Background: an optimization exercise with open tools, aiming at small area and a short achievable clock period. Do not read the settings as production practice. RTL that was checked went through simulation tests only; none was proved equivalent to the original. Not every run is shown, and edits may drop behaviour that the tests do not exercise. For run 2, only the layout was checked, not whether the RTL still works.

$ cat design/flow/config.mk
export PLATFORM = sky130hd
export DESIGN_NAME = tflaf_top
export DESIGN_NICKNAME = tflaf_top
export VERILOG_FILES = /design/flow/design.v
export SDC_FILE = /design/flow/constraint.sdc
export NUM_CORES = 4
export LEC_CHECK = 0
export ABC_AREA = 1
export CAP_MARGIN = 20
export CORE_MARGIN = 2
export CORE_UTILIZATION = 45
export PLACE_DENSITY = 0.6
export SETUP_SLACK_MARGIN = 3.5
export SLEW_MARGIN = 20
$ cat design/flow/design.v
`timescale 1ns / 1ps
module DelayNUnit#( parameter BITSIZE = 8, N = 16  )
    ( input clk,
      input reset,
      input [BITSIZE-1:0] reg_in,
      output [BITSIZE-1:0] reg_out
    );
    reg [BITSIZE-1:0] shift_reg[N-1:0];
    assign reg_out = shift_reg[N-1];
    always @ (posedge clk)
    if( reset )
    begin
        shift_reg[0] <= 0;
    end
    else
    begin
        shift_reg[0] <= reg_in;            
    end
    genvar i;
    generate
        for( i = 1; i < N; i = i+1 )
        begin:stage
            always @ (posedge clk)
            if( reset )
            begin
                shift_reg[i] <= 0;            
            end
            else
            begin
                shift_reg[i] <= shift_reg[i-1];            
            end
       end
    endgenerate
    endmodule
`timescale 1ns / 1ps
module pipeline#( parameter BITSIZE = 8, N = 16 )
    ( input clk,
      input reset,
      input [BITSIZE-1:0] reg_in,
      output [N*BITSIZE-1:0] reg_out_packed
    );
    reg [BITSIZE-1:0] shift_reg[N-1:0];
    assign reg_out = shift_reg[N-1];
    always @ (posedge clk)
    if( reset )
    begin
        shift_reg[0] <= 0;
    end
    else
    begin
        shift_reg[0] <= reg_in;            
    end
    genvar i;
    generate
        for( i = 1; i < N; i = i+1 )
        begin:stage
            always @ (posedge clk)
            if( reset )
            begin
                shift_reg[i] <= 0;            
            end
            else
            begin
                shift_reg[i] <= shift_reg[i-1];            
            end
       end
    endgenerate
    genvar ind;
    generate
      for ( ind = 0; ind < N; ind=ind+1 )
        begin:outreg
          assign reg_out_packed[BITSIZE*ind+:BITSIZE] = shift_reg[ind];
        end
    endgenerate
    endmodule
`timescale 1ns / 1ps
`timescale 1ns / 1ps
`timescale 1ns / 1ps
module booth_enc16 (
    input [15:0] a,
    output [7:0] one, two, neg
);
    assign one[0] = a[0] ^ 1'b0;
    assign two[0] = (a[1] & ~a[0] & ~1'b0) | (~a[1] & a[0] & 1'b0);
    assign neg[0] = a[1];
    assign one[1] = a[2] ^ a[1];
    assign two[1] = (a[3] & ~a[2] & ~a[1]) | (~a[3] & a[2] & a[1]);
    assign neg[1] = a[3];
    assign one[2] = a[4] ^ a[3];
    assign two[2] = (a[5] & ~a[4] & ~a[3]) | (~a[5] & a[4] & a[3]);
    assign neg[2] = a[5];
    assign one[3] = a[6] ^ a[5];
    assign two[3] = (a[7] & ~a[6] & ~a[5]) | (~a[7] & a[6] & a[5]);
    assign neg[3] = a[7];
    assign one[4] = a[8] ^ a[7];
    assign two[4] = (a[9] & ~a[8] & ~a[7]) | (~a[9] & a[8] & a[7]);
    assign neg[4] = a[9];
    assign one[5] = a[10] ^ a[9];
    assign two[5] = (a[11] & ~a[10] & ~a[9]) | (~a[11] & a[10] & a[9]);
    assign neg[5] = a[11];
    assign one[6] = a[12] ^ a[11];
    assign two[6] = (a[13] & ~a[12] & ~a[11]) | (~a[13] & a[12] & a[11]);
    assign neg[6] = a[13];
    assign one[7] = a[14] ^ a[13];
    assign two[7] = (a[15] & ~a[14] & ~a[13]) | (~a[15] & a[14] & a[13]);
    assign neg[7] = a[15];
endmodule
module mul_fir_k12 (
    input [7:0] one, two, neg,
    input [15:0] b,
    output [15:0] y
);
    wire t1 = (one[0] & b[0]) ^ neg[0];
    wire t2 = ((one[0] & b[1]) | (two[0] & b[0])) ^ neg[0];
    wire t3 = ((one[0] & b[2]) | (two[0] & b[1])) ^ neg[0];
    wire t4 = ((one[0] & b[3]) | (two[0] & b[2])) ^ neg[0];
    wire t5 = ((one[0] & b[4]) | (two[0] & b[3])) ^ neg[0];
    wire t6 = ((one[0] & b[5]) | (two[0] & b[4])) ^ neg[0];
    wire t7 = ((one[0] & b[6]) | (two[0] & b[5])) ^ neg[0];
    wire t8 = ((one[0] & b[7]) | (two[0] & b[6])) ^ neg[0];
    wire t9 = ((one[0] & b[8]) | (two[0] & b[7])) ^ neg[0];
    wire t10 = ((one[0] & b[9]) | (two[0] & b[8])) ^ neg[0];
    wire t11 = ((one[0] & b[10]) | (two[0] & b[9])) ^ neg[0];
    wire t12 = ((one[0] & b[11]) | (two[0] & b[10])) ^ neg[0];
    wire t13 = ((one[0] & b[12]) | (two[0] & b[11])) ^ neg[0];
    wire t14 = ((one[0] & b[13]) | (two[0] & b[12])) ^ neg[0];
    wire t15 = ((one[0] & b[14]) | (two[0] & b[13])) ^ neg[0];
    wire t16 = ((one[0] & b[15]) | (two[0] & b[14])) ^ neg[0];
    wire t17 = ~(((one[0] & b[15]) | (two[0] & b[15])) ^ neg[0]);
    wire t18 = (one[1] & b[0]) ^ neg[1];
    wire t19 = ((one[1] & b[1]) | (two[1] & b[0])) ^ neg[1];
    wire t20 = ((one[1] & b[2]) | (two[1] & b[1])) ^ neg[1];
    wire t21 = ((one[1] & b[3]) | (two[1] & b[2])) ^ neg[1];
    wire t22 = ((one[1] & b[4]) | (two[1] & b[3])) ^ neg[1];
    wire t23 = ((one[1] & b[5]) | (two[1] & b[4])) ^ neg[1];
    wire t24 = ((one[1] & b[6]) | (two[1] & b[5])) ^ neg[1];
    wire t25 = ((one[1] & b[7]) | (two[1] & b[6])) ^ neg[1];
    wire t26 = ((one[1] & b[8]) | (two[1] & b[7])) ^ neg[1];
    wire t27 = ((one[1] & b[9]) | (two[1] & b[8])) ^ neg[1];
    wire t28 = ((one[1] & b[10]) | (two[1] & b[9])) ^ neg[1];
    wire t29 = ((one[1] & b[11]) | (two[1] & b[10])) ^ neg[1];
    wire t30 = ((one[1] & b[12]) | (two[1] & b[11])) ^ neg[1];
    wire t31 = ((one[1] & b[13]) | (two[1] & b[12])) ^ neg[1];
    wire t32 = ((one[1] & b[14]) | (two[1] & b[13])) ^ neg[1];
    wire t33 = ((one[1] & b[15]) | (two[1] & b[14])) ^ neg[1];
    wire t34 = ~(((one[1] & b[15]) | (two[1] & b[15])) ^ neg[1]);
    wire t35 = (one[2] & b[0]) ^ neg[2];
    wire t36 = ((one[2] & b[1]) | (two[2] & b[0])) ^ neg[2];
    wire t37 = ((one[2] & b[2]) | (two[2] & b[1])) ^ neg[2];
    wire t38 = ((one[2] & b[3]) | (two[2] & b[2])) ^ neg[2];
    wire t39 = ((one[2] & b[4]) | (two[2] & b[3])) ^ neg[2];
    wire t40 = ((one[2] & b[5]) | (two[2] & b[4])) ^ neg[2];
    wire t41 = ((one[2] & b[6]) | (two[2] & b[5])) ^ neg[2];
    wire t42 = ((one[2] & b[7]) | (two[2] & b[6])) ^ neg[2];
    wire t43 = ((one[2] & b[8]) | (two[2] & b[7])) ^ neg[2];
    wire t44 = ((one[2] & b[9]) | (two[2] & b[8])) ^ neg[2];
    wire t45 = ((one[2] & b[10]) | (two[2] & b[9])) ^ neg[2];
    wire t46 = ((one[2] & b[11]) | (two[2] & b[10])) ^ neg[2];
    wire t47 = ((one[2] & b[12]) | (two[2] & b[11])) ^ neg[2];
    wire t48 = ((one[2] & b[13]) | (two[2] & b[12])) ^ neg[2];
    wire t49 = ((one[2] & b[14]) | (two[2] & b[13])) ^ neg[2];
    wire t50 = ((one[2] & b[15]) | (two[2] & b[14])) ^ neg[2];
    wire t51 = ~(((one[2] & b[15]) | (two[2] & b[15])) ^ neg[2]);
    wire t52 = (one[3] & b[0]) ^ neg[3];
    wire t53 = ((one[3] & b[1]) | (two[3] & b[0])) ^ neg[3];
    wire t54 = ((one[3] & b[2]) | (two[3] & b[1])) ^ neg[3];
    wire t55 = ((one[3] & b[3]) | (two[3] & b[2])) ^ neg[3];
    wire t56 = ((one[3] & b[4]) | (two[3] & b[3])) ^ neg[3];
    wire t57 = ((one[3] & b[5]) | (two[3] & b[4])) ^ neg[3];
    wire t58 = ((one[3] & b[6]) | (two[3] & b[5])) ^ neg[3];
    wire t59 = ((one[3] & b[7]) | (two[3] & b[6])) ^ neg[3];
    wire t60 = ((one[3] & b[8]) | (two[3] & b[7])) ^ neg[3];
    wire t61 = ((one[3] & b[9]) | (two[3] & b[8])) ^ neg[3];
    wire t62 = ((one[3] & b[10]) | (two[3] & b[9])) ^ neg[3];
    wire t63 = ((one[3] & b[11]) | (two[3] & b[10])) ^ neg[3];
    wire t64 = ((one[3] & b[12]) | (two[3] & b[11])) ^ neg[3];
    wire t65 = ((one[3] & b[13]) | (two[3] & b[12])) ^ neg[3];
    wire t66 = ((one[3] & b[14]) | (two[3] & b[13])) ^ neg[3];
    wire t67 = ((one[3] & b[15]) | (two[3] & b[14])) ^ neg[3];
    wire t68 = ~(((one[3] & b[15]) | (two[3] & b[15])) ^ neg[3]);
    wire t69 = (one[4] & b[0]) ^ neg[4];
    wire t70 = ((one[4] & b[1]) | (two[4] & b[0])) ^ neg[4];
    wire t71 = ((one[4] & b[2]) | (two[4] & b[1])) ^ neg[4];
    wire t72 = ((one[4] & b[3]) | (two[4] & b[2])) ^ neg[4];
    wire t73 = ((one[4] & b[4]) | (two[4] & b[3])) ^ neg[4];
    wire t74 = ((one[4] & b[5]) | (two[4] & b[4])) ^ neg[4];
    wire t75 = ((one[4] & b[6]) | (two[4] & b[5])) ^ neg[4];
    wire t76 = ((one[4] & b[7]) | (two[4] & b[6])) ^ neg[4];
    wire t77 = ((one[4] & b[8]) | (two[4] & b[7])) ^ neg[4];
    wire t78 = ((one[4] & b[9]) | (two[4] & b[8])) ^ neg[4];
    wire t79 = ((one[4] & b[10]) | (two[4] & b[9])) ^ neg[4];
    wire t80 = ((one[4] & b[11]) | (two[4] & b[10])) ^ neg[4];
    wire t81 = ((one[4] & b[12]) | (two[4] & b[11])) ^ neg[4];
    wire t82 = ((one[4] & b[13]) | (two[4] & b[12])) ^ neg[4];
    wire t83 = ((one[4] & b[14]) | (two[4] & b[13])) ^ neg[4];
    wire t84 = ((one[4] & b[15]) | (two[4] & b[14])) ^ neg[4];
    wire t85 = ~(((one[4] & b[15]) | (two[4] & b[15])) ^ neg[4]);
    wire t86 = (one[5] & b[0]) ^ neg[5];
    wire t87 = ((one[5] & b[1]) | (two[5] & b[0])) ^ neg[5];
    wire t88 = ((one[5] & b[2]) | (two[5] & b[1])) ^ neg[5];
    wire t89 = ((one[5] & b[3]) | (two[5] & b[2])) ^ neg[5];
    wire t90 = ((one[5] & b[4]) | (two[5] & b[3])) ^ neg[5];
    wire t91 = ((one[5] & b[5]) | (two[5] & b[4])) ^ neg[5];
    wire t92 = ((one[5] & b[6]) | (two[5] & b[5])) ^ neg[5];
    wire t93 = ((one[5] & b[7]) | (two[5] & b[6])) ^ neg[5];
    wire t94 = ((one[5] & b[8]) | (two[5] & b[7])) ^ neg[5];
    wire t95 = ((one[5] & b[9]) | (two[5] & b[8])) ^ neg[5];
    wire t96 = ((one[5] & b[10]) | (two[5] & b[9])) ^ neg[5];
    wire t97 = ((one[5] & b[11]) | (two[5] & b[10])) ^ neg[5];
    wire t98 = ((one[5] & b[12]) | (two[5] & b[11])) ^ neg[5];
    wire t99 = ((one[5] & b[13]) | (two[5] & b[12])) ^ neg[5];
    wire t100 = ((one[5] & b[14]) | (two[5] & b[13])) ^ neg[5];
    wire t101 = ((one[5] & b[15]) | (two[5] & b[14])) ^ neg[5];
    wire t102 = ~(((one[5] & b[15]) | (two[5] & b[15])) ^ neg[5]);
    wire t103 = (one[6] & b[0]) ^ neg[6];
    wire t104 = ((one[6] & b[1]) | (two[6] & b[0])) ^ neg[6];
    wire t105 = ((one[6] & b[2]) | (two[6] & b[1])) ^ neg[6];
    wire t106 = ((one[6] & b[3]) | (two[6] & b[2])) ^ neg[6];
    wire t107 = ((one[6] & b[4]) | (two[6] & b[3])) ^ neg[6];
    wire t108 = ((one[6] & b[5]) | (two[6] & b[4])) ^ neg[6];
    wire t109 = ((one[6] & b[6]) | (two[6] & b[5])) ^ neg[6];
    wire t110 = ((one[6] & b[7]) | (two[6] & b[6])) ^ neg[6];
    wire t111 = ((one[6] & b[8]) | (two[6] & b[7])) ^ neg[6];
    wire t112 = ((one[6] & b[9]) | (two[6] & b[8])) ^ neg[6];
    wire t113 = ((one[6] & b[10]) | (two[6] & b[9])) ^ neg[6];
    wire t114 = ((one[6] & b[11]) | (two[6] & b[10])) ^ neg[6];
    wire t115 = ((one[6] & b[12]) | (two[6] & b[11])) ^ neg[6];
    wire t116 = ((one[6] & b[13]) | (two[6] & b[12])) ^ neg[6];
    wire t117 = ((one[6] & b[14]) | (two[6] & b[13])) ^ neg[6];
    wire t118 = ((one[6] & b[15]) | (two[6] & b[14])) ^ neg[6];
    wire t119 = (one[7] & b[0]) ^ neg[7];
    wire t120 = ((one[7] & b[1]) | (two[7] & b[0])) ^ neg[7];
    wire t121 = ((one[7] & b[2]) | (two[7] & b[1])) ^ neg[7];
    wire t122 = ((one[7] & b[3]) | (two[7] & b[2])) ^ neg[7];
    wire t123 = ((one[7] & b[4]) | (two[7] & b[3])) ^ neg[7];
    wire t124 = ((one[7] & b[5]) | (two[7] & b[4])) ^ neg[7];
    wire t125 = ((one[7] & b[6]) | (two[7] & b[5])) ^ neg[7];
    wire t126 = ((one[7] & b[7]) | (two[7] & b[6])) ^ neg[7];
    wire t127 = ((one[7] & b[8]) | (two[7] & b[7])) ^ neg[7];
    wire t128 = ((one[7] & b[9]) | (two[7] & b[8])) ^ neg[7];
    wire t129 = ((one[7] & b[10]) | (two[7] & b[9])) ^ neg[7];
    wire t130 = ((one[7] & b[11]) | (two[7] & b[10])) ^ neg[7];
    wire t131 = ((one[7] & b[12]) | (two[7] & b[11])) ^ neg[7];
    wire t132 = ((one[7] & b[13]) | (two[7] & b[12])) ^ neg[7];
    wire t133 = t11 ^ t26;
    wire t134 = t11 & t26;
    wire t135 = ~(t12 ^ t27);
    wire t136 = t12 | t27;
    wire t137 = t13 ^ t28 ^ t43;
    wire t138 = (t13 & t28) | (t13 & t43) | (t28 & t43);
    wire t139 = t58 ^ t73;
    wire t140 = t58 & t73;
    wire t141 = t14 ^ t29 ^ t44;
    wire t142 = (t14 & t29) | (t14 & t44) | (t29 & t44);
    wire t143 = t59 ^ t74;
    wire t144 = t59 & t74;
    wire t145 = t15 ^ t30 ^ t45;
    wire t146 = (t15 & t30) | (t15 & t45) | (t30 & t45);
    wire t147 = t60 ^ t75 ^ t90;
    wire t148 = (t60 & t75) | (t60 & t90) | (t75 & t90);
    wire t149 = t105 ^ t119;
    wire t150 = t105 & t119;
    wire t151 = t16 ^ t31 ^ t46;
    wire t152 = (t16 & t31) | (t16 & t46) | (t31 & t46);
    wire t153 = t61 ^ t76 ^ t91;
    wire t154 = (t61 & t76) | (t61 & t91) | (t76 & t91);
    wire t155 = t106 ^ t120;
    wire t156 = t106 & t120;
    wire t157 = ~(t17 ^ t32);
    wire t158 = t17 | t32;
    wire t159 = t47 ^ t62 ^ t77;
    wire t160 = (t47 & t62) | (t47 & t77) | (t62 & t77);
    wire t161 = t92 ^ t107 ^ t121;
    wire t162 = (t92 & t107) | (t92 & t121) | (t107 & t121);
    wire t163 = ~(t33 ^ t48);
    wire t164 = t33 | t48;
    wire t165 = t63 ^ t78 ^ t93;
    wire t166 = (t63 & t78) | (t63 & t93) | (t78 & t93);
    wire t167 = t108 ^ t122;
    wire t168 = t108 & t122;
    wire t169 = t34 ^ t49 ^ t64;
    wire t170 = (t34 & t49) | (t34 & t64) | (t49 & t64);
    wire t171 = t79 ^ t94 ^ t109;
    wire t172 = (t79 & t94) | (t79 & t109) | (t94 & t109);
    wire t173 = ~(t50 ^ t65);
    wire t174 = t50 | t65;
    wire t175 = t80 ^ t95;
    wire t176 = t80 & t95;
    wire t177 = t51 ^ t66 ^ t81;
    wire t178 = (t51 & t66) | (t51 & t81) | (t66 & t81);
    wire t179 = ~t67;
    wire t180 = t7 ^ t22;
    wire t181 = t7 & t22;
    wire t182 = t8 ^ t23;
    wire t183 = t8 & t23;
    wire t184 = t9 ^ t24 ^ t39;
    wire t185 = (t9 & t24) | (t9 & t39) | (t24 & t39);
    wire t186 = t54 ^ t69;
    wire t187 = t54 & t69;
    wire t188 = t10 ^ t25 ^ t40;
    wire t189 = (t10 & t25) | (t10 & t40) | (t25 & t40);
    wire t190 = t55 ^ t70;
    wire t191 = t55 & t70;
    wire t192 = t133 ^ t41 ^ t56;
    wire t193 = (t133 & t41) | (t133 & t56) | (t41 & t56);
    wire t194 = t71 ^ t86 ^ neg[5];
    wire t195 = (t71 & t86) | (t71 & neg[5]) | (t86 & neg[5]);
    wire t196 = t134 ^ t135 ^ t42;
    wire t197 = (t134 & t135) | (t134 & t42) | (t135 & t42);
    wire t198 = t57 ^ t72 ^ t87;
    wire t199 = (t57 & t72) | (t57 & t87) | (t72 & t87);
    wire t200 = t136 ^ t137 ^ t139;
    wire t201 = (t136 & t137) | (t136 & t139) | (t137 & t139);
    wire t202 = t88 ^ t103 ^ neg[6];
    wire t203 = (t88 & t103) | (t88 & neg[6]) | (t103 & neg[6]);
    wire t204 = t138 ^ t140 ^ t141;
    wire t205 = (t138 & t140) | (t138 & t141) | (t140 & t141);
    wire t206 = t143 ^ t89 ^ t104;
    wire t207 = (t143 & t89) | (t143 & t104) | (t89 & t104);
    wire t208 = t142 ^ t144 ^ t145;
    wire t209 = (t142 & t144) | (t142 & t145) | (t144 & t145);
    wire t210 = t147 ^ t149 ^ neg[7];
    wire t211 = (t147 & t149) | (t147 & neg[7]) | (t149 & neg[7]);
    wire t212 = t146 ^ t148 ^ t150;
    wire t213 = (t146 & t148) | (t146 & t150) | (t148 & t150);
    wire t214 = t151 ^ t153 ^ t155;
    wire t215 = (t151 & t153) | (t151 & t155) | (t153 & t155);
    wire t216 = t152 ^ t154 ^ t156;
    wire t217 = (t152 & t154) | (t152 & t156) | (t154 & t156);
    wire t218 = t157 ^ t159 ^ t161;
    wire t219 = (t157 & t159) | (t157 & t161) | (t159 & t161);
    wire t220 = t158 ^ t160 ^ t162;
    wire t221 = (t158 & t160) | (t158 & t162) | (t160 & t162);
    wire t222 = t163 ^ t165 ^ t167;
    wire t223 = (t163 & t165) | (t163 & t167) | (t165 & t167);
    wire t224 = t164 ^ t166 ^ t168;
    wire t225 = (t164 & t166) | (t164 & t168) | (t166 & t168);
    wire t226 = t169 ^ t171 ^ t123;
    wire t227 = (t169 & t171) | (t169 & t123) | (t171 & t123);
    wire t228 = t170 ^ t172 ^ t173;
    wire t229 = (t170 & t172) | (t170 & t173) | (t172 & t173);
    wire t230 = t175 ^ t110 ^ t124;
    wire t231 = (t175 & t110) | (t175 & t124) | (t110 & t124);
    wire t232 = t174 ^ t176 ^ t177;
    wire t233 = (t174 & t176) | (t174 & t177) | (t176 & t177);
    wire t234 = t96 ^ t111 ^ t125;
    wire t235 = (t96 & t111) | (t96 & t125) | (t111 & t125);
    wire t236 = t178 ^ t179 ^ t82;
    wire t237 = (t178 & t179) | (t178 & t82) | (t179 & t82);
    wire t238 = t97 ^ t112 ^ t126;
    wire t239 = (t97 & t112) | (t97 & t126) | (t112 & t126);
    wire t240 = t67 ^ t68 ^ t83;
    wire t241 = (t67 & t68) | (t67 & t83) | (t68 & t83);
    wire t242 = t98 ^ t113 ^ t127;
    wire t243 = (t98 & t113) | (t98 & t127) | (t113 & t127);
    wire t244 = ~(t84 ^ t99);
    wire t245 = t84 | t99;
    wire t246 = t114 ^ t128;
    wire t247 = t114 & t128;
    wire t248 = t85 ^ t100 ^ t115;
    wire t249 = (t85 & t100) | (t85 & t115) | (t100 & t115);
    wire t250 = ~t101;
    wire t251 = t5 ^ t20;
    wire t252 = t5 & t20;
    wire t253 = t6 ^ t21;
    wire t254 = t6 & t21;
    wire t255 = t180 ^ t37 ^ t52;
    wire t256 = (t180 & t37) | (t180 & t52) | (t37 & t52);
    wire t257 = t181 ^ t182 ^ t38;
    wire t258 = (t181 & t182) | (t181 & t38) | (t182 & t38);
    wire t259 = t183 ^ t184 ^ t186;
    wire t260 = (t183 & t184) | (t183 & t186) | (t184 & t186);
    wire t261 = t185 ^ t187 ^ t188;
    wire t262 = (t185 & t187) | (t185 & t188) | (t187 & t188);
    wire t263 = t189 ^ t191 ^ t192;
    wire t264 = (t189 & t191) | (t189 & t192) | (t191 & t192);
    wire t265 = t193 ^ t195 ^ t196;
    wire t266 = (t193 & t195) | (t193 & t196) | (t195 & t196);
    wire t267 = t197 ^ t199 ^ t200;
    wire t268 = (t197 & t199) | (t197 & t200) | (t199 & t200);
    wire t269 = t201 ^ t203 ^ t204;
    wire t270 = (t201 & t203) | (t201 & t204) | (t203 & t204);
    wire t271 = t205 ^ t207 ^ t208;
    wire t272 = (t205 & t207) | (t205 & t208) | (t207 & t208);
    wire t273 = t209 ^ t211 ^ t212;
    wire t274 = (t209 & t211) | (t209 & t212) | (t211 & t212);
    wire t275 = t213 ^ t215 ^ t216;
    wire t276 = (t213 & t215) | (t213 & t216) | (t215 & t216);
    wire t277 = t217 ^ t219 ^ t220;
    wire t278 = (t217 & t219) | (t217 & t220) | (t219 & t220);
    wire t279 = t221 ^ t223 ^ t224;
    wire t280 = (t221 & t223) | (t221 & t224) | (t223 & t224);
    wire t281 = t225 ^ t227 ^ t228;
    wire t282 = (t225 & t227) | (t225 & t228) | (t227 & t228);
    wire t283 = t229 ^ t231 ^ t232;
    wire t284 = (t229 & t231) | (t229 & t232) | (t231 & t232);
    wire t285 = t233 ^ t235 ^ t236;
    wire t286 = (t233 & t235) | (t233 & t236) | (t235 & t236);
    wire t287 = t237 ^ t239 ^ t240;
    wire t288 = (t237 & t239) | (t237 & t240) | (t239 & t240);
    wire t289 = t241 ^ t243 ^ t244;
    wire t290 = (t241 & t243) | (t241 & t244) | (t243 & t244);
    wire t291 = t245 ^ t247 ^ t248;
    wire t292 = (t245 & t247) | (t245 & t248) | (t247 & t248);
    wire t293 = t249 ^ t250 ^ t116;
    wire t294 = (t249 & t250) | (t249 & t116) | (t250 & t116);
    wire t295 = t101 ^ t102 ^ t117;
    wire t296 = (t101 & t102) | (t101 & t117) | (t102 & t117);
    wire t297 = ~t118;
    wire t298 = t3 ^ t18;
    wire t299 = t3 & t18;
    wire t300 = t4 ^ t19;
    wire t301 = t4 & t19;
    wire t302 = t251 ^ t35 ^ neg[2];
    wire t303 = (t251 & t35) | (t251 & neg[2]) | (t35 & neg[2]);
    wire t304 = t252 ^ t253 ^ t36;
    wire t305 = (t252 & t253) | (t252 & t36) | (t253 & t36);
    wire t306 = t254 ^ t255 ^ neg[3];
    wire t307 = (t254 & t255) | (t254 & neg[3]) | (t255 & neg[3]);
    wire t308 = t256 ^ t257 ^ t53;
    wire t309 = (t256 & t257) | (t256 & t53) | (t257 & t53);
    wire t310 = t258 ^ t259 ^ neg[4];
    wire t311 = (t258 & t259) | (t258 & neg[4]) | (t259 & neg[4]);
    wire t312 = t260 ^ t261 ^ t190;
    wire t313 = (t260 & t261) | (t260 & t190) | (t261 & t190);
    wire t314 = t262 ^ t263 ^ t194;
    wire t315 = (t262 & t263) | (t262 & t194) | (t263 & t194);
    wire t316 = t264 ^ t265 ^ t198;
    wire t317 = (t264 & t265) | (t264 & t198) | (t265 & t198);
    wire t318 = t266 ^ t267 ^ t202;
    wire t319 = (t266 & t267) | (t266 & t202) | (t267 & t202);
    wire t320 = t268 ^ t269 ^ t206;
    wire t321 = (t268 & t269) | (t268 & t206) | (t269 & t206);
    wire t322 = t270 ^ t271 ^ t210;
    wire t323 = (t270 & t271) | (t270 & t210) | (t271 & t210);
    wire t324 = t272 ^ t273 ^ t214;
    wire t325 = (t272 & t273) | (t272 & t214) | (t273 & t214);
    wire t326 = t274 ^ t275 ^ t218;
    wire t327 = (t274 & t275) | (t274 & t218) | (t275 & t218);
    wire t328 = t276 ^ t277 ^ t222;
    wire t329 = (t276 & t277) | (t276 & t222) | (t277 & t222);
    wire t330 = t278 ^ t279 ^ t226;
    wire t331 = (t278 & t279) | (t278 & t226) | (t279 & t226);
    wire t332 = t280 ^ t281 ^ t230;
    wire t333 = (t280 & t281) | (t280 & t230) | (t281 & t230);
    wire t334 = t282 ^ t283 ^ t234;
    wire t335 = (t282 & t283) | (t282 & t234) | (t283 & t234);
    wire t336 = t284 ^ t285 ^ t238;
    wire t337 = (t284 & t285) | (t284 & t238) | (t285 & t238);
    wire t338 = t286 ^ t287 ^ t242;
    wire t339 = (t286 & t287) | (t286 & t242) | (t287 & t242);
    wire t340 = t288 ^ t289 ^ t246;
    wire t341 = (t288 & t289) | (t288 & t246) | (t289 & t246);
    wire t342 = t290 ^ t291 ^ t129;
    wire t343 = (t290 & t291) | (t290 & t129) | (t291 & t129);
    wire t344 = t292 ^ t293 ^ t130;
    wire t345 = (t292 & t293) | (t292 & t130) | (t293 & t130);
    wire t346 = t294 ^ t295 ^ t131;
    wire t347 = (t294 & t295) | (t294 & t131) | (t295 & t131);
    wire t348 = t296 ^ t297 ^ t132;
    wire t349 = (t296 & t297) | (t296 & t132) | (t297 & t132);
    wire [27:0] ra_y = {t347, t345, t343, t341, t339, t337, t335, t333, t331, t329, t327, t325, t323, t321, t319, t317, t315, t313, t311, t309, t307, t305, t303, t301, t299, t298, t2, t1};
    wire [27:0] rb_y = {t348, t346, t344, t342, t340, t338, t336, t334, t332, t330, t328, t326, t324, t322, t320, t318, t316, t314, t312, t310, t308, t306, t304, t302, t300, neg[1], 1'b0, neg[0]};
    wire [27:0] s_y = ra_y + rb_y;
    assign y = s_y[27:12];
endmodule
module mul_fir_k14 (
    input [7:0] one, two, neg,
    input [15:0] b,
    output [15:0] y
);
    wire t1 = (one[0] & b[0]) ^ neg[0];
    wire t2 = ((one[0] & b[1]) | (two[0] & b[0])) ^ neg[0];
    wire t3 = ((one[0] & b[2]) | (two[0] & b[1])) ^ neg[0];
    wire t4 = ((one[0] & b[3]) | (two[0] & b[2])) ^ neg[0];
    wire t5 = ((one[0] & b[4]) | (two[0] & b[3])) ^ neg[0];
    wire t6 = ((one[0] & b[5]) | (two[0] & b[4])) ^ neg[0];
    wire t7 = ((one[0] & b[6]) | (two[0] & b[5])) ^ neg[0];
    wire t8 = ((one[0] & b[7]) | (two[0] & b[6])) ^ neg[0];
    wire t9 = ((one[0] & b[8]) | (two[0] & b[7])) ^ neg[0];
    wire t10 = ((one[0] & b[9]) | (two[0] & b[8])) ^ neg[0];
    wire t11 = ((one[0] & b[10]) | (two[0] & b[9])) ^ neg[0];
    wire t12 = ((one[0] & b[11]) | (two[0] & b[10])) ^ neg[0];
    wire t13 = ((one[0] & b[12]) | (two[0] & b[11])) ^ neg[0];
    wire t14 = ((one[0] & b[13]) | (two[0] & b[12])) ^ neg[0];
    wire t15 = ((one[0] & b[14]) | (two[0] & b[13])) ^ neg[0];
    wire t16 = ((one[0] & b[15]) | (two[0] & b[14])) ^ neg[0];
    wire t17 = ~(((one[0] & b[15]) | (two[0] & b[15])) ^ neg[0]);
    wire t18 = (one[1] & b[0]) ^ neg[1];
    wire t19 = ((one[1] & b[1]) | (two[1] & b[0])) ^ neg[1];
    wire t20 = ((one[1] & b[2]) | (two[1] & b[1])) ^ neg[1];
    wire t21 = ((one[1] & b[3]) | (two[1] & b[2])) ^ neg[1];
    wire t22 = ((one[1] & b[4]) | (two[1] & b[3])) ^ neg[1];
    wire t23 = ((one[1] & b[5]) | (two[1] & b[4])) ^ neg[1];
    wire t24 = ((one[1] & b[6]) | (two[1] & b[5])) ^ neg[1];
    wire t25 = ((one[1] & b[7]) | (two[1] & b[6])) ^ neg[1];
    wire t26 = ((one[1] & b[8]) | (two[1] & b[7])) ^ neg[1];
    wire t27 = ((one[1] & b[9]) | (two[1] & b[8])) ^ neg[1];
    wire t28 = ((one[1] & b[10]) | (two[1] & b[9])) ^ neg[1];
    wire t29 = ((one[1] & b[11]) | (two[1] & b[10])) ^ neg[1];
    wire t30 = ((one[1] & b[12]) | (two[1] & b[11])) ^ neg[1];
    wire t31 = ((one[1] & b[13]) | (two[1] & b[12])) ^ neg[1];
    wire t32 = ((one[1] & b[14]) | (two[1] & b[13])) ^ neg[1];
    wire t33 = ((one[1] & b[15]) | (two[1] & b[14])) ^ neg[1];
    wire t34 = ~(((one[1] & b[15]) | (two[1] & b[15])) ^ neg[1]);
    wire t35 = (one[2] & b[0]) ^ neg[2];
    wire t36 = ((one[2] & b[1]) | (two[2] & b[0])) ^ neg[2];
    wire t37 = ((one[2] & b[2]) | (two[2] & b[1])) ^ neg[2];
    wire t38 = ((one[2] & b[3]) | (two[2] & b[2])) ^ neg[2];
    wire t39 = ((one[2] & b[4]) | (two[2] & b[3])) ^ neg[2];
    wire t40 = ((one[2] & b[5]) | (two[2] & b[4])) ^ neg[2];
    wire t41 = ((one[2] & b[6]) | (two[2] & b[5])) ^ neg[2];
    wire t42 = ((one[2] & b[7]) | (two[2] & b[6])) ^ neg[2];
    wire t43 = ((one[2] & b[8]) | (two[2] & b[7])) ^ neg[2];
    wire t44 = ((one[2] & b[9]) | (two[2] & b[8])) ^ neg[2];
    wire t45 = ((one[2] & b[10]) | (two[2] & b[9])) ^ neg[2];
    wire t46 = ((one[2] & b[11]) | (two[2] & b[10])) ^ neg[2];
    wire t47 = ((one[2] & b[12]) | (two[2] & b[11])) ^ neg[2];
    wire t48 = ((one[2] & b[13]) | (two[2] & b[12])) ^ neg[2];
    wire t49 = ((one[2] & b[14]) | (two[2] & b[13])) ^ neg[2];
    wire t50 = ((one[2] & b[15]) | (two[2] & b[14])) ^ neg[2];
    wire t51 = ~(((one[2] & b[15]) | (two[2] & b[15])) ^ neg[2]);
    wire t52 = (one[3] & b[0]) ^ neg[3];
    wire t53 = ((one[3] & b[1]) | (two[3] & b[0])) ^ neg[3];
    wire t54 = ((one[3] & b[2]) | (two[3] & b[1])) ^ neg[3];
    wire t55 = ((one[3] & b[3]) | (two[3] & b[2])) ^ neg[3];
    wire t56 = ((one[3] & b[4]) | (two[3] & b[3])) ^ neg[3];
    wire t57 = ((one[3] & b[5]) | (two[3] & b[4])) ^ neg[3];
    wire t58 = ((one[3] & b[6]) | (two[3] & b[5])) ^ neg[3];
    wire t59 = ((one[3] & b[7]) | (two[3] & b[6])) ^ neg[3];
    wire t60 = ((one[3] & b[8]) | (two[3] & b[7])) ^ neg[3];
    wire t61 = ((one[3] & b[9]) | (two[3] & b[8])) ^ neg[3];
    wire t62 = ((one[3] & b[10]) | (two[3] & b[9])) ^ neg[3];
    wire t63 = ((one[3] & b[11]) | (two[3] & b[10])) ^ neg[3];
    wire t64 = ((one[3] & b[12]) | (two[3] & b[11])) ^ neg[3];
    wire t65 = ((one[3] & b[13]) | (two[3] & b[12])) ^ neg[3];
    wire t66 = ((one[3] & b[14]) | (two[3] & b[13])) ^ neg[3];
    wire t67 = ((one[3] & b[15]) | (two[3] & b[14])) ^ neg[3];
    wire t68 = ~(((one[3] & b[15]) | (two[3] & b[15])) ^ neg[3]);
    wire t69 = (one[4] & b[0]) ^ neg[4];
    wire t70 = ((one[4] & b[1]) | (two[4] & b[0])) ^ neg[4];
    wire t71 = ((one[4] & b[2]) | (two[4] & b[1])) ^ neg[4];
    wire t72 = ((one[4] & b[3]) | (two[4] & b[2])) ^ neg[4];
    wire t73 = ((one[4] & b[4]) | (two[4] & b[3])) ^ neg[4];
    wire t74 = ((one[4] & b[5]) | (two[4] & b[4])) ^ neg[4];
    wire t75 = ((one[4] & b[6]) | (two[4] & b[5])) ^ neg[4];
    wire t76 = ((one[4] & b[7]) | (two[4] & b[6])) ^ neg[4];
    wire t77 = ((one[4] & b[8]) | (two[4] & b[7])) ^ neg[4];
    wire t78 = ((one[4] & b[9]) | (two[4] & b[8])) ^ neg[4];
    wire t79 = ((one[4] & b[10]) | (two[4] & b[9])) ^ neg[4];
    wire t80 = ((one[4] & b[11]) | (two[4] & b[10])) ^ neg[4];
    wire t81 = ((one[4] & b[12]) | (two[4] & b[11])) ^ neg[4];
    wire t82 = ((one[4] & b[13]) | (two[4] & b[12])) ^ neg[4];
    wire t83 = ((one[4] & b[14]) | (two[4] & b[13])) ^ neg[4];
    wire t84 = ((one[4] & b[15]) | (two[4] & b[14])) ^ neg[4];
    wire t85 = ~(((one[4] & b[15]) | (two[4] & b[15])) ^ neg[4]);
    wire t86 = (one[5] & b[0]) ^ neg[5];
    wire t87 = ((one[5] & b[1]) | (two[5] & b[0])) ^ neg[5];
    wire t88 = ((one[5] & b[2]) | (two[5] & b[1])) ^ neg[5];
    wire t89 = ((one[5] & b[3]) | (two[5] & b[2])) ^ neg[5];
    wire t90 = ((one[5] & b[4]) | (two[5] & b[3])) ^ neg[5];
    wire t91 = ((one[5] & b[5]) | (two[5] & b[4])) ^ neg[5];
    wire t92 = ((one[5] & b[6]) | (two[5] & b[5])) ^ neg[5];
    wire t93 = ((one[5] & b[7]) | (two[5] & b[6])) ^ neg[5];
    wire t94 = ((one[5] & b[8]) | (two[5] & b[7])) ^ neg[5];
    wire t95 = ((one[5] & b[9]) | (two[5] & b[8])) ^ neg[5];
    wire t96 = ((one[5] & b[10]) | (two[5] & b[9])) ^ neg[5];
    wire t97 = ((one[5] & b[11]) | (two[5] & b[10])) ^ neg[5];
    wire t98 = ((one[5] & b[12]) | (two[5] & b[11])) ^ neg[5];
    wire t99 = ((one[5] & b[13]) | (two[5] & b[12])) ^ neg[5];
    wire t100 = ((one[5] & b[14]) | (two[5] & b[13])) ^ neg[5];
    wire t101 = ((one[5] & b[15]) | (two[5] & b[14])) ^ neg[5];
    wire t102 = ~(((one[5] & b[15]) | (two[5] & b[15])) ^ neg[5]);
    wire t103 = (one[6] & b[0]) ^ neg[6];
    wire t104 = ((one[6] & b[1]) | (two[6] & b[0])) ^ neg[6];
    wire t105 = ((one[6] & b[2]) | (two[6] & b[1])) ^ neg[6];
    wire t106 = ((one[6] & b[3]) | (two[6] & b[2])) ^ neg[6];
    wire t107 = ((one[6] & b[4]) | (two[6] & b[3])) ^ neg[6];
    wire t108 = ((one[6] & b[5]) | (two[6] & b[4])) ^ neg[6];
    wire t109 = ((one[6] & b[6]) | (two[6] & b[5])) ^ neg[6];
    wire t110 = ((one[6] & b[7]) | (two[6] & b[6])) ^ neg[6];
    wire t111 = ((one[6] & b[8]) | (two[6] & b[7])) ^ neg[6];
    wire t112 = ((one[6] & b[9]) | (two[6] & b[8])) ^ neg[6];
    wire t113 = ((one[6] & b[10]) | (two[6] & b[9])) ^ neg[6];
    wire t114 = ((one[6] & b[11]) | (two[6] & b[10])) ^ neg[6];
    wire t115 = ((one[6] & b[12]) | (two[6] & b[11])) ^ neg[6];
    wire t116 = ((one[6] & b[13]) | (two[6] & b[12])) ^ neg[6];
    wire t117 = ((one[6] & b[14]) | (two[6] & b[13])) ^ neg[6];
    wire t118 = ((one[6] & b[15]) | (two[6] & b[14])) ^ neg[6];
    wire t119 = ~(((one[6] & b[15]) | (two[6] & b[15])) ^ neg[6]);
    wire t120 = (one[7] & b[0]) ^ neg[7];
    wire t121 = (one[7] & b[1]) ^ neg[7];
    wire t122 = (one[7] & b[2]) ^ neg[7];
    wire t123 = (one[7] & b[3]) ^ neg[7];
    wire t124 = (one[7] & b[4]) ^ neg[7];
    wire t125 = (one[7] & b[5]) ^ neg[7];
    wire t126 = (one[7] & b[6]) ^ neg[7];
    wire t127 = (one[7] & b[7]) ^ neg[7];
    wire t128 = (one[7] & b[8]) ^ neg[7];
    wire t129 = (one[7] & b[9]) ^ neg[7];
    wire t130 = (one[7] & b[10]) ^ neg[7];
    wire t131 = (one[7] & b[11]) ^ neg[7];
    wire t132 = (one[7] & b[12]) ^ neg[7];
    wire t133 = (one[7] & b[13]) ^ neg[7];
    wire t134 = (one[7] & b[14]) ^ neg[7];
    wire t135 = (one[7] & b[15]) ^ neg[7];
    wire t136 = t11 ^ t26;
    wire t137 = t11 & t26;
    wire t138 = t12 ^ t27;
    wire t139 = t12 & t27;
    wire t140 = t13 ^ t28 ^ t43;
    wire t141 = (t13 & t28) | (t13 & t43) | (t28 & t43);
    wire t142 = t58 ^ t73;
    wire t143 = t58 & t73;
    wire t144 = ~(t14 ^ t29);
    wire t145 = t14 | t29;
    wire t146 = t44 ^ t59 ^ t74;
    wire t147 = (t44 & t59) | (t44 & t74) | (t59 & t74);
    wire t148 = t15 ^ t30 ^ t45;
    wire t149 = (t15 & t30) | (t15 & t45) | (t30 & t45);
    wire t150 = t60 ^ t75 ^ t90;
    wire t151 = (t60 & t75) | (t60 & t90) | (t75 & t90);
    wire t152 = t105 ^ t120;
    wire t153 = t105 & t120;
    wire t154 = t16 ^ t31 ^ t46;
    wire t155 = (t16 & t31) | (t16 & t46) | (t31 & t46);
    wire t156 = t61 ^ t76 ^ t91;
    wire t157 = (t61 & t76) | (t61 & t91) | (t76 & t91);
    wire t158 = t106 ^ t121;
    wire t159 = t106 & t121;
    wire t160 = ~(t17 ^ t32);
    wire t161 = t17 | t32;
    wire t162 = t47 ^ t62 ^ t77;
    wire t163 = (t47 & t62) | (t47 & t77) | (t62 & t77);
    wire t164 = t92 ^ t107 ^ t122;
    wire t165 = (t92 & t107) | (t92 & t122) | (t107 & t122);
    wire t166 = ~(t33 ^ t48);
    wire t167 = t33 | t48;
    wire t168 = t63 ^ t78 ^ t93;
    wire t169 = (t63 & t78) | (t63 & t93) | (t78 & t93);
    wire t170 = t108 ^ t123;
    wire t171 = t108 & t123;
    wire t172 = t34 ^ t49 ^ t64;
    wire t173 = (t34 & t49) | (t34 & t64) | (t49 & t64);
    wire t174 = t79 ^ t94 ^ t109;
    wire t175 = (t79 & t94) | (t79 & t109) | (t94 & t109);
    wire t176 = ~(t50 ^ t65);
    wire t177 = t50 | t65;
    wire t178 = t80 ^ t95;
    wire t179 = t80 & t95;
    wire t180 = t51 ^ t66 ^ t81;
    wire t181 = (t51 & t66) | (t51 & t81) | (t66 & t81);
    wire t182 = ~t67;
    wire t183 = t7 ^ t22;
    wire t184 = t7 & t22;
    wire t185 = t8 ^ t23;
    wire t186 = t8 & t23;
    wire t187 = t9 ^ t24 ^ t39;
    wire t188 = (t9 & t24) | (t9 & t39) | (t24 & t39);
    wire t189 = t54 ^ t69;
    wire t190 = t54 & t69;
    wire t191 = t10 ^ t25 ^ t40;
    wire t192 = (t10 & t25) | (t10 & t40) | (t25 & t40);
    wire t193 = t55 ^ t70;
    wire t194 = t55 & t70;
    wire t195 = t136 ^ t41 ^ t56;
    wire t196 = (t136 & t41) | (t136 & t56) | (t41 & t56);
    wire t197 = t71 ^ t86 ^ neg[5];
    wire t198 = (t71 & t86) | (t71 & neg[5]) | (t86 & neg[5]);
    wire t199 = t137 ^ t138 ^ t42;
    wire t200 = (t137 & t138) | (t137 & t42) | (t138 & t42);
    wire t201 = t57 ^ t72 ^ t87;
    wire t202 = (t57 & t72) | (t57 & t87) | (t72 & t87);
    wire t203 = t139 ^ t140 ^ t142;
    wire t204 = (t139 & t140) | (t139 & t142) | (t140 & t142);
    wire t205 = t88 ^ t103 ^ neg[6];
    wire t206 = (t88 & t103) | (t88 & neg[6]) | (t103 & neg[6]);
    wire t207 = t141 ^ t143 ^ t144;
    wire t208 = (t141 & t143) | (t141 & t144) | (t143 & t144);
    wire t209 = t146 ^ t89 ^ t104;
    wire t210 = (t146 & t89) | (t146 & t104) | (t89 & t104);
    wire t211 = t145 ^ t147 ^ t148;
    wire t212 = (t145 & t147) | (t145 & t148) | (t147 & t148);
    wire t213 = t150 ^ t152 ^ neg[7];
    wire t214 = (t150 & t152) | (t150 & neg[7]) | (t152 & neg[7]);
    wire t215 = t149 ^ t151 ^ t153;
    wire t216 = (t149 & t151) | (t149 & t153) | (t151 & t153);
    wire t217 = t154 ^ t156 ^ t158;
    wire t218 = (t154 & t156) | (t154 & t158) | (t156 & t158);
    wire t219 = t155 ^ t157 ^ t159;
    wire t220 = (t155 & t157) | (t155 & t159) | (t157 & t159);
    wire t221 = t160 ^ t162 ^ t164;
    wire t222 = (t160 & t162) | (t160 & t164) | (t162 & t164);
    wire t223 = t161 ^ t163 ^ t165;
    wire t224 = (t161 & t163) | (t161 & t165) | (t163 & t165);
    wire t225 = t166 ^ t168 ^ t170;
    wire t226 = (t166 & t168) | (t166 & t170) | (t168 & t170);
    wire t227 = t167 ^ t169 ^ t171;
    wire t228 = (t167 & t169) | (t167 & t171) | (t169 & t171);
    wire t229 = t172 ^ t174 ^ t124;
    wire t230 = (t172 & t174) | (t172 & t124) | (t174 & t124);
    wire t231 = t173 ^ t175 ^ t176;
    wire t232 = (t173 & t175) | (t173 & t176) | (t175 & t176);
    wire t233 = t178 ^ t110 ^ t125;
    wire t234 = (t178 & t110) | (t178 & t125) | (t110 & t125);
    wire t235 = t177 ^ t179 ^ t180;
    wire t236 = (t177 & t179) | (t177 & t180) | (t179 & t180);
    wire t237 = t96 ^ t111 ^ t126;
    wire t238 = (t96 & t111) | (t96 & t126) | (t111 & t126);
    wire t239 = t181 ^ t182 ^ t82;
    wire t240 = (t181 & t182) | (t181 & t82) | (t182 & t82);
    wire t241 = t97 ^ t112 ^ t127;
    wire t242 = (t97 & t112) | (t97 & t127) | (t112 & t127);
    wire t243 = t67 ^ t68 ^ t83;
    wire t244 = (t67 & t68) | (t67 & t83) | (t68 & t83);
    wire t245 = t98 ^ t113 ^ t128;
    wire t246 = (t98 & t113) | (t98 & t128) | (t113 & t128);
    wire t247 = ~(t84 ^ t99);
    wire t248 = t84 | t99;
    wire t249 = t114 ^ t129;
    wire t250 = t114 & t129;
    wire t251 = t85 ^ t100 ^ t115;
    wire t252 = (t85 & t100) | (t85 & t115) | (t100 & t115);
    wire t253 = ~t101;
    wire t254 = t5 ^ t20;
    wire t255 = t5 & t20;
    wire t256 = t6 ^ t21;
    wire t257 = t6 & t21;
    wire t258 = t183 ^ t37 ^ t52;
    wire t259 = (t183 & t37) | (t183 & t52) | (t37 & t52);
    wire t260 = t184 ^ t185 ^ t38;
    wire t261 = (t184 & t185) | (t184 & t38) | (t185 & t38);
    wire t262 = t186 ^ t187 ^ t189;
    wire t263 = (t186 & t187) | (t186 & t189) | (t187 & t189);
    wire t264 = t188 ^ t190 ^ t191;
    wire t265 = (t188 & t190) | (t188 & t191) | (t190 & t191);
    wire t266 = t192 ^ t194 ^ t195;
    wire t267 = (t192 & t194) | (t192 & t195) | (t194 & t195);
    wire t268 = t196 ^ t198 ^ t199;
    wire t269 = (t196 & t198) | (t196 & t199) | (t198 & t199);
    wire t270 = t200 ^ t202 ^ t203;
    wire t271 = (t200 & t202) | (t200 & t203) | (t202 & t203);
    wire t272 = t204 ^ t206 ^ t207;
    wire t273 = (t204 & t206) | (t204 & t207) | (t206 & t207);
    wire t274 = t208 ^ t210 ^ t211;
    wire t275 = (t208 & t210) | (t208 & t211) | (t210 & t211);
    wire t276 = t212 ^ t214 ^ t215;
    wire t277 = (t212 & t214) | (t212 & t215) | (t214 & t215);
    wire t278 = t216 ^ t218 ^ t219;
    wire t279 = (t216 & t218) | (t216 & t219) | (t218 & t219);
    wire t280 = t220 ^ t222 ^ t223;
    wire t281 = (t220 & t222) | (t220 & t223) | (t222 & t223);
    wire t282 = t224 ^ t226 ^ t227;
    wire t283 = (t224 & t226) | (t224 & t227) | (t226 & t227);
    wire t284 = t228 ^ t230 ^ t231;
    wire t285 = (t228 & t230) | (t228 & t231) | (t230 & t231);
    wire t286 = t232 ^ t234 ^ t235;
    wire t287 = (t232 & t234) | (t232 & t235) | (t234 & t235);
    wire t288 = t236 ^ t238 ^ t239;
    wire t289 = (t236 & t238) | (t236 & t239) | (t238 & t239);
    wire t290 = t240 ^ t242 ^ t243;
    wire t291 = (t240 & t242) | (t240 & t243) | (t242 & t243);
    wire t292 = t244 ^ t246 ^ t247;
    wire t293 = (t244 & t246) | (t244 & t247) | (t246 & t247);
    wire t294 = t248 ^ t250 ^ t251;
    wire t295 = (t248 & t250) | (t248 & t251) | (t250 & t251);
    wire t296 = t252 ^ t253 ^ t116;
    wire t297 = (t252 & t253) | (t252 & t116) | (t253 & t116);
    wire t298 = t101 ^ t102 ^ t117;
    wire t299 = (t101 & t102) | (t101 & t117) | (t102 & t117);
    wire t300 = ~t118;
    wire t301 = t3 ^ t18;
    wire t302 = t3 & t18;
    wire t303 = t4 ^ t19;
    wire t304 = t4 & t19;
    wire t305 = t254 ^ t35 ^ neg[2];
    wire t306 = (t254 & t35) | (t254 & neg[2]) | (t35 & neg[2]);
    wire t307 = t255 ^ t256 ^ t36;
    wire t308 = (t255 & t256) | (t255 & t36) | (t256 & t36);
    wire t309 = t257 ^ t258 ^ neg[3];
    wire t310 = (t257 & t258) | (t257 & neg[3]) | (t258 & neg[3]);
    wire t311 = t259 ^ t260 ^ t53;
    wire t312 = (t259 & t260) | (t259 & t53) | (t260 & t53);
    wire t313 = t261 ^ t262 ^ neg[4];
    wire t314 = (t261 & t262) | (t261 & neg[4]) | (t262 & neg[4]);
    wire t315 = t263 ^ t264 ^ t193;
    wire t316 = (t263 & t264) | (t263 & t193) | (t264 & t193);
    wire t317 = t265 ^ t266 ^ t197;
    wire t318 = (t265 & t266) | (t265 & t197) | (t266 & t197);
    wire t319 = t267 ^ t268 ^ t201;
    wire t320 = (t267 & t268) | (t267 & t201) | (t268 & t201);
    wire t321 = t269 ^ t270 ^ t205;
    wire t322 = (t269 & t270) | (t269 & t205) | (t270 & t205);
    wire t323 = t271 ^ t272 ^ t209;
    wire t324 = (t271 & t272) | (t271 & t209) | (t272 & t209);
    wire t325 = t273 ^ t274 ^ t213;
    wire t326 = (t273 & t274) | (t273 & t213) | (t274 & t213);
    wire t327 = t275 ^ t276 ^ t217;
    wire t328 = (t275 & t276) | (t275 & t217) | (t276 & t217);
    wire t329 = t277 ^ t278 ^ t221;
    wire t330 = (t277 & t278) | (t277 & t221) | (t278 & t221);
    wire t331 = t279 ^ t280 ^ t225;
    wire t332 = (t279 & t280) | (t279 & t225) | (t280 & t225);
    wire t333 = t281 ^ t282 ^ t229;
    wire t334 = (t281 & t282) | (t281 & t229) | (t282 & t229);
    wire t335 = t283 ^ t284 ^ t233;
    wire t336 = (t283 & t284) | (t283 & t233) | (t284 & t233);
    wire t337 = t285 ^ t286 ^ t237;
    wire t338 = (t285 & t286) | (t285 & t237) | (t286 & t237);
    wire t339 = t287 ^ t288 ^ t241;
    wire t340 = (t287 & t288) | (t287 & t241) | (t288 & t241);
    wire t341 = t289 ^ t290 ^ t245;
    wire t342 = (t289 & t290) | (t289 & t245) | (t290 & t245);
    wire t343 = t291 ^ t292 ^ t249;
    wire t344 = (t291 & t292) | (t291 & t249) | (t292 & t249);
    wire t345 = t293 ^ t294 ^ t130;
    wire t346 = (t293 & t294) | (t293 & t130) | (t294 & t130);
    wire t347 = t295 ^ t296 ^ t131;
    wire t348 = (t295 & t296) | (t295 & t131) | (t296 & t131);
    wire t349 = t297 ^ t298 ^ t132;
    wire t350 = (t297 & t298) | (t297 & t132) | (t298 & t132);
    wire t351 = t299 ^ t300 ^ t133;
    wire t352 = (t299 & t300) | (t299 & t133) | (t300 & t133);
    wire t353 = t118 ^ t119 ^ t134;
    wire t354 = (t118 & t119) | (t118 & t134) | (t119 & t134);
    wire t355 = ~t135;
    wire [29:0] ra_y = {t354, t352, t350, t348, t346, t344, t342, t340, t338, t336, t334, t332, t330, t328, t326, t324, t322, t320, t318, t316, t314, t312, t310, t308, t306, t304, t302, t301, t2, t1};
    wire [29:0] rb_y = {t355, t353, t351, t349, t347, t345, t343, t341, t339, t337, t335, t333, t331, t329, t327, t325, t323, t321, t319, t317, t315, t313, t311, t309, t307, t305, t303, neg[1], 1'b0, neg[0]};
    wire [29:0] s_y = ra_y + rb_y;
    assign y = s_y[29:14];
endmodule
module booth_enc9 (
    input [8:0] a,
    output [4:0] one, two, neg
);
    assign one[0] = a[0] ^ 1'b0;
    assign two[0] = (a[1] & ~a[0] & ~1'b0) | (~a[1] & a[0] & 1'b0);
    assign neg[0] = a[1];
    assign one[1] = a[2] ^ a[1];
    assign two[1] = (a[3] & ~a[2] & ~a[1]) | (~a[3] & a[2] & a[1]);
    assign neg[1] = a[3];
    assign one[2] = a[4] ^ a[3];
    assign two[2] = (a[5] & ~a[4] & ~a[3]) | (~a[5] & a[4] & a[3]);
    assign neg[2] = a[5];
    assign one[3] = a[6] ^ a[5];
    assign two[3] = (a[7] & ~a[6] & ~a[5]) | (~a[7] & a[6] & a[5]);
    assign neg[3] = a[7];
    assign one[4] = a[8] ^ a[7];
    assign two[4] = (a[8] & ~a[8] & ~a[7]) | (~a[8] & a[8] & a[7]);
    assign neg[4] = a[8];
endmodule
module mul_upd_k12 (
    input [4:0] one, two, neg,
    input [15:0] b,
    output [12:0] y
);
    wire t1 = (one[0] & b[0]) ^ neg[0];
    wire t2 = ((one[0] & b[1]) | (two[0] & b[0])) ^ neg[0];
    wire t3 = ((one[0] & b[2]) | (two[0] & b[1])) ^ neg[0];
    wire t4 = ((one[0] & b[3]) | (two[0] & b[2])) ^ neg[0];
    wire t5 = ((one[0] & b[4]) | (two[0] & b[3])) ^ neg[0];
    wire t6 = ((one[0] & b[5]) | (two[0] & b[4])) ^ neg[0];
    wire t7 = ((one[0] & b[6]) | (two[0] & b[5])) ^ neg[0];
    wire t8 = ((one[0] & b[7]) | (two[0] & b[6])) ^ neg[0];
    wire t9 = ((one[0] & b[8]) | (two[0] & b[7])) ^ neg[0];
    wire t10 = ((one[0] & b[9]) | (two[0] & b[8])) ^ neg[0];
    wire t11 = ((one[0] & b[10]) | (two[0] & b[9])) ^ neg[0];
    wire t12 = ((one[0] & b[11]) | (two[0] & b[10])) ^ neg[0];
    wire t13 = ((one[0] & b[12]) | (two[0] & b[11])) ^ neg[0];
    wire t14 = ((one[0] & b[13]) | (two[0] & b[12])) ^ neg[0];
    wire t15 = ((one[0] & b[14]) | (two[0] & b[13])) ^ neg[0];
    wire t16 = ((one[0] & b[15]) | (two[0] & b[14])) ^ neg[0];
    wire t17 = ~(((one[0] & b[15]) | (two[0] & b[15])) ^ neg[0]);
    wire t18 = (one[1] & b[0]) ^ neg[1];
    wire t19 = ((one[1] & b[1]) | (two[1] & b[0])) ^ neg[1];
    wire t20 = ((one[1] & b[2]) | (two[1] & b[1])) ^ neg[1];
    wire t21 = ((one[1] & b[3]) | (two[1] & b[2])) ^ neg[1];
    wire t22 = ((one[1] & b[4]) | (two[1] & b[3])) ^ neg[1];
    wire t23 = ((one[1] & b[5]) | (two[1] & b[4])) ^ neg[1];
    wire t24 = ((one[1] & b[6]) | (two[1] & b[5])) ^ neg[1];
    wire t25 = ((one[1] & b[7]) | (two[1] & b[6])) ^ neg[1];
    wire t26 = ((one[1] & b[8]) | (two[1] & b[7])) ^ neg[1];
    wire t27 = ((one[1] & b[9]) | (two[1] & b[8])) ^ neg[1];
    wire t28 = ((one[1] & b[10]) | (two[1] & b[9])) ^ neg[1];
    wire t29 = ((one[1] & b[11]) | (two[1] & b[10])) ^ neg[1];
    wire t30 = ((one[1] & b[12]) | (two[1] & b[11])) ^ neg[1];
    wire t31 = ((one[1] & b[13]) | (two[1] & b[12])) ^ neg[1];
    wire t32 = ((one[1] & b[14]) | (two[1] & b[13])) ^ neg[1];
    wire t33 = ((one[1] & b[15]) | (two[1] & b[14])) ^ neg[1];
    wire t34 = ~(((one[1] & b[15]) | (two[1] & b[15])) ^ neg[1]);
    wire t35 = (one[2] & b[0]) ^ neg[2];
    wire t36 = ((one[2] & b[1]) | (two[2] & b[0])) ^ neg[2];
    wire t37 = ((one[2] & b[2]) | (two[2] & b[1])) ^ neg[2];
    wire t38 = ((one[2] & b[3]) | (two[2] & b[2])) ^ neg[2];
    wire t39 = ((one[2] & b[4]) | (two[2] & b[3])) ^ neg[2];
    wire t40 = ((one[2] & b[5]) | (two[2] & b[4])) ^ neg[2];
    wire t41 = ((one[2] & b[6]) | (two[2] & b[5])) ^ neg[2];
    wire t42 = ((one[2] & b[7]) | (two[2] & b[6])) ^ neg[2];
    wire t43 = ((one[2] & b[8]) | (two[2] & b[7])) ^ neg[2];
    wire t44 = ((one[2] & b[9]) | (two[2] & b[8])) ^ neg[2];
    wire t45 = ((one[2] & b[10]) | (two[2] & b[9])) ^ neg[2];
    wire t46 = ((one[2] & b[11]) | (two[2] & b[10])) ^ neg[2];
    wire t47 = ((one[2] & b[12]) | (two[2] & b[11])) ^ neg[2];
    wire t48 = ((one[2] & b[13]) | (two[2] & b[12])) ^ neg[2];
    wire t49 = ((one[2] & b[14]) | (two[2] & b[13])) ^ neg[2];
    wire t50 = ((one[2] & b[15]) | (two[2] & b[14])) ^ neg[2];
    wire t51 = ~(((one[2] & b[15]) | (two[2] & b[15])) ^ neg[2]);
    wire t52 = (one[3] & b[0]) ^ neg[3];
    wire t53 = ((one[3] & b[1]) | (two[3] & b[0])) ^ neg[3];
    wire t54 = ((one[3] & b[2]) | (two[3] & b[1])) ^ neg[3];
    wire t55 = ((one[3] & b[3]) | (two[3] & b[2])) ^ neg[3];
    wire t56 = ((one[3] & b[4]) | (two[3] & b[3])) ^ neg[3];
    wire t57 = ((one[3] & b[5]) | (two[3] & b[4])) ^ neg[3];
    wire t58 = ((one[3] & b[6]) | (two[3] & b[5])) ^ neg[3];
    wire t59 = ((one[3] & b[7]) | (two[3] & b[6])) ^ neg[3];
    wire t60 = ((one[3] & b[8]) | (two[3] & b[7])) ^ neg[3];
    wire t61 = ((one[3] & b[9]) | (two[3] & b[8])) ^ neg[3];
    wire t62 = ((one[3] & b[10]) | (two[3] & b[9])) ^ neg[3];
    wire t63 = ((one[3] & b[11]) | (two[3] & b[10])) ^ neg[3];
    wire t64 = ((one[3] & b[12]) | (two[3] & b[11])) ^ neg[3];
    wire t65 = ((one[3] & b[13]) | (two[3] & b[12])) ^ neg[3];
    wire t66 = ((one[3] & b[14]) | (two[3] & b[13])) ^ neg[3];
    wire t67 = ((one[3] & b[15]) | (two[3] & b[14])) ^ neg[3];
    wire t68 = ~(((one[3] & b[15]) | (two[3] & b[15])) ^ neg[3]);
    wire t69 = (one[4] & b[0]) ^ neg[4];
    wire t70 = ((one[4] & b[1]) | (two[4] & b[0])) ^ neg[4];
    wire t71 = ((one[4] & b[2]) | (two[4] & b[1])) ^ neg[4];
    wire t72 = ((one[4] & b[3]) | (two[4] & b[2])) ^ neg[4];
    wire t73 = ((one[4] & b[4]) | (two[4] & b[3])) ^ neg[4];
    wire t74 = ((one[4] & b[5]) | (two[4] & b[4])) ^ neg[4];
    wire t75 = ((one[4] & b[6]) | (two[4] & b[5])) ^ neg[4];
    wire t76 = ((one[4] & b[7]) | (two[4] & b[6])) ^ neg[4];
    wire t77 = ((one[4] & b[8]) | (two[4] & b[7])) ^ neg[4];
    wire t78 = ((one[4] & b[9]) | (two[4] & b[8])) ^ neg[4];
    wire t79 = ((one[4] & b[10]) | (two[4] & b[9])) ^ neg[4];
    wire t80 = ((one[4] & b[11]) | (two[4] & b[10])) ^ neg[4];
    wire t81 = ((one[4] & b[12]) | (two[4] & b[11])) ^ neg[4];
    wire t82 = ((one[4] & b[13]) | (two[4] & b[12])) ^ neg[4];
    wire t83 = ((one[4] & b[14]) | (two[4] & b[13])) ^ neg[4];
    wire t84 = ((one[4] & b[15]) | (two[4] & b[14])) ^ neg[4];
    wire t85 = ~(((one[4] & b[15]) | (two[4] & b[15])) ^ neg[4]);
    wire t86 = t7 ^ t22;
    wire t87 = t7 & t22;
    wire t88 = t8 ^ t23;
    wire t89 = t8 & t23;
    wire t90 = t9 ^ t24 ^ t39;
    wire t91 = (t9 & t24) | (t9 & t39) | (t24 & t39);
    wire t92 = t54 ^ t69;
    wire t93 = t54 & t69;
    wire t94 = t10 ^ t25 ^ t40;
    wire t95 = (t10 & t25) | (t10 & t40) | (t25 & t40);
    wire t96 = t55 ^ t70;
    wire t97 = t55 & t70;
    wire t98 = t11 ^ t26 ^ t41;
    wire t99 = (t11 & t26) | (t11 & t41) | (t26 & t41);
    wire t100 = t56 ^ t71;
    wire t101 = t56 & t71;
    wire t102 = ~(t12 ^ t27);
    wire t103 = t12 | t27;
    wire t104 = t42 ^ t57 ^ t72;
    wire t105 = (t42 & t57) | (t42 & t72) | (t57 & t72);
    wire t106 = t13 ^ t28 ^ t43;
    wire t107 = (t13 & t28) | (t13 & t43) | (t28 & t43);
    wire t108 = t58 ^ t73;
    wire t109 = t58 & t73;
    wire t110 = t14 ^ t29 ^ t44;
    wire t111 = (t14 & t29) | (t14 & t44) | (t29 & t44);
    wire t112 = t59 ^ t74;
    wire t113 = t59 & t74;
    wire t114 = t15 ^ t30 ^ t45;
    wire t115 = (t15 & t30) | (t15 & t45) | (t30 & t45);
    wire t116 = t60 ^ t75;
    wire t117 = t60 & t75;
    wire t118 = t16 ^ t31 ^ t46;
    wire t119 = (t16 & t31) | (t16 & t46) | (t31 & t46);
    wire t120 = t61 ^ t76;
    wire t121 = t61 & t76;
    wire t122 = ~(t17 ^ t32);
    wire t123 = t17 | t32;
    wire t124 = t47 ^ t62 ^ t77;
    wire t125 = (t47 & t62) | (t47 & t77) | (t62 & t77);
    wire t126 = ~(t33 ^ t48);
    wire t127 = t33 | t48;
    wire t128 = t63 ^ t78;
    wire t129 = t63 & t78;
    wire t130 = t34 ^ t49 ^ t64;
    wire t131 = (t34 & t49) | (t34 & t64) | (t49 & t64);
    wire t132 = ~t50;
    wire t133 = t5 ^ t20;
    wire t134 = t5 & t20;
    wire t135 = t6 ^ t21;
    wire t136 = t6 & t21;
    wire t137 = t86 ^ t37 ^ t52;
    wire t138 = (t86 & t37) | (t86 & t52) | (t37 & t52);
    wire t139 = t87 ^ t88 ^ t38;
    wire t140 = (t87 & t88) | (t87 & t38) | (t88 & t38);
    wire t141 = t89 ^ t90 ^ t92;
    wire t142 = (t89 & t90) | (t89 & t92) | (t90 & t92);
    wire t143 = t91 ^ t93 ^ t94;
    wire t144 = (t91 & t93) | (t91 & t94) | (t93 & t94);
    wire t145 = t95 ^ t97 ^ t98;
    wire t146 = (t95 & t97) | (t95 & t98) | (t97 & t98);
    wire t147 = t99 ^ t101 ^ t102;
    wire t148 = (t99 & t101) | (t99 & t102) | (t101 & t102);
    wire t149 = t103 ^ t105 ^ t106;
    wire t150 = (t103 & t105) | (t103 & t106) | (t105 & t106);
    wire t151 = t107 ^ t109 ^ t110;
    wire t152 = (t107 & t109) | (t107 & t110) | (t109 & t110);
    wire t153 = t111 ^ t113 ^ t114;
    wire t154 = (t111 & t113) | (t111 & t114) | (t113 & t114);
    wire t155 = t115 ^ t117 ^ t118;
    wire t156 = (t115 & t117) | (t115 & t118) | (t117 & t118);
    wire t157 = t119 ^ t121 ^ t122;
    wire t158 = (t119 & t121) | (t119 & t122) | (t121 & t122);
    wire t159 = t123 ^ t125 ^ t126;
    wire t160 = (t123 & t125) | (t123 & t126) | (t125 & t126);
    wire t161 = t127 ^ t129 ^ t130;
    wire t162 = (t127 & t129) | (t127 & t130) | (t129 & t130);
    wire t163 = t131 ^ t132 ^ t65;
    wire t164 = (t131 & t132) | (t131 & t65) | (t132 & t65);
    wire t165 = t50 ^ t51 ^ t66;
    wire t166 = (t50 & t51) | (t50 & t66) | (t51 & t66);
    wire t167 = ~t67;
    wire t168 = t3 ^ t18;
    wire t169 = t3 & t18;
    wire t170 = t4 ^ t19;
    wire t171 = t4 & t19;
    wire t172 = t133 ^ t35 ^ neg[2];
    wire t173 = (t133 & t35) | (t133 & neg[2]) | (t35 & neg[2]);
    wire t174 = t134 ^ t135 ^ t36;
    wire t175 = (t134 & t135) | (t134 & t36) | (t135 & t36);
    wire t176 = t136 ^ t137 ^ neg[3];
    wire t177 = (t136 & t137) | (t136 & neg[3]) | (t137 & neg[3]);
    wire t178 = t138 ^ t139 ^ t53;
    wire t179 = (t138 & t139) | (t138 & t53) | (t139 & t53);
    wire t180 = t140 ^ t141 ^ neg[4];
    wire t181 = (t140 & t141) | (t140 & neg[4]) | (t141 & neg[4]);
    wire t182 = t142 ^ t143 ^ t96;
    wire t183 = (t142 & t143) | (t142 & t96) | (t143 & t96);
    wire t184 = t144 ^ t145 ^ t100;
    wire t185 = (t144 & t145) | (t144 & t100) | (t145 & t100);
    wire t186 = t146 ^ t147 ^ t104;
    wire t187 = (t146 & t147) | (t146 & t104) | (t147 & t104);
    wire t188 = t148 ^ t149 ^ t108;
    wire t189 = (t148 & t149) | (t148 & t108) | (t149 & t108);
    wire t190 = t150 ^ t151 ^ t112;
    wire t191 = (t150 & t151) | (t150 & t112) | (t151 & t112);
    wire t192 = t152 ^ t153 ^ t116;
    wire t193 = (t152 & t153) | (t152 & t116) | (t153 & t116);
    wire t194 = t154 ^ t155 ^ t120;
    wire t195 = (t154 & t155) | (t154 & t120) | (t155 & t120);
    wire t196 = t156 ^ t157 ^ t124;
    wire t197 = (t156 & t157) | (t156 & t124) | (t157 & t124);
    wire t198 = t158 ^ t159 ^ t128;
    wire t199 = (t158 & t159) | (t158 & t128) | (t159 & t128);
    wire t200 = t160 ^ t161 ^ t79;
    wire t201 = (t160 & t161) | (t160 & t79) | (t161 & t79);
    wire t202 = t162 ^ t163 ^ t80;
    wire t203 = (t162 & t163) | (t162 & t80) | (t163 & t80);
    wire t204 = t164 ^ t165 ^ t81;
    wire t205 = (t164 & t165) | (t164 & t81) | (t165 & t81);
    wire t206 = t166 ^ t167 ^ t82;
    wire t207 = (t166 & t167) | (t166 & t82) | (t167 & t82);
    wire t208 = t67 ^ t68 ^ t83;
    wire t209 = (t67 & t68) | (t67 & t83) | (t68 & t83);
    wire t210 = ~t84;
    wire [24:0] ra_y = {t84, t209, t207, t205, t203, t201, t199, t197, t195, t193, t191, t189, t187, t185, t183, t181, t179, t177, t175, t173, t171, t169, t168, t2, t1};
    wire [24:0] rb_y = {t85, t210, t208, t206, t204, t202, t200, t198, t196, t194, t192, t190, t188, t186, t184, t182, t180, t178, t176, t174, t172, t170, neg[1], 1'b0, neg[0]};
    wire [24:0] s_y = ra_y + rb_y;
    assign y = s_y[24:12];
endmodule
module mul_upd_k14 (
    input [4:0] one, two, neg,
    input sgn,
    input [15:0] b,
    output [9:0] y
);
    wire t1 = neg[0] ^ sgn;
    wire t2 = (one[0] & b[0]) ^ t1;
    wire t3 = ((one[0] & b[1]) | (two[0] & b[0])) ^ t1;
    wire t4 = ((one[0] & b[2]) | (two[0] & b[1])) ^ t1;
    wire t5 = ((one[0] & b[3]) | (two[0] & b[2])) ^ t1;
    wire t6 = ((one[0] & b[4]) | (two[0] & b[3])) ^ t1;
    wire t7 = ((one[0] & b[5]) | (two[0] & b[4])) ^ t1;
    wire t8 = ((one[0] & b[6]) | (two[0] & b[5])) ^ t1;
    wire t9 = ((one[0] & b[7]) | (two[0] & b[6])) ^ t1;
    wire t10 = ((one[0] & b[8]) | (two[0] & b[7])) ^ t1;
    wire t11 = ((one[0] & b[9]) | (two[0] & b[8])) ^ t1;
    wire t12 = ((one[0] & b[10]) | (two[0] & b[9])) ^ t1;
    wire t13 = ((one[0] & b[11]) | (two[0] & b[10])) ^ t1;
    wire t14 = ((one[0] & b[12]) | (two[0] & b[11])) ^ t1;
    wire t15 = ((one[0] & b[13]) | (two[0] & b[12])) ^ t1;
    wire t16 = ((one[0] & b[14]) | (two[0] & b[13])) ^ t1;
    wire t17 = ((one[0] & b[15]) | (two[0] & b[14])) ^ t1;
    wire t18 = ~(((one[0] & b[15]) | (two[0] & b[15])) ^ t1);
    wire t19 = neg[1] ^ sgn;
    wire t20 = (one[1] & b[0]) ^ t19;
    wire t21 = ((one[1] & b[1]) | (two[1] & b[0])) ^ t19;
    wire t22 = ((one[1] & b[2]) | (two[1] & b[1])) ^ t19;
    wire t23 = ((one[1] & b[3]) | (two[1] & b[2])) ^ t19;
    wire t24 = ((one[1] & b[4]) | (two[1] & b[3])) ^ t19;
    wire t25 = ((one[1] & b[5]) | (two[1] & b[4])) ^ t19;
    wire t26 = ((one[1] & b[6]) | (two[1] & b[5])) ^ t19;
    wire t27 = ((one[1] & b[7]) | (two[1] & b[6])) ^ t19;
    wire t28 = ((one[1] & b[8]) | (two[1] & b[7])) ^ t19;
    wire t29 = ((one[1] & b[9]) | (two[1] & b[8])) ^ t19;
    wire t30 = ((one[1] & b[10]) | (two[1] & b[9])) ^ t19;
    wire t31 = ((one[1] & b[11]) | (two[1] & b[10])) ^ t19;
    wire t32 = ((one[1] & b[12]) | (two[1] & b[11])) ^ t19;
    wire t33 = ((one[1] & b[13]) | (two[1] & b[12])) ^ t19;
    wire t34 = ((one[1] & b[14]) | (two[1] & b[13])) ^ t19;
    wire t35 = ((one[1] & b[15]) | (two[1] & b[14])) ^ t19;
    wire t36 = ~(((one[1] & b[15]) | (two[1] & b[15])) ^ t19);
    wire t37 = neg[2] ^ sgn;
    wire t38 = (one[2] & b[0]) ^ t37;
    wire t39 = ((one[2] & b[1]) | (two[2] & b[0])) ^ t37;
    wire t40 = ((one[2] & b[2]) | (two[2] & b[1])) ^ t37;
    wire t41 = ((one[2] & b[3]) | (two[2] & b[2])) ^ t37;
    wire t42 = ((one[2] & b[4]) | (two[2] & b[3])) ^ t37;
    wire t43 = ((one[2] & b[5]) | (two[2] & b[4])) ^ t37;
    wire t44 = ((one[2] & b[6]) | (two[2] & b[5])) ^ t37;
    wire t45 = ((one[2] & b[7]) | (two[2] & b[6])) ^ t37;
    wire t46 = ((one[2] & b[8]) | (two[2] & b[7])) ^ t37;
    wire t47 = ((one[2] & b[9]) | (two[2] & b[8])) ^ t37;
    wire t48 = ((one[2] & b[10]) | (two[2] & b[9])) ^ t37;
    wire t49 = ((one[2] & b[11]) | (two[2] & b[10])) ^ t37;
    wire t50 = ((one[2] & b[12]) | (two[2] & b[11])) ^ t37;
    wire t51 = ((one[2] & b[13]) | (two[2] & b[12])) ^ t37;
    wire t52 = ((one[2] & b[14]) | (two[2] & b[13])) ^ t37;
    wire t53 = ((one[2] & b[15]) | (two[2] & b[14])) ^ t37;
    wire t54 = ~(((one[2] & b[15]) | (two[2] & b[15])) ^ t37);
    wire t55 = neg[3] ^ sgn;
    wire t56 = (one[3] & b[0]) ^ t55;
    wire t57 = ((one[3] & b[1]) | (two[3] & b[0])) ^ t55;
    wire t58 = ((one[3] & b[2]) | (two[3] & b[1])) ^ t55;
    wire t59 = ((one[3] & b[3]) | (two[3] & b[2])) ^ t55;
    wire t60 = ((one[3] & b[4]) | (two[3] & b[3])) ^ t55;
    wire t61 = ((one[3] & b[5]) | (two[3] & b[4])) ^ t55;
    wire t62 = ((one[3] & b[6]) | (two[3] & b[5])) ^ t55;
    wire t63 = ((one[3] & b[7]) | (two[3] & b[6])) ^ t55;
    wire t64 = ((one[3] & b[8]) | (two[3] & b[7])) ^ t55;
    wire t65 = ((one[3] & b[9]) | (two[3] & b[8])) ^ t55;
    wire t66 = ((one[3] & b[10]) | (two[3] & b[9])) ^ t55;
    wire t67 = ((one[3] & b[11]) | (two[3] & b[10])) ^ t55;
    wire t68 = ((one[3] & b[12]) | (two[3] & b[11])) ^ t55;
    wire t69 = ((one[3] & b[13]) | (two[3] & b[12])) ^ t55;
    wire t70 = ((one[3] & b[14]) | (two[3] & b[13])) ^ t55;
    wire t71 = ((one[3] & b[15]) | (two[3] & b[14])) ^ t55;
    wire t72 = ~(((one[3] & b[15]) | (two[3] & b[15])) ^ t55);
    wire t73 = neg[4] ^ sgn;
    wire t74 = (one[4] & b[0]) ^ t73;
    wire t75 = ((one[4] & b[1]) | (two[4] & b[0])) ^ t73;
    wire t76 = ((one[4] & b[2]) | (two[4] & b[1])) ^ t73;
    wire t77 = ((one[4] & b[3]) | (two[4] & b[2])) ^ t73;
    wire t78 = ((one[4] & b[4]) | (two[4] & b[3])) ^ t73;
    wire t79 = ((one[4] & b[5]) | (two[4] & b[4])) ^ t73;
    wire t80 = ((one[4] & b[6]) | (two[4] & b[5])) ^ t73;
    wire t81 = ((one[4] & b[7]) | (two[4] & b[6])) ^ t73;
    wire t82 = ((one[4] & b[8]) | (two[4] & b[7])) ^ t73;
    wire t83 = ((one[4] & b[9]) | (two[4] & b[8])) ^ t73;
    wire t84 = ((one[4] & b[10]) | (two[4] & b[9])) ^ t73;
    wire t85 = ((one[4] & b[11]) | (two[4] & b[10])) ^ t73;
    wire t86 = ((one[4] & b[12]) | (two[4] & b[11])) ^ t73;
    wire t87 = ((one[4] & b[13]) | (two[4] & b[12])) ^ t73;
    wire t88 = ((one[4] & b[14]) | (two[4] & b[13])) ^ t73;
    wire t89 = ((one[4] & b[15]) | (two[4] & b[14])) ^ t73;
    wire t90 = t8 ^ t24;
    wire t91 = t8 & t24;
    wire t92 = t9 ^ t25;
    wire t93 = t9 & t25;
    wire t94 = t10 ^ t26 ^ t42;
    wire t95 = (t10 & t26) | (t10 & t42) | (t26 & t42);
    wire t96 = t58 ^ t74;
    wire t97 = t58 & t74;
    wire t98 = t11 ^ t27 ^ t43;
    wire t99 = (t11 & t27) | (t11 & t43) | (t27 & t43);
    wire t100 = t59 ^ t75;
    wire t101 = t59 & t75;
    wire t102 = t12 ^ t28 ^ t44;
    wire t103 = (t12 & t28) | (t12 & t44) | (t28 & t44);
    wire t104 = t60 ^ t76;
    wire t105 = t60 & t76;
    wire t106 = t13 ^ t29 ^ t45;
    wire t107 = (t13 & t29) | (t13 & t45) | (t29 & t45);
    wire t108 = t61 ^ t77;
    wire t109 = t61 & t77;
    wire t110 = t14 ^ t30 ^ t46;
    wire t111 = (t14 & t30) | (t14 & t46) | (t30 & t46);
    wire t112 = t62 ^ t78;
    wire t113 = t62 & t78;
    wire t114 = ~(t15 ^ t31);
    wire t115 = t15 | t31;
    wire t116 = t47 ^ t63 ^ t79;
    wire t117 = (t47 & t63) | (t47 & t79) | (t63 & t79);
    wire t118 = t16 ^ t32 ^ t48;
    wire t119 = (t16 & t32) | (t16 & t48) | (t32 & t48);
    wire t120 = t64 ^ t80;
    wire t121 = t64 & t80;
    wire t122 = t17 ^ t33 ^ t49;
    wire t123 = (t17 & t33) | (t17 & t49) | (t33 & t49);
    wire t124 = t65 ^ t81;
    wire t125 = t65 & t81;
    wire t126 = ~(t18 ^ t34);
    wire t127 = t18 | t34;
    wire t128 = t50 ^ t66 ^ t82;
    wire t129 = (t50 & t66) | (t50 & t82) | (t66 & t82);
    wire t130 = ~(t35 ^ t51);
    wire t131 = t35 | t51;
    wire t132 = t67 ^ t83;
    wire t133 = t67 & t83;
    wire t134 = t36 ^ t52 ^ t68;
    wire t135 = (t36 & t52) | (t36 & t68) | (t52 & t68);
    wire t136 = ~t53;
    wire t137 = t6 ^ t22;
    wire t138 = t6 & t22;
    wire t139 = t7 ^ t23;
    wire t140 = t7 & t23;
    wire t141 = t90 ^ t40 ^ t56;
    wire t142 = (t90 & t40) | (t90 & t56) | (t40 & t56);
    wire t143 = t91 ^ t92 ^ t41;
    wire t144 = (t91 & t92) | (t91 & t41) | (t92 & t41);
    wire t145 = t93 ^ t94 ^ t96;
    wire t146 = (t93 & t94) | (t93 & t96) | (t94 & t96);
    wire t147 = t95 ^ t97 ^ t98;
    wire t148 = (t95 & t97) | (t95 & t98) | (t97 & t98);
    wire t149 = t99 ^ t101 ^ t102;
    wire t150 = (t99 & t101) | (t99 & t102) | (t101 & t102);
    wire t151 = t103 ^ t105 ^ t106;
    wire t152 = (t103 & t105) | (t103 & t106) | (t105 & t106);
    wire t153 = t107 ^ t109 ^ t110;
    wire t154 = (t107 & t109) | (t107 & t110) | (t109 & t110);
    wire t155 = t111 ^ t113 ^ t114;
    wire t156 = (t111 & t113) | (t111 & t114) | (t113 & t114);
    wire t157 = t115 ^ t117 ^ t118;
    wire t158 = (t115 & t117) | (t115 & t118) | (t117 & t118);
    wire t159 = t119 ^ t121 ^ t122;
    wire t160 = (t119 & t121) | (t119 & t122) | (t121 & t122);
    wire t161 = t123 ^ t125 ^ t126;
    wire t162 = (t123 & t125) | (t123 & t126) | (t125 & t126);
    wire t163 = t127 ^ t129 ^ t130;
    wire t164 = (t127 & t129) | (t127 & t130) | (t129 & t130);
    wire t165 = t131 ^ t133 ^ t134;
    wire t166 = (t131 & t133) | (t131 & t134) | (t133 & t134);
    wire t167 = t135 ^ t136 ^ t69;
    wire t168 = (t135 & t136) | (t135 & t69) | (t136 & t69);
    wire t169 = t53 ^ t54 ^ t70;
    wire t170 = (t53 & t54) | (t53 & t70) | (t54 & t70);
    wire t171 = ~t71;
    wire t172 = t4 ^ t20;
    wire t173 = t4 & t20;
    wire t174 = t5 ^ t21;
    wire t175 = t5 & t21;
    wire t176 = t137 ^ t38 ^ t37;
    wire t177 = (t137 & t38) | (t137 & t37) | (t38 & t37);
    wire t178 = t138 ^ t139 ^ t39;
    wire t179 = (t138 & t139) | (t138 & t39) | (t139 & t39);
    wire t180 = t140 ^ t141 ^ t55;
    wire t181 = (t140 & t141) | (t140 & t55) | (t141 & t55);
    wire t182 = t142 ^ t143 ^ t57;
    wire t183 = (t142 & t143) | (t142 & t57) | (t143 & t57);
    wire t184 = t144 ^ t145 ^ t73;
    wire t185 = (t144 & t145) | (t144 & t73) | (t145 & t73);
    wire t186 = t146 ^ t147 ^ t100;
    wire t187 = (t146 & t147) | (t146 & t100) | (t147 & t100);
    wire t188 = t148 ^ t149 ^ t104;
    wire t189 = (t148 & t149) | (t148 & t104) | (t149 & t104);
    wire t190 = t150 ^ t151 ^ t108;
    wire t191 = (t150 & t151) | (t150 & t108) | (t151 & t108);
    wire t192 = t152 ^ t153 ^ t112;
    wire t193 = (t152 & t153) | (t152 & t112) | (t153 & t112);
    wire t194 = t154 ^ t155 ^ t116;
    wire t195 = (t154 & t155) | (t154 & t116) | (t155 & t116);
    wire t196 = t156 ^ t157 ^ t120;
    wire t197 = (t156 & t157) | (t156 & t120) | (t157 & t120);
    wire t198 = t158 ^ t159 ^ t124;
    wire t199 = (t158 & t159) | (t158 & t124) | (t159 & t124);
    wire t200 = t160 ^ t161 ^ t128;
    wire t201 = (t160 & t161) | (t160 & t128) | (t161 & t128);
    wire t202 = t162 ^ t163 ^ t132;
    wire t203 = (t162 & t163) | (t162 & t132) | (t163 & t132);
    wire t204 = t164 ^ t165 ^ t84;
    wire t205 = (t164 & t165) | (t164 & t84) | (t165 & t84);
    wire t206 = t166 ^ t167 ^ t85;
    wire t207 = (t166 & t167) | (t166 & t85) | (t167 & t85);
    wire t208 = t168 ^ t169 ^ t86;
    wire t209 = (t168 & t169) | (t168 & t86) | (t169 & t86);
    wire t210 = t170 ^ t171 ^ t87;
    wire t211 = (t170 & t171) | (t170 & t87) | (t171 & t87);
    wire t212 = t71 ^ t72 ^ t88;
    wire t213 = (t71 & t72) | (t71 & t88) | (t72 & t88);
    wire t214 = ~t89;
    wire [23:0] ra_y = {t213, t211, t209, t207, t205, t203, t201, t199, t197, t195, t193, t191, t189, t187, t185, t183, t181, t179, t177, t175, t173, t172, t3, t2};
    wire [23:0] rb_y = {t214, t212, t210, t208, t206, t204, t202, t200, t198, t196, t194, t192, t190, t188, t186, t184, t182, t180, t178, t176, t174, t19, 1'b0, t1};
    wire [23:0] s_y = ra_y + rb_y;
    assign y = s_y[23:14];
endmodule
module add15x16cs (
    input [239:0] x,
    output [15:0] ya, yb
);
    wire t1 = x[0] ^ x[16] ^ x[32];
    wire t2 = (x[0] & x[16]) | (x[0] & x[32]) | (x[16] & x[32]);
    wire t3 = x[1] ^ x[17] ^ x[33];
    wire t4 = (x[1] & x[17]) | (x[1] & x[33]) | (x[17] & x[33]);
    wire t5 = x[49] ^ x[65];
    wire t6 = x[49] & x[65];
    wire t7 = x[2] ^ x[18] ^ x[34];
    wire t8 = (x[2] & x[18]) | (x[2] & x[34]) | (x[18] & x[34]);
    wire t9 = x[50] ^ x[66] ^ x[82];
    wire t10 = (x[50] & x[66]) | (x[50] & x[82]) | (x[66] & x[82]);
    wire t11 = x[3] ^ x[19] ^ x[35];
    wire t12 = (x[3] & x[19]) | (x[3] & x[35]) | (x[19] & x[35]);
    wire t13 = x[51] ^ x[67] ^ x[83];
    wire t14 = (x[51] & x[67]) | (x[51] & x[83]) | (x[67] & x[83]);
    wire t15 = x[4] ^ x[20] ^ x[36];
    wire t16 = (x[4] & x[20]) | (x[4] & x[36]) | (x[20] & x[36]);
    wire t17 = x[52] ^ x[68] ^ x[84];
    wire t18 = (x[52] & x[68]) | (x[52] & x[84]) | (x[68] & x[84]);
    wire t19 = x[5] ^ x[21] ^ x[37];
    wire t20 = (x[5] & x[21]) | (x[5] & x[37]) | (x[21] & x[37]);
    wire t21 = x[53] ^ x[69] ^ x[85];
    wire t22 = (x[53] & x[69]) | (x[53] & x[85]) | (x[69] & x[85]);
    wire t23 = x[6] ^ x[22] ^ x[38];
    wire t24 = (x[6] & x[22]) | (x[6] & x[38]) | (x[22] & x[38]);
    wire t25 = x[54] ^ x[70] ^ x[86];
    wire t26 = (x[54] & x[70]) | (x[54] & x[86]) | (x[70] & x[86]);
    wire t27 = x[7] ^ x[23] ^ x[39];
    wire t28 = (x[7] & x[23]) | (x[7] & x[39]) | (x[23] & x[39]);
    wire t29 = x[55] ^ x[71] ^ x[87];
    wire t30 = (x[55] & x[71]) | (x[55] & x[87]) | (x[71] & x[87]);
    wire t31 = x[8] ^ x[24] ^ x[40];
    wire t32 = (x[8] & x[24]) | (x[8] & x[40]) | (x[24] & x[40]);
    wire t33 = x[56] ^ x[72] ^ x[88];
    wire t34 = (x[56] & x[72]) | (x[56] & x[88]) | (x[72] & x[88]);
    wire t35 = x[9] ^ x[25] ^ x[41];
    wire t36 = (x[9] & x[25]) | (x[9] & x[41]) | (x[25] & x[41]);
    wire t37 = x[57] ^ x[73] ^ x[89];
    wire t38 = (x[57] & x[73]) | (x[57] & x[89]) | (x[73] & x[89]);
    wire t39 = x[10] ^ x[26] ^ x[42];
    wire t40 = (x[10] & x[26]) | (x[10] & x[42]) | (x[26] & x[42]);
    wire t41 = x[58] ^ x[74] ^ x[90];
    wire t42 = (x[58] & x[74]) | (x[58] & x[90]) | (x[74] & x[90]);
    wire t43 = x[11] ^ x[27] ^ x[43];
    wire t44 = (x[11] & x[27]) | (x[11] & x[43]) | (x[27] & x[43]);
    wire t45 = x[59] ^ x[75] ^ x[91];
    wire t46 = (x[59] & x[75]) | (x[59] & x[91]) | (x[75] & x[91]);
    wire t47 = x[12] ^ x[28] ^ x[44];
    wire t48 = (x[12] & x[28]) | (x[12] & x[44]) | (x[28] & x[44]);
    wire t49 = x[60] ^ x[76] ^ x[92];
    wire t50 = (x[60] & x[76]) | (x[60] & x[92]) | (x[76] & x[92]);
    wire t51 = x[13] ^ x[29] ^ x[45];
    wire t52 = (x[13] & x[29]) | (x[13] & x[45]) | (x[29] & x[45]);
    wire t53 = x[61] ^ x[77] ^ x[93];
    wire t54 = (x[61] & x[77]) | (x[61] & x[93]) | (x[77] & x[93]);
    wire t55 = x[14] ^ x[30] ^ x[46];
    wire t56 = (x[14] & x[30]) | (x[14] & x[46]) | (x[30] & x[46]);
    wire t57 = x[62] ^ x[78] ^ x[94];
    wire t58 = (x[62] & x[78]) | (x[62] & x[94]) | (x[78] & x[94]);
    wire t59 = x[15] ^ x[31] ^ x[47];
    wire t60 = (x[15] & x[31]) | (x[15] & x[47]) | (x[31] & x[47]);
    wire t61 = x[63] ^ x[79] ^ x[95];
    wire t62 = (x[63] & x[79]) | (x[63] & x[95]) | (x[79] & x[95]);
    wire t63 = t1 ^ x[48] ^ x[64];
    wire t64 = (t1 & x[48]) | (t1 & x[64]) | (x[48] & x[64]);
    wire t65 = x[80] ^ x[96] ^ x[112];
    wire t66 = (x[80] & x[96]) | (x[80] & x[112]) | (x[96] & x[112]);
    wire t67 = t2 ^ t3 ^ t5;
    wire t68 = (t2 & t3) | (t2 & t5) | (t3 & t5);
    wire t69 = x[81] ^ x[97] ^ x[113];
    wire t70 = (x[81] & x[97]) | (x[81] & x[113]) | (x[97] & x[113]);
    wire t71 = x[129] ^ x[145] ^ x[161];
    wire t72 = (x[129] & x[145]) | (x[129] & x[161]) | (x[145] & x[161]);
    wire t73 = t4 ^ t6 ^ t7;
    wire t74 = (t4 & t6) | (t4 & t7) | (t6 & t7);
    wire t75 = t9 ^ x[98] ^ x[114];
    wire t76 = (t9 & x[98]) | (t9 & x[114]) | (x[98] & x[114]);
    wire t77 = x[130] ^ x[146] ^ x[162];
    wire t78 = (x[130] & x[146]) | (x[130] & x[162]) | (x[146] & x[162]);
    wire t79 = x[178] ^ x[194];
    wire t80 = x[178] & x[194];
    wire t81 = t8 ^ t10 ^ t11;
    wire t82 = (t8 & t10) | (t8 & t11) | (t10 & t11);
    wire t83 = t13 ^ x[99] ^ x[115];
    wire t84 = (t13 & x[99]) | (t13 & x[115]) | (x[99] & x[115]);
    wire t85 = x[131] ^ x[147] ^ x[163];
    wire t86 = (x[131] & x[147]) | (x[131] & x[163]) | (x[147] & x[163]);
    wire t87 = x[179] ^ x[195] ^ x[211];
    wire t88 = (x[179] & x[195]) | (x[179] & x[211]) | (x[195] & x[211]);
    wire t89 = t12 ^ t14 ^ t15;
    wire t90 = (t12 & t14) | (t12 & t15) | (t14 & t15);
    wire t91 = t17 ^ x[100] ^ x[116];
    wire t92 = (t17 & x[100]) | (t17 & x[116]) | (x[100] & x[116]);
    wire t93 = x[132] ^ x[148] ^ x[164];
    wire t94 = (x[132] & x[148]) | (x[132] & x[164]) | (x[148] & x[164]);
    wire t95 = x[180] ^ x[196] ^ x[212];
    wire t96 = (x[180] & x[196]) | (x[180] & x[212]) | (x[196] & x[212]);
    wire t97 = t16 ^ t18 ^ t19;
    wire t98 = (t16 & t18) | (t16 & t19) | (t18 & t19);
    wire t99 = t21 ^ x[101] ^ x[117];
    wire t100 = (t21 & x[101]) | (t21 & x[117]) | (x[101] & x[117]);
    wire t101 = x[133] ^ x[149] ^ x[165];
    wire t102 = (x[133] & x[149]) | (x[133] & x[165]) | (x[149] & x[165]);
    wire t103 = x[181] ^ x[197] ^ x[213];
    wire t104 = (x[181] & x[197]) | (x[181] & x[213]) | (x[197] & x[213]);
    wire t105 = t20 ^ t22 ^ t23;
    wire t106 = (t20 & t22) | (t20 & t23) | (t22 & t23);
    wire t107 = t25 ^ x[102] ^ x[118];
    wire t108 = (t25 & x[102]) | (t25 & x[118]) | (x[102] & x[118]);
    wire t109 = x[134] ^ x[150] ^ x[166];
    wire t110 = (x[134] & x[150]) | (x[134] & x[166]) | (x[150] & x[166]);
    wire t111 = x[182] ^ x[198] ^ x[214];
    wire t112 = (x[182] & x[198]) | (x[182] & x[214]) | (x[198] & x[214]);
    wire t113 = t24 ^ t26 ^ t27;
    wire t114 = (t24 & t26) | (t24 & t27) | (t26 & t27);
    wire t115 = t29 ^ x[103] ^ x[119];
    wire t116 = (t29 & x[103]) | (t29 & x[119]) | (x[103] & x[119]);
    wire t117 = x[135] ^ x[151] ^ x[167];
    wire t118 = (x[135] & x[151]) | (x[135] & x[167]) | (x[151] & x[167]);
    wire t119 = x[183] ^ x[199] ^ x[215];
    wire t120 = (x[183] & x[199]) | (x[183] & x[215]) | (x[199] & x[215]);
    wire t121 = t28 ^ t30 ^ t31;
    wire t122 = (t28 & t30) | (t28 & t31) | (t30 & t31);
    wire t123 = t33 ^ x[104] ^ x[120];
    wire t124 = (t33 & x[104]) | (t33 & x[120]) | (x[104] & x[120]);
    wire t125 = x[136] ^ x[152] ^ x[168];
    wire t126 = (x[136] & x[152]) | (x[136] & x[168]) | (x[152] & x[168]);
    wire t127 = x[184] ^ x[200] ^ x[216];
    wire t128 = (x[184] & x[200]) | (x[184] & x[216]) | (x[200] & x[216]);
    wire t129 = t32 ^ t34 ^ t35;
    wire t130 = (t32 & t34) | (t32 & t35) | (t34 & t35);
    wire t131 = t37 ^ x[105] ^ x[121];
    wire t132 = (t37 & x[105]) | (t37 & x[121]) | (x[105] & x[121]);
    wire t133 = x[137] ^ x[153] ^ x[169];
    wire t134 = (x[137] & x[153]) | (x[137] & x[169]) | (x[153] & x[169]);
    wire t135 = x[185] ^ x[201] ^ x[217];
    wire t136 = (x[185] & x[201]) | (x[185] & x[217]) | (x[201] & x[217]);
    wire t137 = t36 ^ t38 ^ t39;
    wire t138 = (t36 & t38) | (t36 & t39) | (t38 & t39);
    wire t139 = t41 ^ x[106] ^ x[122];
    wire t140 = (t41 & x[106]) | (t41 & x[122]) | (x[106] & x[122]);
    wire t141 = x[138] ^ x[154] ^ x[170];
    wire t142 = (x[138] & x[154]) | (x[138] & x[170]) | (x[154] & x[170]);
    wire t143 = x[186] ^ x[202] ^ x[218];
    wire t144 = (x[186] & x[202]) | (x[186] & x[218]) | (x[202] & x[218]);
    wire t145 = t40 ^ t42 ^ t43;
    wire t146 = (t40 & t42) | (t40 & t43) | (t42 & t43);
    wire t147 = t45 ^ x[107] ^ x[123];
    wire t148 = (t45 & x[107]) | (t45 & x[123]) | (x[107] & x[123]);
    wire t149 = x[139] ^ x[155] ^ x[171];
    wire t150 = (x[139] & x[155]) | (x[139] & x[171]) | (x[155] & x[171]);
    wire t151 = x[187] ^ x[203] ^ x[219];
    wire t152 = (x[187] & x[203]) | (x[187] & x[219]) | (x[203] & x[219]);
    wire t153 = t44 ^ t46 ^ t47;
    wire t154 = (t44 & t46) | (t44 & t47) | (t46 & t47);
    wire t155 = t49 ^ x[108] ^ x[124];
    wire t156 = (t49 & x[108]) | (t49 & x[124]) | (x[108] & x[124]);
    wire t157 = x[140] ^ x[156] ^ x[172];
    wire t158 = (x[140] & x[156]) | (x[140] & x[172]) | (x[156] & x[172]);
    wire t159 = x[188] ^ x[204] ^ x[220];
    wire t160 = (x[188] & x[204]) | (x[188] & x[220]) | (x[204] & x[220]);
    wire t161 = t48 ^ t50 ^ t51;
    wire t162 = (t48 & t50) | (t48 & t51) | (t50 & t51);
    wire t163 = t53 ^ x[109] ^ x[125];
    wire t164 = (t53 & x[109]) | (t53 & x[125]) | (x[109] & x[125]);
    wire t165 = x[141] ^ x[157] ^ x[173];
    wire t166 = (x[141] & x[157]) | (x[141] & x[173]) | (x[157] & x[173]);
    wire t167 = x[189] ^ x[205] ^ x[221];
    wire t168 = (x[189] & x[205]) | (x[189] & x[221]) | (x[205] & x[221]);
    wire t169 = t52 ^ t54 ^ t55;
    wire t170 = (t52 & t54) | (t52 & t55) | (t54 & t55);
    wire t171 = t57 ^ x[110] ^ x[126];
    wire t172 = (t57 & x[110]) | (t57 & x[126]) | (x[110] & x[126]);
    wire t173 = x[142] ^ x[158] ^ x[174];
    wire t174 = (x[142] & x[158]) | (x[142] & x[174]) | (x[158] & x[174]);
    wire t175 = x[190] ^ x[206] ^ x[222];
    wire t176 = (x[190] & x[206]) | (x[190] & x[222]) | (x[206] & x[222]);
    wire t177 = t56 ^ t58 ^ t59;
    wire t178 = (t56 & t58) | (t56 & t59) | (t58 & t59);
    wire t179 = t61 ^ x[111] ^ x[127];
    wire t180 = (t61 & x[111]) | (t61 & x[127]) | (x[111] & x[127]);
    wire t181 = x[143] ^ x[159] ^ x[175];
    wire t182 = (x[143] & x[159]) | (x[143] & x[175]) | (x[159] & x[175]);
    wire t183 = x[191] ^ x[207] ^ x[223];
    wire t184 = (x[191] & x[207]) | (x[191] & x[223]) | (x[207] & x[223]);
    wire t185 = t63 ^ t65 ^ x[128];
    wire t186 = (t63 & t65) | (t63 & x[128]) | (t65 & x[128]);
    wire t187 = x[144] ^ x[160];
    wire t188 = x[144] & x[160];
    wire t189 = t64 ^ t66 ^ t67;
    wire t190 = (t64 & t66) | (t64 & t67) | (t66 & t67);
    wire t191 = t69 ^ t71 ^ x[177];
    wire t192 = (t69 & t71) | (t69 & x[177]) | (t71 & x[177]);
    wire t193 = x[193] ^ x[209];
    wire t194 = x[193] & x[209];
    wire t195 = t68 ^ t70 ^ t72;
    wire t196 = (t68 & t70) | (t68 & t72) | (t70 & t72);
    wire t197 = t73 ^ t75 ^ t77;
    wire t198 = (t73 & t75) | (t73 & t77) | (t75 & t77);
    wire t199 = t79 ^ x[210] ^ x[226];
    wire t200 = (t79 & x[210]) | (t79 & x[226]) | (x[210] & x[226]);
    wire t201 = t74 ^ t76 ^ t78;
    wire t202 = (t74 & t76) | (t74 & t78) | (t76 & t78);
    wire t203 = t80 ^ t81 ^ t83;
    wire t204 = (t80 & t81) | (t80 & t83) | (t81 & t83);
    wire t205 = t85 ^ t87 ^ x[227];
    wire t206 = (t85 & t87) | (t85 & x[227]) | (t87 & x[227]);
    wire t207 = t82 ^ t84 ^ t86;
    wire t208 = (t82 & t84) | (t82 & t86) | (t84 & t86);
    wire t209 = t88 ^ t89 ^ t91;
    wire t210 = (t88 & t89) | (t88 & t91) | (t89 & t91);
    wire t211 = t93 ^ t95 ^ x[228];
    wire t212 = (t93 & t95) | (t93 & x[228]) | (t95 & x[228]);
    wire t213 = t90 ^ t92 ^ t94;
    wire t214 = (t90 & t92) | (t90 & t94) | (t92 & t94);
    wire t215 = t96 ^ t97 ^ t99;
    wire t216 = (t96 & t97) | (t96 & t99) | (t97 & t99);
    wire t217 = t101 ^ t103 ^ x[229];
    wire t218 = (t101 & t103) | (t101 & x[229]) | (t103 & x[229]);
    wire t219 = t98 ^ t100 ^ t102;
    wire t220 = (t98 & t100) | (t98 & t102) | (t100 & t102);
    wire t221 = t104 ^ t105 ^ t107;
    wire t222 = (t104 & t105) | (t104 & t107) | (t105 & t107);
    wire t223 = t109 ^ t111 ^ x[230];
    wire t224 = (t109 & t111) | (t109 & x[230]) | (t111 & x[230]);
    wire t225 = t106 ^ t108 ^ t110;
    wire t226 = (t106 & t108) | (t106 & t110) | (t108 & t110);
    wire t227 = t112 ^ t113 ^ t115;
    wire t228 = (t112 & t113) | (t112 & t115) | (t113 & t115);
    wire t229 = t117 ^ t119 ^ x[231];
    wire t230 = (t117 & t119) | (t117 & x[231]) | (t119 & x[231]);
    wire t231 = t114 ^ t116 ^ t118;
    wire t232 = (t114 & t116) | (t114 & t118) | (t116 & t118);
    wire t233 = t120 ^ t121 ^ t123;
    wire t234 = (t120 & t121) | (t120 & t123) | (t121 & t123);
    wire t235 = t125 ^ t127 ^ x[232];
    wire t236 = (t125 & t127) | (t125 & x[232]) | (t127 & x[232]);
    wire t237 = t122 ^ t124 ^ t126;
    wire t238 = (t122 & t124) | (t122 & t126) | (t124 & t126);
    wire t239 = t128 ^ t129 ^ t131;
    wire t240 = (t128 & t129) | (t128 & t131) | (t129 & t131);
    wire t241 = t133 ^ t135 ^ x[233];
    wire t242 = (t133 & t135) | (t133 & x[233]) | (t135 & x[233]);
    wire t243 = t130 ^ t132 ^ t134;
    wire t244 = (t130 & t132) | (t130 & t134) | (t132 & t134);
    wire t245 = t136 ^ t137 ^ t139;
    wire t246 = (t136 & t137) | (t136 & t139) | (t137 & t139);
    wire t247 = t141 ^ t143 ^ x[234];
    wire t248 = (t141 & t143) | (t141 & x[234]) | (t143 & x[234]);
    wire t249 = t138 ^ t140 ^ t142;
    wire t250 = (t138 & t140) | (t138 & t142) | (t140 & t142);
    wire t251 = t144 ^ t145 ^ t147;
    wire t252 = (t144 & t145) | (t144 & t147) | (t145 & t147);
    wire t253 = t149 ^ t151 ^ x[235];
    wire t254 = (t149 & t151) | (t149 & x[235]) | (t151 & x[235]);
    wire t255 = t146 ^ t148 ^ t150;
    wire t256 = (t146 & t148) | (t146 & t150) | (t148 & t150);
    wire t257 = t152 ^ t153 ^ t155;
    wire t258 = (t152 & t153) | (t152 & t155) | (t153 & t155);
    wire t259 = t157 ^ t159 ^ x[236];
    wire t260 = (t157 & t159) | (t157 & x[236]) | (t159 & x[236]);
    wire t261 = t154 ^ t156 ^ t158;
    wire t262 = (t154 & t156) | (t154 & t158) | (t156 & t158);
    wire t263 = t160 ^ t161 ^ t163;
    wire t264 = (t160 & t161) | (t160 & t163) | (t161 & t163);
    wire t265 = t165 ^ t167 ^ x[237];
    wire t266 = (t165 & t167) | (t165 & x[237]) | (t167 & x[237]);
    wire t267 = t162 ^ t164 ^ t166;
    wire t268 = (t162 & t164) | (t162 & t166) | (t164 & t166);
    wire t269 = t168 ^ t169 ^ t171;
    wire t270 = (t168 & t169) | (t168 & t171) | (t169 & t171);
    wire t271 = t173 ^ t175 ^ x[238];
    wire t272 = (t173 & t175) | (t173 & x[238]) | (t175 & x[238]);
    wire t273 = t170 ^ t172 ^ t174;
    wire t274 = (t170 & t172) | (t170 & t174) | (t172 & t174);
    wire t275 = t176 ^ t177 ^ t179;
    wire t276 = (t176 & t177) | (t176 & t179) | (t177 & t179);
    wire t277 = t181 ^ t183 ^ x[239];
    wire t278 = (t181 & t183) | (t181 & x[239]) | (t183 & x[239]);
    wire t279 = t185 ^ t187 ^ x[176];
    wire t280 = (t185 & t187) | (t185 & x[176]) | (t187 & x[176]);
    wire t281 = t186 ^ t188 ^ t189;
    wire t282 = (t186 & t188) | (t186 & t189) | (t188 & t189);
    wire t283 = t191 ^ t193;
    wire t284 = t191 & t193;
    wire t285 = t190 ^ t192 ^ t194;
    wire t286 = (t190 & t192) | (t190 & t194) | (t192 & t194);
    wire t287 = t195 ^ t197 ^ t199;
    wire t288 = (t195 & t197) | (t195 & t199) | (t197 & t199);
    wire t289 = t196 ^ t198 ^ t200;
    wire t290 = (t196 & t198) | (t196 & t200) | (t198 & t200);
    wire t291 = t201 ^ t203 ^ t205;
    wire t292 = (t201 & t203) | (t201 & t205) | (t203 & t205);
    wire t293 = t202 ^ t204 ^ t206;
    wire t294 = (t202 & t204) | (t202 & t206) | (t204 & t206);
    wire t295 = t207 ^ t209 ^ t211;
    wire t296 = (t207 & t209) | (t207 & t211) | (t209 & t211);
    wire t297 = t208 ^ t210 ^ t212;
    wire t298 = (t208 & t210) | (t208 & t212) | (t210 & t212);
    wire t299 = t213 ^ t215 ^ t217;
    wire t300 = (t213 & t215) | (t213 & t217) | (t215 & t217);
    wire t301 = t214 ^ t216 ^ t218;
    wire t302 = (t214 & t216) | (t214 & t218) | (t216 & t218);
    wire t303 = t219 ^ t221 ^ t223;
    wire t304 = (t219 & t221) | (t219 & t223) | (t221 & t223);
    wire t305 = t220 ^ t222 ^ t224;
    wire t306 = (t220 & t222) | (t220 & t224) | (t222 & t224);
    wire t307 = t225 ^ t227 ^ t229;
    wire t308 = (t225 & t227) | (t225 & t229) | (t227 & t229);
    wire t309 = t226 ^ t228 ^ t230;
    wire t310 = (t226 & t228) | (t226 & t230) | (t228 & t230);
    wire t311 = t231 ^ t233 ^ t235;
    wire t312 = (t231 & t233) | (t231 & t235) | (t233 & t235);
    wire t313 = t232 ^ t234 ^ t236;
    wire t314 = (t232 & t234) | (t232 & t236) | (t234 & t236);
    wire t315 = t237 ^ t239 ^ t241;
    wire t316 = (t237 & t239) | (t237 & t241) | (t239 & t241);
    wire t317 = t238 ^ t240 ^ t242;
    wire t318 = (t238 & t240) | (t238 & t242) | (t240 & t242);
    wire t319 = t243 ^ t245 ^ t247;
    wire t320 = (t243 & t245) | (t243 & t247) | (t245 & t247);
    wire t321 = t244 ^ t246 ^ t248;
    wire t322 = (t244 & t246) | (t244 & t248) | (t246 & t248);
    wire t323 = t249 ^ t251 ^ t253;
    wire t324 = (t249 & t251) | (t249 & t253) | (t251 & t253);
    wire t325 = t250 ^ t252 ^ t254;
    wire t326 = (t250 & t252) | (t250 & t254) | (t252 & t254);
    wire t327 = t255 ^ t257 ^ t259;
    wire t328 = (t255 & t257) | (t255 & t259) | (t257 & t259);
    wire t329 = t256 ^ t258 ^ t260;
    wire t330 = (t256 & t258) | (t256 & t260) | (t258 & t260);
    wire t331 = t261 ^ t263 ^ t265;
    wire t332 = (t261 & t263) | (t261 & t265) | (t263 & t265);
    wire t333 = t262 ^ t264 ^ t266;
    wire t334 = (t262 & t264) | (t262 & t266) | (t264 & t266);
    wire t335 = t267 ^ t269 ^ t271;
    wire t336 = (t267 & t269) | (t267 & t271) | (t269 & t271);
    wire t337 = t268 ^ t270 ^ t272;
    wire t338 = (t268 & t270) | (t268 & t272) | (t270 & t272);
    wire t339 = t273 ^ t275 ^ t277;
    wire t340 = (t273 & t275) | (t273 & t277) | (t275 & t277);
    wire t341 = t279 ^ x[192];
    wire t342 = t279 & x[192];
    wire t343 = t280 ^ t281 ^ t283;
    wire t344 = (t280 & t281) | (t280 & t283) | (t281 & t283);
    wire t345 = t282 ^ t284 ^ t285;
    wire t346 = (t282 & t284) | (t282 & t285) | (t284 & t285);
    wire t347 = t286 ^ t288 ^ t289;
    wire t348 = (t286 & t288) | (t286 & t289) | (t288 & t289);
    wire t349 = t290 ^ t292 ^ t293;
    wire t350 = (t290 & t292) | (t290 & t293) | (t292 & t293);
    wire t351 = t294 ^ t296 ^ t297;
    wire t352 = (t294 & t296) | (t294 & t297) | (t296 & t297);
    wire t353 = t298 ^ t300 ^ t301;
    wire t354 = (t298 & t300) | (t298 & t301) | (t300 & t301);
    wire t355 = t302 ^ t304 ^ t305;
    wire t356 = (t302 & t304) | (t302 & t305) | (t304 & t305);
    wire t357 = t306 ^ t308 ^ t309;
    wire t358 = (t306 & t308) | (t306 & t309) | (t308 & t309);
    wire t359 = t310 ^ t312 ^ t313;
    wire t360 = (t310 & t312) | (t310 & t313) | (t312 & t313);
    wire t361 = t314 ^ t316 ^ t317;
    wire t362 = (t314 & t316) | (t314 & t317) | (t316 & t317);
    wire t363 = t318 ^ t320 ^ t321;
    wire t364 = (t318 & t320) | (t318 & t321) | (t320 & t321);
    wire t365 = t322 ^ t324 ^ t325;
    wire t366 = (t322 & t324) | (t322 & t325) | (t324 & t325);
    wire t367 = t326 ^ t328 ^ t329;
    wire t368 = (t326 & t328) | (t326 & t329) | (t328 & t329);
    wire t369 = t330 ^ t332 ^ t333;
    wire t370 = (t330 & t332) | (t330 & t333) | (t332 & t333);
    wire t371 = t334 ^ t336 ^ t337;
    wire t372 = (t334 & t336) | (t334 & t337) | (t336 & t337);
    wire t373 = t341 ^ x[208];
    wire t374 = t341 & x[208];
    wire t375 = t342 ^ t343 ^ x[225];
    wire t376 = (t342 & t343) | (t342 & x[225]) | (t343 & x[225]);
    wire t377 = t344 ^ t345 ^ t287;
    wire t378 = (t344 & t345) | (t344 & t287) | (t345 & t287);
    wire t379 = t346 ^ t347 ^ t291;
    wire t380 = (t346 & t347) | (t346 & t291) | (t347 & t291);
    wire t381 = t348 ^ t349 ^ t295;
    wire t382 = (t348 & t349) | (t348 & t295) | (t349 & t295);
    wire t383 = t350 ^ t351 ^ t299;
    wire t384 = (t350 & t351) | (t350 & t299) | (t351 & t299);
    wire t385 = t352 ^ t353 ^ t303;
    wire t386 = (t352 & t353) | (t352 & t303) | (t353 & t303);
    wire t387 = t354 ^ t355 ^ t307;
    wire t388 = (t354 & t355) | (t354 & t307) | (t355 & t307);
    wire t389 = t356 ^ t357 ^ t311;
    wire t390 = (t356 & t357) | (t356 & t311) | (t357 & t311);
    wire t391 = t358 ^ t359 ^ t315;
    wire t392 = (t358 & t359) | (t358 & t315) | (t359 & t315);
    wire t393 = t360 ^ t361 ^ t319;
    wire t394 = (t360 & t361) | (t360 & t319) | (t361 & t319);
    wire t395 = t362 ^ t363 ^ t323;
    wire t396 = (t362 & t363) | (t362 & t323) | (t363 & t323);
    wire t397 = t364 ^ t365 ^ t327;
    wire t398 = (t364 & t365) | (t364 & t327) | (t365 & t327);
    wire t399 = t366 ^ t367 ^ t331;
    wire t400 = (t366 & t367) | (t366 & t331) | (t367 & t331);
    wire t401 = t368 ^ t369 ^ t335;
    wire t402 = (t368 & t369) | (t368 & t335) | (t369 & t335);
    wire t403 = t370 ^ t371 ^ t339;
    wire t404 = (t370 & t371) | (t370 & t339) | (t371 & t339);
    assign ya = {t402, t400, t398, t396, t394, t392, t390, t388, t386, t384, t382, t380, t378, t376, t374, t373};
    assign yb = {t403, t401, t399, t397, t395, t393, t391, t389, t387, t385, t383, t381, t379, t377, t375, x[224]};
endmodule
`timescale 1ns / 1ps
`timescale 1ns / 1ps
module angle_map_pib2
#(parameter LUT_WIDTH = 5, TRUNC_WIDTH = 8)
(
    input signed [TRUNC_WIDTH-1:0] x_in,
    output reg   [LUT_WIDTH-1:0]   x_map,
    output reg                     sign_cos,
    output reg                     sign_sin
);
    localparam LUT_QP = LUT_WIDTH - 1;
    wire sign_sin_in;
    wire gr_0_5, gr_1, gr_1_5, gr_2;
    wire [TRUNC_WIDTH-2:0] x_abs, x_map_lvl1;
    localparam TWO_Q3_1  = 4'b010_0;      
    localparam ONE_Q3_1  = 4'b001_0;      
    localparam ZR_5_Q3_1 = 4'b000_1;      
    localparam ON_5_Q3_1 = 4'b001_1;      
    assign sign_sin_in = x_in[TRUNC_WIDTH-1];
    assign x_abs       = sign_sin_in ? -x_in: x_in;
    assign gr_2   = x_abs > (TWO_Q3_1 <<< (LUT_WIDTH-1));
    assign x_map_lvl1 = gr_2 ? x_abs - (TWO_Q3_1 <<< (LUT_WIDTH-1)) : x_abs;
    assign gr_0_5 = x_map_lvl1 > (ZR_5_Q3_1 <<< (LUT_WIDTH-1));
    assign gr_1   = x_map_lvl1 > (ONE_Q3_1 <<< (LUT_WIDTH-1));
    assign gr_1_5 = x_map_lvl1 > (ON_5_Q3_1 <<< (LUT_WIDTH-1));
    always @(*)
    begin
        case ({gr_1_5, gr_1, gr_0_5})
            3'b111: begin     
                x_map    = (TWO_Q3_1 <<< (LUT_WIDTH-1)) - x_map_lvl1;
                sign_sin = ~sign_sin_in;
                sign_cos = 1'b0;    
            end
            3'b011: begin     
                x_map    = x_map_lvl1 - (ONE_Q3_1 <<< (LUT_WIDTH-1));
                sign_sin = ~sign_sin_in;
                sign_cos = 1'b1;
            end
            3'b001: begin     
                x_map    = (ONE_Q3_1 <<< (LUT_WIDTH-1)) - x_map_lvl1;
                sign_sin = sign_sin_in;
                sign_cos = 1'b1;
            end
            3'b000: begin     
                x_map    = x_map_lvl1;
                sign_sin = sign_sin_in;
                sign_cos = 1'b0;
            end
            default: begin 
                x_map    = 16'bx;
                sign_sin = 1'bx;
                sign_cos = 1'bx;
            end
        endcase
    end
endmodule
`timescale 1ns / 1ps
module sin_cos_LUT_7QP
(
    input      [ 6:0] x_in1, x_in2, x_in3,
    output reg [15:0] sin1, sin2, sin3, cos1, cos2, cos3
);
    wire [15:0] mux_in_cos0, mux_in_sin0, mux_in_cos1, mux_in_sin1, mux_in_cos2, mux_in_sin2, mux_in_cos3, mux_in_sin3, mux_in_cos4, mux_in_sin4, mux_in_cos5, mux_in_sin5, mux_in_cos6, mux_in_sin6, mux_in_cos7, mux_in_sin7, mux_in_cos8, mux_in_sin8, mux_in_cos9, mux_in_sin9, mux_in_cos10, mux_in_sin10, mux_in_cos11, mux_in_sin11, mux_in_cos12, mux_in_sin12, mux_in_cos13, mux_in_sin13, mux_in_cos14, mux_in_sin14, mux_in_cos15, mux_in_sin15, mux_in_cos16, mux_in_sin16, mux_in_cos17, mux_in_sin17, mux_in_cos18, mux_in_sin18, mux_in_cos19, mux_in_sin19, mux_in_cos20, mux_in_sin20, mux_in_cos21, mux_in_sin21, mux_in_cos22, mux_in_sin22, mux_in_cos23, mux_in_sin23, mux_in_cos24, mux_in_sin24, mux_in_cos25, mux_in_sin25, mux_in_cos26, mux_in_sin26, mux_in_cos27, mux_in_sin27, mux_in_cos28, mux_in_sin28, mux_in_cos29, mux_in_sin29, mux_in_cos30, mux_in_sin30, mux_in_cos31, mux_in_sin31, mux_in_cos32, mux_in_sin32, mux_in_cos33, mux_in_sin33, mux_in_cos34, mux_in_sin34, mux_in_cos35, mux_in_sin35, mux_in_cos36, mux_in_sin36, mux_in_cos37, mux_in_sin37, mux_in_cos38, mux_in_sin38, mux_in_cos39, mux_in_sin39, mux_in_cos40, mux_in_sin40, mux_in_cos41, mux_in_sin41, mux_in_cos42, mux_in_sin42, mux_in_cos43, mux_in_sin43, mux_in_cos44, mux_in_sin44, mux_in_cos45, mux_in_sin45, mux_in_cos46, mux_in_sin46, mux_in_cos47, mux_in_sin47, mux_in_cos48, mux_in_sin48, mux_in_cos49, mux_in_sin49, mux_in_cos50, mux_in_sin50, mux_in_cos51, mux_in_sin51, mux_in_cos52, mux_in_sin52, mux_in_cos53, mux_in_sin53, mux_in_cos54, mux_in_sin54, mux_in_cos55, mux_in_sin55, mux_in_cos56, mux_in_sin56, mux_in_cos57, mux_in_sin57, mux_in_cos58, mux_in_sin58, mux_in_cos59, mux_in_sin59, mux_in_cos60, mux_in_sin60, mux_in_cos61, mux_in_sin61, mux_in_cos62, mux_in_sin62, mux_in_cos63, mux_in_sin63, mux_in_cos64, mux_in_sin64;
    assign mux_in_cos0 = 16'b1000000000000000;
    assign mux_in_sin0 = 16'b0000000000000000;
    assign mux_in_cos1 = 16'b0111111111110110;
    assign mux_in_sin1 = 16'b0000001100100100;
    assign mux_in_cos2 = 16'b0111111111011001;
    assign mux_in_sin2 = 16'b0000011001001000;
    assign mux_in_cos3 = 16'b0111111110100111;
    assign mux_in_sin3 = 16'b0000100101101011;
    assign mux_in_cos4 = 16'b0111111101100010;
    assign mux_in_sin4 = 16'b0000110010001100;
    assign mux_in_cos5 = 16'b0111111100001010;
    assign mux_in_sin5 = 16'b0000111110101011;
    assign mux_in_cos6 = 16'b0111111010011101;
    assign mux_in_sin6 = 16'b0001001011001000;
    assign mux_in_cos7 = 16'b0111111000011110;
    assign mux_in_sin7 = 16'b0001010111100010;
    assign mux_in_cos8 = 16'b0111110110001010;
    assign mux_in_sin8 = 16'b0001100011111001;
    assign mux_in_cos9 = 16'b0111110011100100;
    assign mux_in_sin9 = 16'b0001110000001100;
    assign mux_in_cos10 = 16'b0111110000101010;
    assign mux_in_sin10 = 16'b0001111100011010;
    assign mux_in_cos11 = 16'b0111101101011101;
    assign mux_in_sin11 = 16'b0010001000100100;
    assign mux_in_cos12 = 16'b0111101001111101;
    assign mux_in_sin12 = 16'b0010010100101000;
    assign mux_in_cos13 = 16'b0111100110001010;
    assign mux_in_sin13 = 16'b0010100000100111;
    assign mux_in_cos14 = 16'b0111100010000101;
    assign mux_in_sin14 = 16'b0010101100011111;
    assign mux_in_cos15 = 16'b0111011101101100;
    assign mux_in_sin15 = 16'b0010111000010001;
    assign mux_in_cos16 = 16'b0111011001000010;
    assign mux_in_sin16 = 16'b0011000011111100;
    assign mux_in_cos17 = 16'b0111010100000101;
    assign mux_in_sin17 = 16'b0011001111011111;
    assign mux_in_cos18 = 16'b0111001110110110;
    assign mux_in_sin18 = 16'b0011011010111010;
    assign mux_in_cos19 = 16'b0111001001010101;
    assign mux_in_sin19 = 16'b0011100110001101;
    assign mux_in_cos20 = 16'b0111000011100011;
    assign mux_in_sin20 = 16'b0011110001010111;
    assign mux_in_cos21 = 16'b0110111101011111;
    assign mux_in_sin21 = 16'b0011111100010111;
    assign mux_in_cos22 = 16'b0110110111001010;
    assign mux_in_sin22 = 16'b0100000111001110;
    assign mux_in_cos23 = 16'b0110110000100100;
    assign mux_in_sin23 = 16'b0100010001111011;
    assign mux_in_cos24 = 16'b0110101001101110;
    assign mux_in_sin24 = 16'b0100011100011101;
    assign mux_in_cos25 = 16'b0110100010100111;
    assign mux_in_sin25 = 16'b0100100110110100;
    assign mux_in_cos26 = 16'b0110011011010000;
    assign mux_in_sin26 = 16'b0100110001000000;
    assign mux_in_cos27 = 16'b0110010011101001;
    assign mux_in_sin27 = 16'b0100111011000000;
    assign mux_in_cos28 = 16'b0110001011110010;
    assign mux_in_sin28 = 16'b0101000100110100;
    assign mux_in_cos29 = 16'b0110000011101100;
    assign mux_in_sin29 = 16'b0101001110011011;
    assign mux_in_cos30 = 16'b0101111011010111;
    assign mux_in_sin30 = 16'b0101010111110110;
    assign mux_in_cos31 = 16'b0101110010110100;
    assign mux_in_sin31 = 16'b0101100001000011;
    assign mux_in_cos32 = 16'b0101101010000010;
    assign mux_in_sin32 = 16'b0101101010000010;
    assign mux_in_cos33 = 16'b0101100001000011;
    assign mux_in_sin33 = 16'b0101110010110100;
    assign mux_in_cos34 = 16'b0101010111110110;
    assign mux_in_sin34 = 16'b0101111011010111;
    assign mux_in_cos35 = 16'b0101001110011011;
    assign mux_in_sin35 = 16'b0110000011101100;
    assign mux_in_cos36 = 16'b0101000100110100;
    assign mux_in_sin36 = 16'b0110001011110010;
    assign mux_in_cos37 = 16'b0100111011000000;
    assign mux_in_sin37 = 16'b0110010011101001;
    assign mux_in_cos38 = 16'b0100110001000000;
    assign mux_in_sin38 = 16'b0110011011010000;
    assign mux_in_cos39 = 16'b0100100110110100;
    assign mux_in_sin39 = 16'b0110100010100111;
    assign mux_in_cos40 = 16'b0100011100011101;
    assign mux_in_sin40 = 16'b0110101001101110;
    assign mux_in_cos41 = 16'b0100010001111011;
    assign mux_in_sin41 = 16'b0110110000100100;
    assign mux_in_cos42 = 16'b0100000111001110;
    assign mux_in_sin42 = 16'b0110110111001010;
    assign mux_in_cos43 = 16'b0011111100010111;
    assign mux_in_sin43 = 16'b0110111101011111;
    assign mux_in_cos44 = 16'b0011110001010111;
    assign mux_in_sin44 = 16'b0111000011100011;
    assign mux_in_cos45 = 16'b0011100110001101;
    assign mux_in_sin45 = 16'b0111001001010101;
    assign mux_in_cos46 = 16'b0011011010111010;
    assign mux_in_sin46 = 16'b0111001110110110;
    assign mux_in_cos47 = 16'b0011001111011111;
    assign mux_in_sin47 = 16'b0111010100000101;
    assign mux_in_cos48 = 16'b0011000011111100;
    assign mux_in_sin48 = 16'b0111011001000010;
    assign mux_in_cos49 = 16'b0010111000010001;
    assign mux_in_sin49 = 16'b0111011101101100;
    assign mux_in_cos50 = 16'b0010101100011111;
    assign mux_in_sin50 = 16'b0111100010000101;
    assign mux_in_cos51 = 16'b0010100000100111;
    assign mux_in_sin51 = 16'b0111100110001010;
    assign mux_in_cos52 = 16'b0010010100101000;
    assign mux_in_sin52 = 16'b0111101001111101;
    assign mux_in_cos53 = 16'b0010001000100100;
    assign mux_in_sin53 = 16'b0111101101011101;
    assign mux_in_cos54 = 16'b0001111100011010;
    assign mux_in_sin54 = 16'b0111110000101010;
    assign mux_in_cos55 = 16'b0001110000001100;
    assign mux_in_sin55 = 16'b0111110011100100;
    assign mux_in_cos56 = 16'b0001100011111001;
    assign mux_in_sin56 = 16'b0111110110001010;
    assign mux_in_cos57 = 16'b0001010111100010;
    assign mux_in_sin57 = 16'b0111111000011110;
    assign mux_in_cos58 = 16'b0001001011001000;
    assign mux_in_sin58 = 16'b0111111010011101;
    assign mux_in_cos59 = 16'b0000111110101011;
    assign mux_in_sin59 = 16'b0111111100001010;
    assign mux_in_cos60 = 16'b0000110010001100;
    assign mux_in_sin60 = 16'b0111111101100010;
    assign mux_in_cos61 = 16'b0000100101101011;
    assign mux_in_sin61 = 16'b0111111110100111;
    assign mux_in_cos62 = 16'b0000011001001000;
    assign mux_in_sin62 = 16'b0111111111011001;
    assign mux_in_cos63 = 16'b0000001100100100;
    assign mux_in_sin63 = 16'b0111111111110110;
    assign mux_in_cos64 = 16'b0000000000000000;
    assign mux_in_sin64 = 16'b1000000000000000;
    always @ (*)
    begin
        case(x_in1)
        7'b0000000 : sin1 = mux_in_sin0;
        7'b0000001 : sin1 = mux_in_sin1;
        7'b0000010 : sin1 = mux_in_sin2;
        7'b0000011 : sin1 = mux_in_sin3;
        7'b0000100 : sin1 = mux_in_sin4;
        7'b0000101 : sin1 = mux_in_sin5;
        7'b0000110 : sin1 = mux_in_sin6;
        7'b0000111 : sin1 = mux_in_sin7;
        7'b0001000 : sin1 = mux_in_sin8;
        7'b0001001 : sin1 = mux_in_sin9;
        7'b0001010 : sin1 = mux_in_sin10;
        7'b0001011 : sin1 = mux_in_sin11;
        7'b0001100 : sin1 = mux_in_sin12;
        7'b0001101 : sin1 = mux_in_sin13;
        7'b0001110 : sin1 = mux_in_sin14;
        7'b0001111 : sin1 = mux_in_sin15;
        7'b0010000 : sin1 = mux_in_sin16;
        7'b0010001 : sin1 = mux_in_sin17;
        7'b0010010 : sin1 = mux_in_sin18;
        7'b0010011 : sin1 = mux_in_sin19;
        7'b0010100 : sin1 = mux_in_sin20;
        7'b0010101 : sin1 = mux_in_sin21;
        7'b0010110 : sin1 = mux_in_sin22;
        7'b0010111 : sin1 = mux_in_sin23;
        7'b0011000 : sin1 = mux_in_sin24;
        7'b0011001 : sin1 = mux_in_sin25;
        7'b0011010 : sin1 = mux_in_sin26;
        7'b0011011 : sin1 = mux_in_sin27;
        7'b0011100 : sin1 = mux_in_sin28;
        7'b0011101 : sin1 = mux_in_sin29;
        7'b0011110 : sin1 = mux_in_sin30;
        7'b0011111 : sin1 = mux_in_sin31;
        7'b0100000 : sin1 = mux_in_sin32;
        7'b0100001 : sin1 = mux_in_sin33;
        7'b0100010 : sin1 = mux_in_sin34;
        7'b0100011 : sin1 = mux_in_sin35;
        7'b0100100 : sin1 = mux_in_sin36;
        7'b0100101 : sin1 = mux_in_sin37;
        7'b0100110 : sin1 = mux_in_sin38;
        7'b0100111 : sin1 = mux_in_sin39;
        7'b0101000 : sin1 = mux_in_sin40;
        7'b0101001 : sin1 = mux_in_sin41;
        7'b0101010 : sin1 = mux_in_sin42;
        7'b0101011 : sin1 = mux_in_sin43;
        7'b0101100 : sin1 = mux_in_sin44;
        7'b0101101 : sin1 = mux_in_sin45;
        7'b0101110 : sin1 = mux_in_sin46;
        7'b0101111 : sin1 = mux_in_sin47;
        7'b0110000 : sin1 = mux_in_sin48;
        7'b0110001 : sin1 = mux_in_sin49;
        7'b0110010 : sin1 = mux_in_sin50;
        7'b0110011 : sin1 = mux_in_sin51;
        7'b0110100 : sin1 = mux_in_sin52;
        7'b0110101 : sin1 = mux_in_sin53;
        7'b0110110 : sin1 = mux_in_sin54;
        7'b0110111 : sin1 = mux_in_sin55;
        7'b0111000 : sin1 = mux_in_sin56;
        7'b0111001 : sin1 = mux_in_sin57;
        7'b0111010 : sin1 = mux_in_sin58;
        7'b0111011 : sin1 = mux_in_sin59;
        7'b0111100 : sin1 = mux_in_sin60;
        7'b0111101 : sin1 = mux_in_sin61;
        7'b0111110 : sin1 = mux_in_sin62;
        7'b0111111 : sin1 = mux_in_sin63;
        7'b1000000 : sin1 = mux_in_sin64;
        default: sin1 = 15'bx;
        endcase
    end
    always @ (*)
    begin
        case(x_in2)
        7'b0000000 : sin2 = mux_in_sin0;
        7'b0000001 : sin2 = mux_in_sin1;
        7'b0000010 : sin2 = mux_in_sin2;
        7'b0000011 : sin2 = mux_in_sin3;
        7'b0000100 : sin2 = mux_in_sin4;
        7'b0000101 : sin2 = mux_in_sin5;
        7'b0000110 : sin2 = mux_in_sin6;
        7'b0000111 : sin2 = mux_in_sin7;
        7'b0001000 : sin2 = mux_in_sin8;
        7'b0001001 : sin2 = mux_in_sin9;
        7'b0001010 : sin2 = mux_in_sin10;
        7'b0001011 : sin2 = mux_in_sin11;
        7'b0001100 : sin2 = mux_in_sin12;
        7'b0001101 : sin2 = mux_in_sin13;
        7'b0001110 : sin2 = mux_in_sin14;
        7'b0001111 : sin2 = mux_in_sin15;
        7'b0010000 : sin2 = mux_in_sin16;
        7'b0010001 : sin2 = mux_in_sin17;
        7'b0010010 : sin2 = mux_in_sin18;
        7'b0010011 : sin2 = mux_in_sin19;
        7'b0010100 : sin2 = mux_in_sin20;
        7'b0010101 : sin2 = mux_in_sin21;
        7'b0010110 : sin2 = mux_in_sin22;
        7'b0010111 : sin2 = mux_in_sin23;
        7'b0011000 : sin2 = mux_in_sin24;
        7'b0011001 : sin2 = mux_in_sin25;
        7'b0011010 : sin2 = mux_in_sin26;
        7'b0011011 : sin2 = mux_in_sin27;
        7'b0011100 : sin2 = mux_in_sin28;
        7'b0011101 : sin2 = mux_in_sin29;
        7'b0011110 : sin2 = mux_in_sin30;
        7'b0011111 : sin2 = mux_in_sin31;
        7'b0100000 : sin2 = mux_in_sin32;
        7'b0100001 : sin2 = mux_in_sin33;
        7'b0100010 : sin2 = mux_in_sin34;
        7'b0100011 : sin2 = mux_in_sin35;
        7'b0100100 : sin2 = mux_in_sin36;
        7'b0100101 : sin2 = mux_in_sin37;
        7'b0100110 : sin2 = mux_in_sin38;
        7'b0100111 : sin2 = mux_in_sin39;
        7'b0101000 : sin2 = mux_in_sin40;
        7'b0101001 : sin2 = mux_in_sin41;
        7'b0101010 : sin2 = mux_in_sin42;
        7'b0101011 : sin2 = mux_in_sin43;
        7'b0101100 : sin2 = mux_in_sin44;
        7'b0101101 : sin2 = mux_in_sin45;
        7'b0101110 : sin2 = mux_in_sin46;
        7'b0101111 : sin2 = mux_in_sin47;
        7'b0110000 : sin2 = mux_in_sin48;
        7'b0110001 : sin2 = mux_in_sin49;
        7'b0110010 : sin2 = mux_in_sin50;
        7'b0110011 : sin2 = mux_in_sin51;
        7'b0110100 : sin2 = mux_in_sin52;
        7'b0110101 : sin2 = mux_in_sin53;
        7'b0110110 : sin2 = mux_in_sin54;
        7'b0110111 : sin2 = mux_in_sin55;
        7'b0111000 : sin2 = mux_in_sin56;
        7'b0111001 : sin2 = mux_in_sin57;
        7'b0111010 : sin2 = mux_in_sin58;
        7'b0111011 : sin2 = mux_in_sin59;
        7'b0111100 : sin2 = mux_in_sin60;
        7'b0111101 : sin2 = mux_in_sin61;
        7'b0111110 : sin2 = mux_in_sin62;
        7'b0111111 : sin2 = mux_in_sin63;
        7'b1000000 : sin2 = mux_in_sin64;
        default: sin2 = 15'bx;
        endcase
    end
    always @ (*)
    begin
        case(x_in3)
        7'b0000000 : sin3 = mux_in_sin0;
        7'b0000001 : sin3 = mux_in_sin1;
        7'b0000010 : sin3 = mux_in_sin2;
        7'b0000011 : sin3 = mux_in_sin3;
        7'b0000100 : sin3 = mux_in_sin4;
        7'b0000101 : sin3 = mux_in_sin5;
        7'b0000110 : sin3 = mux_in_sin6;
        7'b0000111 : sin3 = mux_in_sin7;
        7'b0001000 : sin3 = mux_in_sin8;
        7'b0001001 : sin3 = mux_in_sin9;
        7'b0001010 : sin3 = mux_in_sin10;
        7'b0001011 : sin3 = mux_in_sin11;
        7'b0001100 : sin3 = mux_in_sin12;
        7'b0001101 : sin3 = mux_in_sin13;
        7'b0001110 : sin3 = mux_in_sin14;
        7'b0001111 : sin3 = mux_in_sin15;
        7'b0010000 : sin3 = mux_in_sin16;
        7'b0010001 : sin3 = mux_in_sin17;
        7'b0010010 : sin3 = mux_in_sin18;
        7'b0010011 : sin3 = mux_in_sin19;
        7'b0010100 : sin3 = mux_in_sin20;
        7'b0010101 : sin3 = mux_in_sin21;
        7'b0010110 : sin3 = mux_in_sin22;
        7'b0010111 : sin3 = mux_in_sin23;
        7'b0011000 : sin3 = mux_in_sin24;
        7'b0011001 : sin3 = mux_in_sin25;
        7'b0011010 : sin3 = mux_in_sin26;
        7'b0011011 : sin3 = mux_in_sin27;
        7'b0011100 : sin3 = mux_in_sin28;
        7'b0011101 : sin3 = mux_in_sin29;
        7'b0011110 : sin3 = mux_in_sin30;
        7'b0011111 : sin3 = mux_in_sin31;
        7'b0100000 : sin3 = mux_in_sin32;
        7'b0100001 : sin3 = mux_in_sin33;
        7'b0100010 : sin3 = mux_in_sin34;
        7'b0100011 : sin3 = mux_in_sin35;
        7'b0100100 : sin3 = mux_in_sin36;
        7'b0100101 : sin3 = mux_in_sin37;
        7'b0100110 : sin3 = mux_in_sin38;
        7'b0100111 : sin3 = mux_in_sin39;
        7'b0101000 : sin3 = mux_in_sin40;
        7'b0101001 : sin3 = mux_in_sin41;
        7'b0101010 : sin3 = mux_in_sin42;
        7'b0101011 : sin3 = mux_in_sin43;
        7'b0101100 : sin3 = mux_in_sin44;
        7'b0101101 : sin3 = mux_in_sin45;
        7'b0101110 : sin3 = mux_in_sin46;
        7'b0101111 : sin3 = mux_in_sin47;
        7'b0110000 : sin3 = mux_in_sin48;
        7'b0110001 : sin3 = mux_in_sin49;
        7'b0110010 : sin3 = mux_in_sin50;
        7'b0110011 : sin3 = mux_in_sin51;
        7'b0110100 : sin3 = mux_in_sin52;
        7'b0110101 : sin3 = mux_in_sin53;
        7'b0110110 : sin3 = mux_in_sin54;
        7'b0110111 : sin3 = mux_in_sin55;
        7'b0111000 : sin3 = mux_in_sin56;
        7'b0111001 : sin3 = mux_in_sin57;
        7'b0111010 : sin3 = mux_in_sin58;
        7'b0111011 : sin3 = mux_in_sin59;
        7'b0111100 : sin3 = mux_in_sin60;
        7'b0111101 : sin3 = mux_in_sin61;
        7'b0111110 : sin3 = mux_in_sin62;
        7'b0111111 : sin3 = mux_in_sin63;
        7'b1000000 : sin3 = mux_in_sin64;
        default: sin3 = 15'bx;
        endcase
    end
    always @ (*)
    begin
        case(x_in1)
        7'b0000000 : cos1 = mux_in_cos0;
        7'b0000001 : cos1 = mux_in_cos1;
        7'b0000010 : cos1 = mux_in_cos2;
        7'b0000011 : cos1 = mux_in_cos3;
        7'b0000100 : cos1 = mux_in_cos4;
        7'b0000101 : cos1 = mux_in_cos5;
        7'b0000110 : cos1 = mux_in_cos6;
        7'b0000111 : cos1 = mux_in_cos7;
        7'b0001000 : cos1 = mux_in_cos8;
        7'b0001001 : cos1 = mux_in_cos9;
        7'b0001010 : cos1 = mux_in_cos10;
        7'b0001011 : cos1 = mux_in_cos11;
        7'b0001100 : cos1 = mux_in_cos12;
        7'b0001101 : cos1 = mux_in_cos13;
        7'b0001110 : cos1 = mux_in_cos14;
        7'b0001111 : cos1 = mux_in_cos15;
        7'b0010000 : cos1 = mux_in_cos16;
        7'b0010001 : cos1 = mux_in_cos17;
        7'b0010010 : cos1 = mux_in_cos18;
        7'b0010011 : cos1 = mux_in_cos19;
        7'b0010100 : cos1 = mux_in_cos20;
        7'b0010101 : cos1 = mux_in_cos21;
        7'b0010110 : cos1 = mux_in_cos22;
        7'b0010111 : cos1 = mux_in_cos23;
        7'b0011000 : cos1 = mux_in_cos24;
        7'b0011001 : cos1 = mux_in_cos25;
        7'b0011010 : cos1 = mux_in_cos26;
        7'b0011011 : cos1 = mux_in_cos27;
        7'b0011100 : cos1 = mux_in_cos28;
        7'b0011101 : cos1 = mux_in_cos29;
        7'b0011110 : cos1 = mux_in_cos30;
        7'b0011111 : cos1 = mux_in_cos31;
        7'b0100000 : cos1 = mux_in_cos32;
        7'b0100001 : cos1 = mux_in_cos33;
        7'b0100010 : cos1 = mux_in_cos34;
        7'b0100011 : cos1 = mux_in_cos35;
        7'b0100100 : cos1 = mux_in_cos36;
        7'b0100101 : cos1 = mux_in_cos37;
        7'b0100110 : cos1 = mux_in_cos38;
        7'b0100111 : cos1 = mux_in_cos39;
        7'b0101000 : cos1 = mux_in_cos40;
        7'b0101001 : cos1 = mux_in_cos41;
        7'b0101010 : cos1 = mux_in_cos42;
        7'b0101011 : cos1 = mux_in_cos43;
        7'b0101100 : cos1 = mux_in_cos44;
        7'b0101101 : cos1 = mux_in_cos45;
        7'b0101110 : cos1 = mux_in_cos46;
        7'b0101111 : cos1 = mux_in_cos47;
        7'b0110000 : cos1 = mux_in_cos48;
        7'b0110001 : cos1 = mux_in_cos49;
        7'b0110010 : cos1 = mux_in_cos50;
        7'b0110011 : cos1 = mux_in_cos51;
        7'b0110100 : cos1 = mux_in_cos52;
        7'b0110101 : cos1 = mux_in_cos53;
        7'b0110110 : cos1 = mux_in_cos54;
        7'b0110111 : cos1 = mux_in_cos55;
        7'b0111000 : cos1 = mux_in_cos56;
        7'b0111001 : cos1 = mux_in_cos57;
        7'b0111010 : cos1 = mux_in_cos58;
        7'b0111011 : cos1 = mux_in_cos59;
        7'b0111100 : cos1 = mux_in_cos60;
        7'b0111101 : cos1 = mux_in_cos61;
        7'b0111110 : cos1 = mux_in_cos62;
        7'b0111111 : cos1 = mux_in_cos63;
        7'b1000000 : cos1 = mux_in_cos64;
        default: cos1 = 15'bx;
        endcase
    end
    always @ (*)
    begin
        case(x_in2)
        7'b0000000 : cos2 = mux_in_cos0;
        7'b0000001 : cos2 = mux_in_cos1;
        7'b0000010 : cos2 = mux_in_cos2;
        7'b0000011 : cos2 = mux_in_cos3;
        7'b0000100 : cos2 = mux_in_cos4;
        7'b0000101 : cos2 = mux_in_cos5;
        7'b0000110 : cos2 = mux_in_cos6;
        7'b0000111 : cos2 = mux_in_cos7;
        7'b0001000 : cos2 = mux_in_cos8;
        7'b0001001 : cos2 = mux_in_cos9;
        7'b0001010 : cos2 = mux_in_cos10;
        7'b0001011 : cos2 = mux_in_cos11;
        7'b0001100 : cos2 = mux_in_cos12;
        7'b0001101 : cos2 = mux_in_cos13;
        7'b0001110 : cos2 = mux_in_cos14;
        7'b0001111 : cos2 = mux_in_cos15;
        7'b0010000 : cos2 = mux_in_cos16;
        7'b0010001 : cos2 = mux_in_cos17;
        7'b0010010 : cos2 = mux_in_cos18;
        7'b0010011 : cos2 = mux_in_cos19;
        7'b0010100 : cos2 = mux_in_cos20;
        7'b0010101 : cos2 = mux_in_cos21;
        7'b0010110 : cos2 = mux_in_cos22;
        7'b0010111 : cos2 = mux_in_cos23;
        7'b0011000 : cos2 = mux_in_cos24;
        7'b0011001 : cos2 = mux_in_cos25;
        7'b0011010 : cos2 = mux_in_cos26;
        7'b0011011 : cos2 = mux_in_cos27;
        7'b0011100 : cos2 = mux_in_cos28;
        7'b0011101 : cos2 = mux_in_cos29;
        7'b0011110 : cos2 = mux_in_cos30;
        7'b0011111 : cos2 = mux_in_cos31;
        7'b0100000 : cos2 = mux_in_cos32;
        7'b0100001 : cos2 = mux_in_cos33;
        7'b0100010 : cos2 = mux_in_cos34;
        7'b0100011 : cos2 = mux_in_cos35;
        7'b0100100 : cos2 = mux_in_cos36;
        7'b0100101 : cos2 = mux_in_cos37;
        7'b0100110 : cos2 = mux_in_cos38;
        7'b0100111 : cos2 = mux_in_cos39;
        7'b0101000 : cos2 = mux_in_cos40;
        7'b0101001 : cos2 = mux_in_cos41;
        7'b0101010 : cos2 = mux_in_cos42;
        7'b0101011 : cos2 = mux_in_cos43;
        7'b0101100 : cos2 = mux_in_cos44;
        7'b0101101 : cos2 = mux_in_cos45;
        7'b0101110 : cos2 = mux_in_cos46;
        7'b0101111 : cos2 = mux_in_cos47;
        7'b0110000 : cos2 = mux_in_cos48;
        7'b0110001 : cos2 = mux_in_cos49;
        7'b0110010 : cos2 = mux_in_cos50;
        7'b0110011 : cos2 = mux_in_cos51;
        7'b0110100 : cos2 = mux_in_cos52;
        7'b0110101 : cos2 = mux_in_cos53;
        7'b0110110 : cos2 = mux_in_cos54;
        7'b0110111 : cos2 = mux_in_cos55;
        7'b0111000 : cos2 = mux_in_cos56;
        7'b0111001 : cos2 = mux_in_cos57;
        7'b0111010 : cos2 = mux_in_cos58;
        7'b0111011 : cos2 = mux_in_cos59;
        7'b0111100 : cos2 = mux_in_cos60;
        7'b0111101 : cos2 = mux_in_cos61;
        7'b0111110 : cos2 = mux_in_cos62;
        7'b0111111 : cos2 = mux_in_cos63;
        7'b1000000 : cos2 = mux_in_cos64;
        default: cos2 = 15'bx;
        endcase
    end
    always @ (*)
    begin
        case(x_in3)
        7'b0000000 : cos3 = mux_in_cos0;
        7'b0000001 : cos3 = mux_in_cos1;
        7'b0000010 : cos3 = mux_in_cos2;
        7'b0000011 : cos3 = mux_in_cos3;
        7'b0000100 : cos3 = mux_in_cos4;
        7'b0000101 : cos3 = mux_in_cos5;
        7'b0000110 : cos3 = mux_in_cos6;
        7'b0000111 : cos3 = mux_in_cos7;
        7'b0001000 : cos3 = mux_in_cos8;
        7'b0001001 : cos3 = mux_in_cos9;
        7'b0001010 : cos3 = mux_in_cos10;
        7'b0001011 : cos3 = mux_in_cos11;
        7'b0001100 : cos3 = mux_in_cos12;
        7'b0001101 : cos3 = mux_in_cos13;
        7'b0001110 : cos3 = mux_in_cos14;
        7'b0001111 : cos3 = mux_in_cos15;
        7'b0010000 : cos3 = mux_in_cos16;
        7'b0010001 : cos3 = mux_in_cos17;
        7'b0010010 : cos3 = mux_in_cos18;
        7'b0010011 : cos3 = mux_in_cos19;
        7'b0010100 : cos3 = mux_in_cos20;
        7'b0010101 : cos3 = mux_in_cos21;
        7'b0010110 : cos3 = mux_in_cos22;
        7'b0010111 : cos3 = mux_in_cos23;
        7'b0011000 : cos3 = mux_in_cos24;
        7'b0011001 : cos3 = mux_in_cos25;
        7'b0011010 : cos3 = mux_in_cos26;
        7'b0011011 : cos3 = mux_in_cos27;
        7'b0011100 : cos3 = mux_in_cos28;
        7'b0011101 : cos3 = mux_in_cos29;
        7'b0011110 : cos3 = mux_in_cos30;
        7'b0011111 : cos3 = mux_in_cos31;
        7'b0100000 : cos3 = mux_in_cos32;
        7'b0100001 : cos3 = mux_in_cos33;
        7'b0100010 : cos3 = mux_in_cos34;
        7'b0100011 : cos3 = mux_in_cos35;
        7'b0100100 : cos3 = mux_in_cos36;
        7'b0100101 : cos3 = mux_in_cos37;
        7'b0100110 : cos3 = mux_in_cos38;
        7'b0100111 : cos3 = mux_in_cos39;
        7'b0101000 : cos3 = mux_in_cos40;
        7'b0101001 : cos3 = mux_in_cos41;
        7'b0101010 : cos3 = mux_in_cos42;
        7'b0101011 : cos3 = mux_in_cos43;
        7'b0101100 : cos3 = mux_in_cos44;
        7'b0101101 : cos3 = mux_in_cos45;
        7'b0101110 : cos3 = mux_in_cos46;
        7'b0101111 : cos3 = mux_in_cos47;
        7'b0110000 : cos3 = mux_in_cos48;
        7'b0110001 : cos3 = mux_in_cos49;
        7'b0110010 : cos3 = mux_in_cos50;
        7'b0110011 : cos3 = mux_in_cos51;
        7'b0110100 : cos3 = mux_in_cos52;
        7'b0110101 : cos3 = mux_in_cos53;
        7'b0110110 : cos3 = mux_in_cos54;
        7'b0110111 : cos3 = mux_in_cos55;
        7'b0111000 : cos3 = mux_in_cos56;
        7'b0111001 : cos3 = mux_in_cos57;
        7'b0111010 : cos3 = mux_in_cos58;
        7'b0111011 : cos3 = mux_in_cos59;
        7'b0111100 : cos3 = mux_in_cos60;
        7'b0111101 : cos3 = mux_in_cos61;
        7'b0111110 : cos3 = mux_in_cos62;
        7'b0111111 : cos3 = mux_in_cos63;
        7'b1000000 : cos3 = mux_in_cos64;
        default: cos3 = 15'bx;
        endcase
    end
endmodule
`timescale 1ns / 1ps
module nonl_PhiMap_pip_lut
#( parameter LUT_WIDTH = 7, TRUNC_WIDTH = 10)
(
    input  [TRUNC_WIDTH-1:0] x_trunc,
    input  [TRUNC_WIDTH-1:0] x_trunc3,
    output [6*15-1:0]        mag_packed,
    output [5:0]             sign_packed
);
    wire [TRUNC_WIDTH-1:0] x_trunc2 = x_trunc << 1;
    wire [LUT_WIDTH-1:0] x_map1, x_map2, x_map3;
    wire sign_sin1, sign_sin2, sign_sin3, sign_cos1, sign_cos2, sign_cos3;
    angle_map_pib2 #(.LUT_WIDTH(LUT_WIDTH), .TRUNC_WIDTH(TRUNC_WIDTH))
                 AM1(.x_in(x_trunc), .x_map(x_map1), .sign_cos(sign_cos1), .sign_sin(sign_sin1));
    angle_map_pib2 #(.LUT_WIDTH(LUT_WIDTH), .TRUNC_WIDTH(TRUNC_WIDTH))
                 AM2(.x_in(x_trunc2), .x_map(x_map2), .sign_cos(sign_cos2), .sign_sin(sign_sin2));
    angle_map_pib2 #(.LUT_WIDTH(LUT_WIDTH), .TRUNC_WIDTH(TRUNC_WIDTH))
                 AM3(.x_in(x_trunc3), .x_map(x_map3), .sign_cos(sign_cos3), .sign_sin(sign_sin3));
    wire [15:0] sin1_usgn, sin2_usgn, sin3_usgn, cos1_usgn, cos2_usgn, cos3_usgn;
    sin_cos_LUT_7QP SC_LUT(.x_in1(x_map1), .x_in2(x_map2), .x_in3(x_map3), .sin1(sin1_usgn), .cos1(cos1_usgn), .sin2(sin2_usgn), .cos2(cos2_usgn), .sin3(sin3_usgn), .cos3(cos3_usgn));
    assign mag_packed  = {cos3_usgn[15:1], sin3_usgn[15:1], cos2_usgn[15:1], sin2_usgn[15:1], cos1_usgn[15:1], sin1_usgn[15:1]};
    assign sign_packed = {sign_cos3, sign_sin3, sign_cos2, sign_sin2, sign_cos1, sign_sin1};
endmodule
`timescale 1ns / 1ps
module tflaf_top
#(parameter L_ORD = 2, Q_ORD = 7, WIDTH = 16, QP = 12)
(
    input clk,
    input reset,
    input [WIDTH-1:0] signal_in,
    input [WIDTH-1:0] desired_in,
    output [WIDTH-1:0] filter_out_d,
    output reg [WIDTH-1:0] error_d
);
    reg  [15:0] s1, d1, d2, d3, d4;
    reg  [9:0]  xt1, xt3;
    reg  [15:0] f0 [0:6], f1 [0:6], f2 [0:6], f3 [0:6], f4 [0:6];
    reg  [23:0] e0 [0:6], e1 [0:6];
    reg  [15:0] w0 [0:6], w1 [0:6], wc;
    reg  [15:0] m0 [0:6], m1 [0:6], mc;
    reg  [12:0] xe0 [0:6], xe1 [0:6];
    reg  [8:0]  xec;
    reg  [15:0] ya, yb;
    reg  [8:0]  mu;
    reg  [4:0]  mu_one, mu_two, mu_neg;
    wire [15:0] p0 [0:6], p1 [0:6];
    wire [12:0] q0 [0:6], q1 [0:6];
    wire [15:0] fn [0:6];
    wire [23:0] en [0:6];
    wire [15:0] x_rnd  = signal_in + 16'd16;
    wire [9:0]  xt1_n  = x_rnd[14:5];
    wire [9:0]  xt3_n  = xt1_n + {xt1_n[8:0], 1'b0};
    wire [6*15-1:0] mag;
    wire [5:0]      sgn;
    nonl_PhiMap_pip_lut Phi(.x_trunc(xt1), .x_trunc3(xt3), .mag_packed(mag), .sign_packed(sgn));
    genvar g;
    generate
        for (g = 0; g < 7; g = g + 1) begin : br
            wire [7:0] one, two, neg;
            if (g == 0) begin : k12
                assign fn[g] = s1;
                booth_enc16 ENC(.a(s1), .one(one), .two(two), .neg(neg));
                assign en[g] = {one, two, neg};
                mul_fir_k12 FM0(.one(e0[g][23:16]), .two(e0[g][15:8]), .neg(e0[g][7:0]), .b(w0[g]), .y(p0[g]));
                mul_fir_k12 FM1(.one(e1[g][23:16]), .two(e1[g][15:8]), .neg(e1[g][7:0]), .b(w1[g]), .y(p1[g]));
                mul_upd_k12 UM0(.one(mu_one), .two(mu_two), .neg(mu_neg), .b(f3[g]), .y(q0[g]));
                mul_upd_k12 UM1(.one(mu_one), .two(mu_two), .neg(mu_neg), .b(f4[g]), .y(q1[g]));
            end else begin : k14
                assign fn[g] = {sgn[g-1], mag[15*(g-1) +: 15]};
                booth_enc16 ENC(.a({1'b0, mag[15*(g-1) +: 15]}), .one(one), .two(two), .neg(neg));
                assign en[g] = {one, 1'b0, two[6:0], neg ^ {8{sgn[g-1]}}};
                mul_fir_k14 FM0(.one(e0[g][23:16]), .two(e0[g][15:8]), .neg(e0[g][7:0]), .b(w0[g]), .y(p0[g]));
                mul_fir_k14 FM1(.one(e1[g][23:16]), .two(e1[g][15:8]), .neg(e1[g][7:0]), .b(w1[g]), .y(p1[g]));
                wire [9:0] r0, r1;
                mul_upd_k14 UM0(.one(mu_one), .two(mu_two), .neg(mu_neg), .sgn(f3[g][15]),
                                .b({1'b0, f3[g][14:0]}), .y(r0));
                mul_upd_k14 UM1(.one(mu_one), .two(mu_two), .neg(mu_neg), .sgn(f4[g][15]),
                                .b({1'b0, f4[g][14:0]}), .y(r1));
                assign q0[g] = {{3{r0[9]}}, r0};
                assign q1[g] = {{3{r1[9]}}, r1};
            end
            always @(posedge clk) begin
                if (reset) begin
                    f0[g] <= 16'd0; f1[g] <= 16'd0; f2[g] <= 16'd0; f3[g] <= 16'd0; f4[g] <= 16'd0;
                    e0[g] <= 24'd0; e1[g] <= 24'd0;
                    m0[g] <= 16'd0; m1[g] <= 16'd0;
                    xe0[g] <= 13'd0; xe1[g] <= 13'd0;
                    w0[g] <= 16'd0; w1[g] <= 16'd0;
                end else begin
                    f0[g] <= fn[g];
                    f1[g] <= f0[g]; f2[g] <= f1[g]; f3[g] <= f2[g]; f4[g] <= f3[g];
                    e0[g] <= en[g]; e1[g] <= e0[g];
                    m0[g] <= p0[g]; m1[g] <= p1[g];
                    xe0[g] <= q0[g]; xe1[g] <= q1[g];
                    w0[g] <= w0[g] + {{3{xe0[g][12]}}, xe0[g]};
                    w1[g] <= w1[g] + {{3{xe1[g][12]}}, xe1[g]};
                end
            end
        end
    endgenerate
    wire [15:0] sa, sb;
    add15x16cs YADD(.x({m0[0], m1[0], m0[1], m1[1], m0[2], m1[2], m0[3], m1[3],
                        m0[4], m1[4], m0[5], m1[5], m0[6], m1[6], mc}), .ya(sa), .yb(sb));
    wire [15:0] err = d4 - ya - yb;
    wire [15:0] err_rnd = d4 - ya - yb + 16'd64;
    wire [8:0]  mu_n = err_rnd[15:7];
    wire [4:0]  mu_n_one, mu_n_two, mu_n_neg;
    booth_enc9 MUENC(.a(mu_n), .one(mu_n_one), .two(mu_n_two), .neg(mu_n_neg));
    always @(posedge clk) begin
        if (reset) begin
            s1 <= 16'd0; xt1 <= 10'd0; xt3 <= 10'd0;
            d1 <= 16'd0; d2 <= 16'd0; d3 <= 16'd0; d4 <= 16'd0;
            mc <= 16'd0; xec <= 9'd0; wc <= 16'd0;
            ya <= 16'd0; yb <= 16'd0; mu <= 9'd0; error_d <= 16'd0;
            mu_one <= 5'd0; mu_two <= 5'd0; mu_neg <= 5'd0;
        end else begin
            s1 <= signal_in; xt1 <= xt1_n; xt3 <= xt3_n;
            d1 <= desired_in; d2 <= d1; d3 <= d2; d4 <= d3;
            mc <= wc;
            xec <= mu;
            wc <= wc + {{7{xec[8]}}, xec};
            ya <= sa; yb <= sb;
            mu <= mu_n;
            mu_one <= mu_n_one; mu_two <= mu_n_two; mu_neg <= mu_n_neg;
            error_d <= err;
        end
    end
    assign filter_out_d = ya + yb;
endmodule
$ cat design/flow/constraint.sdc
create_clock -name core_clock -period 8.5 [get_ports {clk}]
set_input_delay 1.7000 -clock core_clock [delete_from_list [all_inputs] [get_ports {clk}]]
set_output_delay 1.7000 -clock core_clock [all_outputs]
set_load 0.01 [all_outputs]
$ cat design/flow/run.sh
#!/bin/bash
# synth_recipe.tcl (not shown) runs the flow's synth.tcl, then flattens the netlist and writes it again
# the make line also repeats each setting of config.mk as NAME=value (left out here)
make -C /OpenROAD-flow-scripts/flow DESIGN_CONFIG=/design/flow/config.mk WORK_HOME=/design/flow/orfs CLKGATE_MAP_FILE= SYNTH_SCRIPT=/design/flow/synth_recipe.tcl finish
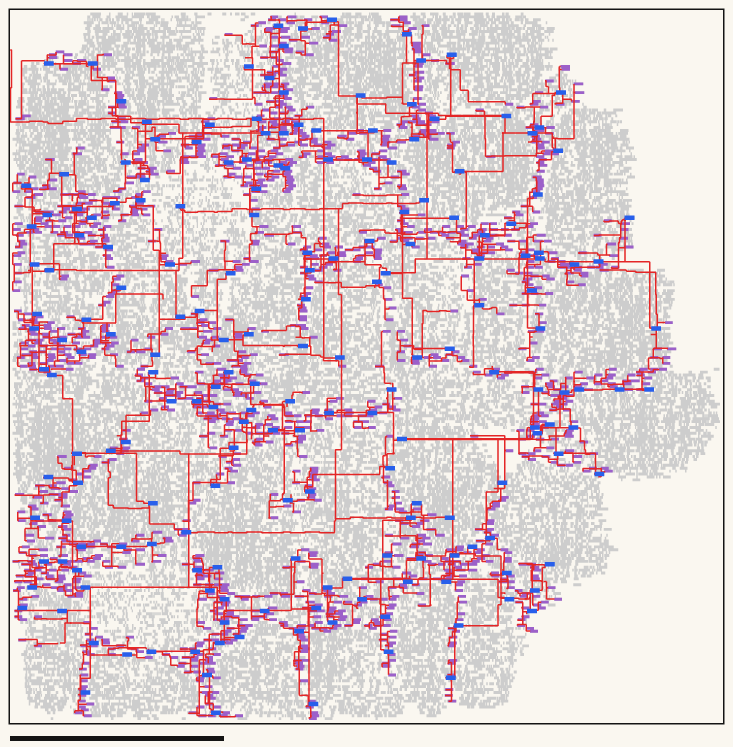
(run_1/clock_wires.png)
Scale bar: 200 um.
[clock-net drivers] blue | count: 197
[flip-flops] purple | count: 1,641
[clock wires] red | length: 26.2 mm
flops lie	widely spread
worst skew pair latency: 990 ps
Setup Skew: 96.97 ps

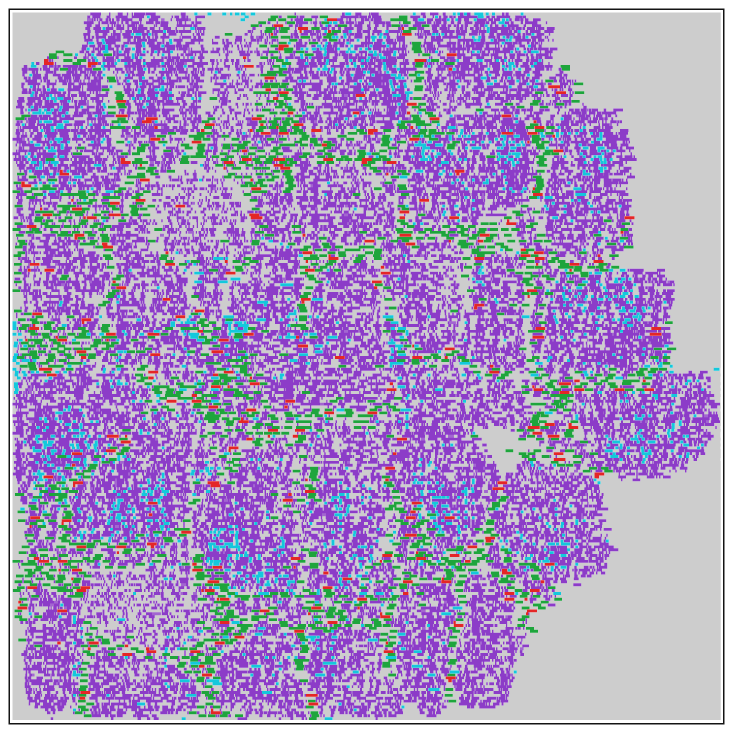
(run_1/class_map.png)
Fill, decap, tap and diode cells in gray.
class	color	cells
clock drivers and dummy loads	red	359
remaining buffers and delay cells	cyan	1,758
remaining logic cells	purple	22,928
registers	green	1,641

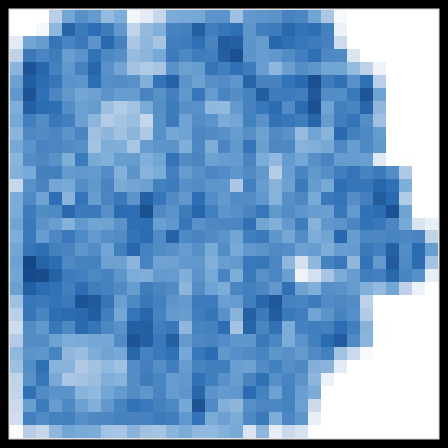
(run_1/util_map.png)
The die is cut into 33 by 33 equal tiles; white is low, dark blue is high, 0 to 100% covered.
mean over tiles	51%
nearly empty tiles	14%
emptiest ninth of the die	lower right
tiles over 75% full	8.4%
fullest tile	91%

==> flow_summary.toml, run 1 <==
[run_status]
outcome = "complete, no violations"

[logic_synthesis]
synth_top_area_cell = "fa_1"
synth_area_sq_um = 197200
synth_top_cell_area_share = 0.1993
synthFlopType = "dfxtp_1"
synthSimpleGateAreaFrac = 0.1135
ys_ff_latch = 1641
yosysMostFrequentCell = "inv_1"
synth_top_family_by_area = "adder cells"

[global_route]
use_met1 = 0.4176
grt_use_met2 = 0.4564
grt_use_met3 = 0.07573
grtUsageTotal = 0.3086
grt.busiest_layer = "met2"

[layout]
largestClassByArea = "multi-input combinational cells"
layout_commonest_cell = "inv_1"
n_antenna_cell = 48
seq_share = 0.1450
seq_area_sq_um = 33720
mostFrequentLayoutCells = "inv_1 (4,564), xor2_1 (2,868), nand2_1 (2,725)"
seq_cells = 1641
n_clock_buffer = 251
clock_area_frac = 0.02900
fin_nets = 30060

[routing]
highest_layer = "met5"
wirelength_mm = 738.8

[hold_path]
hp-start = "f2[5][15]$_SDFF_PP0_"
hold_depth = 2
worstHoldPathType = "register to register"

[critical_path]
end_kind = "primary output"
crit_buf_inv = 2
cp-start-kind = "register"
cpLargestDelayFamily = "simple AND/OR/NAND/NOR gates"
cp_data_required_time_ps = 6800
startpoint = "ya[1]$_SDFF_PP0_"
path_depth = 18
path_class = "register to primary output"
endpoint = "filter_out_d[15]"
crit_chain = "ha_4 > inv_4 > o21bai_4 > a21oi_4 > o21ai_2 > nand3_2 > nand2_2 > nand3_2 > nand2_4 > nand3_2 > nand2_2 > nand3_2 > nand2_4 > a21oi_2 > nor2_2 > nor2_4 > xor2_4 > buf_6"
crit_top_cell = "nand3_2"
reg2reg_slack_ps = 3350
reg2reg_to = "m0[2][14]$_SDFF_PP0_"

[flow_run]
cap_violations = 0

[timing]
min_period_ps = 5386
setup_viol = 0
rsz0062_at_grt = "yes"
max_freq_mhz = 185.7
finalWorstSetupSlack_ps = 3114
fin_tns_setup_ps = 0

[place]
place_congestion = 1.007
numPlacedInstances = 30510
dpl.hpwl_mm = 516.5

[clock_tree]
cts_tree = "yes"
cts_hold_buf = 0
htreeDepth = 4
ctsResizeCount = 1156
cts_buffers = 197
cts_buffer_depth = 4

[floorplanning]
die-area_sq_um = 443600
die_width_um = 666.0
die_y_um = 666.0
taps = 5757
## Run 2: files that changed since run 1, shown whole
==> design/flow/design.v <==
`timescale 1ns / 1ps
module DelayNUnit#( parameter BITSIZE = 8, N = 16  )
    ( input clk,
      input reset,
      input [BITSIZE-1:0] reg_in,
      output [BITSIZE-1:0] reg_out
    );
    reg [BITSIZE-1:0] shift_reg[N-1:0];
    assign reg_out = shift_reg[N-1];
    always @ (posedge clk)
    if( reset )
    begin
        shift_reg[0] <= 0;
    end
    else
    begin
        shift_reg[0] <= reg_in;            
    end
    genvar i;
    generate
        for( i = 1; i < N; i = i+1 )
        begin:stage
            always @ (posedge clk)
            if( reset )
            begin
                shift_reg[i] <= 0;            
            end
            else
            begin
                shift_reg[i] <= shift_reg[i-1];            
            end
       end
    endgenerate
    endmodule
`timescale 1ns / 1ps
module pipeline#( parameter BITSIZE = 8, N = 16 )
    ( input clk,
      input reset,
      input [BITSIZE-1:0] reg_in,
      output [N*BITSIZE-1:0] reg_out_packed
    );
    reg [BITSIZE-1:0] shift_reg[N-1:0];
    assign reg_out = shift_reg[N-1];
    always @ (posedge clk)
    if( reset )
    begin
        shift_reg[0] <= 0;
    end
    else
    begin
        shift_reg[0] <= reg_in;            
    end
    genvar i;
    generate
        for( i = 1; i < N; i = i+1 )
        begin:stage
            always @ (posedge clk)
            if( reset )
            begin
                shift_reg[i] <= 0;            
            end
            else
            begin
                shift_reg[i] <= shift_reg[i-1];            
            end
       end
    endgenerate
    genvar ind;
    generate
      for ( ind = 0; ind < N; ind=ind+1 )
        begin:outreg
          assign reg_out_packed[BITSIZE*ind+:BITSIZE] = shift_reg[ind];
        end
    endgenerate
    endmodule
`timescale 1ns / 1ps
module adder_tree
#(parameter WIDTH=16, LEN=1024, piping_start_stage=3)
(
    input [LEN*WIDTH-1:0] adder_tree_in_packed,
    input clk,reset,
    output [WIDTH-1:0] adder_tree_out
);
    wire signed [WIDTH-1:0] stage[$clog2(LEN)-1:0][LEN/2-1:0];
    wire signed [WIDTH-1:0] adder_tree_in[LEN-1:0];
    parameter max_possible_stage = $clog2(LEN)-1;
    genvar i;
    generate
        for ( i = 0; i < LEN; i=i+1 )
        begin:unpack
            assign adder_tree_in[i] = adder_tree_in_packed[WIDTH*i+:WIDTH];
        end
    endgenerate
    genvar j;
    generate
    for(j = 0; j < LEN/2; j = j+1)
        begin : tree0
            assign stage[0][j] = adder_tree_in[2*j] + adder_tree_in[2*j+1];
        end
    endgenerate 
    genvar p,q,r,s,t,u,v,w,x;
    generate
        if (max_possible_stage-piping_start_stage > 0) 
        begin    
            for (p = 1; p <= piping_start_stage; p = p+1)
            begin : tree_before_pipeline_stage
                for(q = 0; q < LEN/4; q = q+1)
                begin : tree_before_pipeline_stage_inner
                    assign stage[p][q] = stage[p-1][2*q] + stage[p-1][(2*q)+1];
                end
            end
            for(r = piping_start_stage; r < max_possible_stage; r = r+(piping_start_stage+1)) 
            begin: multipipe
                wire [WIDTH-1:0] pip_reg[(LEN/2**(r+1))-1:0]; 
                for (s=0; s < ((LEN/2**(r+1))); s=s+1)
                begin: pipe_in 
                    DelayNUnit #(WIDTH, 1) piping(clk, reset, stage[r][s], pip_reg[s]);
                end
                for (t=0; t < (LEN/2**(r+1))/2; t=t+1)
                begin: pipe_out 
                    assign stage[r+1][t] = pip_reg[2*t] + pip_reg[(2*t)+1];
                end
                for(u = r+2; (u <= max_possible_stage) && (u <= r+(piping_start_stage+1)); u = u+1)
                begin : tree_after_pipeline_stage
                    for(v = 0; v < LEN/4; v = v+1)
                    begin : tree_after_pipeline_stage_inner
                        assign stage[u][v] = stage[u-1][2*v] + stage[u-1][(2*v)+1];
                    end
                end
            end
        end
        else 
        begin
            for(w = 1; (w <= max_possible_stage); w = w+1)
            begin : tree_with_no_pipeline
                for(x = 0; x < LEN/4; x = x+1)
                begin : tree_with_no_pipeline_inner
                    assign stage[w][x] = stage[w-1][2*x] + stage[w-1][2*x+1];
                end
            end
        end
    endgenerate 
    assign adder_tree_out = stage[max_possible_stage][0];
endmodule
`timescale 1ns / 1ps
module error_compute
#(parameter WIDTH = 16)
(
    input [WIDTH-1:0] desired_in,
    input [WIDTH-1:0] filter_out,
    output [WIDTH-1:0] error
);
    assign error = desired_in - filter_out;
endmodule
`timescale 1ns / 1ps
module fir_taps
#(parameter WIDTH = 16, QP = 12, ORD = 64, SHIFT = 0)
(
    input [ORD*WIDTH-1:0] filter_in_packed,
    input [ORD*WIDTH-1:0] weight_in_packed,
    output [ORD*WIDTH-1:0] tap_out_packed
);
    wire signed [2*WIDTH-1:0] tap_out_full[ORD-1:0], tap_out_rnd[ORD-1:0];
    wire signed [WIDTH-1:0] filter_in[ORD-1:0], weight[ORD-1:0], tap_out[ORD-1:0];
    genvar i;
    generate
        for(i = 0; i < ORD; i = i + 1)
        begin:taps
            assign tap_out_full[i] = $signed(filter_in[i]) * $signed(weight[i]);
            assign tap_out_rnd[i] = tap_out_full[i] + (1'b1 << ((QP+SHIFT)-1));
            assign tap_out[i] = tap_out_rnd[i][(QP+SHIFT)+:WIDTH];
        end
    endgenerate
    genvar ind;
    generate
        for ( ind = 0; ind < ORD; ind=ind+1 )
        begin:filter_pack
            assign filter_in[ind] = filter_in_packed[WIDTH*ind+:WIDTH];
        end
    endgenerate
    generate
        for ( ind = 0; ind < ORD; ind=ind+1 )
        begin:weight_pack
            assign weight[ind] = weight_in_packed[WIDTH*ind+:WIDTH];
        end
    endgenerate
    generate
        for ( ind = 0; ind < ORD; ind=ind+1 )
        begin:tap_pack
            assign tap_out_packed[WIDTH*ind+:WIDTH] = tap_out[ind];
        end
    endgenerate
endmodule
`timescale 1ns / 1ps
module w_update_d
#(parameter WIDTH = 16, QP = 12, SHIFT = 0)
(
    input clk,
    input reset,
    input [WIDTH-1:0] mu_error,
    input [WIDTH-1:0] x_n,
    output reg [WIDTH-1:0] weight
);
    wire signed [2*WIDTH-1:0] x_n_error_full, x_n_error_rnd; 
    wire signed [WIDTH-1:0] x_n_error, new_weight, x_n_error_d, x_n_error_rnd_2;
    DelayNUnit #(WIDTH, 1) IN_PIP(clk, reset, x_n_error, x_n_error_d);         
    assign x_n_error_full = $signed(x_n) * $signed(mu_error);
    assign x_n_error_rnd = x_n_error_full + (1<<((QP+SHIFT)-1));
    assign x_n_error = x_n_error_rnd[(QP+SHIFT)+:WIDTH];
    assign new_weight = weight + x_n_error_d;
    always @ ( posedge clk )
    if ( reset )
        weight <= 0;
    else
        weight <= new_weight;
endmodule
`timescale 1ns / 1ps
module angle_map_pib2
#(parameter LUT_WIDTH = 5, TRUNC_WIDTH = 8)
(
    input signed [TRUNC_WIDTH-1:0] x_in,
    output reg   [LUT_WIDTH-1:0]   x_map,
    output reg                     sign_cos,
    output reg                     sign_sin
);
    localparam LUT_QP = LUT_WIDTH - 1;
    wire sign_sin_in;
    wire gr_0_5, gr_1, gr_1_5, gr_2;
    wire [TRUNC_WIDTH-2:0] x_abs, x_map_lvl1;
    localparam TWO_Q3_1  = 4'b010_0;      
    localparam ONE_Q3_1  = 4'b001_0;      
    localparam ZR_5_Q3_1 = 4'b000_1;      
    localparam ON_5_Q3_1 = 4'b001_1;      
    assign sign_sin_in = x_in[TRUNC_WIDTH-1];
    assign x_abs       = sign_sin_in ? -x_in: x_in;
    assign gr_2   = x_abs > (TWO_Q3_1 <<< (LUT_WIDTH-1));
    assign x_map_lvl1 = gr_2 ? x_abs - (TWO_Q3_1 <<< (LUT_WIDTH-1)) : x_abs;
    assign gr_0_5 = x_map_lvl1 > (ZR_5_Q3_1 <<< (LUT_WIDTH-1));
    assign gr_1   = x_map_lvl1 > (ONE_Q3_1 <<< (LUT_WIDTH-1));
    assign gr_1_5 = x_map_lvl1 > (ON_5_Q3_1 <<< (LUT_WIDTH-1));
    always @(*)
    begin
        case ({gr_1_5, gr_1, gr_0_5})
            3'b111: begin     
                x_map    = (TWO_Q3_1 <<< (LUT_WIDTH-1)) - x_map_lvl1;
                sign_sin = ~sign_sin_in;
                sign_cos = 1'b0;    
            end
            3'b011: begin     
                x_map    = x_map_lvl1 - (ONE_Q3_1 <<< (LUT_WIDTH-1));
                sign_sin = ~sign_sin_in;
                sign_cos = 1'b1;
            end
            3'b001: begin     
                x_map    = (ONE_Q3_1 <<< (LUT_WIDTH-1)) - x_map_lvl1;
                sign_sin = sign_sin_in;
                sign_cos = 1'b1;
            end
            3'b000: begin     
                x_map    = x_map_lvl1;
                sign_sin = sign_sin_in;
                sign_cos = 1'b0;
            end
            default: begin 
                x_map    = 16'bx;
                sign_sin = 1'bx;
                sign_cos = 1'bx;
            end
        endcase
    end
endmodule
`timescale 1ns / 1ps
module sin_cos_LUT_7QP
(
    input      [ 6:0] x_in1, x_in2, x_in3,
    output reg [15:0] sin1, sin2, sin3, cos1, cos2, cos3
);
    wire [15:0] mux_in_cos0, mux_in_sin0, mux_in_cos1, mux_in_sin1, mux_in_cos2, mux_in_sin2, mux_in_cos3, mux_in_sin3, mux_in_cos4, mux_in_sin4, mux_in_cos5, mux_in_sin5, mux_in_cos6, mux_in_sin6, mux_in_cos7, mux_in_sin7, mux_in_cos8, mux_in_sin8, mux_in_cos9, mux_in_sin9, mux_in_cos10, mux_in_sin10, mux_in_cos11, mux_in_sin11, mux_in_cos12, mux_in_sin12, mux_in_cos13, mux_in_sin13, mux_in_cos14, mux_in_sin14, mux_in_cos15, mux_in_sin15, mux_in_cos16, mux_in_sin16, mux_in_cos17, mux_in_sin17, mux_in_cos18, mux_in_sin18, mux_in_cos19, mux_in_sin19, mux_in_cos20, mux_in_sin20, mux_in_cos21, mux_in_sin21, mux_in_cos22, mux_in_sin22, mux_in_cos23, mux_in_sin23, mux_in_cos24, mux_in_sin24, mux_in_cos25, mux_in_sin25, mux_in_cos26, mux_in_sin26, mux_in_cos27, mux_in_sin27, mux_in_cos28, mux_in_sin28, mux_in_cos29, mux_in_sin29, mux_in_cos30, mux_in_sin30, mux_in_cos31, mux_in_sin31, mux_in_cos32, mux_in_sin32, mux_in_cos33, mux_in_sin33, mux_in_cos34, mux_in_sin34, mux_in_cos35, mux_in_sin35, mux_in_cos36, mux_in_sin36, mux_in_cos37, mux_in_sin37, mux_in_cos38, mux_in_sin38, mux_in_cos39, mux_in_sin39, mux_in_cos40, mux_in_sin40, mux_in_cos41, mux_in_sin41, mux_in_cos42, mux_in_sin42, mux_in_cos43, mux_in_sin43, mux_in_cos44, mux_in_sin44, mux_in_cos45, mux_in_sin45, mux_in_cos46, mux_in_sin46, mux_in_cos47, mux_in_sin47, mux_in_cos48, mux_in_sin48, mux_in_cos49, mux_in_sin49, mux_in_cos50, mux_in_sin50, mux_in_cos51, mux_in_sin51, mux_in_cos52, mux_in_sin52, mux_in_cos53, mux_in_sin53, mux_in_cos54, mux_in_sin54, mux_in_cos55, mux_in_sin55, mux_in_cos56, mux_in_sin56, mux_in_cos57, mux_in_sin57, mux_in_cos58, mux_in_sin58, mux_in_cos59, mux_in_sin59, mux_in_cos60, mux_in_sin60, mux_in_cos61, mux_in_sin61, mux_in_cos62, mux_in_sin62, mux_in_cos63, mux_in_sin63, mux_in_cos64, mux_in_sin64;
    assign mux_in_cos0 = 16'b1000000000000000;
    assign mux_in_sin0 = 16'b0000000000000000;
    assign mux_in_cos1 = 16'b0111111111110110;
    assign mux_in_sin1 = 16'b0000001100100100;
    assign mux_in_cos2 = 16'b0111111111011001;
    assign mux_in_sin2 = 16'b0000011001001000;
    assign mux_in_cos3 = 16'b0111111110100111;
    assign mux_in_sin3 = 16'b0000100101101011;
    assign mux_in_cos4 = 16'b0111111101100010;
    assign mux_in_sin4 = 16'b0000110010001100;
    assign mux_in_cos5 = 16'b0111111100001010;
    assign mux_in_sin5 = 16'b0000111110101011;
    assign mux_in_cos6 = 16'b0111111010011101;
    assign mux_in_sin6 = 16'b0001001011001000;
    assign mux_in_cos7 = 16'b0111111000011110;
    assign mux_in_sin7 = 16'b0001010111100010;
    assign mux_in_cos8 = 16'b0111110110001010;
    assign mux_in_sin8 = 16'b0001100011111001;
    assign mux_in_cos9 = 16'b0111110011100100;
    assign mux_in_sin9 = 16'b0001110000001100;
    assign mux_in_cos10 = 16'b0111110000101010;
    assign mux_in_sin10 = 16'b0001111100011010;
    assign mux_in_cos11 = 16'b0111101101011101;
    assign mux_in_sin11 = 16'b0010001000100100;
    assign mux_in_cos12 = 16'b0111101001111101;
    assign mux_in_sin12 = 16'b0010010100101000;
    assign mux_in_cos13 = 16'b0111100110001010;
    assign mux_in_sin13 = 16'b0010100000100111;
    assign mux_in_cos14 = 16'b0111100010000101;
    assign mux_in_sin14 = 16'b0010101100011111;
    assign mux_in_cos15 = 16'b0111011101101100;
    assign mux_in_sin15 = 16'b0010111000010001;
    assign mux_in_cos16 = 16'b0111011001000010;
    assign mux_in_sin16 = 16'b0011000011111100;
    assign mux_in_cos17 = 16'b0111010100000101;
    assign mux_in_sin17 = 16'b0011001111011111;
    assign mux_in_cos18 = 16'b0111001110110110;
    assign mux_in_sin18 = 16'b0011011010111010;
    assign mux_in_cos19 = 16'b0111001001010101;
    assign mux_in_sin19 = 16'b0011100110001101;
    assign mux_in_cos20 = 16'b0111000011100011;
    assign mux_in_sin20 = 16'b0011110001010111;
    assign mux_in_cos21 = 16'b0110111101011111;
    assign mux_in_sin21 = 16'b0011111100010111;
    assign mux_in_cos22 = 16'b0110110111001010;
    assign mux_in_sin22 = 16'b0100000111001110;
    assign mux_in_cos23 = 16'b0110110000100100;
    assign mux_in_sin23 = 16'b0100010001111011;
    assign mux_in_cos24 = 16'b0110101001101110;
    assign mux_in_sin24 = 16'b0100011100011101;
    assign mux_in_cos25 = 16'b0110100010100111;
    assign mux_in_sin25 = 16'b0100100110110100;
    assign mux_in_cos26 = 16'b0110011011010000;
    assign mux_in_sin26 = 16'b0100110001000000;
    assign mux_in_cos27 = 16'b0110010011101001;
    assign mux_in_sin27 = 16'b0100111011000000;
    assign mux_in_cos28 = 16'b0110001011110010;
    assign mux_in_sin28 = 16'b0101000100110100;
    assign mux_in_cos29 = 16'b0110000011101100;
    assign mux_in_sin29 = 16'b0101001110011011;
    assign mux_in_cos30 = 16'b0101111011010111;
    assign mux_in_sin30 = 16'b0101010111110110;
    assign mux_in_cos31 = 16'b0101110010110100;
    assign mux_in_sin31 = 16'b0101100001000011;
    assign mux_in_cos32 = 16'b0101101010000010;
    assign mux_in_sin32 = 16'b0101101010000010;
    assign mux_in_cos33 = 16'b0101100001000011;
    assign mux_in_sin33 = 16'b0101110010110100;
    assign mux_in_cos34 = 16'b0101010111110110;
    assign mux_in_sin34 = 16'b0101111011010111;
    assign mux_in_cos35 = 16'b0101001110011011;
    assign mux_in_sin35 = 16'b0110000011101100;
    assign mux_in_cos36 = 16'b0101000100110100;
    assign mux_in_sin36 = 16'b0110001011110010;
    assign mux_in_cos37 = 16'b0100111011000000;
    assign mux_in_sin37 = 16'b0110010011101001;
    assign mux_in_cos38 = 16'b0100110001000000;
    assign mux_in_sin38 = 16'b0110011011010000;
    assign mux_in_cos39 = 16'b0100100110110100;
    assign mux_in_sin39 = 16'b0110100010100111;
    assign mux_in_cos40 = 16'b0100011100011101;
    assign mux_in_sin40 = 16'b0110101001101110;
    assign mux_in_cos41 = 16'b0100010001111011;
    assign mux_in_sin41 = 16'b0110110000100100;
    assign mux_in_cos42 = 16'b0100000111001110;
    assign mux_in_sin42 = 16'b0110110111001010;
    assign mux_in_cos43 = 16'b0011111100010111;
    assign mux_in_sin43 = 16'b0110111101011111;
    assign mux_in_cos44 = 16'b0011110001010111;
    assign mux_in_sin44 = 16'b0111000011100011;
    assign mux_in_cos45 = 16'b0011100110001101;
    assign mux_in_sin45 = 16'b0111001001010101;
    assign mux_in_cos46 = 16'b0011011010111010;
    assign mux_in_sin46 = 16'b0111001110110110;
    assign mux_in_cos47 = 16'b0011001111011111;
    assign mux_in_sin47 = 16'b0111010100000101;
    assign mux_in_cos48 = 16'b0011000011111100;
    assign mux_in_sin48 = 16'b0111011001000010;
    assign mux_in_cos49 = 16'b0010111000010001;
    assign mux_in_sin49 = 16'b0111011101101100;
    assign mux_in_cos50 = 16'b0010101100011111;
    assign mux_in_sin50 = 16'b0111100010000101;
    assign mux_in_cos51 = 16'b0010100000100111;
    assign mux_in_sin51 = 16'b0111100110001010;
    assign mux_in_cos52 = 16'b0010010100101000;
    assign mux_in_sin52 = 16'b0111101001111101;
    assign mux_in_cos53 = 16'b0010001000100100;
    assign mux_in_sin53 = 16'b0111101101011101;
    assign mux_in_cos54 = 16'b0001111100011010;
    assign mux_in_sin54 = 16'b0111110000101010;
    assign mux_in_cos55 = 16'b0001110000001100;
    assign mux_in_sin55 = 16'b0111110011100100;
    assign mux_in_cos56 = 16'b0001100011111001;
    assign mux_in_sin56 = 16'b0111110110001010;
    assign mux_in_cos57 = 16'b0001010111100010;
    assign mux_in_sin57 = 16'b0111111000011110;
    assign mux_in_cos58 = 16'b0001001011001000;
    assign mux_in_sin58 = 16'b0111111010011101;
    assign mux_in_cos59 = 16'b0000111110101011;
    assign mux_in_sin59 = 16'b0111111100001010;
    assign mux_in_cos60 = 16'b0000110010001100;
    assign mux_in_sin60 = 16'b0111111101100010;
    assign mux_in_cos61 = 16'b0000100101101011;
    assign mux_in_sin61 = 16'b0111111110100111;
    assign mux_in_cos62 = 16'b0000011001001000;
    assign mux_in_sin62 = 16'b0111111111011001;
    assign mux_in_cos63 = 16'b0000001100100100;
    assign mux_in_sin63 = 16'b0111111111110110;
    assign mux_in_cos64 = 16'b0000000000000000;
    assign mux_in_sin64 = 16'b1000000000000000;
    always @ (*)
    begin
        case(x_in1)
        7'b0000000 : sin1 = mux_in_sin0;
        7'b0000001 : sin1 = mux_in_sin1;
        7'b0000010 : sin1 = mux_in_sin2;
        7'b0000011 : sin1 = mux_in_sin3;
        7'b0000100 : sin1 = mux_in_sin4;
        7'b0000101 : sin1 = mux_in_sin5;
        7'b0000110 : sin1 = mux_in_sin6;
        7'b0000111 : sin1 = mux_in_sin7;
        7'b0001000 : sin1 = mux_in_sin8;
        7'b0001001 : sin1 = mux_in_sin9;
        7'b0001010 : sin1 = mux_in_sin10;
        7'b0001011 : sin1 = mux_in_sin11;
        7'b0001100 : sin1 = mux_in_sin12;
        7'b0001101 : sin1 = mux_in_sin13;
        7'b0001110 : sin1 = mux_in_sin14;
        7'b0001111 : sin1 = mux_in_sin15;
        7'b0010000 : sin1 = mux_in_sin16;
        7'b0010001 : sin1 = mux_in_sin17;
        7'b0010010 : sin1 = mux_in_sin18;
        7'b0010011 : sin1 = mux_in_sin19;
        7'b0010100 : sin1 = mux_in_sin20;
        7'b0010101 : sin1 = mux_in_sin21;
        7'b0010110 : sin1 = mux_in_sin22;
        7'b0010111 : sin1 = mux_in_sin23;
        7'b0011000 : sin1 = mux_in_sin24;
        7'b0011001 : sin1 = mux_in_sin25;
        7'b0011010 : sin1 = mux_in_sin26;
        7'b0011011 : sin1 = mux_in_sin27;
        7'b0011100 : sin1 = mux_in_sin28;
        7'b0011101 : sin1 = mux_in_sin29;
        7'b0011110 : sin1 = mux_in_sin30;
        7'b0011111 : sin1 = mux_in_sin31;
        7'b0100000 : sin1 = mux_in_sin32;
        7'b0100001 : sin1 = mux_in_sin33;
        7'b0100010 : sin1 = mux_in_sin34;
        7'b0100011 : sin1 = mux_in_sin35;
        7'b0100100 : sin1 = mux_in_sin36;
        7'b0100101 : sin1 = mux_in_sin37;
        7'b0100110 : sin1 = mux_in_sin38;
        7'b0100111 : sin1 = mux_in_sin39;
        7'b0101000 : sin1 = mux_in_sin40;
        7'b0101001 : sin1 = mux_in_sin41;
        7'b0101010 : sin1 = mux_in_sin42;
        7'b0101011 : sin1 = mux_in_sin43;
        7'b0101100 : sin1 = mux_in_sin44;
        7'b0101101 : sin1 = mux_in_sin45;
        7'b0101110 : sin1 = mux_in_sin46;
        7'b0101111 : sin1 = mux_in_sin47;
        7'b0110000 : sin1 = mux_in_sin48;
        7'b0110001 : sin1 = mux_in_sin49;
        7'b0110010 : sin1 = mux_in_sin50;
        7'b0110011 : sin1 = mux_in_sin51;
        7'b0110100 : sin1 = mux_in_sin52;
        7'b0110101 : sin1 = mux_in_sin53;
        7'b0110110 : sin1 = mux_in_sin54;
        7'b0110111 : sin1 = mux_in_sin55;
        7'b0111000 : sin1 = mux_in_sin56;
        7'b0111001 : sin1 = mux_in_sin57;
        7'b0111010 : sin1 = mux_in_sin58;
        7'b0111011 : sin1 = mux_in_sin59;
        7'b0111100 : sin1 = mux_in_sin60;
        7'b0111101 : sin1 = mux_in_sin61;
        7'b0111110 : sin1 = mux_in_sin62;
        7'b0111111 : sin1 = mux_in_sin63;
        7'b1000000 : sin1 = mux_in_sin64;
        default: sin1 = 15'bx;
        endcase
    end
    always @ (*)
    begin
        case(x_in2)
        7'b0000000 : sin2 = mux_in_sin0;
        7'b0000001 : sin2 = mux_in_sin1;
        7'b0000010 : sin2 = mux_in_sin2;
        7'b0000011 : sin2 = mux_in_sin3;
        7'b0000100 : sin2 = mux_in_sin4;
        7'b0000101 : sin2 = mux_in_sin5;
        7'b0000110 : sin2 = mux_in_sin6;
        7'b0000111 : sin2 = mux_in_sin7;
        7'b0001000 : sin2 = mux_in_sin8;
        7'b0001001 : sin2 = mux_in_sin9;
        7'b0001010 : sin2 = mux_in_sin10;
        7'b0001011 : sin2 = mux_in_sin11;
        7'b0001100 : sin2 = mux_in_sin12;
        7'b0001101 : sin2 = mux_in_sin13;
        7'b0001110 : sin2 = mux_in_sin14;
        7'b0001111 : sin2 = mux_in_sin15;
        7'b0010000 : sin2 = mux_in_sin16;
        7'b0010001 : sin2 = mux_in_sin17;
        7'b0010010 : sin2 = mux_in_sin18;
        7'b0010011 : sin2 = mux_in_sin19;
        7'b0010100 : sin2 = mux_in_sin20;
        7'b0010101 : sin2 = mux_in_sin21;
        7'b0010110 : sin2 = mux_in_sin22;
        7'b0010111 : sin2 = mux_in_sin23;
        7'b0011000 : sin2 = mux_in_sin24;
        7'b0011001 : sin2 = mux_in_sin25;
        7'b0011010 : sin2 = mux_in_sin26;
        7'b0011011 : sin2 = mux_in_sin27;
        7'b0011100 : sin2 = mux_in_sin28;
        7'b0011101 : sin2 = mux_in_sin29;
        7'b0011110 : sin2 = mux_in_sin30;
        7'b0011111 : sin2 = mux_in_sin31;
        7'b0100000 : sin2 = mux_in_sin32;
        7'b0100001 : sin2 = mux_in_sin33;
        7'b0100010 : sin2 = mux_in_sin34;
        7'b0100011 : sin2 = mux_in_sin35;
        7'b0100100 : sin2 = mux_in_sin36;
        7'b0100101 : sin2 = mux_in_sin37;
        7'b0100110 : sin2 = mux_in_sin38;
        7'b0100111 : sin2 = mux_in_sin39;
        7'b0101000 : sin2 = mux_in_sin40;
        7'b0101001 : sin2 = mux_in_sin41;
        7'b0101010 : sin2 = mux_in_sin42;
        7'b0101011 : sin2 = mux_in_sin43;
        7'b0101100 : sin2 = mux_in_sin44;
        7'b0101101 : sin2 = mux_in_sin45;
        7'b0101110 : sin2 = mux_in_sin46;
        7'b0101111 : sin2 = mux_in_sin47;
        7'b0110000 : sin2 = mux_in_sin48;
        7'b0110001 : sin2 = mux_in_sin49;
        7'b0110010 : sin2 = mux_in_sin50;
        7'b0110011 : sin2 = mux_in_sin51;
        7'b0110100 : sin2 = mux_in_sin52;
        7'b0110101 : sin2 = mux_in_sin53;
        7'b0110110 : sin2 = mux_in_sin54;
        7'b0110111 : sin2 = mux_in_sin55;
        7'b0111000 : sin2 = mux_in_sin56;
        7'b0111001 : sin2 = mux_in_sin57;
        7'b0111010 : sin2 = mux_in_sin58;
        7'b0111011 : sin2 = mux_in_sin59;
        7'b0111100 : sin2 = mux_in_sin60;
        7'b0111101 : sin2 = mux_in_sin61;
        7'b0111110 : sin2 = mux_in_sin62;
        7'b0111111 : sin2 = mux_in_sin63;
        7'b1000000 : sin2 = mux_in_sin64;
        default: sin2 = 15'bx;
        endcase
    end
    always @ (*)
    begin
        case(x_in3)
        7'b0000000 : sin3 = mux_in_sin0;
        7'b0000001 : sin3 = mux_in_sin1;
        7'b0000010 : sin3 = mux_in_sin2;
        7'b0000011 : sin3 = mux_in_sin3;
        7'b0000100 : sin3 = mux_in_sin4;
        7'b0000101 : sin3 = mux_in_sin5;
        7'b0000110 : sin3 = mux_in_sin6;
        7'b0000111 : sin3 = mux_in_sin7;
        7'b0001000 : sin3 = mux_in_sin8;
        7'b0001001 : sin3 = mux_in_sin9;
        7'b0001010 : sin3 = mux_in_sin10;
        7'b0001011 : sin3 = mux_in_sin11;
        7'b0001100 : sin3 = mux_in_sin12;
        7'b0001101 : sin3 = mux_in_sin13;
        7'b0001110 : sin3 = mux_in_sin14;
        7'b0001111 : sin3 = mux_in_sin15;
        7'b0010000 : sin3 = mux_in_sin16;
        7'b0010001 : sin3 = mux_in_sin17;
        7'b0010010 : sin3 = mux_in_sin18;
        7'b0010011 : sin3 = mux_in_sin19;
        7'b0010100 : sin3 = mux_in_sin20;
        7'b0010101 : sin3 = mux_in_sin21;
        7'b0010110 : sin3 = mux_in_sin22;
        7'b0010111 : sin3 = mux_in_sin23;
        7'b0011000 : sin3 = mux_in_sin24;
        7'b0011001 : sin3 = mux_in_sin25;
        7'b0011010 : sin3 = mux_in_sin26;
        7'b0011011 : sin3 = mux_in_sin27;
        7'b0011100 : sin3 = mux_in_sin28;
        7'b0011101 : sin3 = mux_in_sin29;
        7'b0011110 : sin3 = mux_in_sin30;
        7'b0011111 : sin3 = mux_in_sin31;
        7'b0100000 : sin3 = mux_in_sin32;
        7'b0100001 : sin3 = mux_in_sin33;
        7'b0100010 : sin3 = mux_in_sin34;
        7'b0100011 : sin3 = mux_in_sin35;
        7'b0100100 : sin3 = mux_in_sin36;
        7'b0100101 : sin3 = mux_in_sin37;
        7'b0100110 : sin3 = mux_in_sin38;
        7'b0100111 : sin3 = mux_in_sin39;
        7'b0101000 : sin3 = mux_in_sin40;
        7'b0101001 : sin3 = mux_in_sin41;
        7'b0101010 : sin3 = mux_in_sin42;
        7'b0101011 : sin3 = mux_in_sin43;
        7'b0101100 : sin3 = mux_in_sin44;
        7'b0101101 : sin3 = mux_in_sin45;
        7'b0101110 : sin3 = mux_in_sin46;
        7'b0101111 : sin3 = mux_in_sin47;
        7'b0110000 : sin3 = mux_in_sin48;
        7'b0110001 : sin3 = mux_in_sin49;
        7'b0110010 : sin3 = mux_in_sin50;
        7'b0110011 : sin3 = mux_in_sin51;
        7'b0110100 : sin3 = mux_in_sin52;
        7'b0110101 : sin3 = mux_in_sin53;
        7'b0110110 : sin3 = mux_in_sin54;
        7'b0110111 : sin3 = mux_in_sin55;
        7'b0111000 : sin3 = mux_in_sin56;
        7'b0111001 : sin3 = mux_in_sin57;
        7'b0111010 : sin3 = mux_in_sin58;
        7'b0111011 : sin3 = mux_in_sin59;
        7'b0111100 : sin3 = mux_in_sin60;
        7'b0111101 : sin3 = mux_in_sin61;
        7'b0111110 : sin3 = mux_in_sin62;
        7'b0111111 : sin3 = mux_in_sin63;
        7'b1000000 : sin3 = mux_in_sin64;
        default: sin3 = 15'bx;
        endcase
    end
    always @ (*)
    begin
        case(x_in1)
        7'b0000000 : cos1 = mux_in_cos0;
        7'b0000001 : cos1 = mux_in_cos1;
        7'b0000010 : cos1 = mux_in_cos2;
        7'b0000011 : cos1 = mux_in_cos3;
        7'b0000100 : cos1 = mux_in_cos4;
        7'b0000101 : cos1 = mux_in_cos5;
        7'b0000110 : cos1 = mux_in_cos6;
        7'b0000111 : cos1 = mux_in_cos7;
        7'b0001000 : cos1 = mux_in_cos8;
        7'b0001001 : cos1 = mux_in_cos9;
        7'b0001010 : cos1 = mux_in_cos10;
        7'b0001011 : cos1 = mux_in_cos11;
        7'b0001100 : cos1 = mux_in_cos12;
        7'b0001101 : cos1 = mux_in_cos13;
        7'b0001110 : cos1 = mux_in_cos14;
        7'b0001111 : cos1 = mux_in_cos15;
        7'b0010000 : cos1 = mux_in_cos16;
        7'b0010001 : cos1 = mux_in_cos17;
        7'b0010010 : cos1 = mux_in_cos18;
        7'b0010011 : cos1 = mux_in_cos19;
        7'b0010100 : cos1 = mux_in_cos20;
        7'b0010101 : cos1 = mux_in_cos21;
        7'b0010110 : cos1 = mux_in_cos22;
        7'b0010111 : cos1 = mux_in_cos23;
        7'b0011000 : cos1 = mux_in_cos24;
        7'b0011001 : cos1 = mux_in_cos25;
        7'b0011010 : cos1 = mux_in_cos26;
        7'b0011011 : cos1 = mux_in_cos27;
        7'b0011100 : cos1 = mux_in_cos28;
        7'b0011101 : cos1 = mux_in_cos29;
        7'b0011110 : cos1 = mux_in_cos30;
        7'b0011111 : cos1 = mux_in_cos31;
        7'b0100000 : cos1 = mux_in_cos32;
        7'b0100001 : cos1 = mux_in_cos33;
        7'b0100010 : cos1 = mux_in_cos34;
        7'b0100011 : cos1 = mux_in_cos35;
        7'b0100100 : cos1 = mux_in_cos36;
        7'b0100101 : cos1 = mux_in_cos37;
        7'b0100110 : cos1 = mux_in_cos38;
        7'b0100111 : cos1 = mux_in_cos39;
        7'b0101000 : cos1 = mux_in_cos40;
        7'b0101001 : cos1 = mux_in_cos41;
        7'b0101010 : cos1 = mux_in_cos42;
        7'b0101011 : cos1 = mux_in_cos43;
        7'b0101100 : cos1 = mux_in_cos44;
        7'b0101101 : cos1 = mux_in_cos45;
        7'b0101110 : cos1 = mux_in_cos46;
        7'b0101111 : cos1 = mux_in_cos47;
        7'b0110000 : cos1 = mux_in_cos48;
        7'b0110001 : cos1 = mux_in_cos49;
        7'b0110010 : cos1 = mux_in_cos50;
        7'b0110011 : cos1 = mux_in_cos51;
        7'b0110100 : cos1 = mux_in_cos52;
        7'b0110101 : cos1 = mux_in_cos53;
        7'b0110110 : cos1 = mux_in_cos54;
        7'b0110111 : cos1 = mux_in_cos55;
        7'b0111000 : cos1 = mux_in_cos56;
        7'b0111001 : cos1 = mux_in_cos57;
        7'b0111010 : cos1 = mux_in_cos58;
        7'b0111011 : cos1 = mux_in_cos59;
        7'b0111100 : cos1 = mux_in_cos60;
        7'b0111101 : cos1 = mux_in_cos61;
        7'b0111110 : cos1 = mux_in_cos62;
        7'b0111111 : cos1 = mux_in_cos63;
        7'b1000000 : cos1 = mux_in_cos64;
        default: cos1 = 15'bx;
        endcase
    end
    always @ (*)
    begin
        case(x_in2)
        7'b0000000 : cos2 = mux_in_cos0;
        7'b0000001 : cos2 = mux_in_cos1;
        7'b0000010 : cos2 = mux_in_cos2;
        7'b0000011 : cos2 = mux_in_cos3;
        7'b0000100 : cos2 = mux_in_cos4;
        7'b0000101 : cos2 = mux_in_cos5;
        7'b0000110 : cos2 = mux_in_cos6;
        7'b0000111 : cos2 = mux_in_cos7;
        7'b0001000 : cos2 = mux_in_cos8;
        7'b0001001 : cos2 = mux_in_cos9;
        7'b0001010 : cos2 = mux_in_cos10;
        7'b0001011 : cos2 = mux_in_cos11;
        7'b0001100 : cos2 = mux_in_cos12;
        7'b0001101 : cos2 = mux_in_cos13;
        7'b0001110 : cos2 = mux_in_cos14;
        7'b0001111 : cos2 = mux_in_cos15;
        7'b0010000 : cos2 = mux_in_cos16;
        7'b0010001 : cos2 = mux_in_cos17;
        7'b0010010 : cos2 = mux_in_cos18;
        7'b0010011 : cos2 = mux_in_cos19;
        7'b0010100 : cos2 = mux_in_cos20;
        7'b0010101 : cos2 = mux_in_cos21;
        7'b0010110 : cos2 = mux_in_cos22;
        7'b0010111 : cos2 = mux_in_cos23;
        7'b0011000 : cos2 = mux_in_cos24;
        7'b0011001 : cos2 = mux_in_cos25;
        7'b0011010 : cos2 = mux_in_cos26;
        7'b0011011 : cos2 = mux_in_cos27;
        7'b0011100 : cos2 = mux_in_cos28;
        7'b0011101 : cos2 = mux_in_cos29;
        7'b0011110 : cos2 = mux_in_cos30;
        7'b0011111 : cos2 = mux_in_cos31;
        7'b0100000 : cos2 = mux_in_cos32;
        7'b0100001 : cos2 = mux_in_cos33;
        7'b0100010 : cos2 = mux_in_cos34;
        7'b0100011 : cos2 = mux_in_cos35;
        7'b0100100 : cos2 = mux_in_cos36;
        7'b0100101 : cos2 = mux_in_cos37;
        7'b0100110 : cos2 = mux_in_cos38;
        7'b0100111 : cos2 = mux_in_cos39;
        7'b0101000 : cos2 = mux_in_cos40;
        7'b0101001 : cos2 = mux_in_cos41;
        7'b0101010 : cos2 = mux_in_cos42;
        7'b0101011 : cos2 = mux_in_cos43;
        7'b0101100 : cos2 = mux_in_cos44;
        7'b0101101 : cos2 = mux_in_cos45;
        7'b0101110 : cos2 = mux_in_cos46;
        7'b0101111 : cos2 = mux_in_cos47;
        7'b0110000 : cos2 = mux_in_cos48;
        7'b0110001 : cos2 = mux_in_cos49;
        7'b0110010 : cos2 = mux_in_cos50;
        7'b0110011 : cos2 = mux_in_cos51;
        7'b0110100 : cos2 = mux_in_cos52;
        7'b0110101 : cos2 = mux_in_cos53;
        7'b0110110 : cos2 = mux_in_cos54;
        7'b0110111 : cos2 = mux_in_cos55;
        7'b0111000 : cos2 = mux_in_cos56;
        7'b0111001 : cos2 = mux_in_cos57;
        7'b0111010 : cos2 = mux_in_cos58;
        7'b0111011 : cos2 = mux_in_cos59;
        7'b0111100 : cos2 = mux_in_cos60;
        7'b0111101 : cos2 = mux_in_cos61;
        7'b0111110 : cos2 = mux_in_cos62;
        7'b0111111 : cos2 = mux_in_cos63;
        7'b1000000 : cos2 = mux_in_cos64;
        default: cos2 = 15'bx;
        endcase
    end
    always @ (*)
    begin
        case(x_in3)
        7'b0000000 : cos3 = mux_in_cos0;
        7'b0000001 : cos3 = mux_in_cos1;
        7'b0000010 : cos3 = mux_in_cos2;
        7'b0000011 : cos3 = mux_in_cos3;
        7'b0000100 : cos3 = mux_in_cos4;
        7'b0000101 : cos3 = mux_in_cos5;
        7'b0000110 : cos3 = mux_in_cos6;
        7'b0000111 : cos3 = mux_in_cos7;
        7'b0001000 : cos3 = mux_in_cos8;
        7'b0001001 : cos3 = mux_in_cos9;
        7'b0001010 : cos3 = mux_in_cos10;
        7'b0001011 : cos3 = mux_in_cos11;
        7'b0001100 : cos3 = mux_in_cos12;
        7'b0001101 : cos3 = mux_in_cos13;
        7'b0001110 : cos3 = mux_in_cos14;
        7'b0001111 : cos3 = mux_in_cos15;
        7'b0010000 : cos3 = mux_in_cos16;
        7'b0010001 : cos3 = mux_in_cos17;
        7'b0010010 : cos3 = mux_in_cos18;
        7'b0010011 : cos3 = mux_in_cos19;
        7'b0010100 : cos3 = mux_in_cos20;
        7'b0010101 : cos3 = mux_in_cos21;
        7'b0010110 : cos3 = mux_in_cos22;
        7'b0010111 : cos3 = mux_in_cos23;
        7'b0011000 : cos3 = mux_in_cos24;
        7'b0011001 : cos3 = mux_in_cos25;
        7'b0011010 : cos3 = mux_in_cos26;
        7'b0011011 : cos3 = mux_in_cos27;
        7'b0011100 : cos3 = mux_in_cos28;
        7'b0011101 : cos3 = mux_in_cos29;
        7'b0011110 : cos3 = mux_in_cos30;
        7'b0011111 : cos3 = mux_in_cos31;
        7'b0100000 : cos3 = mux_in_cos32;
        7'b0100001 : cos3 = mux_in_cos33;
        7'b0100010 : cos3 = mux_in_cos34;
        7'b0100011 : cos3 = mux_in_cos35;
        7'b0100100 : cos3 = mux_in_cos36;
        7'b0100101 : cos3 = mux_in_cos37;
        7'b0100110 : cos3 = mux_in_cos38;
        7'b0100111 : cos3 = mux_in_cos39;
        7'b0101000 : cos3 = mux_in_cos40;
        7'b0101001 : cos3 = mux_in_cos41;
        7'b0101010 : cos3 = mux_in_cos42;
        7'b0101011 : cos3 = mux_in_cos43;
        7'b0101100 : cos3 = mux_in_cos44;
        7'b0101101 : cos3 = mux_in_cos45;
        7'b0101110 : cos3 = mux_in_cos46;
        7'b0101111 : cos3 = mux_in_cos47;
        7'b0110000 : cos3 = mux_in_cos48;
        7'b0110001 : cos3 = mux_in_cos49;
        7'b0110010 : cos3 = mux_in_cos50;
        7'b0110011 : cos3 = mux_in_cos51;
        7'b0110100 : cos3 = mux_in_cos52;
        7'b0110101 : cos3 = mux_in_cos53;
        7'b0110110 : cos3 = mux_in_cos54;
        7'b0110111 : cos3 = mux_in_cos55;
        7'b0111000 : cos3 = mux_in_cos56;
        7'b0111001 : cos3 = mux_in_cos57;
        7'b0111010 : cos3 = mux_in_cos58;
        7'b0111011 : cos3 = mux_in_cos59;
        7'b0111100 : cos3 = mux_in_cos60;
        7'b0111101 : cos3 = mux_in_cos61;
        7'b0111110 : cos3 = mux_in_cos62;
        7'b0111111 : cos3 = mux_in_cos63;
        7'b1000000 : cos3 = mux_in_cos64;
        default: cos3 = 15'bx;
        endcase
    end
endmodule
`timescale 1ns / 1ps
module nonl_PhiMap_pip_lut
#( parameter Q_ORD = 7, WIDTH = 16, QP = 12, LUT_WIDTH = 7)
( 
    input signed [WIDTH-1:0] x_in,
    output signed [Q_ORD*WIDTH-1:0] nonl_x_out_packed     
);
    localparam TRUNC_WIDTH = LUT_WIDTH + 3;      
    wire signed [WIDTH-1:0] x_in_d, x_trunc_rnd;
    wire signed [TRUNC_WIDTH-1:0] x_trunc, x_trunc2, x_trunc3;
    wire signed [WIDTH-1:0] nonl_x_out[Q_ORD-1:0];       
    wire signed [2*WIDTH:0] theta_full[(Q_ORD-1)/2-1:0], theta_rnd[(Q_ORD-1)/2-1:0];
    wire signed [2*WIDTH:0] pi_x_in[3:0];
    wire signed [WIDTH:0] theta_in[(Q_ORD-1)/2-1:0], theta_in_d[(Q_ORD-1)/2-1:0];
    wire [LUT_WIDTH-1:0] x_map1, x_map_d, x_map2, x_map3;
    wire sign_sin1, sign_sin2, sign_sin3, sign_cos1, sign_cos2, sign_cos3;
    wire [Q_ORD*WIDTH-1:0] nonl_x_out_packed_out;
    assign nonl_x_out_packed[WIDTH-1:0] = x_in;      
    assign x_trunc_rnd = x_in + (16'b1 << (QP-LUT_WIDTH)-1 );
    assign x_trunc     = x_trunc_rnd[(QP-LUT_WIDTH)+:TRUNC_WIDTH] ;
    assign x_trunc2    = (x_trunc <<< 1);
    assign x_trunc3    = x_trunc + x_trunc2;
    angle_map_pib2 #(.LUT_WIDTH(LUT_WIDTH),
                     .TRUNC_WIDTH(TRUNC_WIDTH)) 
                 AM1(.x_in(x_trunc),
                     .x_map(x_map1),
                     .sign_cos(sign_cos1),
                     .sign_sin(sign_sin1));
    angle_map_pib2 #(.LUT_WIDTH(LUT_WIDTH),
                     .TRUNC_WIDTH(TRUNC_WIDTH)) 
                 AM2(.x_in(x_trunc2),
                     .x_map(x_map2),
                     .sign_cos(sign_cos2),
                     .sign_sin(sign_sin2));
    angle_map_pib2 #(.LUT_WIDTH(LUT_WIDTH),
                     .TRUNC_WIDTH(TRUNC_WIDTH)) 
                 AM3(.x_in(x_trunc3),
                     .x_map(x_map3),
                     .sign_cos(sign_cos3),
                     .sign_sin(sign_sin3));
    wire [WIDTH-1:0] sin1_usgn, sin2_usgn, sin3_usgn, cos1_usgn, cos2_usgn, cos3_usgn;
    sin_cos_LUT_7QP SC_LUT(.x_in1(x_map1), .x_in2(x_map2), .x_in3(x_map3), .sin1(sin1_usgn), .cos1(cos1_usgn), .sin2(sin2_usgn), .cos2(cos2_usgn), .sin3(sin3_usgn), .cos3(cos3_usgn));
    assign nonl_x_out[1] = sign_sin1 ? -(sin1_usgn >> 1): (sin1_usgn >> 1);
    assign nonl_x_out[2] = sign_cos1 ? -(cos1_usgn >> 1): (cos1_usgn >> 1);
    assign nonl_x_out[3] = sign_sin2 ? -(sin2_usgn >> 1): (sin2_usgn >> 1);
    assign nonl_x_out[4] = sign_cos2 ? -(cos2_usgn >> 1): (cos2_usgn >> 1);
    assign nonl_x_out[5] = sign_sin3 ? -(sin3_usgn >> 1): (sin3_usgn >> 1);
    assign nonl_x_out[6] = sign_cos3 ? -(cos3_usgn >> 1): (cos3_usgn >> 1);
    genvar ind;
    generate
        for ( ind = 1; ind < Q_ORD; ind=ind+1 )
        begin:out_pack
            assign nonl_x_out_packed[WIDTH*ind+:WIDTH] = (nonl_x_out[ind]);
        end
    endgenerate
endmodule
`timescale 1ns / 1ps
module tflaf_top
#(parameter L_ORD = 2, Q_ORD = 7, WIDTH = 16, QP = 12)
(
    input clk,
    input reset, 
    input [WIDTH-1:0] signal_in,
    input [WIDTH-1:0] desired_in,
    output [WIDTH-1:0] filter_out_d,
    output reg [WIDTH-1:0] error_d
);
    localparam WRET = 1, NON_PIP = 1, E_PIP = 1;
    localparam LIN_PIP = 2 + (($clog2(L_ORD*Q_ORD+1)-1)/4);
    localparam RET = NON_PIP + LIN_PIP + WRET + E_PIP;
    localparam W_PIP = LIN_PIP + E_PIP;
    localparam LIN_ADD_LEN = 2**$clog2(L_ORD*Q_ORD+1);
    localparam LIN_ADD_ZERO_PAD = LIN_ADD_LEN - L_ORD*Q_ORD - 1;
    reg signed [WIDTH-1:0] signal_in_d, desired_in_d;
    wire signed [WIDTH-1:0] filter_in[Q_ORD-1:0][L_ORD+W_PIP-1:0], weight[Q_ORD-1:0][L_ORD-1:0], mu_error, mu_error_d, error_rnd, adder_out, adder_out_d[Q_ORD-1:0];
    wire signed [WIDTH-1:0] adder_tree_out, adder_tree_out_rnd;
    wire signed [WIDTH-1:0] error, filter_out, desired_in_ret_d;
    wire signed [L_ORD*WIDTH-1:0] tap_out_packed[Q_ORD-1:0], tap_out_packed_d[Q_ORD-1:0], weight_packed[Q_ORD-1:0];
    wire signed [L_ORD*Q_ORD*WIDTH-1:0] tap_out_packed_adder;
    wire signed [(L_ORD+W_PIP-1)*WIDTH-1:0] filter_in_packed[Q_ORD-1:0];
    wire signed [Q_ORD*WIDTH-1:0] nonl_x_out_packed;
    wire signed [WIDTH-1:0] nonl_x_out[Q_ORD-1:0], nonl_x_out_d[Q_ORD-1:0];
    wire signed [WIDTH-1:0] weight_const, tap_out_const, tap_out_const_d;
    nonl_PhiMap_pip_lut #(Q_ORD, WIDTH, QP) Phi( .x_in(signal_in_d), .nonl_x_out_packed(nonl_x_out_packed));
    genvar f;
    generate
        for (f = 0; f < Q_ORD; f = f+1)
        begin:pipe
            DelayNUnit #(WIDTH, 1) NONL_PIP(clk, reset, nonl_x_out[f], nonl_x_out_d[f]);       
            assign filter_in[f][0] = nonl_x_out_d[f];
            pipeline #(WIDTH, (L_ORD+W_PIP-1)) PIP(clk, reset, filter_in[f][0], filter_in_packed[f]);
        end
    endgenerate
    fir_taps #(WIDTH, QP, L_ORD) FIR_0({filter_in_packed[0][(L_ORD-1)*WIDTH-1:0], filter_in[0][0]}, weight_packed[0], tap_out_packed[0]); 
    DelayNUnit #(L_ORD*WIDTH, 1) MULT_PIP_0(clk, reset, tap_out_packed[0], tap_out_packed_d[0]);       
    genvar i;
    generate
        for (i = 1; i < Q_ORD ; i = i+1) 
        begin: filters
            fir_taps #(WIDTH, QP, L_ORD,2) FIR({filter_in_packed[i][(L_ORD-1)*WIDTH-1:0], filter_in[i][0]}, weight_packed[i], tap_out_packed[i]); 
            DelayNUnit #(L_ORD*WIDTH, 1) MULT_PIP(clk, reset, tap_out_packed[i], tap_out_packed_d[i]);       
        end
    endgenerate
    fir_taps #(WIDTH, QP, 1) FIR_CONST(({{(WIDTH-1){1'b0}}, 1'b1} << QP), weight_const, tap_out_const);
    DelayNUnit #(WIDTH, 1) MULT_PIP_CONST(clk, reset, tap_out_const, tap_out_const_d);       
    adder_tree #(WIDTH, LIN_ADD_LEN) ADD1(.clk(clk), .reset(reset), .adder_tree_in_packed({tap_out_packed_adder,tap_out_const_d,{(LIN_ADD_ZERO_PAD*WIDTH){1'b0}}}), .adder_tree_out(adder_out)); 
    assign filter_out = adder_out;
    DelayNUnit #(WIDTH, 1) FILT_OUT_PIP(clk, reset, filter_out, filter_out_d);               
    error_compute #(WIDTH) EC( .desired_in(desired_in_ret_d), .filter_out(filter_out_d), .error(error));
    assign error_rnd = error + (1<<(7-1));
    assign mu_error = error_rnd >>> 7;        
    DelayNUnit #(WIDTH, 1) ERR_PIP(clk, reset, mu_error, mu_error_d);               
    genvar w_q, w_l;
    generate
    for ( w_l = 0; w_l < L_ORD; w_l = w_l+1 ) 
    begin: weights_l_0
        w_update_d #(WIDTH, QP, 0) WUB_0( clk, reset, mu_error_d, filter_in[0][w_l+W_PIP], weight[0][w_l]); 
    end
    endgenerate
    generate
        for( w_q = 1; w_q < Q_ORD; w_q = w_q+1 )
        begin: weights_q
            for ( w_l = 0; w_l < L_ORD; w_l = w_l+1 ) 
            begin: weights_l
                w_update_d #(WIDTH, QP, 2) WUB( clk, reset, mu_error_d, filter_in[w_q][w_l+W_PIP], weight[w_q][w_l]); 
            end
        end
    endgenerate
    w_update_d #(WIDTH, QP) WUB_CONST( clk, reset, mu_error_d, ({{(WIDTH-1){1'b0}}, 1'b1} << QP), weight_const); 
    always @ (posedge clk)
    begin
        if (reset)
        begin
            signal_in_d <= 0;
            desired_in_d <= 0;           
        end
        else
        begin
            signal_in_d <= signal_in;
            desired_in_d <= desired_in;
        end
    end
    always @ (posedge clk)
    begin
        if (reset)
        begin
            error_d <= 0;
        end
        else
        begin
            error_d <= error;
        end
    end
    DelayNUnit #(WIDTH, RET-WRET-E_PIP) DES_PIP(clk, reset, desired_in_d, desired_in_ret_d);
    genvar ind_l, ind_q;
    generate
        for ( ind_q = 0; ind_q < Q_ORD; ind_q=ind_q+1 )
        begin:filter_pack
            for ( ind_l = 0; ind_l < L_ORD+W_PIP-1; ind_l=ind_l+1 ) 
            begin:filter_inner
                assign filter_in[ind_q][ind_l+1] = filter_in_packed[ind_q][WIDTH*ind_l+:WIDTH];
            end
        end
    endgenerate
    generate
        for ( ind_q = 0; ind_q < Q_ORD; ind_q=ind_q+1 )
        begin:weight_pack
            for ( ind_l = 0; ind_l < L_ORD; ind_l=ind_l+1 ) 
            begin:weight_inner
                assign weight_packed[ind_q][WIDTH*ind_l+:WIDTH] = weight[ind_q][ind_l];
            end
        end
    endgenerate
    genvar ind;
    generate
        for ( ind = 0; ind < Q_ORD; ind=ind+1 )
        begin:nonl_x_pack
            assign nonl_x_out[ind] = nonl_x_out_packed[WIDTH*ind+:WIDTH];
        end
    endgenerate
    generate
        for ( ind = 0; ind < Q_ORD; ind=ind+1 )
        begin:tap_out_pack
            assign tap_out_packed_adder[L_ORD*WIDTH*ind+:L_ORD*WIDTH] = tap_out_packed_d[ind];
        end
    endgenerate
endmodule
==> design/flow/config.mk <==
export PLATFORM = sky130hd
export DESIGN_NAME = tflaf_top
export DESIGN_NICKNAME = tflaf_top
export VERILOG_FILES = /design/flow/design.v
export SDC_FILE = /design/flow/constraint.sdc
export NUM_CORES = 4
export LEC_CHECK = 0
export CAP_MARGIN = 20
export CORE_MARGIN = 2
export CORE_UTILIZATION = 45
export PLACE_DENSITY = 0.6
export SLEW_MARGIN = 20
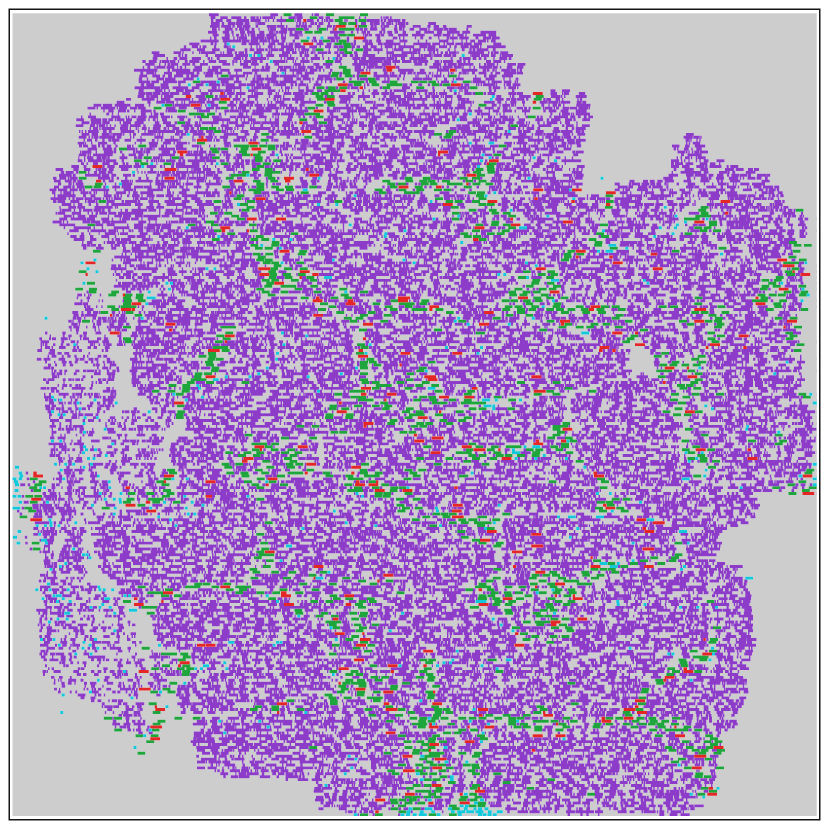
(run_2/class_map.png)
Fill, decap, tap and diode cells in gray.
class	color	cells
clock drivers and dummy loads	red	344
remaining logic cells	purple	24,938
remaining buffers and delay cells	cyan	505
registers	green	1,394

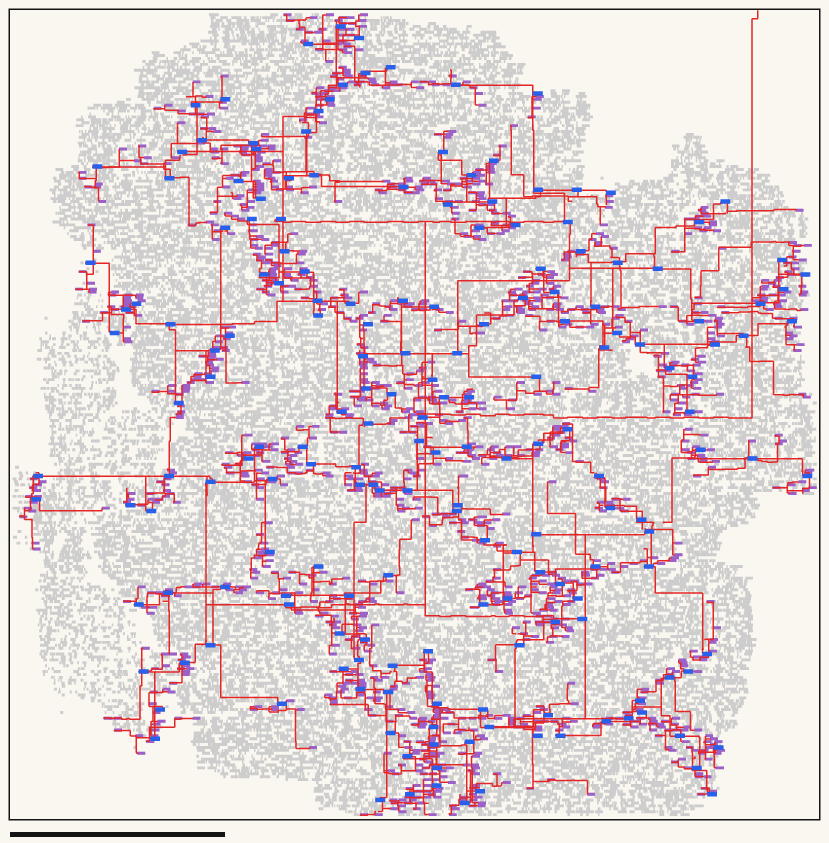
(run_2/clock_wires.png)
Scale bar: 200 um.
[flip-flops] purple | count: 1,394
[clock wires] red | length: 26.1 mm
[clock-net drivers] blue | count: 189
routed clock nets	190

==> flow_summary.toml, run 2 <==
[layout]
layout_commonest_cell = "inv_1"
seq_cells = 1394
fin_nets = 34360
mostFrequentLayoutCells = "inv_1 (5,744), fa_1 (5,288), nand2_1 (3,455)"
n_antenna_cell = 84
largestClassByArea = "multi-input combinational cells"

[critical_path]
path_depth = 22
path_class = "register to register"
crit_buf_inv = 5
reg2reg_to = "filters[1].MULT_PIP.shift_reg[0][15]$_SDFF_PP0_"
cpLargestDelayFamily = "adder cells"
endpoint = "filters[1].MULT_PIP.shift_reg[0][15]$_SDFF_PP0_"
crit_chain = "nand2_1 > fa_1 > inv_1 > fa_1 > inv_1 > fa_1 > fa_1 > inv_1 > fa_1 > inv_1 > fa_1 > inv_1 > ha_1 > a211oi_1 > o21ai_0 > nand3_1 > a31oi_1 > a211oi_1 > o21ai_0 > a2111oi_0 > o21ai_0 > and3b_1"
end_kind = "register"

[floorplanning]
taps = 7479
die_width_um = 753.8
die_y_um = 753.8

[global_route]
grt_use_met3 = 0.03280
grt.busiest_layer = "met2"
grt_use_met2 = 0.3851

[logic_synthesis]
synth_top_cell_area_share = 0.4185
synth_top_area_cell = "fa_1"
ys_ff_latch = 1394
yosysMostFrequentCell = "inv_1"
synthFlopType = "dfxtp_1"
synth_top_family_by_area = "adder cells"
synth_area_sq_um = 253000

[clock_tree]
clock_latency_ps = 1020
htreeDepth = 4
cts_buffers = 189
cts_hold_buf = 0
cts_buffer_depth = 4

[flow_run]
cap_violations = 0

[timing]
fin_tns_setup_ps = 0
min_period_ps = 8107
rsz0062_at_grt = "no"
max_freq_mhz = 123.4
finalClockSkew_ps = 115.5
setup_viol = 0
finalWorstSetupSlack_ps = 393.1

[place]
numPlacedInstances = 34310
place_congestion = 0.9384
dpl.hpwl_mm = 537.1

[hold_path]
worstHoldPathType = "register to register"
hold_depth = 1

[run_status]
outcome = "complete, no violations"

[routing]
wirelength_mm = 670.3
==> run_2/util_map.png <==
The die is cut into 38 by 38 equal tiles; white is low, dark blue is high, 0 to 100% covered.
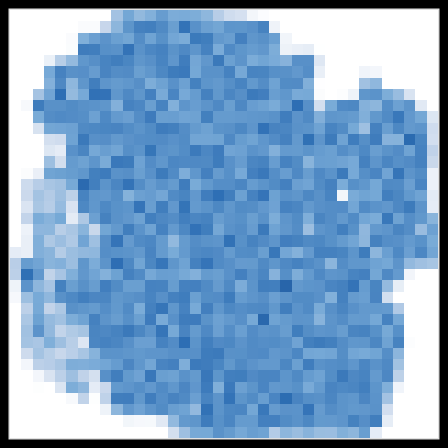

==> run 3: too many edits to list; what changed since run 2 <==
design/flow/design.v: 1022 -> 2983 lines; modules unchanged: 4
  booth_enc16: new, 29 lines
  mul_fir_k12: new, 362 lines
  mul_fir_k14: new, 368 lines
  booth_enc9: new, 20 lines
  mul_upd_k12: new, 223 lines
  mul_upd_k14: new, 228 lines
  add_tree_cs: new, 902 lines
  nonl_PhiMap_pip_lut: edited, 55 -> 22 lines
  tflaf_top: edited, 130 -> 129 lines
  removed: adder_tree, error_compute, fir_taps, w_update_d
==> module tflaf_top as of run 3 <==
module tflaf_top
#(parameter L_ORD = 2, Q_ORD = 7, WIDTH = 16, QP = 12)
(
    input clk,
    input reset,
    input [WIDTH-1:0] signal_in,
    input [WIDTH-1:0] desired_in,
    output [WIDTH-1:0] filter_out_d,
    output reg [WIDTH-1:0] error_d
);
    reg  [15:0] s1, d1, d2, d3, d4;
    reg  [9:0]  xt1, xt3;
    reg  [15:0] f0 [0:6], f1 [0:6], f2 [0:6], f3 [0:6], f4 [0:6];
    reg  [23:0] e1 [0:6];
    reg  [15:0] w0 [0:6], w1 [0:6], wc;
    reg  [15:0] m0a [0:6], m0b [0:6], m1a [0:6], m1b [0:6], mc;
    reg  [6:0]  m0c, m1c;
    reg  [12:0] xe0a [0:6], xe0b [0:6], xe1a [0:6], xe1b [0:6];
    reg  [6:0]  xe0c, xe1c;
    reg  [8:0]  xec;
    reg  [15:0] ya, yb;
    reg  [8:0]  mu;
    reg  [4:0]  mu_one, mu_two, mu_neg;
    wire [15:0] p0a [0:6], p0b [0:6], p1a [0:6], p1b [0:6];
    wire [6:0]  p0c, p1c;
    wire [12:0] q0a [0:6], q0b [0:6], q1a [0:6], q1b [0:6];
    wire [6:0]  q0c, q1c;
    wire [12:0] xe0 [0:6], xe1 [0:6];
    wire [15:0] fn [0:6];
    wire [23:0] en [0:6];
    wire [15:0] x_rnd  = signal_in + 16'd16;
    wire [9:0]  xt1_n  = x_rnd[14:5];
    wire [9:0]  xt3_n  = xt1_n + {xt1_n[8:0], 1'b0};
    wire [6*15-1:0] mag;
    wire [5:0]      sgn;
    nonl_PhiMap_pip_lut Phi(.x_trunc(xt1), .x_trunc3(xt3), .mag_packed(mag), .sign_packed(sgn));
    genvar g;
    generate
        for (g = 0; g < 7; g = g + 1) begin : br
            wire [7:0] one, two, neg;
            if (g == 0) begin : k12
                assign fn[g] = s1;
                booth_enc16 ENC(.a(f0[g]), .one(one), .two(two), .neg(neg));
                assign en[g] = {one, two, neg};
                mul_fir_k12 FM0(.one(en[g][23:16]), .two(en[g][15:8]), .neg(en[g][7:0]), .b(w0[g]),
                                .ya(p0a[g]), .yb(p0b[g]), .c(p0c[g]));
                mul_fir_k12 FM1(.one(e1[g][23:16]), .two(e1[g][15:8]), .neg(e1[g][7:0]), .b(w1[g]),
                                .ya(p1a[g]), .yb(p1b[g]), .c(p1c[g]));
                mul_upd_k12 UM0(.one(mu_one), .two(mu_two), .neg(mu_neg), .b(f3[g]),
                                .ya(q0a[g]), .yb(q0b[g]), .c(q0c[g]));
                mul_upd_k12 UM1(.one(mu_one), .two(mu_two), .neg(mu_neg), .b(f4[g]),
                                .ya(q1a[g]), .yb(q1b[g]), .c(q1c[g]));
                assign xe0[g] = xe0a[g] + xe0b[g] + xe0c[g];
                assign xe1[g] = xe1a[g] + xe1b[g] + xe1c[g];
            end else begin : k14
                assign fn[g] = {sgn[g-1], mag[15*(g-1) +: 15]};
                booth_enc16 ENC(.a({1'b0, f0[g][14:0]}), .one(one), .two(two), .neg(neg));
                assign en[g] = {one, 1'b0, two[6:0], neg ^ {8{f0[g][15]}}};
                mul_fir_k14 FM0(.one(en[g][23:16]), .two(en[g][15:8]), .neg(en[g][7:0]), .b(w0[g]),
                                .ya(p0a[g]), .yb(p0b[g]), .c(p0c[g]));
                mul_fir_k14 FM1(.one(e1[g][23:16]), .two(e1[g][15:8]), .neg(e1[g][7:0]), .b(w1[g]),
                                .ya(p1a[g]), .yb(p1b[g]), .c(p1c[g]));
                wire [9:0] r0a, r0b, r1a, r1b;
                mul_upd_k14 UM0(.one(mu_one), .two(mu_two), .neg(mu_neg), .sgn(f3[g][15]),
                                .b({1'b0, f3[g][14:0]}), .ya(r0a), .yb(r0b), .c(q0c[g]));
                mul_upd_k14 UM1(.one(mu_one), .two(mu_two), .neg(mu_neg), .sgn(f4[g][15]),
                                .b({1'b0, f4[g][14:0]}), .ya(r1a), .yb(r1b), .c(q1c[g]));
                assign q0a[g] = {3'd0, r0a}; assign q0b[g] = {3'd0, r0b};
                assign q1a[g] = {3'd0, r1a}; assign q1b[g] = {3'd0, r1b};
                wire [9:0] x0 = xe0a[g][9:0] + xe0b[g][9:0] + xe0c[g];
                wire [9:0] x1 = xe1a[g][9:0] + xe1b[g][9:0] + xe1c[g];
                assign xe0[g] = {{3{x0[9]}}, x0};
                assign xe1[g] = {{3{x1[9]}}, x1};
            end
            always @(posedge clk) begin
                f0[g] <= fn[g];
                f1[g] <= f0[g]; f2[g] <= f1[g]; f3[g] <= f2[g]; f4[g] <= f3[g];
                e1[g] <= en[g];
            end
            always @(posedge clk) begin
                if (reset) begin
                    m0a[g] <= 16'd0; m0b[g] <= 16'd0; m0c[g] <= 1'b0;
                    m1a[g] <= 16'd0; m1b[g] <= 16'd0; m1c[g] <= 1'b0;
                    xe0a[g] <= 13'd0; xe0b[g] <= 13'd0; xe0c[g] <= 1'b0;
                    xe1a[g] <= 13'd0; xe1b[g] <= 13'd0; xe1c[g] <= 1'b0;
                    w0[g] <= 16'd0; w1[g] <= 16'd0;
                end else begin
                    m0a[g] <= p0a[g]; m0b[g] <= p0b[g]; m0c[g] <= p0c[g];
                    m1a[g] <= p1a[g]; m1b[g] <= p1b[g]; m1c[g] <= p1c[g];
                    xe0a[g] <= q0a[g]; xe0b[g] <= q0b[g]; xe0c[g] <= q0c[g];
                    xe1a[g] <= q1a[g]; xe1b[g] <= q1b[g]; xe1c[g] <= q1c[g];
                    w0[g] <= w0[g] + {{3{xe0[g][12]}}, xe0[g]};
                    w1[g] <= w1[g] + {{3{xe1[g][12]}}, xe1[g]};
                end
            end
        end
    endgenerate
    wire [15:0] sa, sb;
    add_tree_cs YADD(.x({m0a[0], m0b[0], m1a[0], m1b[0], m0a[1], m0b[1], m1a[1], m1b[1],
                         m0a[2], m0b[2], m1a[2], m1b[2], m0a[3], m0b[3], m1a[3], m1b[3],
                         m0a[4], m0b[4], m1a[4], m1b[4], m0a[5], m0b[5], m1a[5], m1b[5],
                         m0a[6], m0b[6], m1a[6], m1b[6], mc}),
                     .c({m0c, m1c}), .ya(sa), .yb(sb));
    wire [15:0] err = d4 - ya - yb;
    wire [15:0] err_rnd = d4 - ya - yb + 16'd64;
    wire [8:0]  mu_n = err_rnd[15:7];
    wire [4:0]  mu_n_one, mu_n_two, mu_n_neg;
    booth_enc9 MUENC(.a(mu_n), .one(mu_n_one), .two(mu_n_two), .neg(mu_n_neg));
    always @(posedge clk) begin
        if (reset) begin
            s1 <= 16'd0; xt1 <= 10'd0; xt3 <= 10'd0;
            d1 <= 16'd0; d2 <= 16'd0; d3 <= 16'd0; d4 <= 16'd0;
            mc <= 16'd0; xec <= 9'd0; wc <= 16'd0;
            ya <= 16'd0; yb <= 16'd0; mu <= 9'd0; error_d <= 16'd0;
            mu_one <= 5'd0; mu_two <= 5'd0; mu_neg <= 5'd0;
        end else begin
            s1 <= signal_in; xt1 <= xt1_n; xt3 <= xt3_n;
            d1 <= desired_in; d2 <= d1; d3 <= d2; d4 <= d3;
            mc <= wc;
            xec <= mu;
            wc <= wc + {{7{xec[8]}}, xec};
            ya <= sa; yb <= sb;
            mu <= mu_n;
            mu_one <= mu_n_one; mu_two <= mu_n_two; mu_neg <= mu_n_neg;
            error_d <= err;
        end
    end
    assign filter_out_d = ya + yb;
endmodule
==> module nonl_PhiMap_pip_lut as of run 3 <==
module nonl_PhiMap_pip_lut
#( parameter LUT_WIDTH = 7, TRUNC_WIDTH = 10)
(
    input  [TRUNC_WIDTH-1:0] x_trunc,
    input  [TRUNC_WIDTH-1:0] x_trunc3,
    output [6*15-1:0]        mag_packed,
    output [5:0]             sign_packed
);
    wire [TRUNC_WIDTH-1:0] x_trunc2 = x_trunc << 1;
    wire [LUT_WIDTH-1:0] x_map1, x_map2, x_map3;
    wire sign_sin1, sign_sin2, sign_sin3, sign_cos1, sign_cos2, sign_cos3;
    angle_map_pib2 #(.LUT_WIDTH(LUT_WIDTH), .TRUNC_WIDTH(TRUNC_WIDTH))
                 AM1(.x_in(x_trunc), .x_map(x_map1), .sign_cos(sign_cos1), .sign_sin(sign_sin1));
    angle_map_pib2 #(.LUT_WIDTH(LUT_WIDTH), .TRUNC_WIDTH(TRUNC_WIDTH))
                 AM2(.x_in(x_trunc2), .x_map(x_map2), .sign_cos(sign_cos2), .sign_sin(sign_sin2));
    angle_map_pib2 #(.LUT_WIDTH(LUT_WIDTH), .TRUNC_WIDTH(TRUNC_WIDTH))
                 AM3(.x_in(x_trunc3), .x_map(x_map3), .sign_cos(sign_cos3), .sign_sin(sign_sin3));
    wire [15:0] sin1_usgn, sin2_usgn, sin3_usgn, cos1_usgn, cos2_usgn, cos3_usgn;
    sin_cos_LUT_7QP SC_LUT(.x_in1(x_map1), .x_in2(x_map2), .x_in3(x_map3), .sin1(sin1_usgn), .cos1(cos1_usgn), .sin2(sin2_usgn), .cos2(cos2_usgn), .sin3(sin3_usgn), .cos3(cos3_usgn));
    assign mag_packed  = {cos3_usgn[15:1], sin3_usgn[15:1], cos2_usgn[15:1], sin2_usgn[15:1], cos1_usgn[15:1], sin1_usgn[15:1]};
    assign sign_packed = {sign_cos3, sign_sin3, sign_cos2, sign_sin2, sign_cos1, sign_sin1};
endmodule
==> module booth_enc16 as of run 3 <==
module booth_enc16 (
    input [15:0] a,
    output [7:0] one, two, neg
);
    assign one[0] = a[0] ^ 1'b0;
    assign two[0] = (a[1] & ~a[0] & ~1'b0) | (~a[1] & a[0] & 1'b0);
    assign neg[0] = a[1];
    assign one[1] = a[2] ^ a[1];
    assign two[1] = (a[3] & ~a[2] & ~a[1]) | (~a[3] & a[2] & a[1]);
    assign neg[1] = a[3];
    assign one[2] = a[4] ^ a[3];
    assign two[2] = (a[5] & ~a[4] & ~a[3]) | (~a[5] & a[4] & a[3]);
    assign neg[2] = a[5];
    assign one[3] = a[6] ^ a[5];
    assign two[3] = (a[7] & ~a[6] & ~a[5]) | (~a[7] & a[6] & a[5]);
    assign neg[3] = a[7];
    assign one[4] = a[8] ^ a[7];
    assign two[4] = (a[9] & ~a[8] & ~a[7]) | (~a[9] & a[8] & a[7]);
    assign neg[4] = a[9];
    assign one[5] = a[10] ^ a[9];
    assign two[5] = (a[11] & ~a[10] & ~a[9]) | (~a[11] & a[10] & a[9]);
    assign neg[5] = a[11];
    assign one[6] = a[12] ^ a[11];
    assign two[6] = (a[13] & ~a[12] & ~a[11]) | (~a[13] & a[12] & a[11]);
    assign neg[6] = a[13];
    assign one[7] = a[14] ^ a[13];
    assign two[7] = (a[15] & ~a[14] & ~a[13]) | (~a[15] & a[14] & a[13]);
    assign neg[7] = a[15];
endmodule
==> module booth_enc9 as of run 3 <==
module booth_enc9 (
    input [8:0] a,
    output [4:0] one, two, neg
);
    assign one[0] = a[0] ^ 1'b0;
    assign two[0] = (a[1] & ~a[0] & ~1'b0) | (~a[1] & a[0] & 1'b0);
    assign neg[0] = a[1];
    assign one[1] = a[2] ^ a[1];
    assign two[1] = (a[3] & ~a[2] & ~a[1]) | (~a[3] & a[2] & a[1]);
    assign neg[1] = a[3];
    assign one[2] = a[4] ^ a[3];
    assign two[2] = (a[5] & ~a[4] & ~a[3]) | (~a[5] & a[4] & a[3]);
    assign neg[2] = a[5];
    assign one[3] = a[6] ^ a[5];
    assign two[3] = (a[7] & ~a[6] & ~a[5]) | (~a[7] & a[6] & a[5]);
    assign neg[3] = a[7];
    assign one[4] = a[8] ^ a[7];
    assign two[4] = (a[8] & ~a[8] & ~a[7]) | (~a[8] & a[8] & a[7]);
    assign neg[4] = a[8];
endmodule
--- a/design/flow/config.mk
+++ b/design/flow/config.mk
@@ -6,7 +6,9 @@
 export NUM_CORES = 4
 export LEC_CHECK = 0
+export ABC_AREA = 1
 export CAP_MARGIN = 20
 export CORE_MARGIN = 2
 export CORE_UTILIZATION = 45
 export PLACE_DENSITY = 0.6
+export SETUP_SLACK_MARGIN = 3.0
 export SLEW_MARGIN = 20
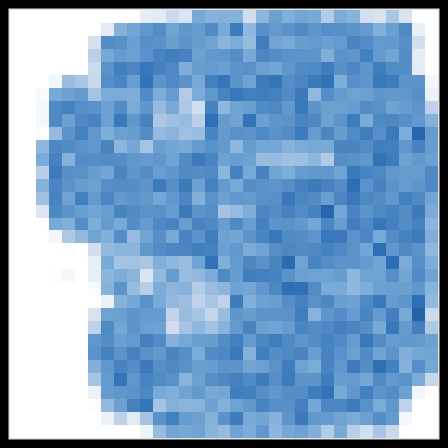
(run_3/util_map.png)
The die is cut into 33 by 33 equal tiles; white is low, dark blue is high, 0 to 100% covered.
fullest tile	80%
emptiest ninth of the die	lower left
tiles over 75% full	0.60%
Core Region: 420,200 sq um
Initial Util: 0.4521
final design utilization: 0.4848

==> flow_summary.toml, run 3 <==
[place]
place_congestion = 1.017
numPlacedInstances = 27420

[layout]
n_antenna_cell = 26
largestClassByArea = "multi-input combinational cells"
n_clock_buffer = 267
clock_area_frac = 0.03966
seq_area_sq_um = 37990
fillers = 40900
seq_share = 0.1865
multi_input_area_sq_um = 129500
mostFrequentLayoutCells = "inv_1 (4,794), xor2_1 (2,839), fa_1 (2,269)"
fin_nets = 25640
layout_commonest_cell = "inv_1"

[routing]
highest_layer = "met5"
wirelength_mm = 634.1
wl_met1_mm = 268.1
ant_nets = 0

[run_status]
outcome = "complete, no violations"

[critical_path]
startpoint = "ya[0]$_SDFF_PP0_"
path_class = "register to primary output"
crit_top_cell = "nand2_1"
cpLargestDelayFamily = "compound AO/OA/AOI/OAI gates"
cp_data_required_time_ps = 6800
path_depth = 16
end_kind = "primary output"
reg2reg_to = "m0c[0]$_SDFF_PP0_"
reg2reg_slack_ps = 3300
crit_chain = "ha_1 > inv_1 > fa_1 > o21ai_2 > a21oi_1 > o21bai_2 > nand3_1 > nand2_1 > a21oi_1 > o21ai_1 > nand2_1 > inv_1 > o21ai_0 > nand2_1 > xor2_1 > clkbuf_2"
cp-start-kind = "register"
crit_buf_inv = 3
endpoint = "filter_out_d[12]"

[timing]
max_freq_mhz = 190.4
finalHoldViolations = 0
min_period_ps = 5251
fin_tns_setup_ps = 0
setup_viol = 0
rsz0062_at_grt = "no"
finalClockSkew_ps = 56.57

[clock_tree]
cts_buffer_depth = 4
ctsResizeCount = 7
htreeDepth = 4
cts_hold_buf = 0
cts_buffers = 224
cts_root_buf = "clkbuf_16"
clock_latency_ps = 1010
cts_tree = "yes"

[floorplanning]
die_y_um = 653.7
die-area_sq_um = 427300
die_width_um = 653.7
taps = 5640

[logic_synthesis]
synth_top_family_by_area = "adder cells"
synth_top_cell_area_share = 0.2391
ys_ff_latch = 1896
synthSimpleGateAreaFrac = 0.08136
yosysMostFrequentCell = "inv_1"
synthFlopType = "dfxtp_1"
synth_area_sq_um = 189900

[hold_path]
hold_depth = 0
worstHoldPathType = "register to register"

[global_route]
grtUsageTotal = 0.2932
grt.busiest_layer = "met2"
grt_use_met3 = 0.06604
grt_use_met2 = 0.4355
use_met1 = 0.4009

[flow_run]
cap_violations = 0
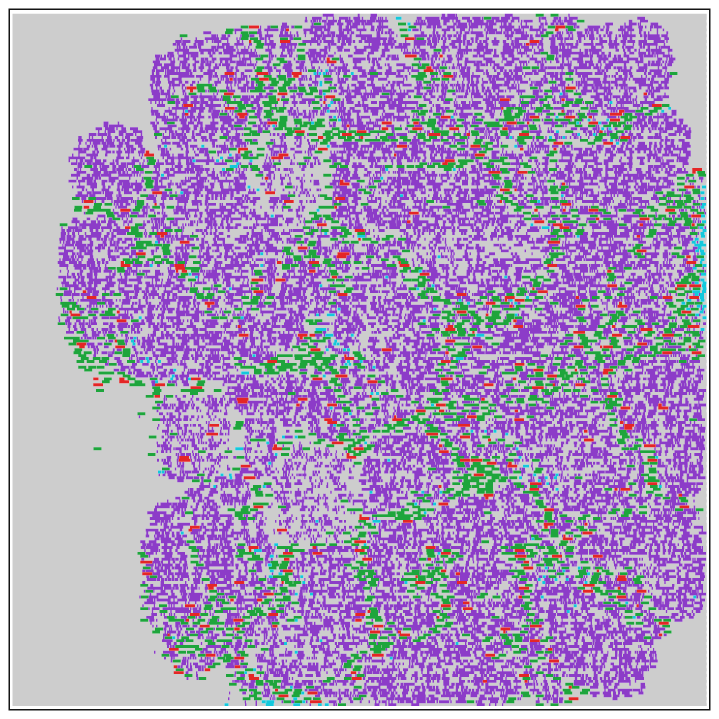
(run_3/class_map.png)
Fill, decap, tap and diode cells in gray.
class	color	cells
clock drivers and dummy loads	red	418
registers	green	1,896
remaining buffers and delay cells	cyan	277
remaining logic cells	purple	19,605

==> run_3/clock_wires.png <==
Scale bar: 200 um.
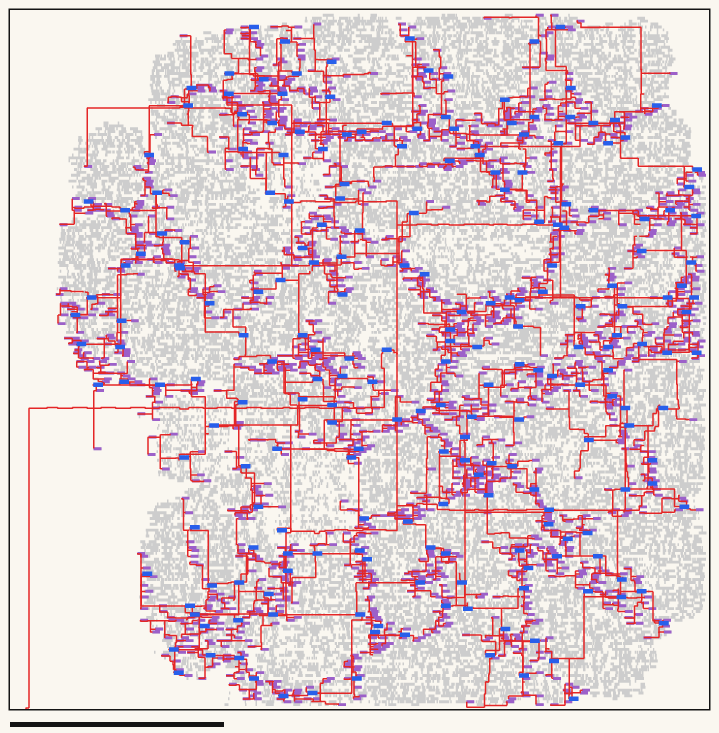

==> run 3 -> run 4 <==
--- a/design/flow/config.mk
+++ b/design/flow/config.mk
@@ -12,3 +12,3 @@
 export PLACE_DENSITY = 0.6
-export SETUP_SLACK_MARGIN = 3.0
+export SETUP_SLACK_MARGIN = 3.6
 export SLEW_MARGIN = 20
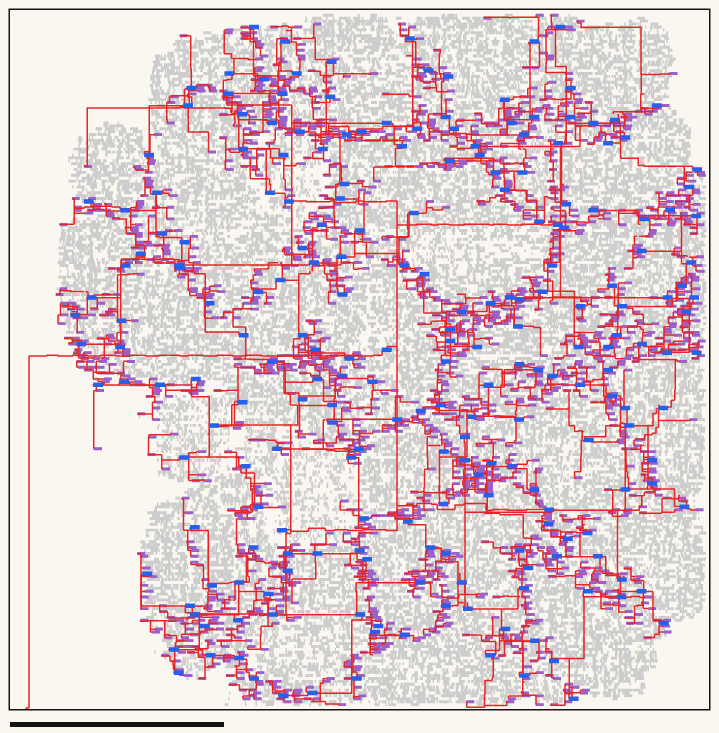
(run_4/clock_wires.png)
Scale bar: 200 um.
[clock wires] red | length: 29.5 mm
[clock-net drivers] blue | count: 224
[flip-flops] purple | count: 1,896
routed clock nets	225
worst skew pair latency: 1020 ps
Setup Skew: 62.53 ps

==> flow_summary.toml, run 4 <==
[run_status]
outcome = "complete, no violations"

[critical_path]
reg2reg_slack_ps = 3670
crit_path_top_delay_cell = "fa_2"
crit_chain = "ha_4 > inv_2 > fa_2 > o21ai_2 > a21oi_2 > o21bai_2 > nand3_1 > nand2_2 > a21oi_2 > o21ai_2 > nand2_1 > inv_1 > o21ai_1 > nand2_1 > xor2_2 > buf_2"
critical_path_arrival_ps = 3310
end_kind = "primary output"
rr_startpoint = "m0b[0][3]$_SDFF_PP0_"
reg2regPathDepth = 11
cp_data_required_time_ps = 6800
path_class = "register to primary output"
path_depth = 16
endpoint = "filter_out_d[12]"
crit_buf_inv = 3
cp-start-kind = "register"
startpoint = "yb[0]$_SDFF_PP0_"
crit_fanout = 2
cpLargestDelayFamily = "compound AO/OA/AOI/OAI gates"
reg2reg_to = "yb[4]$_SDFF_PP0_"

[layout]
largestClassByArea = "multi-input combinational cells"
multi_input_area_sq_um = 129700
inv_count = 4961
seq_area_sq_um = 38040
layout_commonest_cell = "inv_1"
fin_nets = 25700
n_clock_buffer = 267
area_growth_pct = 7.679
drive_gt1_frac = 0.04862
fillers = 40830
buf_share = 0.01397
n_antenna_cell = 27
seq_cells = 1896
clock_area_frac = 0.03950
mostFrequentLayoutCells = "inv_1 (4,771), xor2_1 (2,838), fa_1 (2,268)"
largest_reg_flops = 156

[floorplanning]
start_util = 0.4521
die-area_sq_um = 427300
io_pins = 66
die_width_um = 653.7
taps = 5640
core_sq_um = 420200
die_y_um = 653.7

[logic_synthesis]
synth_top_area_cell = "fa_1"
synth_top_family_by_area = "adder cells"
ys_ff_latch = 1896
synthSimpleGateAreaFrac = 0.08136
synthFlopType = "dfxtp_1"
synth.yosys.warnings = 35
synth_xor_area_frac = 0.1480
syn_avg_cell_area_sq_um = 8.420
netlist_top_cells_count = "inv_1 (4,800), xor2_1 (2,856), fa_1 (2,269)"
synth_edf_count = 0
synth_area_sq_um = 189900
seq_area_frac_synth = 0.1998
yosysMostFrequentCell = "inv_1"
synth_mux_area_frac = 0
synth_top_cell_area_share = 0.2391
synthCells = 22560
synth_compound_area_frac = 0.1240

[global_route]
overflow = 0
grt_use_met2 = 0.4355
grtUsageTotal = 0.2933
grt.busiest_layer = "met2"
use_met1 = 0.4009
grt_pass1_vias = 149500
grt_use_met3 = 0.06607

[clock_tree]
clk_pin_slew_worst_paths_ps = 60
htreeDepth = 4
cts_root_buf = "clkbuf_16"
cts_buffer_depth = 4
cts_buffers = 224
cts_hold_buf = 0
cts_tree = "yes"
ctsResizeCount = 56
cts_sinks = 1896

[place]
place_congestion = 1.017
numPlacedInstances = 27420
dpl.hpwl_mm = 486.5
dpl_cell_area_sq_um = 195500

[routing]
highest_layer = "met5"
wl_met1_mm = 269.4
route.detailed.drc = 0
avgViaCountPerCell = 5.430
wirelength_mm = 634.9
wl_per_cell_um = 22.74
ant_nets = 0

[hold_path]
hold_depth = 0
worstHoldPathType = "register to register"
hp-start = "f1[4][11]$_DFF_P_"

[timing]
finalWorstSetupSlack_ps = 3486
finalMaxSlewViolations = 0
rsz0062_at_grt = "yes"
fin_tns_setup_ps = 0
min_period_ps = 5014
max_freq_mhz = 199.4
finalHoldViolations = 0
setup_viol = 0

[flow_run]
cap_violations = 0
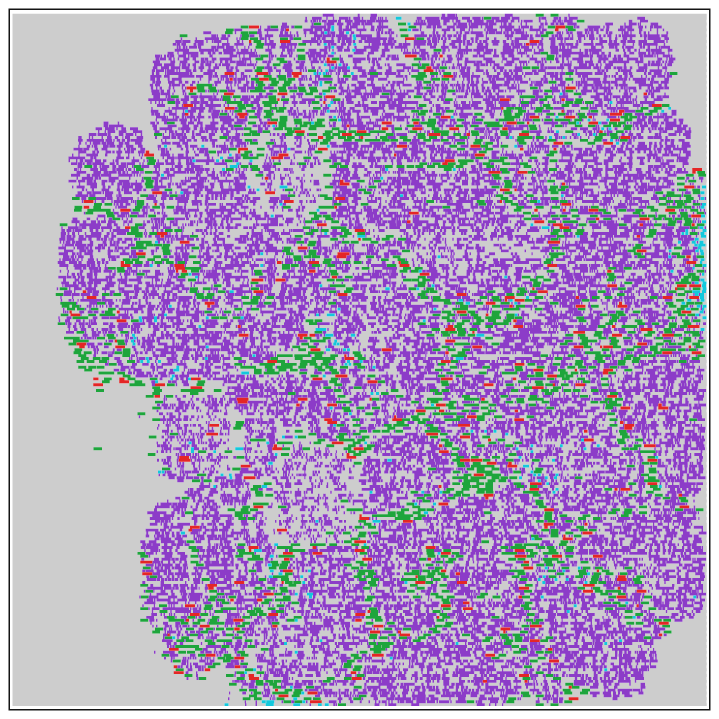
(run_4/class_map.png)
Fill, decap, tap and diode cells in gray.
class	color	cells
clock drivers and dummy loads	red	418
remaining buffers and delay cells	cyan	334
registers	green	1,896
remaining logic cells	purple	19,605
# rows: 238
Final Cell Area: 204,500 sq um
final design utilization: 0.4868
fraction of area in registers: 0.1860

==> run_4/util_map.png <==
The die is cut into 33 by 33 equal tiles; white is low, dark blue is high, 0 to 100% covered.
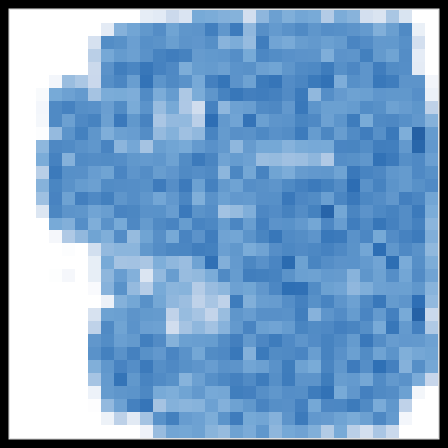

==> run 4 -> run 5 <==
--- a/design/flow/design.v
+++ b/design/flow/design.v
@@ -2875,2 +2875,3 @@
     reg  [15:0] ya, yb;
+    reg         reset_d;
     reg  [8:0]  mu;
@@ -2934,13 +2935,11 @@
             always @(posedge clk) begin
-                if (reset) begin
-                    m0a[g] <= 16'd0; m0b[g] <= 16'd0; m0c[g] <= 1'b0;
-                    m1a[g] <= 16'd0; m1b[g] <= 16'd0; m1c[g] <= 1'b0;
-                    xe0a[g] <= 13'd0; xe0b[g] <= 13'd0; xe0c[g] <= 1'b0;
-                    xe1a[g] <= 13'd0; xe1b[g] <= 13'd0; xe1c[g] <= 1'b0;
+                m0a[g] <= p0a[g]; m0b[g] <= p0b[g]; m0c[g] <= p0c[g];
+                m1a[g] <= p1a[g]; m1b[g] <= p1b[g]; m1c[g] <= p1c[g];
+                xe0a[g] <= q0a[g]; xe0b[g] <= q0b[g]; xe0c[g] <= q0c[g];
+                xe1a[g] <= q1a[g]; xe1b[g] <= q1b[g]; xe1c[g] <= q1c[g];
+            end
+            always @(posedge clk) begin
+                if (reset | reset_d) begin
                     w0[g] <= 16'd0; w1[g] <= 16'd0;
                 end else begin
-                    m0a[g] <= p0a[g]; m0b[g] <= p0b[g]; m0c[g] <= p0c[g];
-                    m1a[g] <= p1a[g]; m1b[g] <= p1b[g]; m1c[g] <= p1c[g];
-                    xe0a[g] <= q0a[g]; xe0b[g] <= q0b[g]; xe0c[g] <= q0c[g];
-                    xe1a[g] <= q1a[g]; xe1b[g] <= q1b[g]; xe1c[g] <= q1c[g];
                     w0[g] <= w0[g] + {{3{xe0[g][12]}}, xe0[g]};
@@ -2966,4 +2965,3 @@
             d1 <= 16'd0; d2 <= 16'd0; d3 <= 16'd0; d4 <= 16'd0;
-            mc <= 16'd0; xec <= 9'd0; wc <= 16'd0;
-            ya <= 16'd0; yb <= 16'd0; mu <= 9'd0; error_d <= 16'd0;
+            mu <= 9'd0; error_d <= 16'd0;
             mu_one <= 5'd0; mu_two <= 5'd0; mu_neg <= 5'd0;
@@ -2972,6 +2970,2 @@
             d1 <= desired_in; d2 <= d1; d3 <= d2; d4 <= d3;
-            mc <= wc;
-            xec <= mu;
-            wc <= wc + {{7{xec[8]}}, xec};
-            ya <= sa; yb <= sb;
             mu <= mu_n;
@@ -2980,2 +2974,14 @@
         end
+    end
+    always @(posedge clk) begin
+        reset_d <= reset;
+        mc <= wc;
+        xec <= mu;
+        if (reset | reset_d) begin
+            wc <= 16'd0;
+            ya <= 16'd0; yb <= 16'd0;
+        end else begin
+            wc <= wc + {{7{xec[8]}}, xec};
+            ya <= sa; yb <= sb;
+        end
     end
--- a/design/flow/config.mk
+++ b/design/flow/config.mk
@@ -12,3 +12,3 @@
 export PLACE_DENSITY = 0.6
-export SETUP_SLACK_MARGIN = 3.6
+export SETUP_SLACK_MARGIN = 3.8
 export SLEW_MARGIN = 20
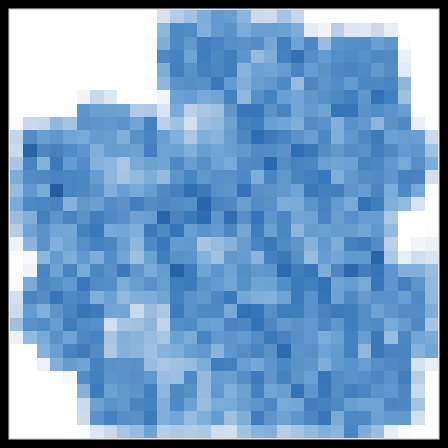
(run_5/util_map.png)
The die is cut into 32 by 32 equal tiles; white is low, dark blue is high, 0 to 100% covered.
nearly empty tiles	14%
emptiest ninth of the die	upper left
fullest tile	81%
Core Region: 409,300 sq um
Initial Util: 0.4516
final design utilization: 0.4884

==> flow_summary.toml, run 5 <==
[run_status]
outcome = "complete, no violations"

[global_route]
grtUsageTotal = 0.2951
use_met1 = 0.3987
overflow = 0

[critical_path]
crit_path_top_delay_cell = "dfxtp_2"
reg2reg_slack_ps = 3860
critical_path_arrival_ps = 3570
crit_fanout = 2
crit_chain = "ha_4 > inv_2 > fa_2 > inv_2 > nand2_2 > nand2_2 > a21oi_4 > o21ai_4 > a21oi_2 > o21bai_2 > a21oi_2 > o21bai_4 > and3_4 > nand2_2 > nand2_2 > xor2_1 > buf_2"
end_kind = "primary output"
path_depth = 17
rr_startpoint = "e1[2][17]$_DFF_P_"
cp_data_required_time_ps = 6800
path_class = "register to primary output"
cpLargestDelayFamily = "compound AO/OA/AOI/OAI gates"

[logic_synthesis]
synth_top_area_cell = "fa_1"
yosysMostFrequentCell = "inv_1"
synthSimpleGateAreaFrac = 0.06781
seq_area_frac_synth = 0.2055
ys_ff_latch = 1897
synth_xor_area_frac = 0.1549
synth_compound_area_frac = 0.1260
synth_area_sq_um = 184800

[timing]
setup_viol = 0
rsz0062_at_grt = "yes"
finalMaxSlewViolations = 0
finalHoldViolations = 0

[clock_tree]
cts_hold_buf = 0
cts_root_buf = "clkbuf_16"
cts_buffer_depth = 4
clock_latency_ps = 1000

[routing]
ant_nets = 0
route.detailed.drc = 0
avgViaCountPerCell = 5.488
wl_per_cell_um = 23.50

[layout]
largestClassByArea = "multi-input combinational cells"
area_growth_pct = 8.137
multi_input_area_sq_um = 127300
buf_share = 0.01501
mostFrequentLayoutCells = "inv_1 (4,203), xor2_1 (2,874), fa_1 (2,255)"
n_antenna_cell = 87
clock_area_frac = 0.03926
seq_share = 0.1904
fin_nets = 24390
final_area_sq_um = 199900

[hold_path]
hp-start = "f2[2][11]$_DFF_P_"

[floorplanning]
taps = 5451
die-area_sq_um = 415900
rows = 235

[flow_run]
cap_violations = 0

[place]
numPlacedInstances = 25930
dpl.hpwl_mm = 475.2
place_congestion = 1.018
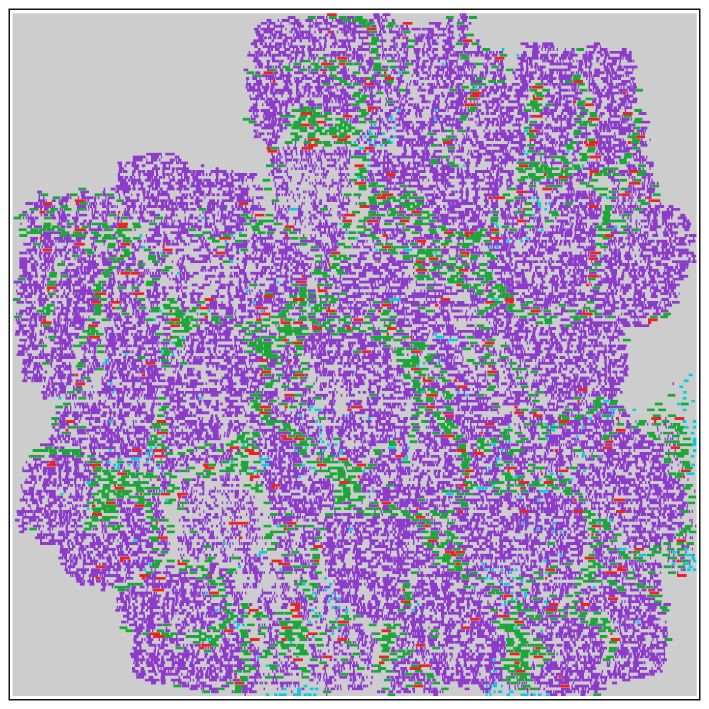
(run_5/class_map.png)
Fill, decap, tap and diode cells in gray.
class	color	cells
registers	green	1,897
clock drivers and dummy loads	red	411
remaining logic cells	purple	18,293
remaining buffers and delay cells	cyan	346

==> run_5/clock_wires.png <==
Scale bar: 200 um.
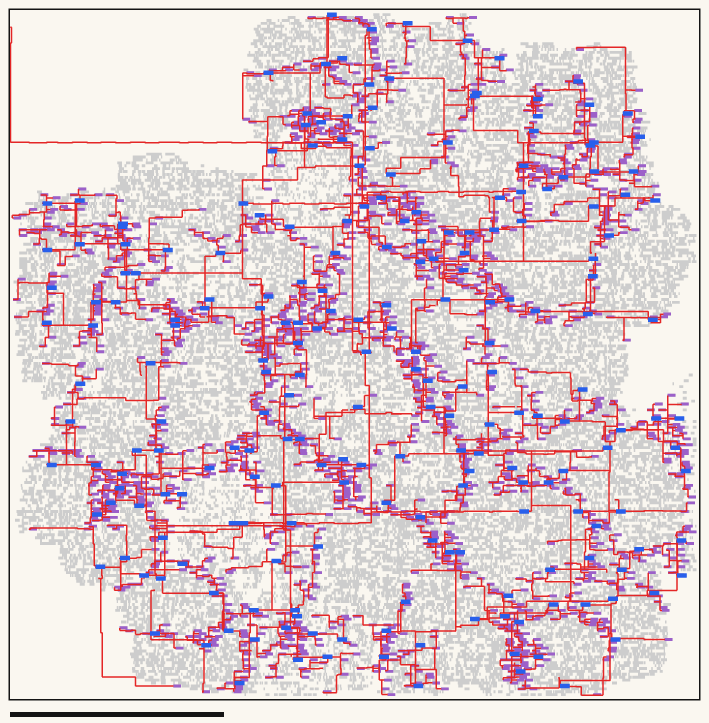

==> run 5 -> run 6 <==
--- a/design/flow/design.v
+++ b/design/flow/design.v
@@ -2867,3 +2867,2 @@
     reg  [15:0] f0 [0:6], f1 [0:6], f2 [0:6], f3 [0:6], f4 [0:6];
-    reg  [23:0] e1 [0:6];
     reg  [15:0] w0 [0:6], w1 [0:6], wc;
@@ -2884,3 +2883,3 @@
     wire [15:0] fn [0:6];
-    wire [23:0] en [0:6];
+    wire [23:0] en [0:6], en1 [0:6];
     wire [15:0] x_rnd  = signal_in + 16'd16;
@@ -2899,5 +2898,8 @@
                 assign en[g] = {one, two, neg};
+                wire [7:0] one1, two1, neg1;
+                booth_enc16 ENC1(.a(f1[g]), .one(one1), .two(two1), .neg(neg1));
+                assign en1[g] = {one1, two1, neg1};
                 mul_fir_k12 FM0(.one(en[g][23:16]), .two(en[g][15:8]), .neg(en[g][7:0]), .b(w0[g]),
                                 .ya(p0a[g]), .yb(p0b[g]), .c(p0c[g]));
-                mul_fir_k12 FM1(.one(e1[g][23:16]), .two(e1[g][15:8]), .neg(e1[g][7:0]), .b(w1[g]),
+                mul_fir_k12 FM1(.one(en1[g][23:16]), .two(en1[g][15:8]), .neg(en1[g][7:0]), .b(w1[g]),
                                 .ya(p1a[g]), .yb(p1b[g]), .c(p1c[g]));
@@ -2913,5 +2915,8 @@
                 assign en[g] = {one, 1'b0, two[6:0], neg ^ {8{f0[g][15]}}};
+                wire [7:0] one1, two1, neg1;
+                booth_enc16 ENC1(.a({1'b0, f1[g][14:0]}), .one(one1), .two(two1), .neg(neg1));
+                assign en1[g] = {one1, 1'b0, two1[6:0], neg1 ^ {8{f1[g][15]}}};
                 mul_fir_k14 FM0(.one(en[g][23:16]), .two(en[g][15:8]), .neg(en[g][7:0]), .b(w0[g]),
                                 .ya(p0a[g]), .yb(p0b[g]), .c(p0c[g]));
-                mul_fir_k14 FM1(.one(e1[g][23:16]), .two(e1[g][15:8]), .neg(e1[g][7:0]), .b(w1[g]),
+                mul_fir_k14 FM1(.one(en1[g][23:16]), .two(en1[g][15:8]), .neg(en1[g][7:0]), .b(w1[g]),
                                 .ya(p1a[g]), .yb(p1b[g]), .c(p1c[g]));
@@ -2932,3 +2937,2 @@
                 f1[g] <= f0[g]; f2[g] <= f1[g]; f3[g] <= f2[g]; f4[g] <= f3[g];
-                e1[g] <= en[g];
             end
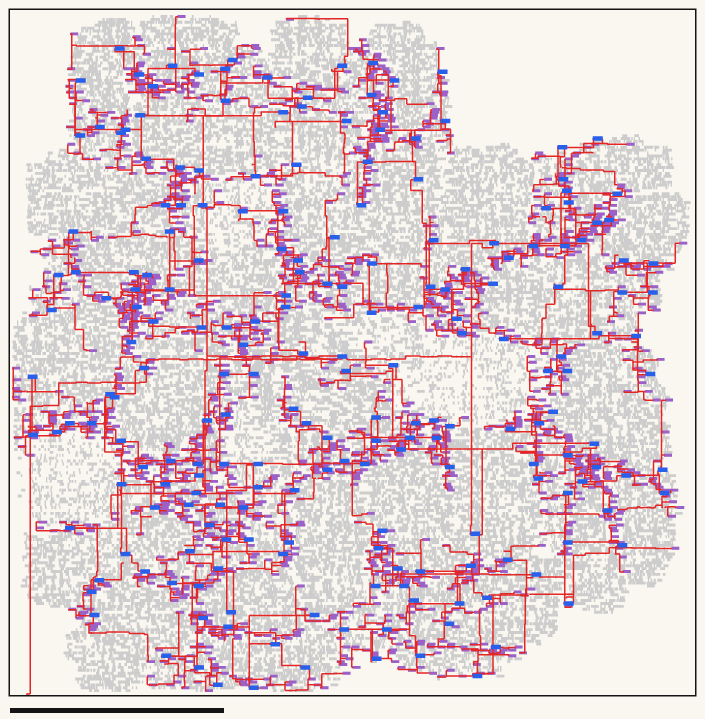
(run_6/clock_wires.png)
Scale bar: 200 um.
[flip-flops] purple | count: 1,756
[clock wires] red | length: 27.5 mm
[clock-net drivers] blue | count: 212
routed clock nets	213

==> flow_summary.toml, run 6 <==
[run_status]
outcome = "complete, no violations"

[layout]
buf_share = 0.01623
fin_nets = 24390
clock_area_frac = 0.03823
final_util = 0.4899
largestClassByArea = "multi-input combinational cells"
seq_area_sq_um = 35220
n_clock_buffer = 280

[critical_path]
reg2reg_to = "yb[15]$_SDFF_PP0_"
end_kind = "primary output"
cp_data_required_time_ps = 6800
path_depth = 18

[logic_synthesis]
synthCells = 21140
synth_top_cell_area_share = 0.2486
ys_ff_latch = 1756
yosysMostFrequentCell = "inv_1"
synth_edf_count = 0
synth_top_family_by_area = "adder cells"
synthFlopType = "dfxtp_1"
synth.yosys.warnings = 33
syn_avg_cell_area_sq_um = 8.643
synth_compound_area_frac = 0.1285
seq_area_frac_synth = 0.1924
netlist_top_cells_count = "inv_1 (4,100), xor2_1 (2,838), o22ai_1 (2,270)"

[timing]
finalClockSkew_ps = 104.4
rsz0062_at_grt = "yes"
max_freq_mhz = 189.9
finalWorstSetupSlack_ps = 3233
setup_viol = 0

[clock_tree]
cts_buffers = 212
cts_buffer_depth = 4
cts_root_buf = "clkbuf_16"

[floorplanning]
die-area_sq_um = 411100
die_y_um = 641.2
core_sq_um = 403500

[routing]
highest_layer = "met5"
ant_nets = 0

[global_route]
grt_use_met2 = 0.4377
use_met1 = 0.4096

[hold_path]
hold_depth = 0
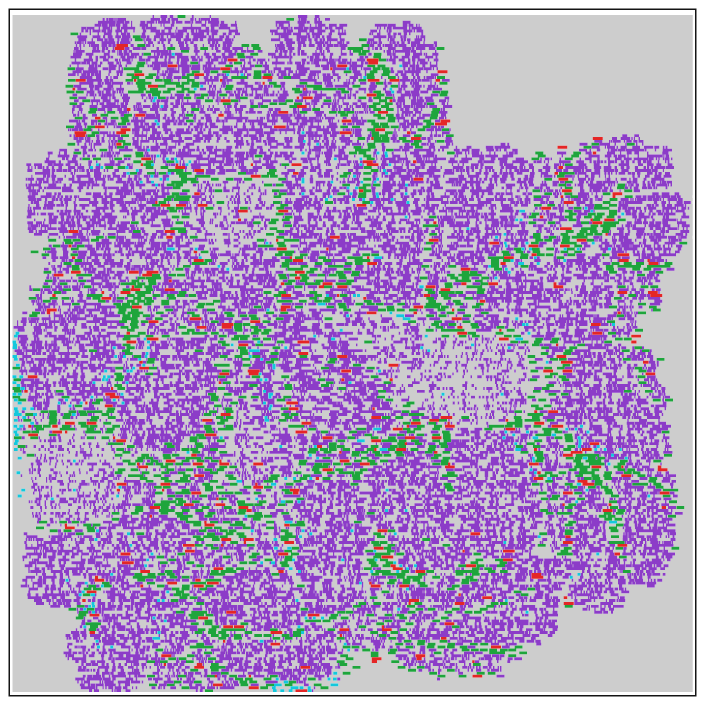
(run_6/class_map.png)
Fill, decap, tap and diode cells in gray.
class	color	cells
clock drivers and dummy loads	red	390
registers	green	1,756
remaining buffers and delay cells	cyan	379
remaining logic cells	purple	18,409
fraction of area in registers: 0.1782
# rows: 233

==> run_6/util_map.png <==
The die is cut into 32 by 32 equal tiles; white is low, dark blue is high, 0 to 100% covered.
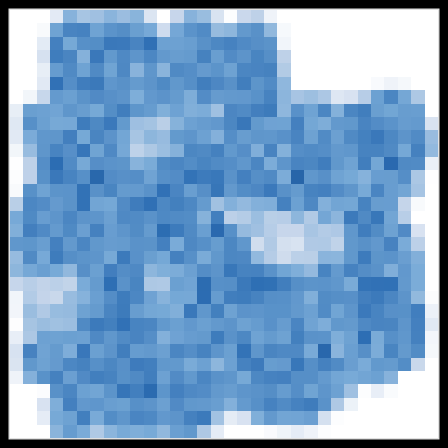

==> run 6 -> run 7 <==
--- a/design/flow/design.v
+++ b/design/flow/design.v
@@ -2874,3 +2874,2 @@
     reg  [15:0] ya, yb;
-    reg         reset_d;
     reg  [8:0]  mu;
@@ -2935,15 +2934,16 @@
             always @(posedge clk) begin
-                f0[g] <= fn[g];
-                f1[g] <= f0[g]; f2[g] <= f1[g]; f3[g] <= f2[g]; f4[g] <= f3[g];
-            end
-            always @(posedge clk) begin
-                m0a[g] <= p0a[g]; m0b[g] <= p0b[g]; m0c[g] <= p0c[g];
-                m1a[g] <= p1a[g]; m1b[g] <= p1b[g]; m1c[g] <= p1c[g];
-                xe0a[g] <= q0a[g]; xe0b[g] <= q0b[g]; xe0c[g] <= q0c[g];
-                xe1a[g] <= q1a[g]; xe1b[g] <= q1b[g]; xe1c[g] <= q1c[g];
-            end
-            always @(posedge clk) begin
-                if (reset | reset_d) begin
+                if (reset) begin
+                    f0[g] <= 16'd0; f1[g] <= 16'd0; f2[g] <= 16'd0; f3[g] <= 16'd0; f4[g] <= 16'd0;
+                    m0a[g] <= 16'd0; m0b[g] <= 16'd0; m0c[g] <= 1'b0;
+                    m1a[g] <= 16'd0; m1b[g] <= 16'd0; m1c[g] <= 1'b0;
+                    xe0a[g] <= 13'd0; xe0b[g] <= 13'd0; xe0c[g] <= 1'b0;
+                    xe1a[g] <= 13'd0; xe1b[g] <= 13'd0; xe1c[g] <= 1'b0;
                     w0[g] <= 16'd0; w1[g] <= 16'd0;
                 end else begin
+                    f0[g] <= fn[g];
+                    f1[g] <= f0[g]; f2[g] <= f1[g]; f3[g] <= f2[g]; f4[g] <= f3[g];
+                    m0a[g] <= p0a[g]; m0b[g] <= p0b[g]; m0c[g] <= p0c[g];
+                    m1a[g] <= p1a[g]; m1b[g] <= p1b[g]; m1c[g] <= p1c[g];
+                    xe0a[g] <= q0a[g]; xe0b[g] <= q0b[g]; xe0c[g] <= q0c[g];
+                    xe1a[g] <= q1a[g]; xe1b[g] <= q1b[g]; xe1c[g] <= q1c[g];
                     w0[g] <= w0[g] + {{3{xe0[g][12]}}, xe0[g]};
@@ -2980,9 +2980,8 @@
     always @(posedge clk) begin
-        reset_d <= reset;
-        mc <= wc;
-        xec <= mu;
-        if (reset | reset_d) begin
-            wc <= 16'd0;
+        if (reset) begin
+            mc <= 16'd0; xec <= 9'd0; wc <= 16'd0;
             ya <= 16'd0; yb <= 16'd0;
         end else begin
+            mc <= wc;
+            xec <= mu;
             wc <= wc + {{7{xec[8]}}, xec};
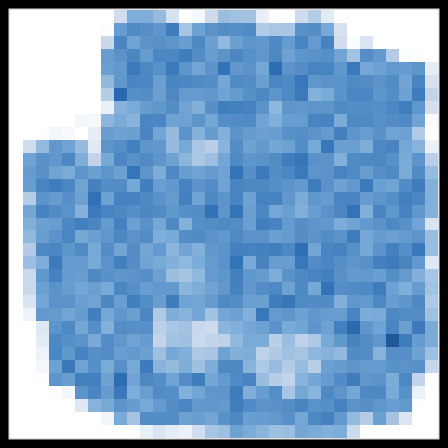
(run_7/util_map.png)
The die is cut into 33 by 33 equal tiles; white is low, dark blue is high, 0 to 100% covered.
nearly empty tiles	14%
emptiest ninth of the die	upper left
tiles over 75% full	0.50%
mean over tiles	46%
fullest tile	84%

==> flow_summary.toml, run 7 <==
[run_status]
outcome = "complete, no violations"

[timing]
max_freq_mhz = 196.5
finalWorstSetupSlack_ps = 3410
finalHoldViolations = 0
fin_tns_setup_ps = 0
setup_viol = 0
rsz0062_at_grt = "yes"
min_period_ps = 5090

[logic_synthesis]
synth_top_cell_area_share = 0.2380
synth_top_family_by_area = "adder cells"
synth_xor_area_frac = 0.1504
synth_top_area_cell = "fa_1"
ys_ff_latch = 1755
synth_area_sq_um = 190800
synthFlopType = "dfxtp_1"
synthSimpleGateAreaFrac = 0.09277
seq_area_frac_synth = 0.1841
yosysMostFrequentCell = "inv_1"
synthCells = 23330

[critical_path]
critical_path_arrival_ps = 3390
end_kind = "primary output"
crit_path_top_delay_cell = "dfxtp_1"
crit_buf_inv = 3
endpoint = "filter_out_d[15]"
reg2reg_to = "xe0c[6]$_SDFF_PP0_"
rr_startpoint = "mu_one[1]$_SDFF_PP0_"

[place]
dpl.hpwl_mm = 487.6
numPlacedInstances = 28260
dpl_cell_area_sq_um = 197000

[floorplanning]
start_util = 0.4510
die-area_sq_um = 429300
rows = 239
io_pins = 66
die_width_um = 655.2

[global_route]
grt_use_met3 = 0.05089
grt_use_met2 = 0.4536
use_met1 = 0.3868
grtUsageTotal = 0.2915
grt.busiest_layer = "met2"

[routing]
ant_nets = 0
wirelength_mm = 633.0
route.detailed.drc = 0

[layout]
multi_input_area_sq_um = 133100
fillers = 41150
seq_cells = 1755
inv_count = 5135
area_growth_pct = 8.067
layout_commonest_cell = "inv_1"
seq_area_sq_um = 35240

[clock_tree]
cts_tree = "yes"
clk_pin_slew_worst_paths_ps = 60
cts_hold_buf = 0
htreeDepth = 4
cts_sinks = 1755
ctsResizeCount = 194

[flow_run]
cap_violations = 0

[power_and_ir_drop]
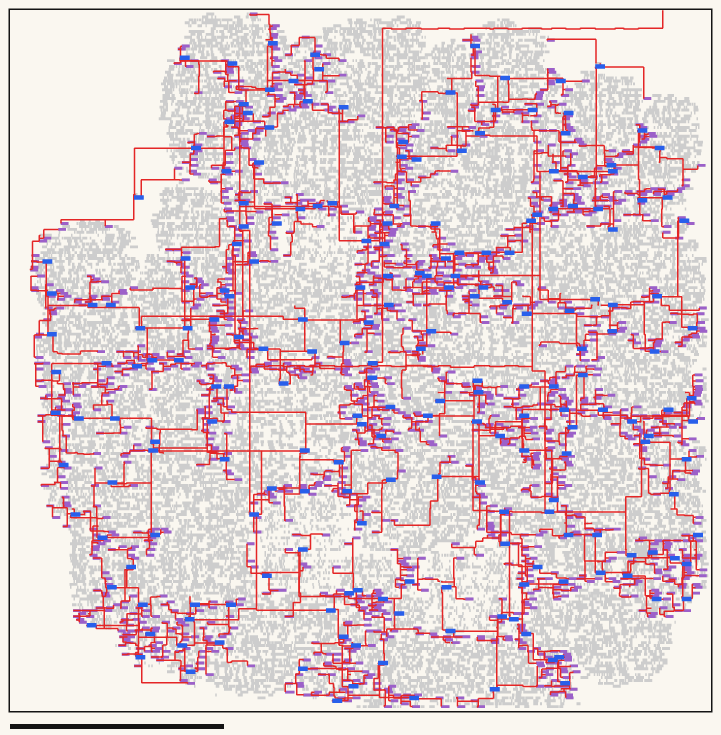
(run_7/clock_wires.png)
Scale bar: 200 um.
[clock wires] red | length: 28.7 mm
[flip-flops] purple | count: 1,755
[clock-net drivers] blue | count: 215
flops lie	widely spread
routed clock nets	216

## separate check: timing with driven ports
The results above use ideal ports. As a check the final layouts listed here were re-extracted and re-timed, cells and wires unchanged.
Step 1 sets driving cells, clkbuf_16 on the clock port and buf_2 on the other inputs (assumed; they add their load-dependent delay and slew).
Step 2 adds t to the input delays and takes it off the output delays; t is the mean of the earliest and latest rising clock arrival at the registers after step 1. Input paths then give back, and output paths get back, about the clock's delay inside the block.
a / b / c = ideal ports / drivers / drivers and shift; a / b = the first two.
run | t, ns | slack for setup (ns) | hold WS [ns] | worst setup path after step 2 | cell pins on the clock port's net
run 1 | 1.073 | 3.114 / 2.987 / 3.285 | 0.354 / 0.354 / 0.354 | input to register | 1
run 2 | 1.095 | 0.393 / 0.393 / 0.393 | 0.343 / 0.343 / 0.343 | register to register | 1
run 3 | 1.087 | 3.249 / 3.148 / 3.299 | 0.294 / 0.294 / 0.294 | register to register | 1
run 4 | 1.091 | 3.486 / 3.386 / 3.307 | 0.293 / 0.293 / 0.293 | input to register | 1
run 5 | 1.075 | 3.231 / 3.117 / 3.573 | 0.313 / 0.313 / 0.313 | input to register | 1
run 6 | 1.067 | 3.233 / 3.108 / 3.670 | 0.304 / 0.304 / 0.304 | input to register | 1
run 7 | 1.062 | 3.410 / 3.294 / 3.613 | 0.382 / 0.382 / 0.382 | input to register | 1
After both steps every run listed still meets setup and hold. For run 4, which loses most, drivers alone change the setup slack by -0.100 ns; drivers and shift together by -0.179 ns.
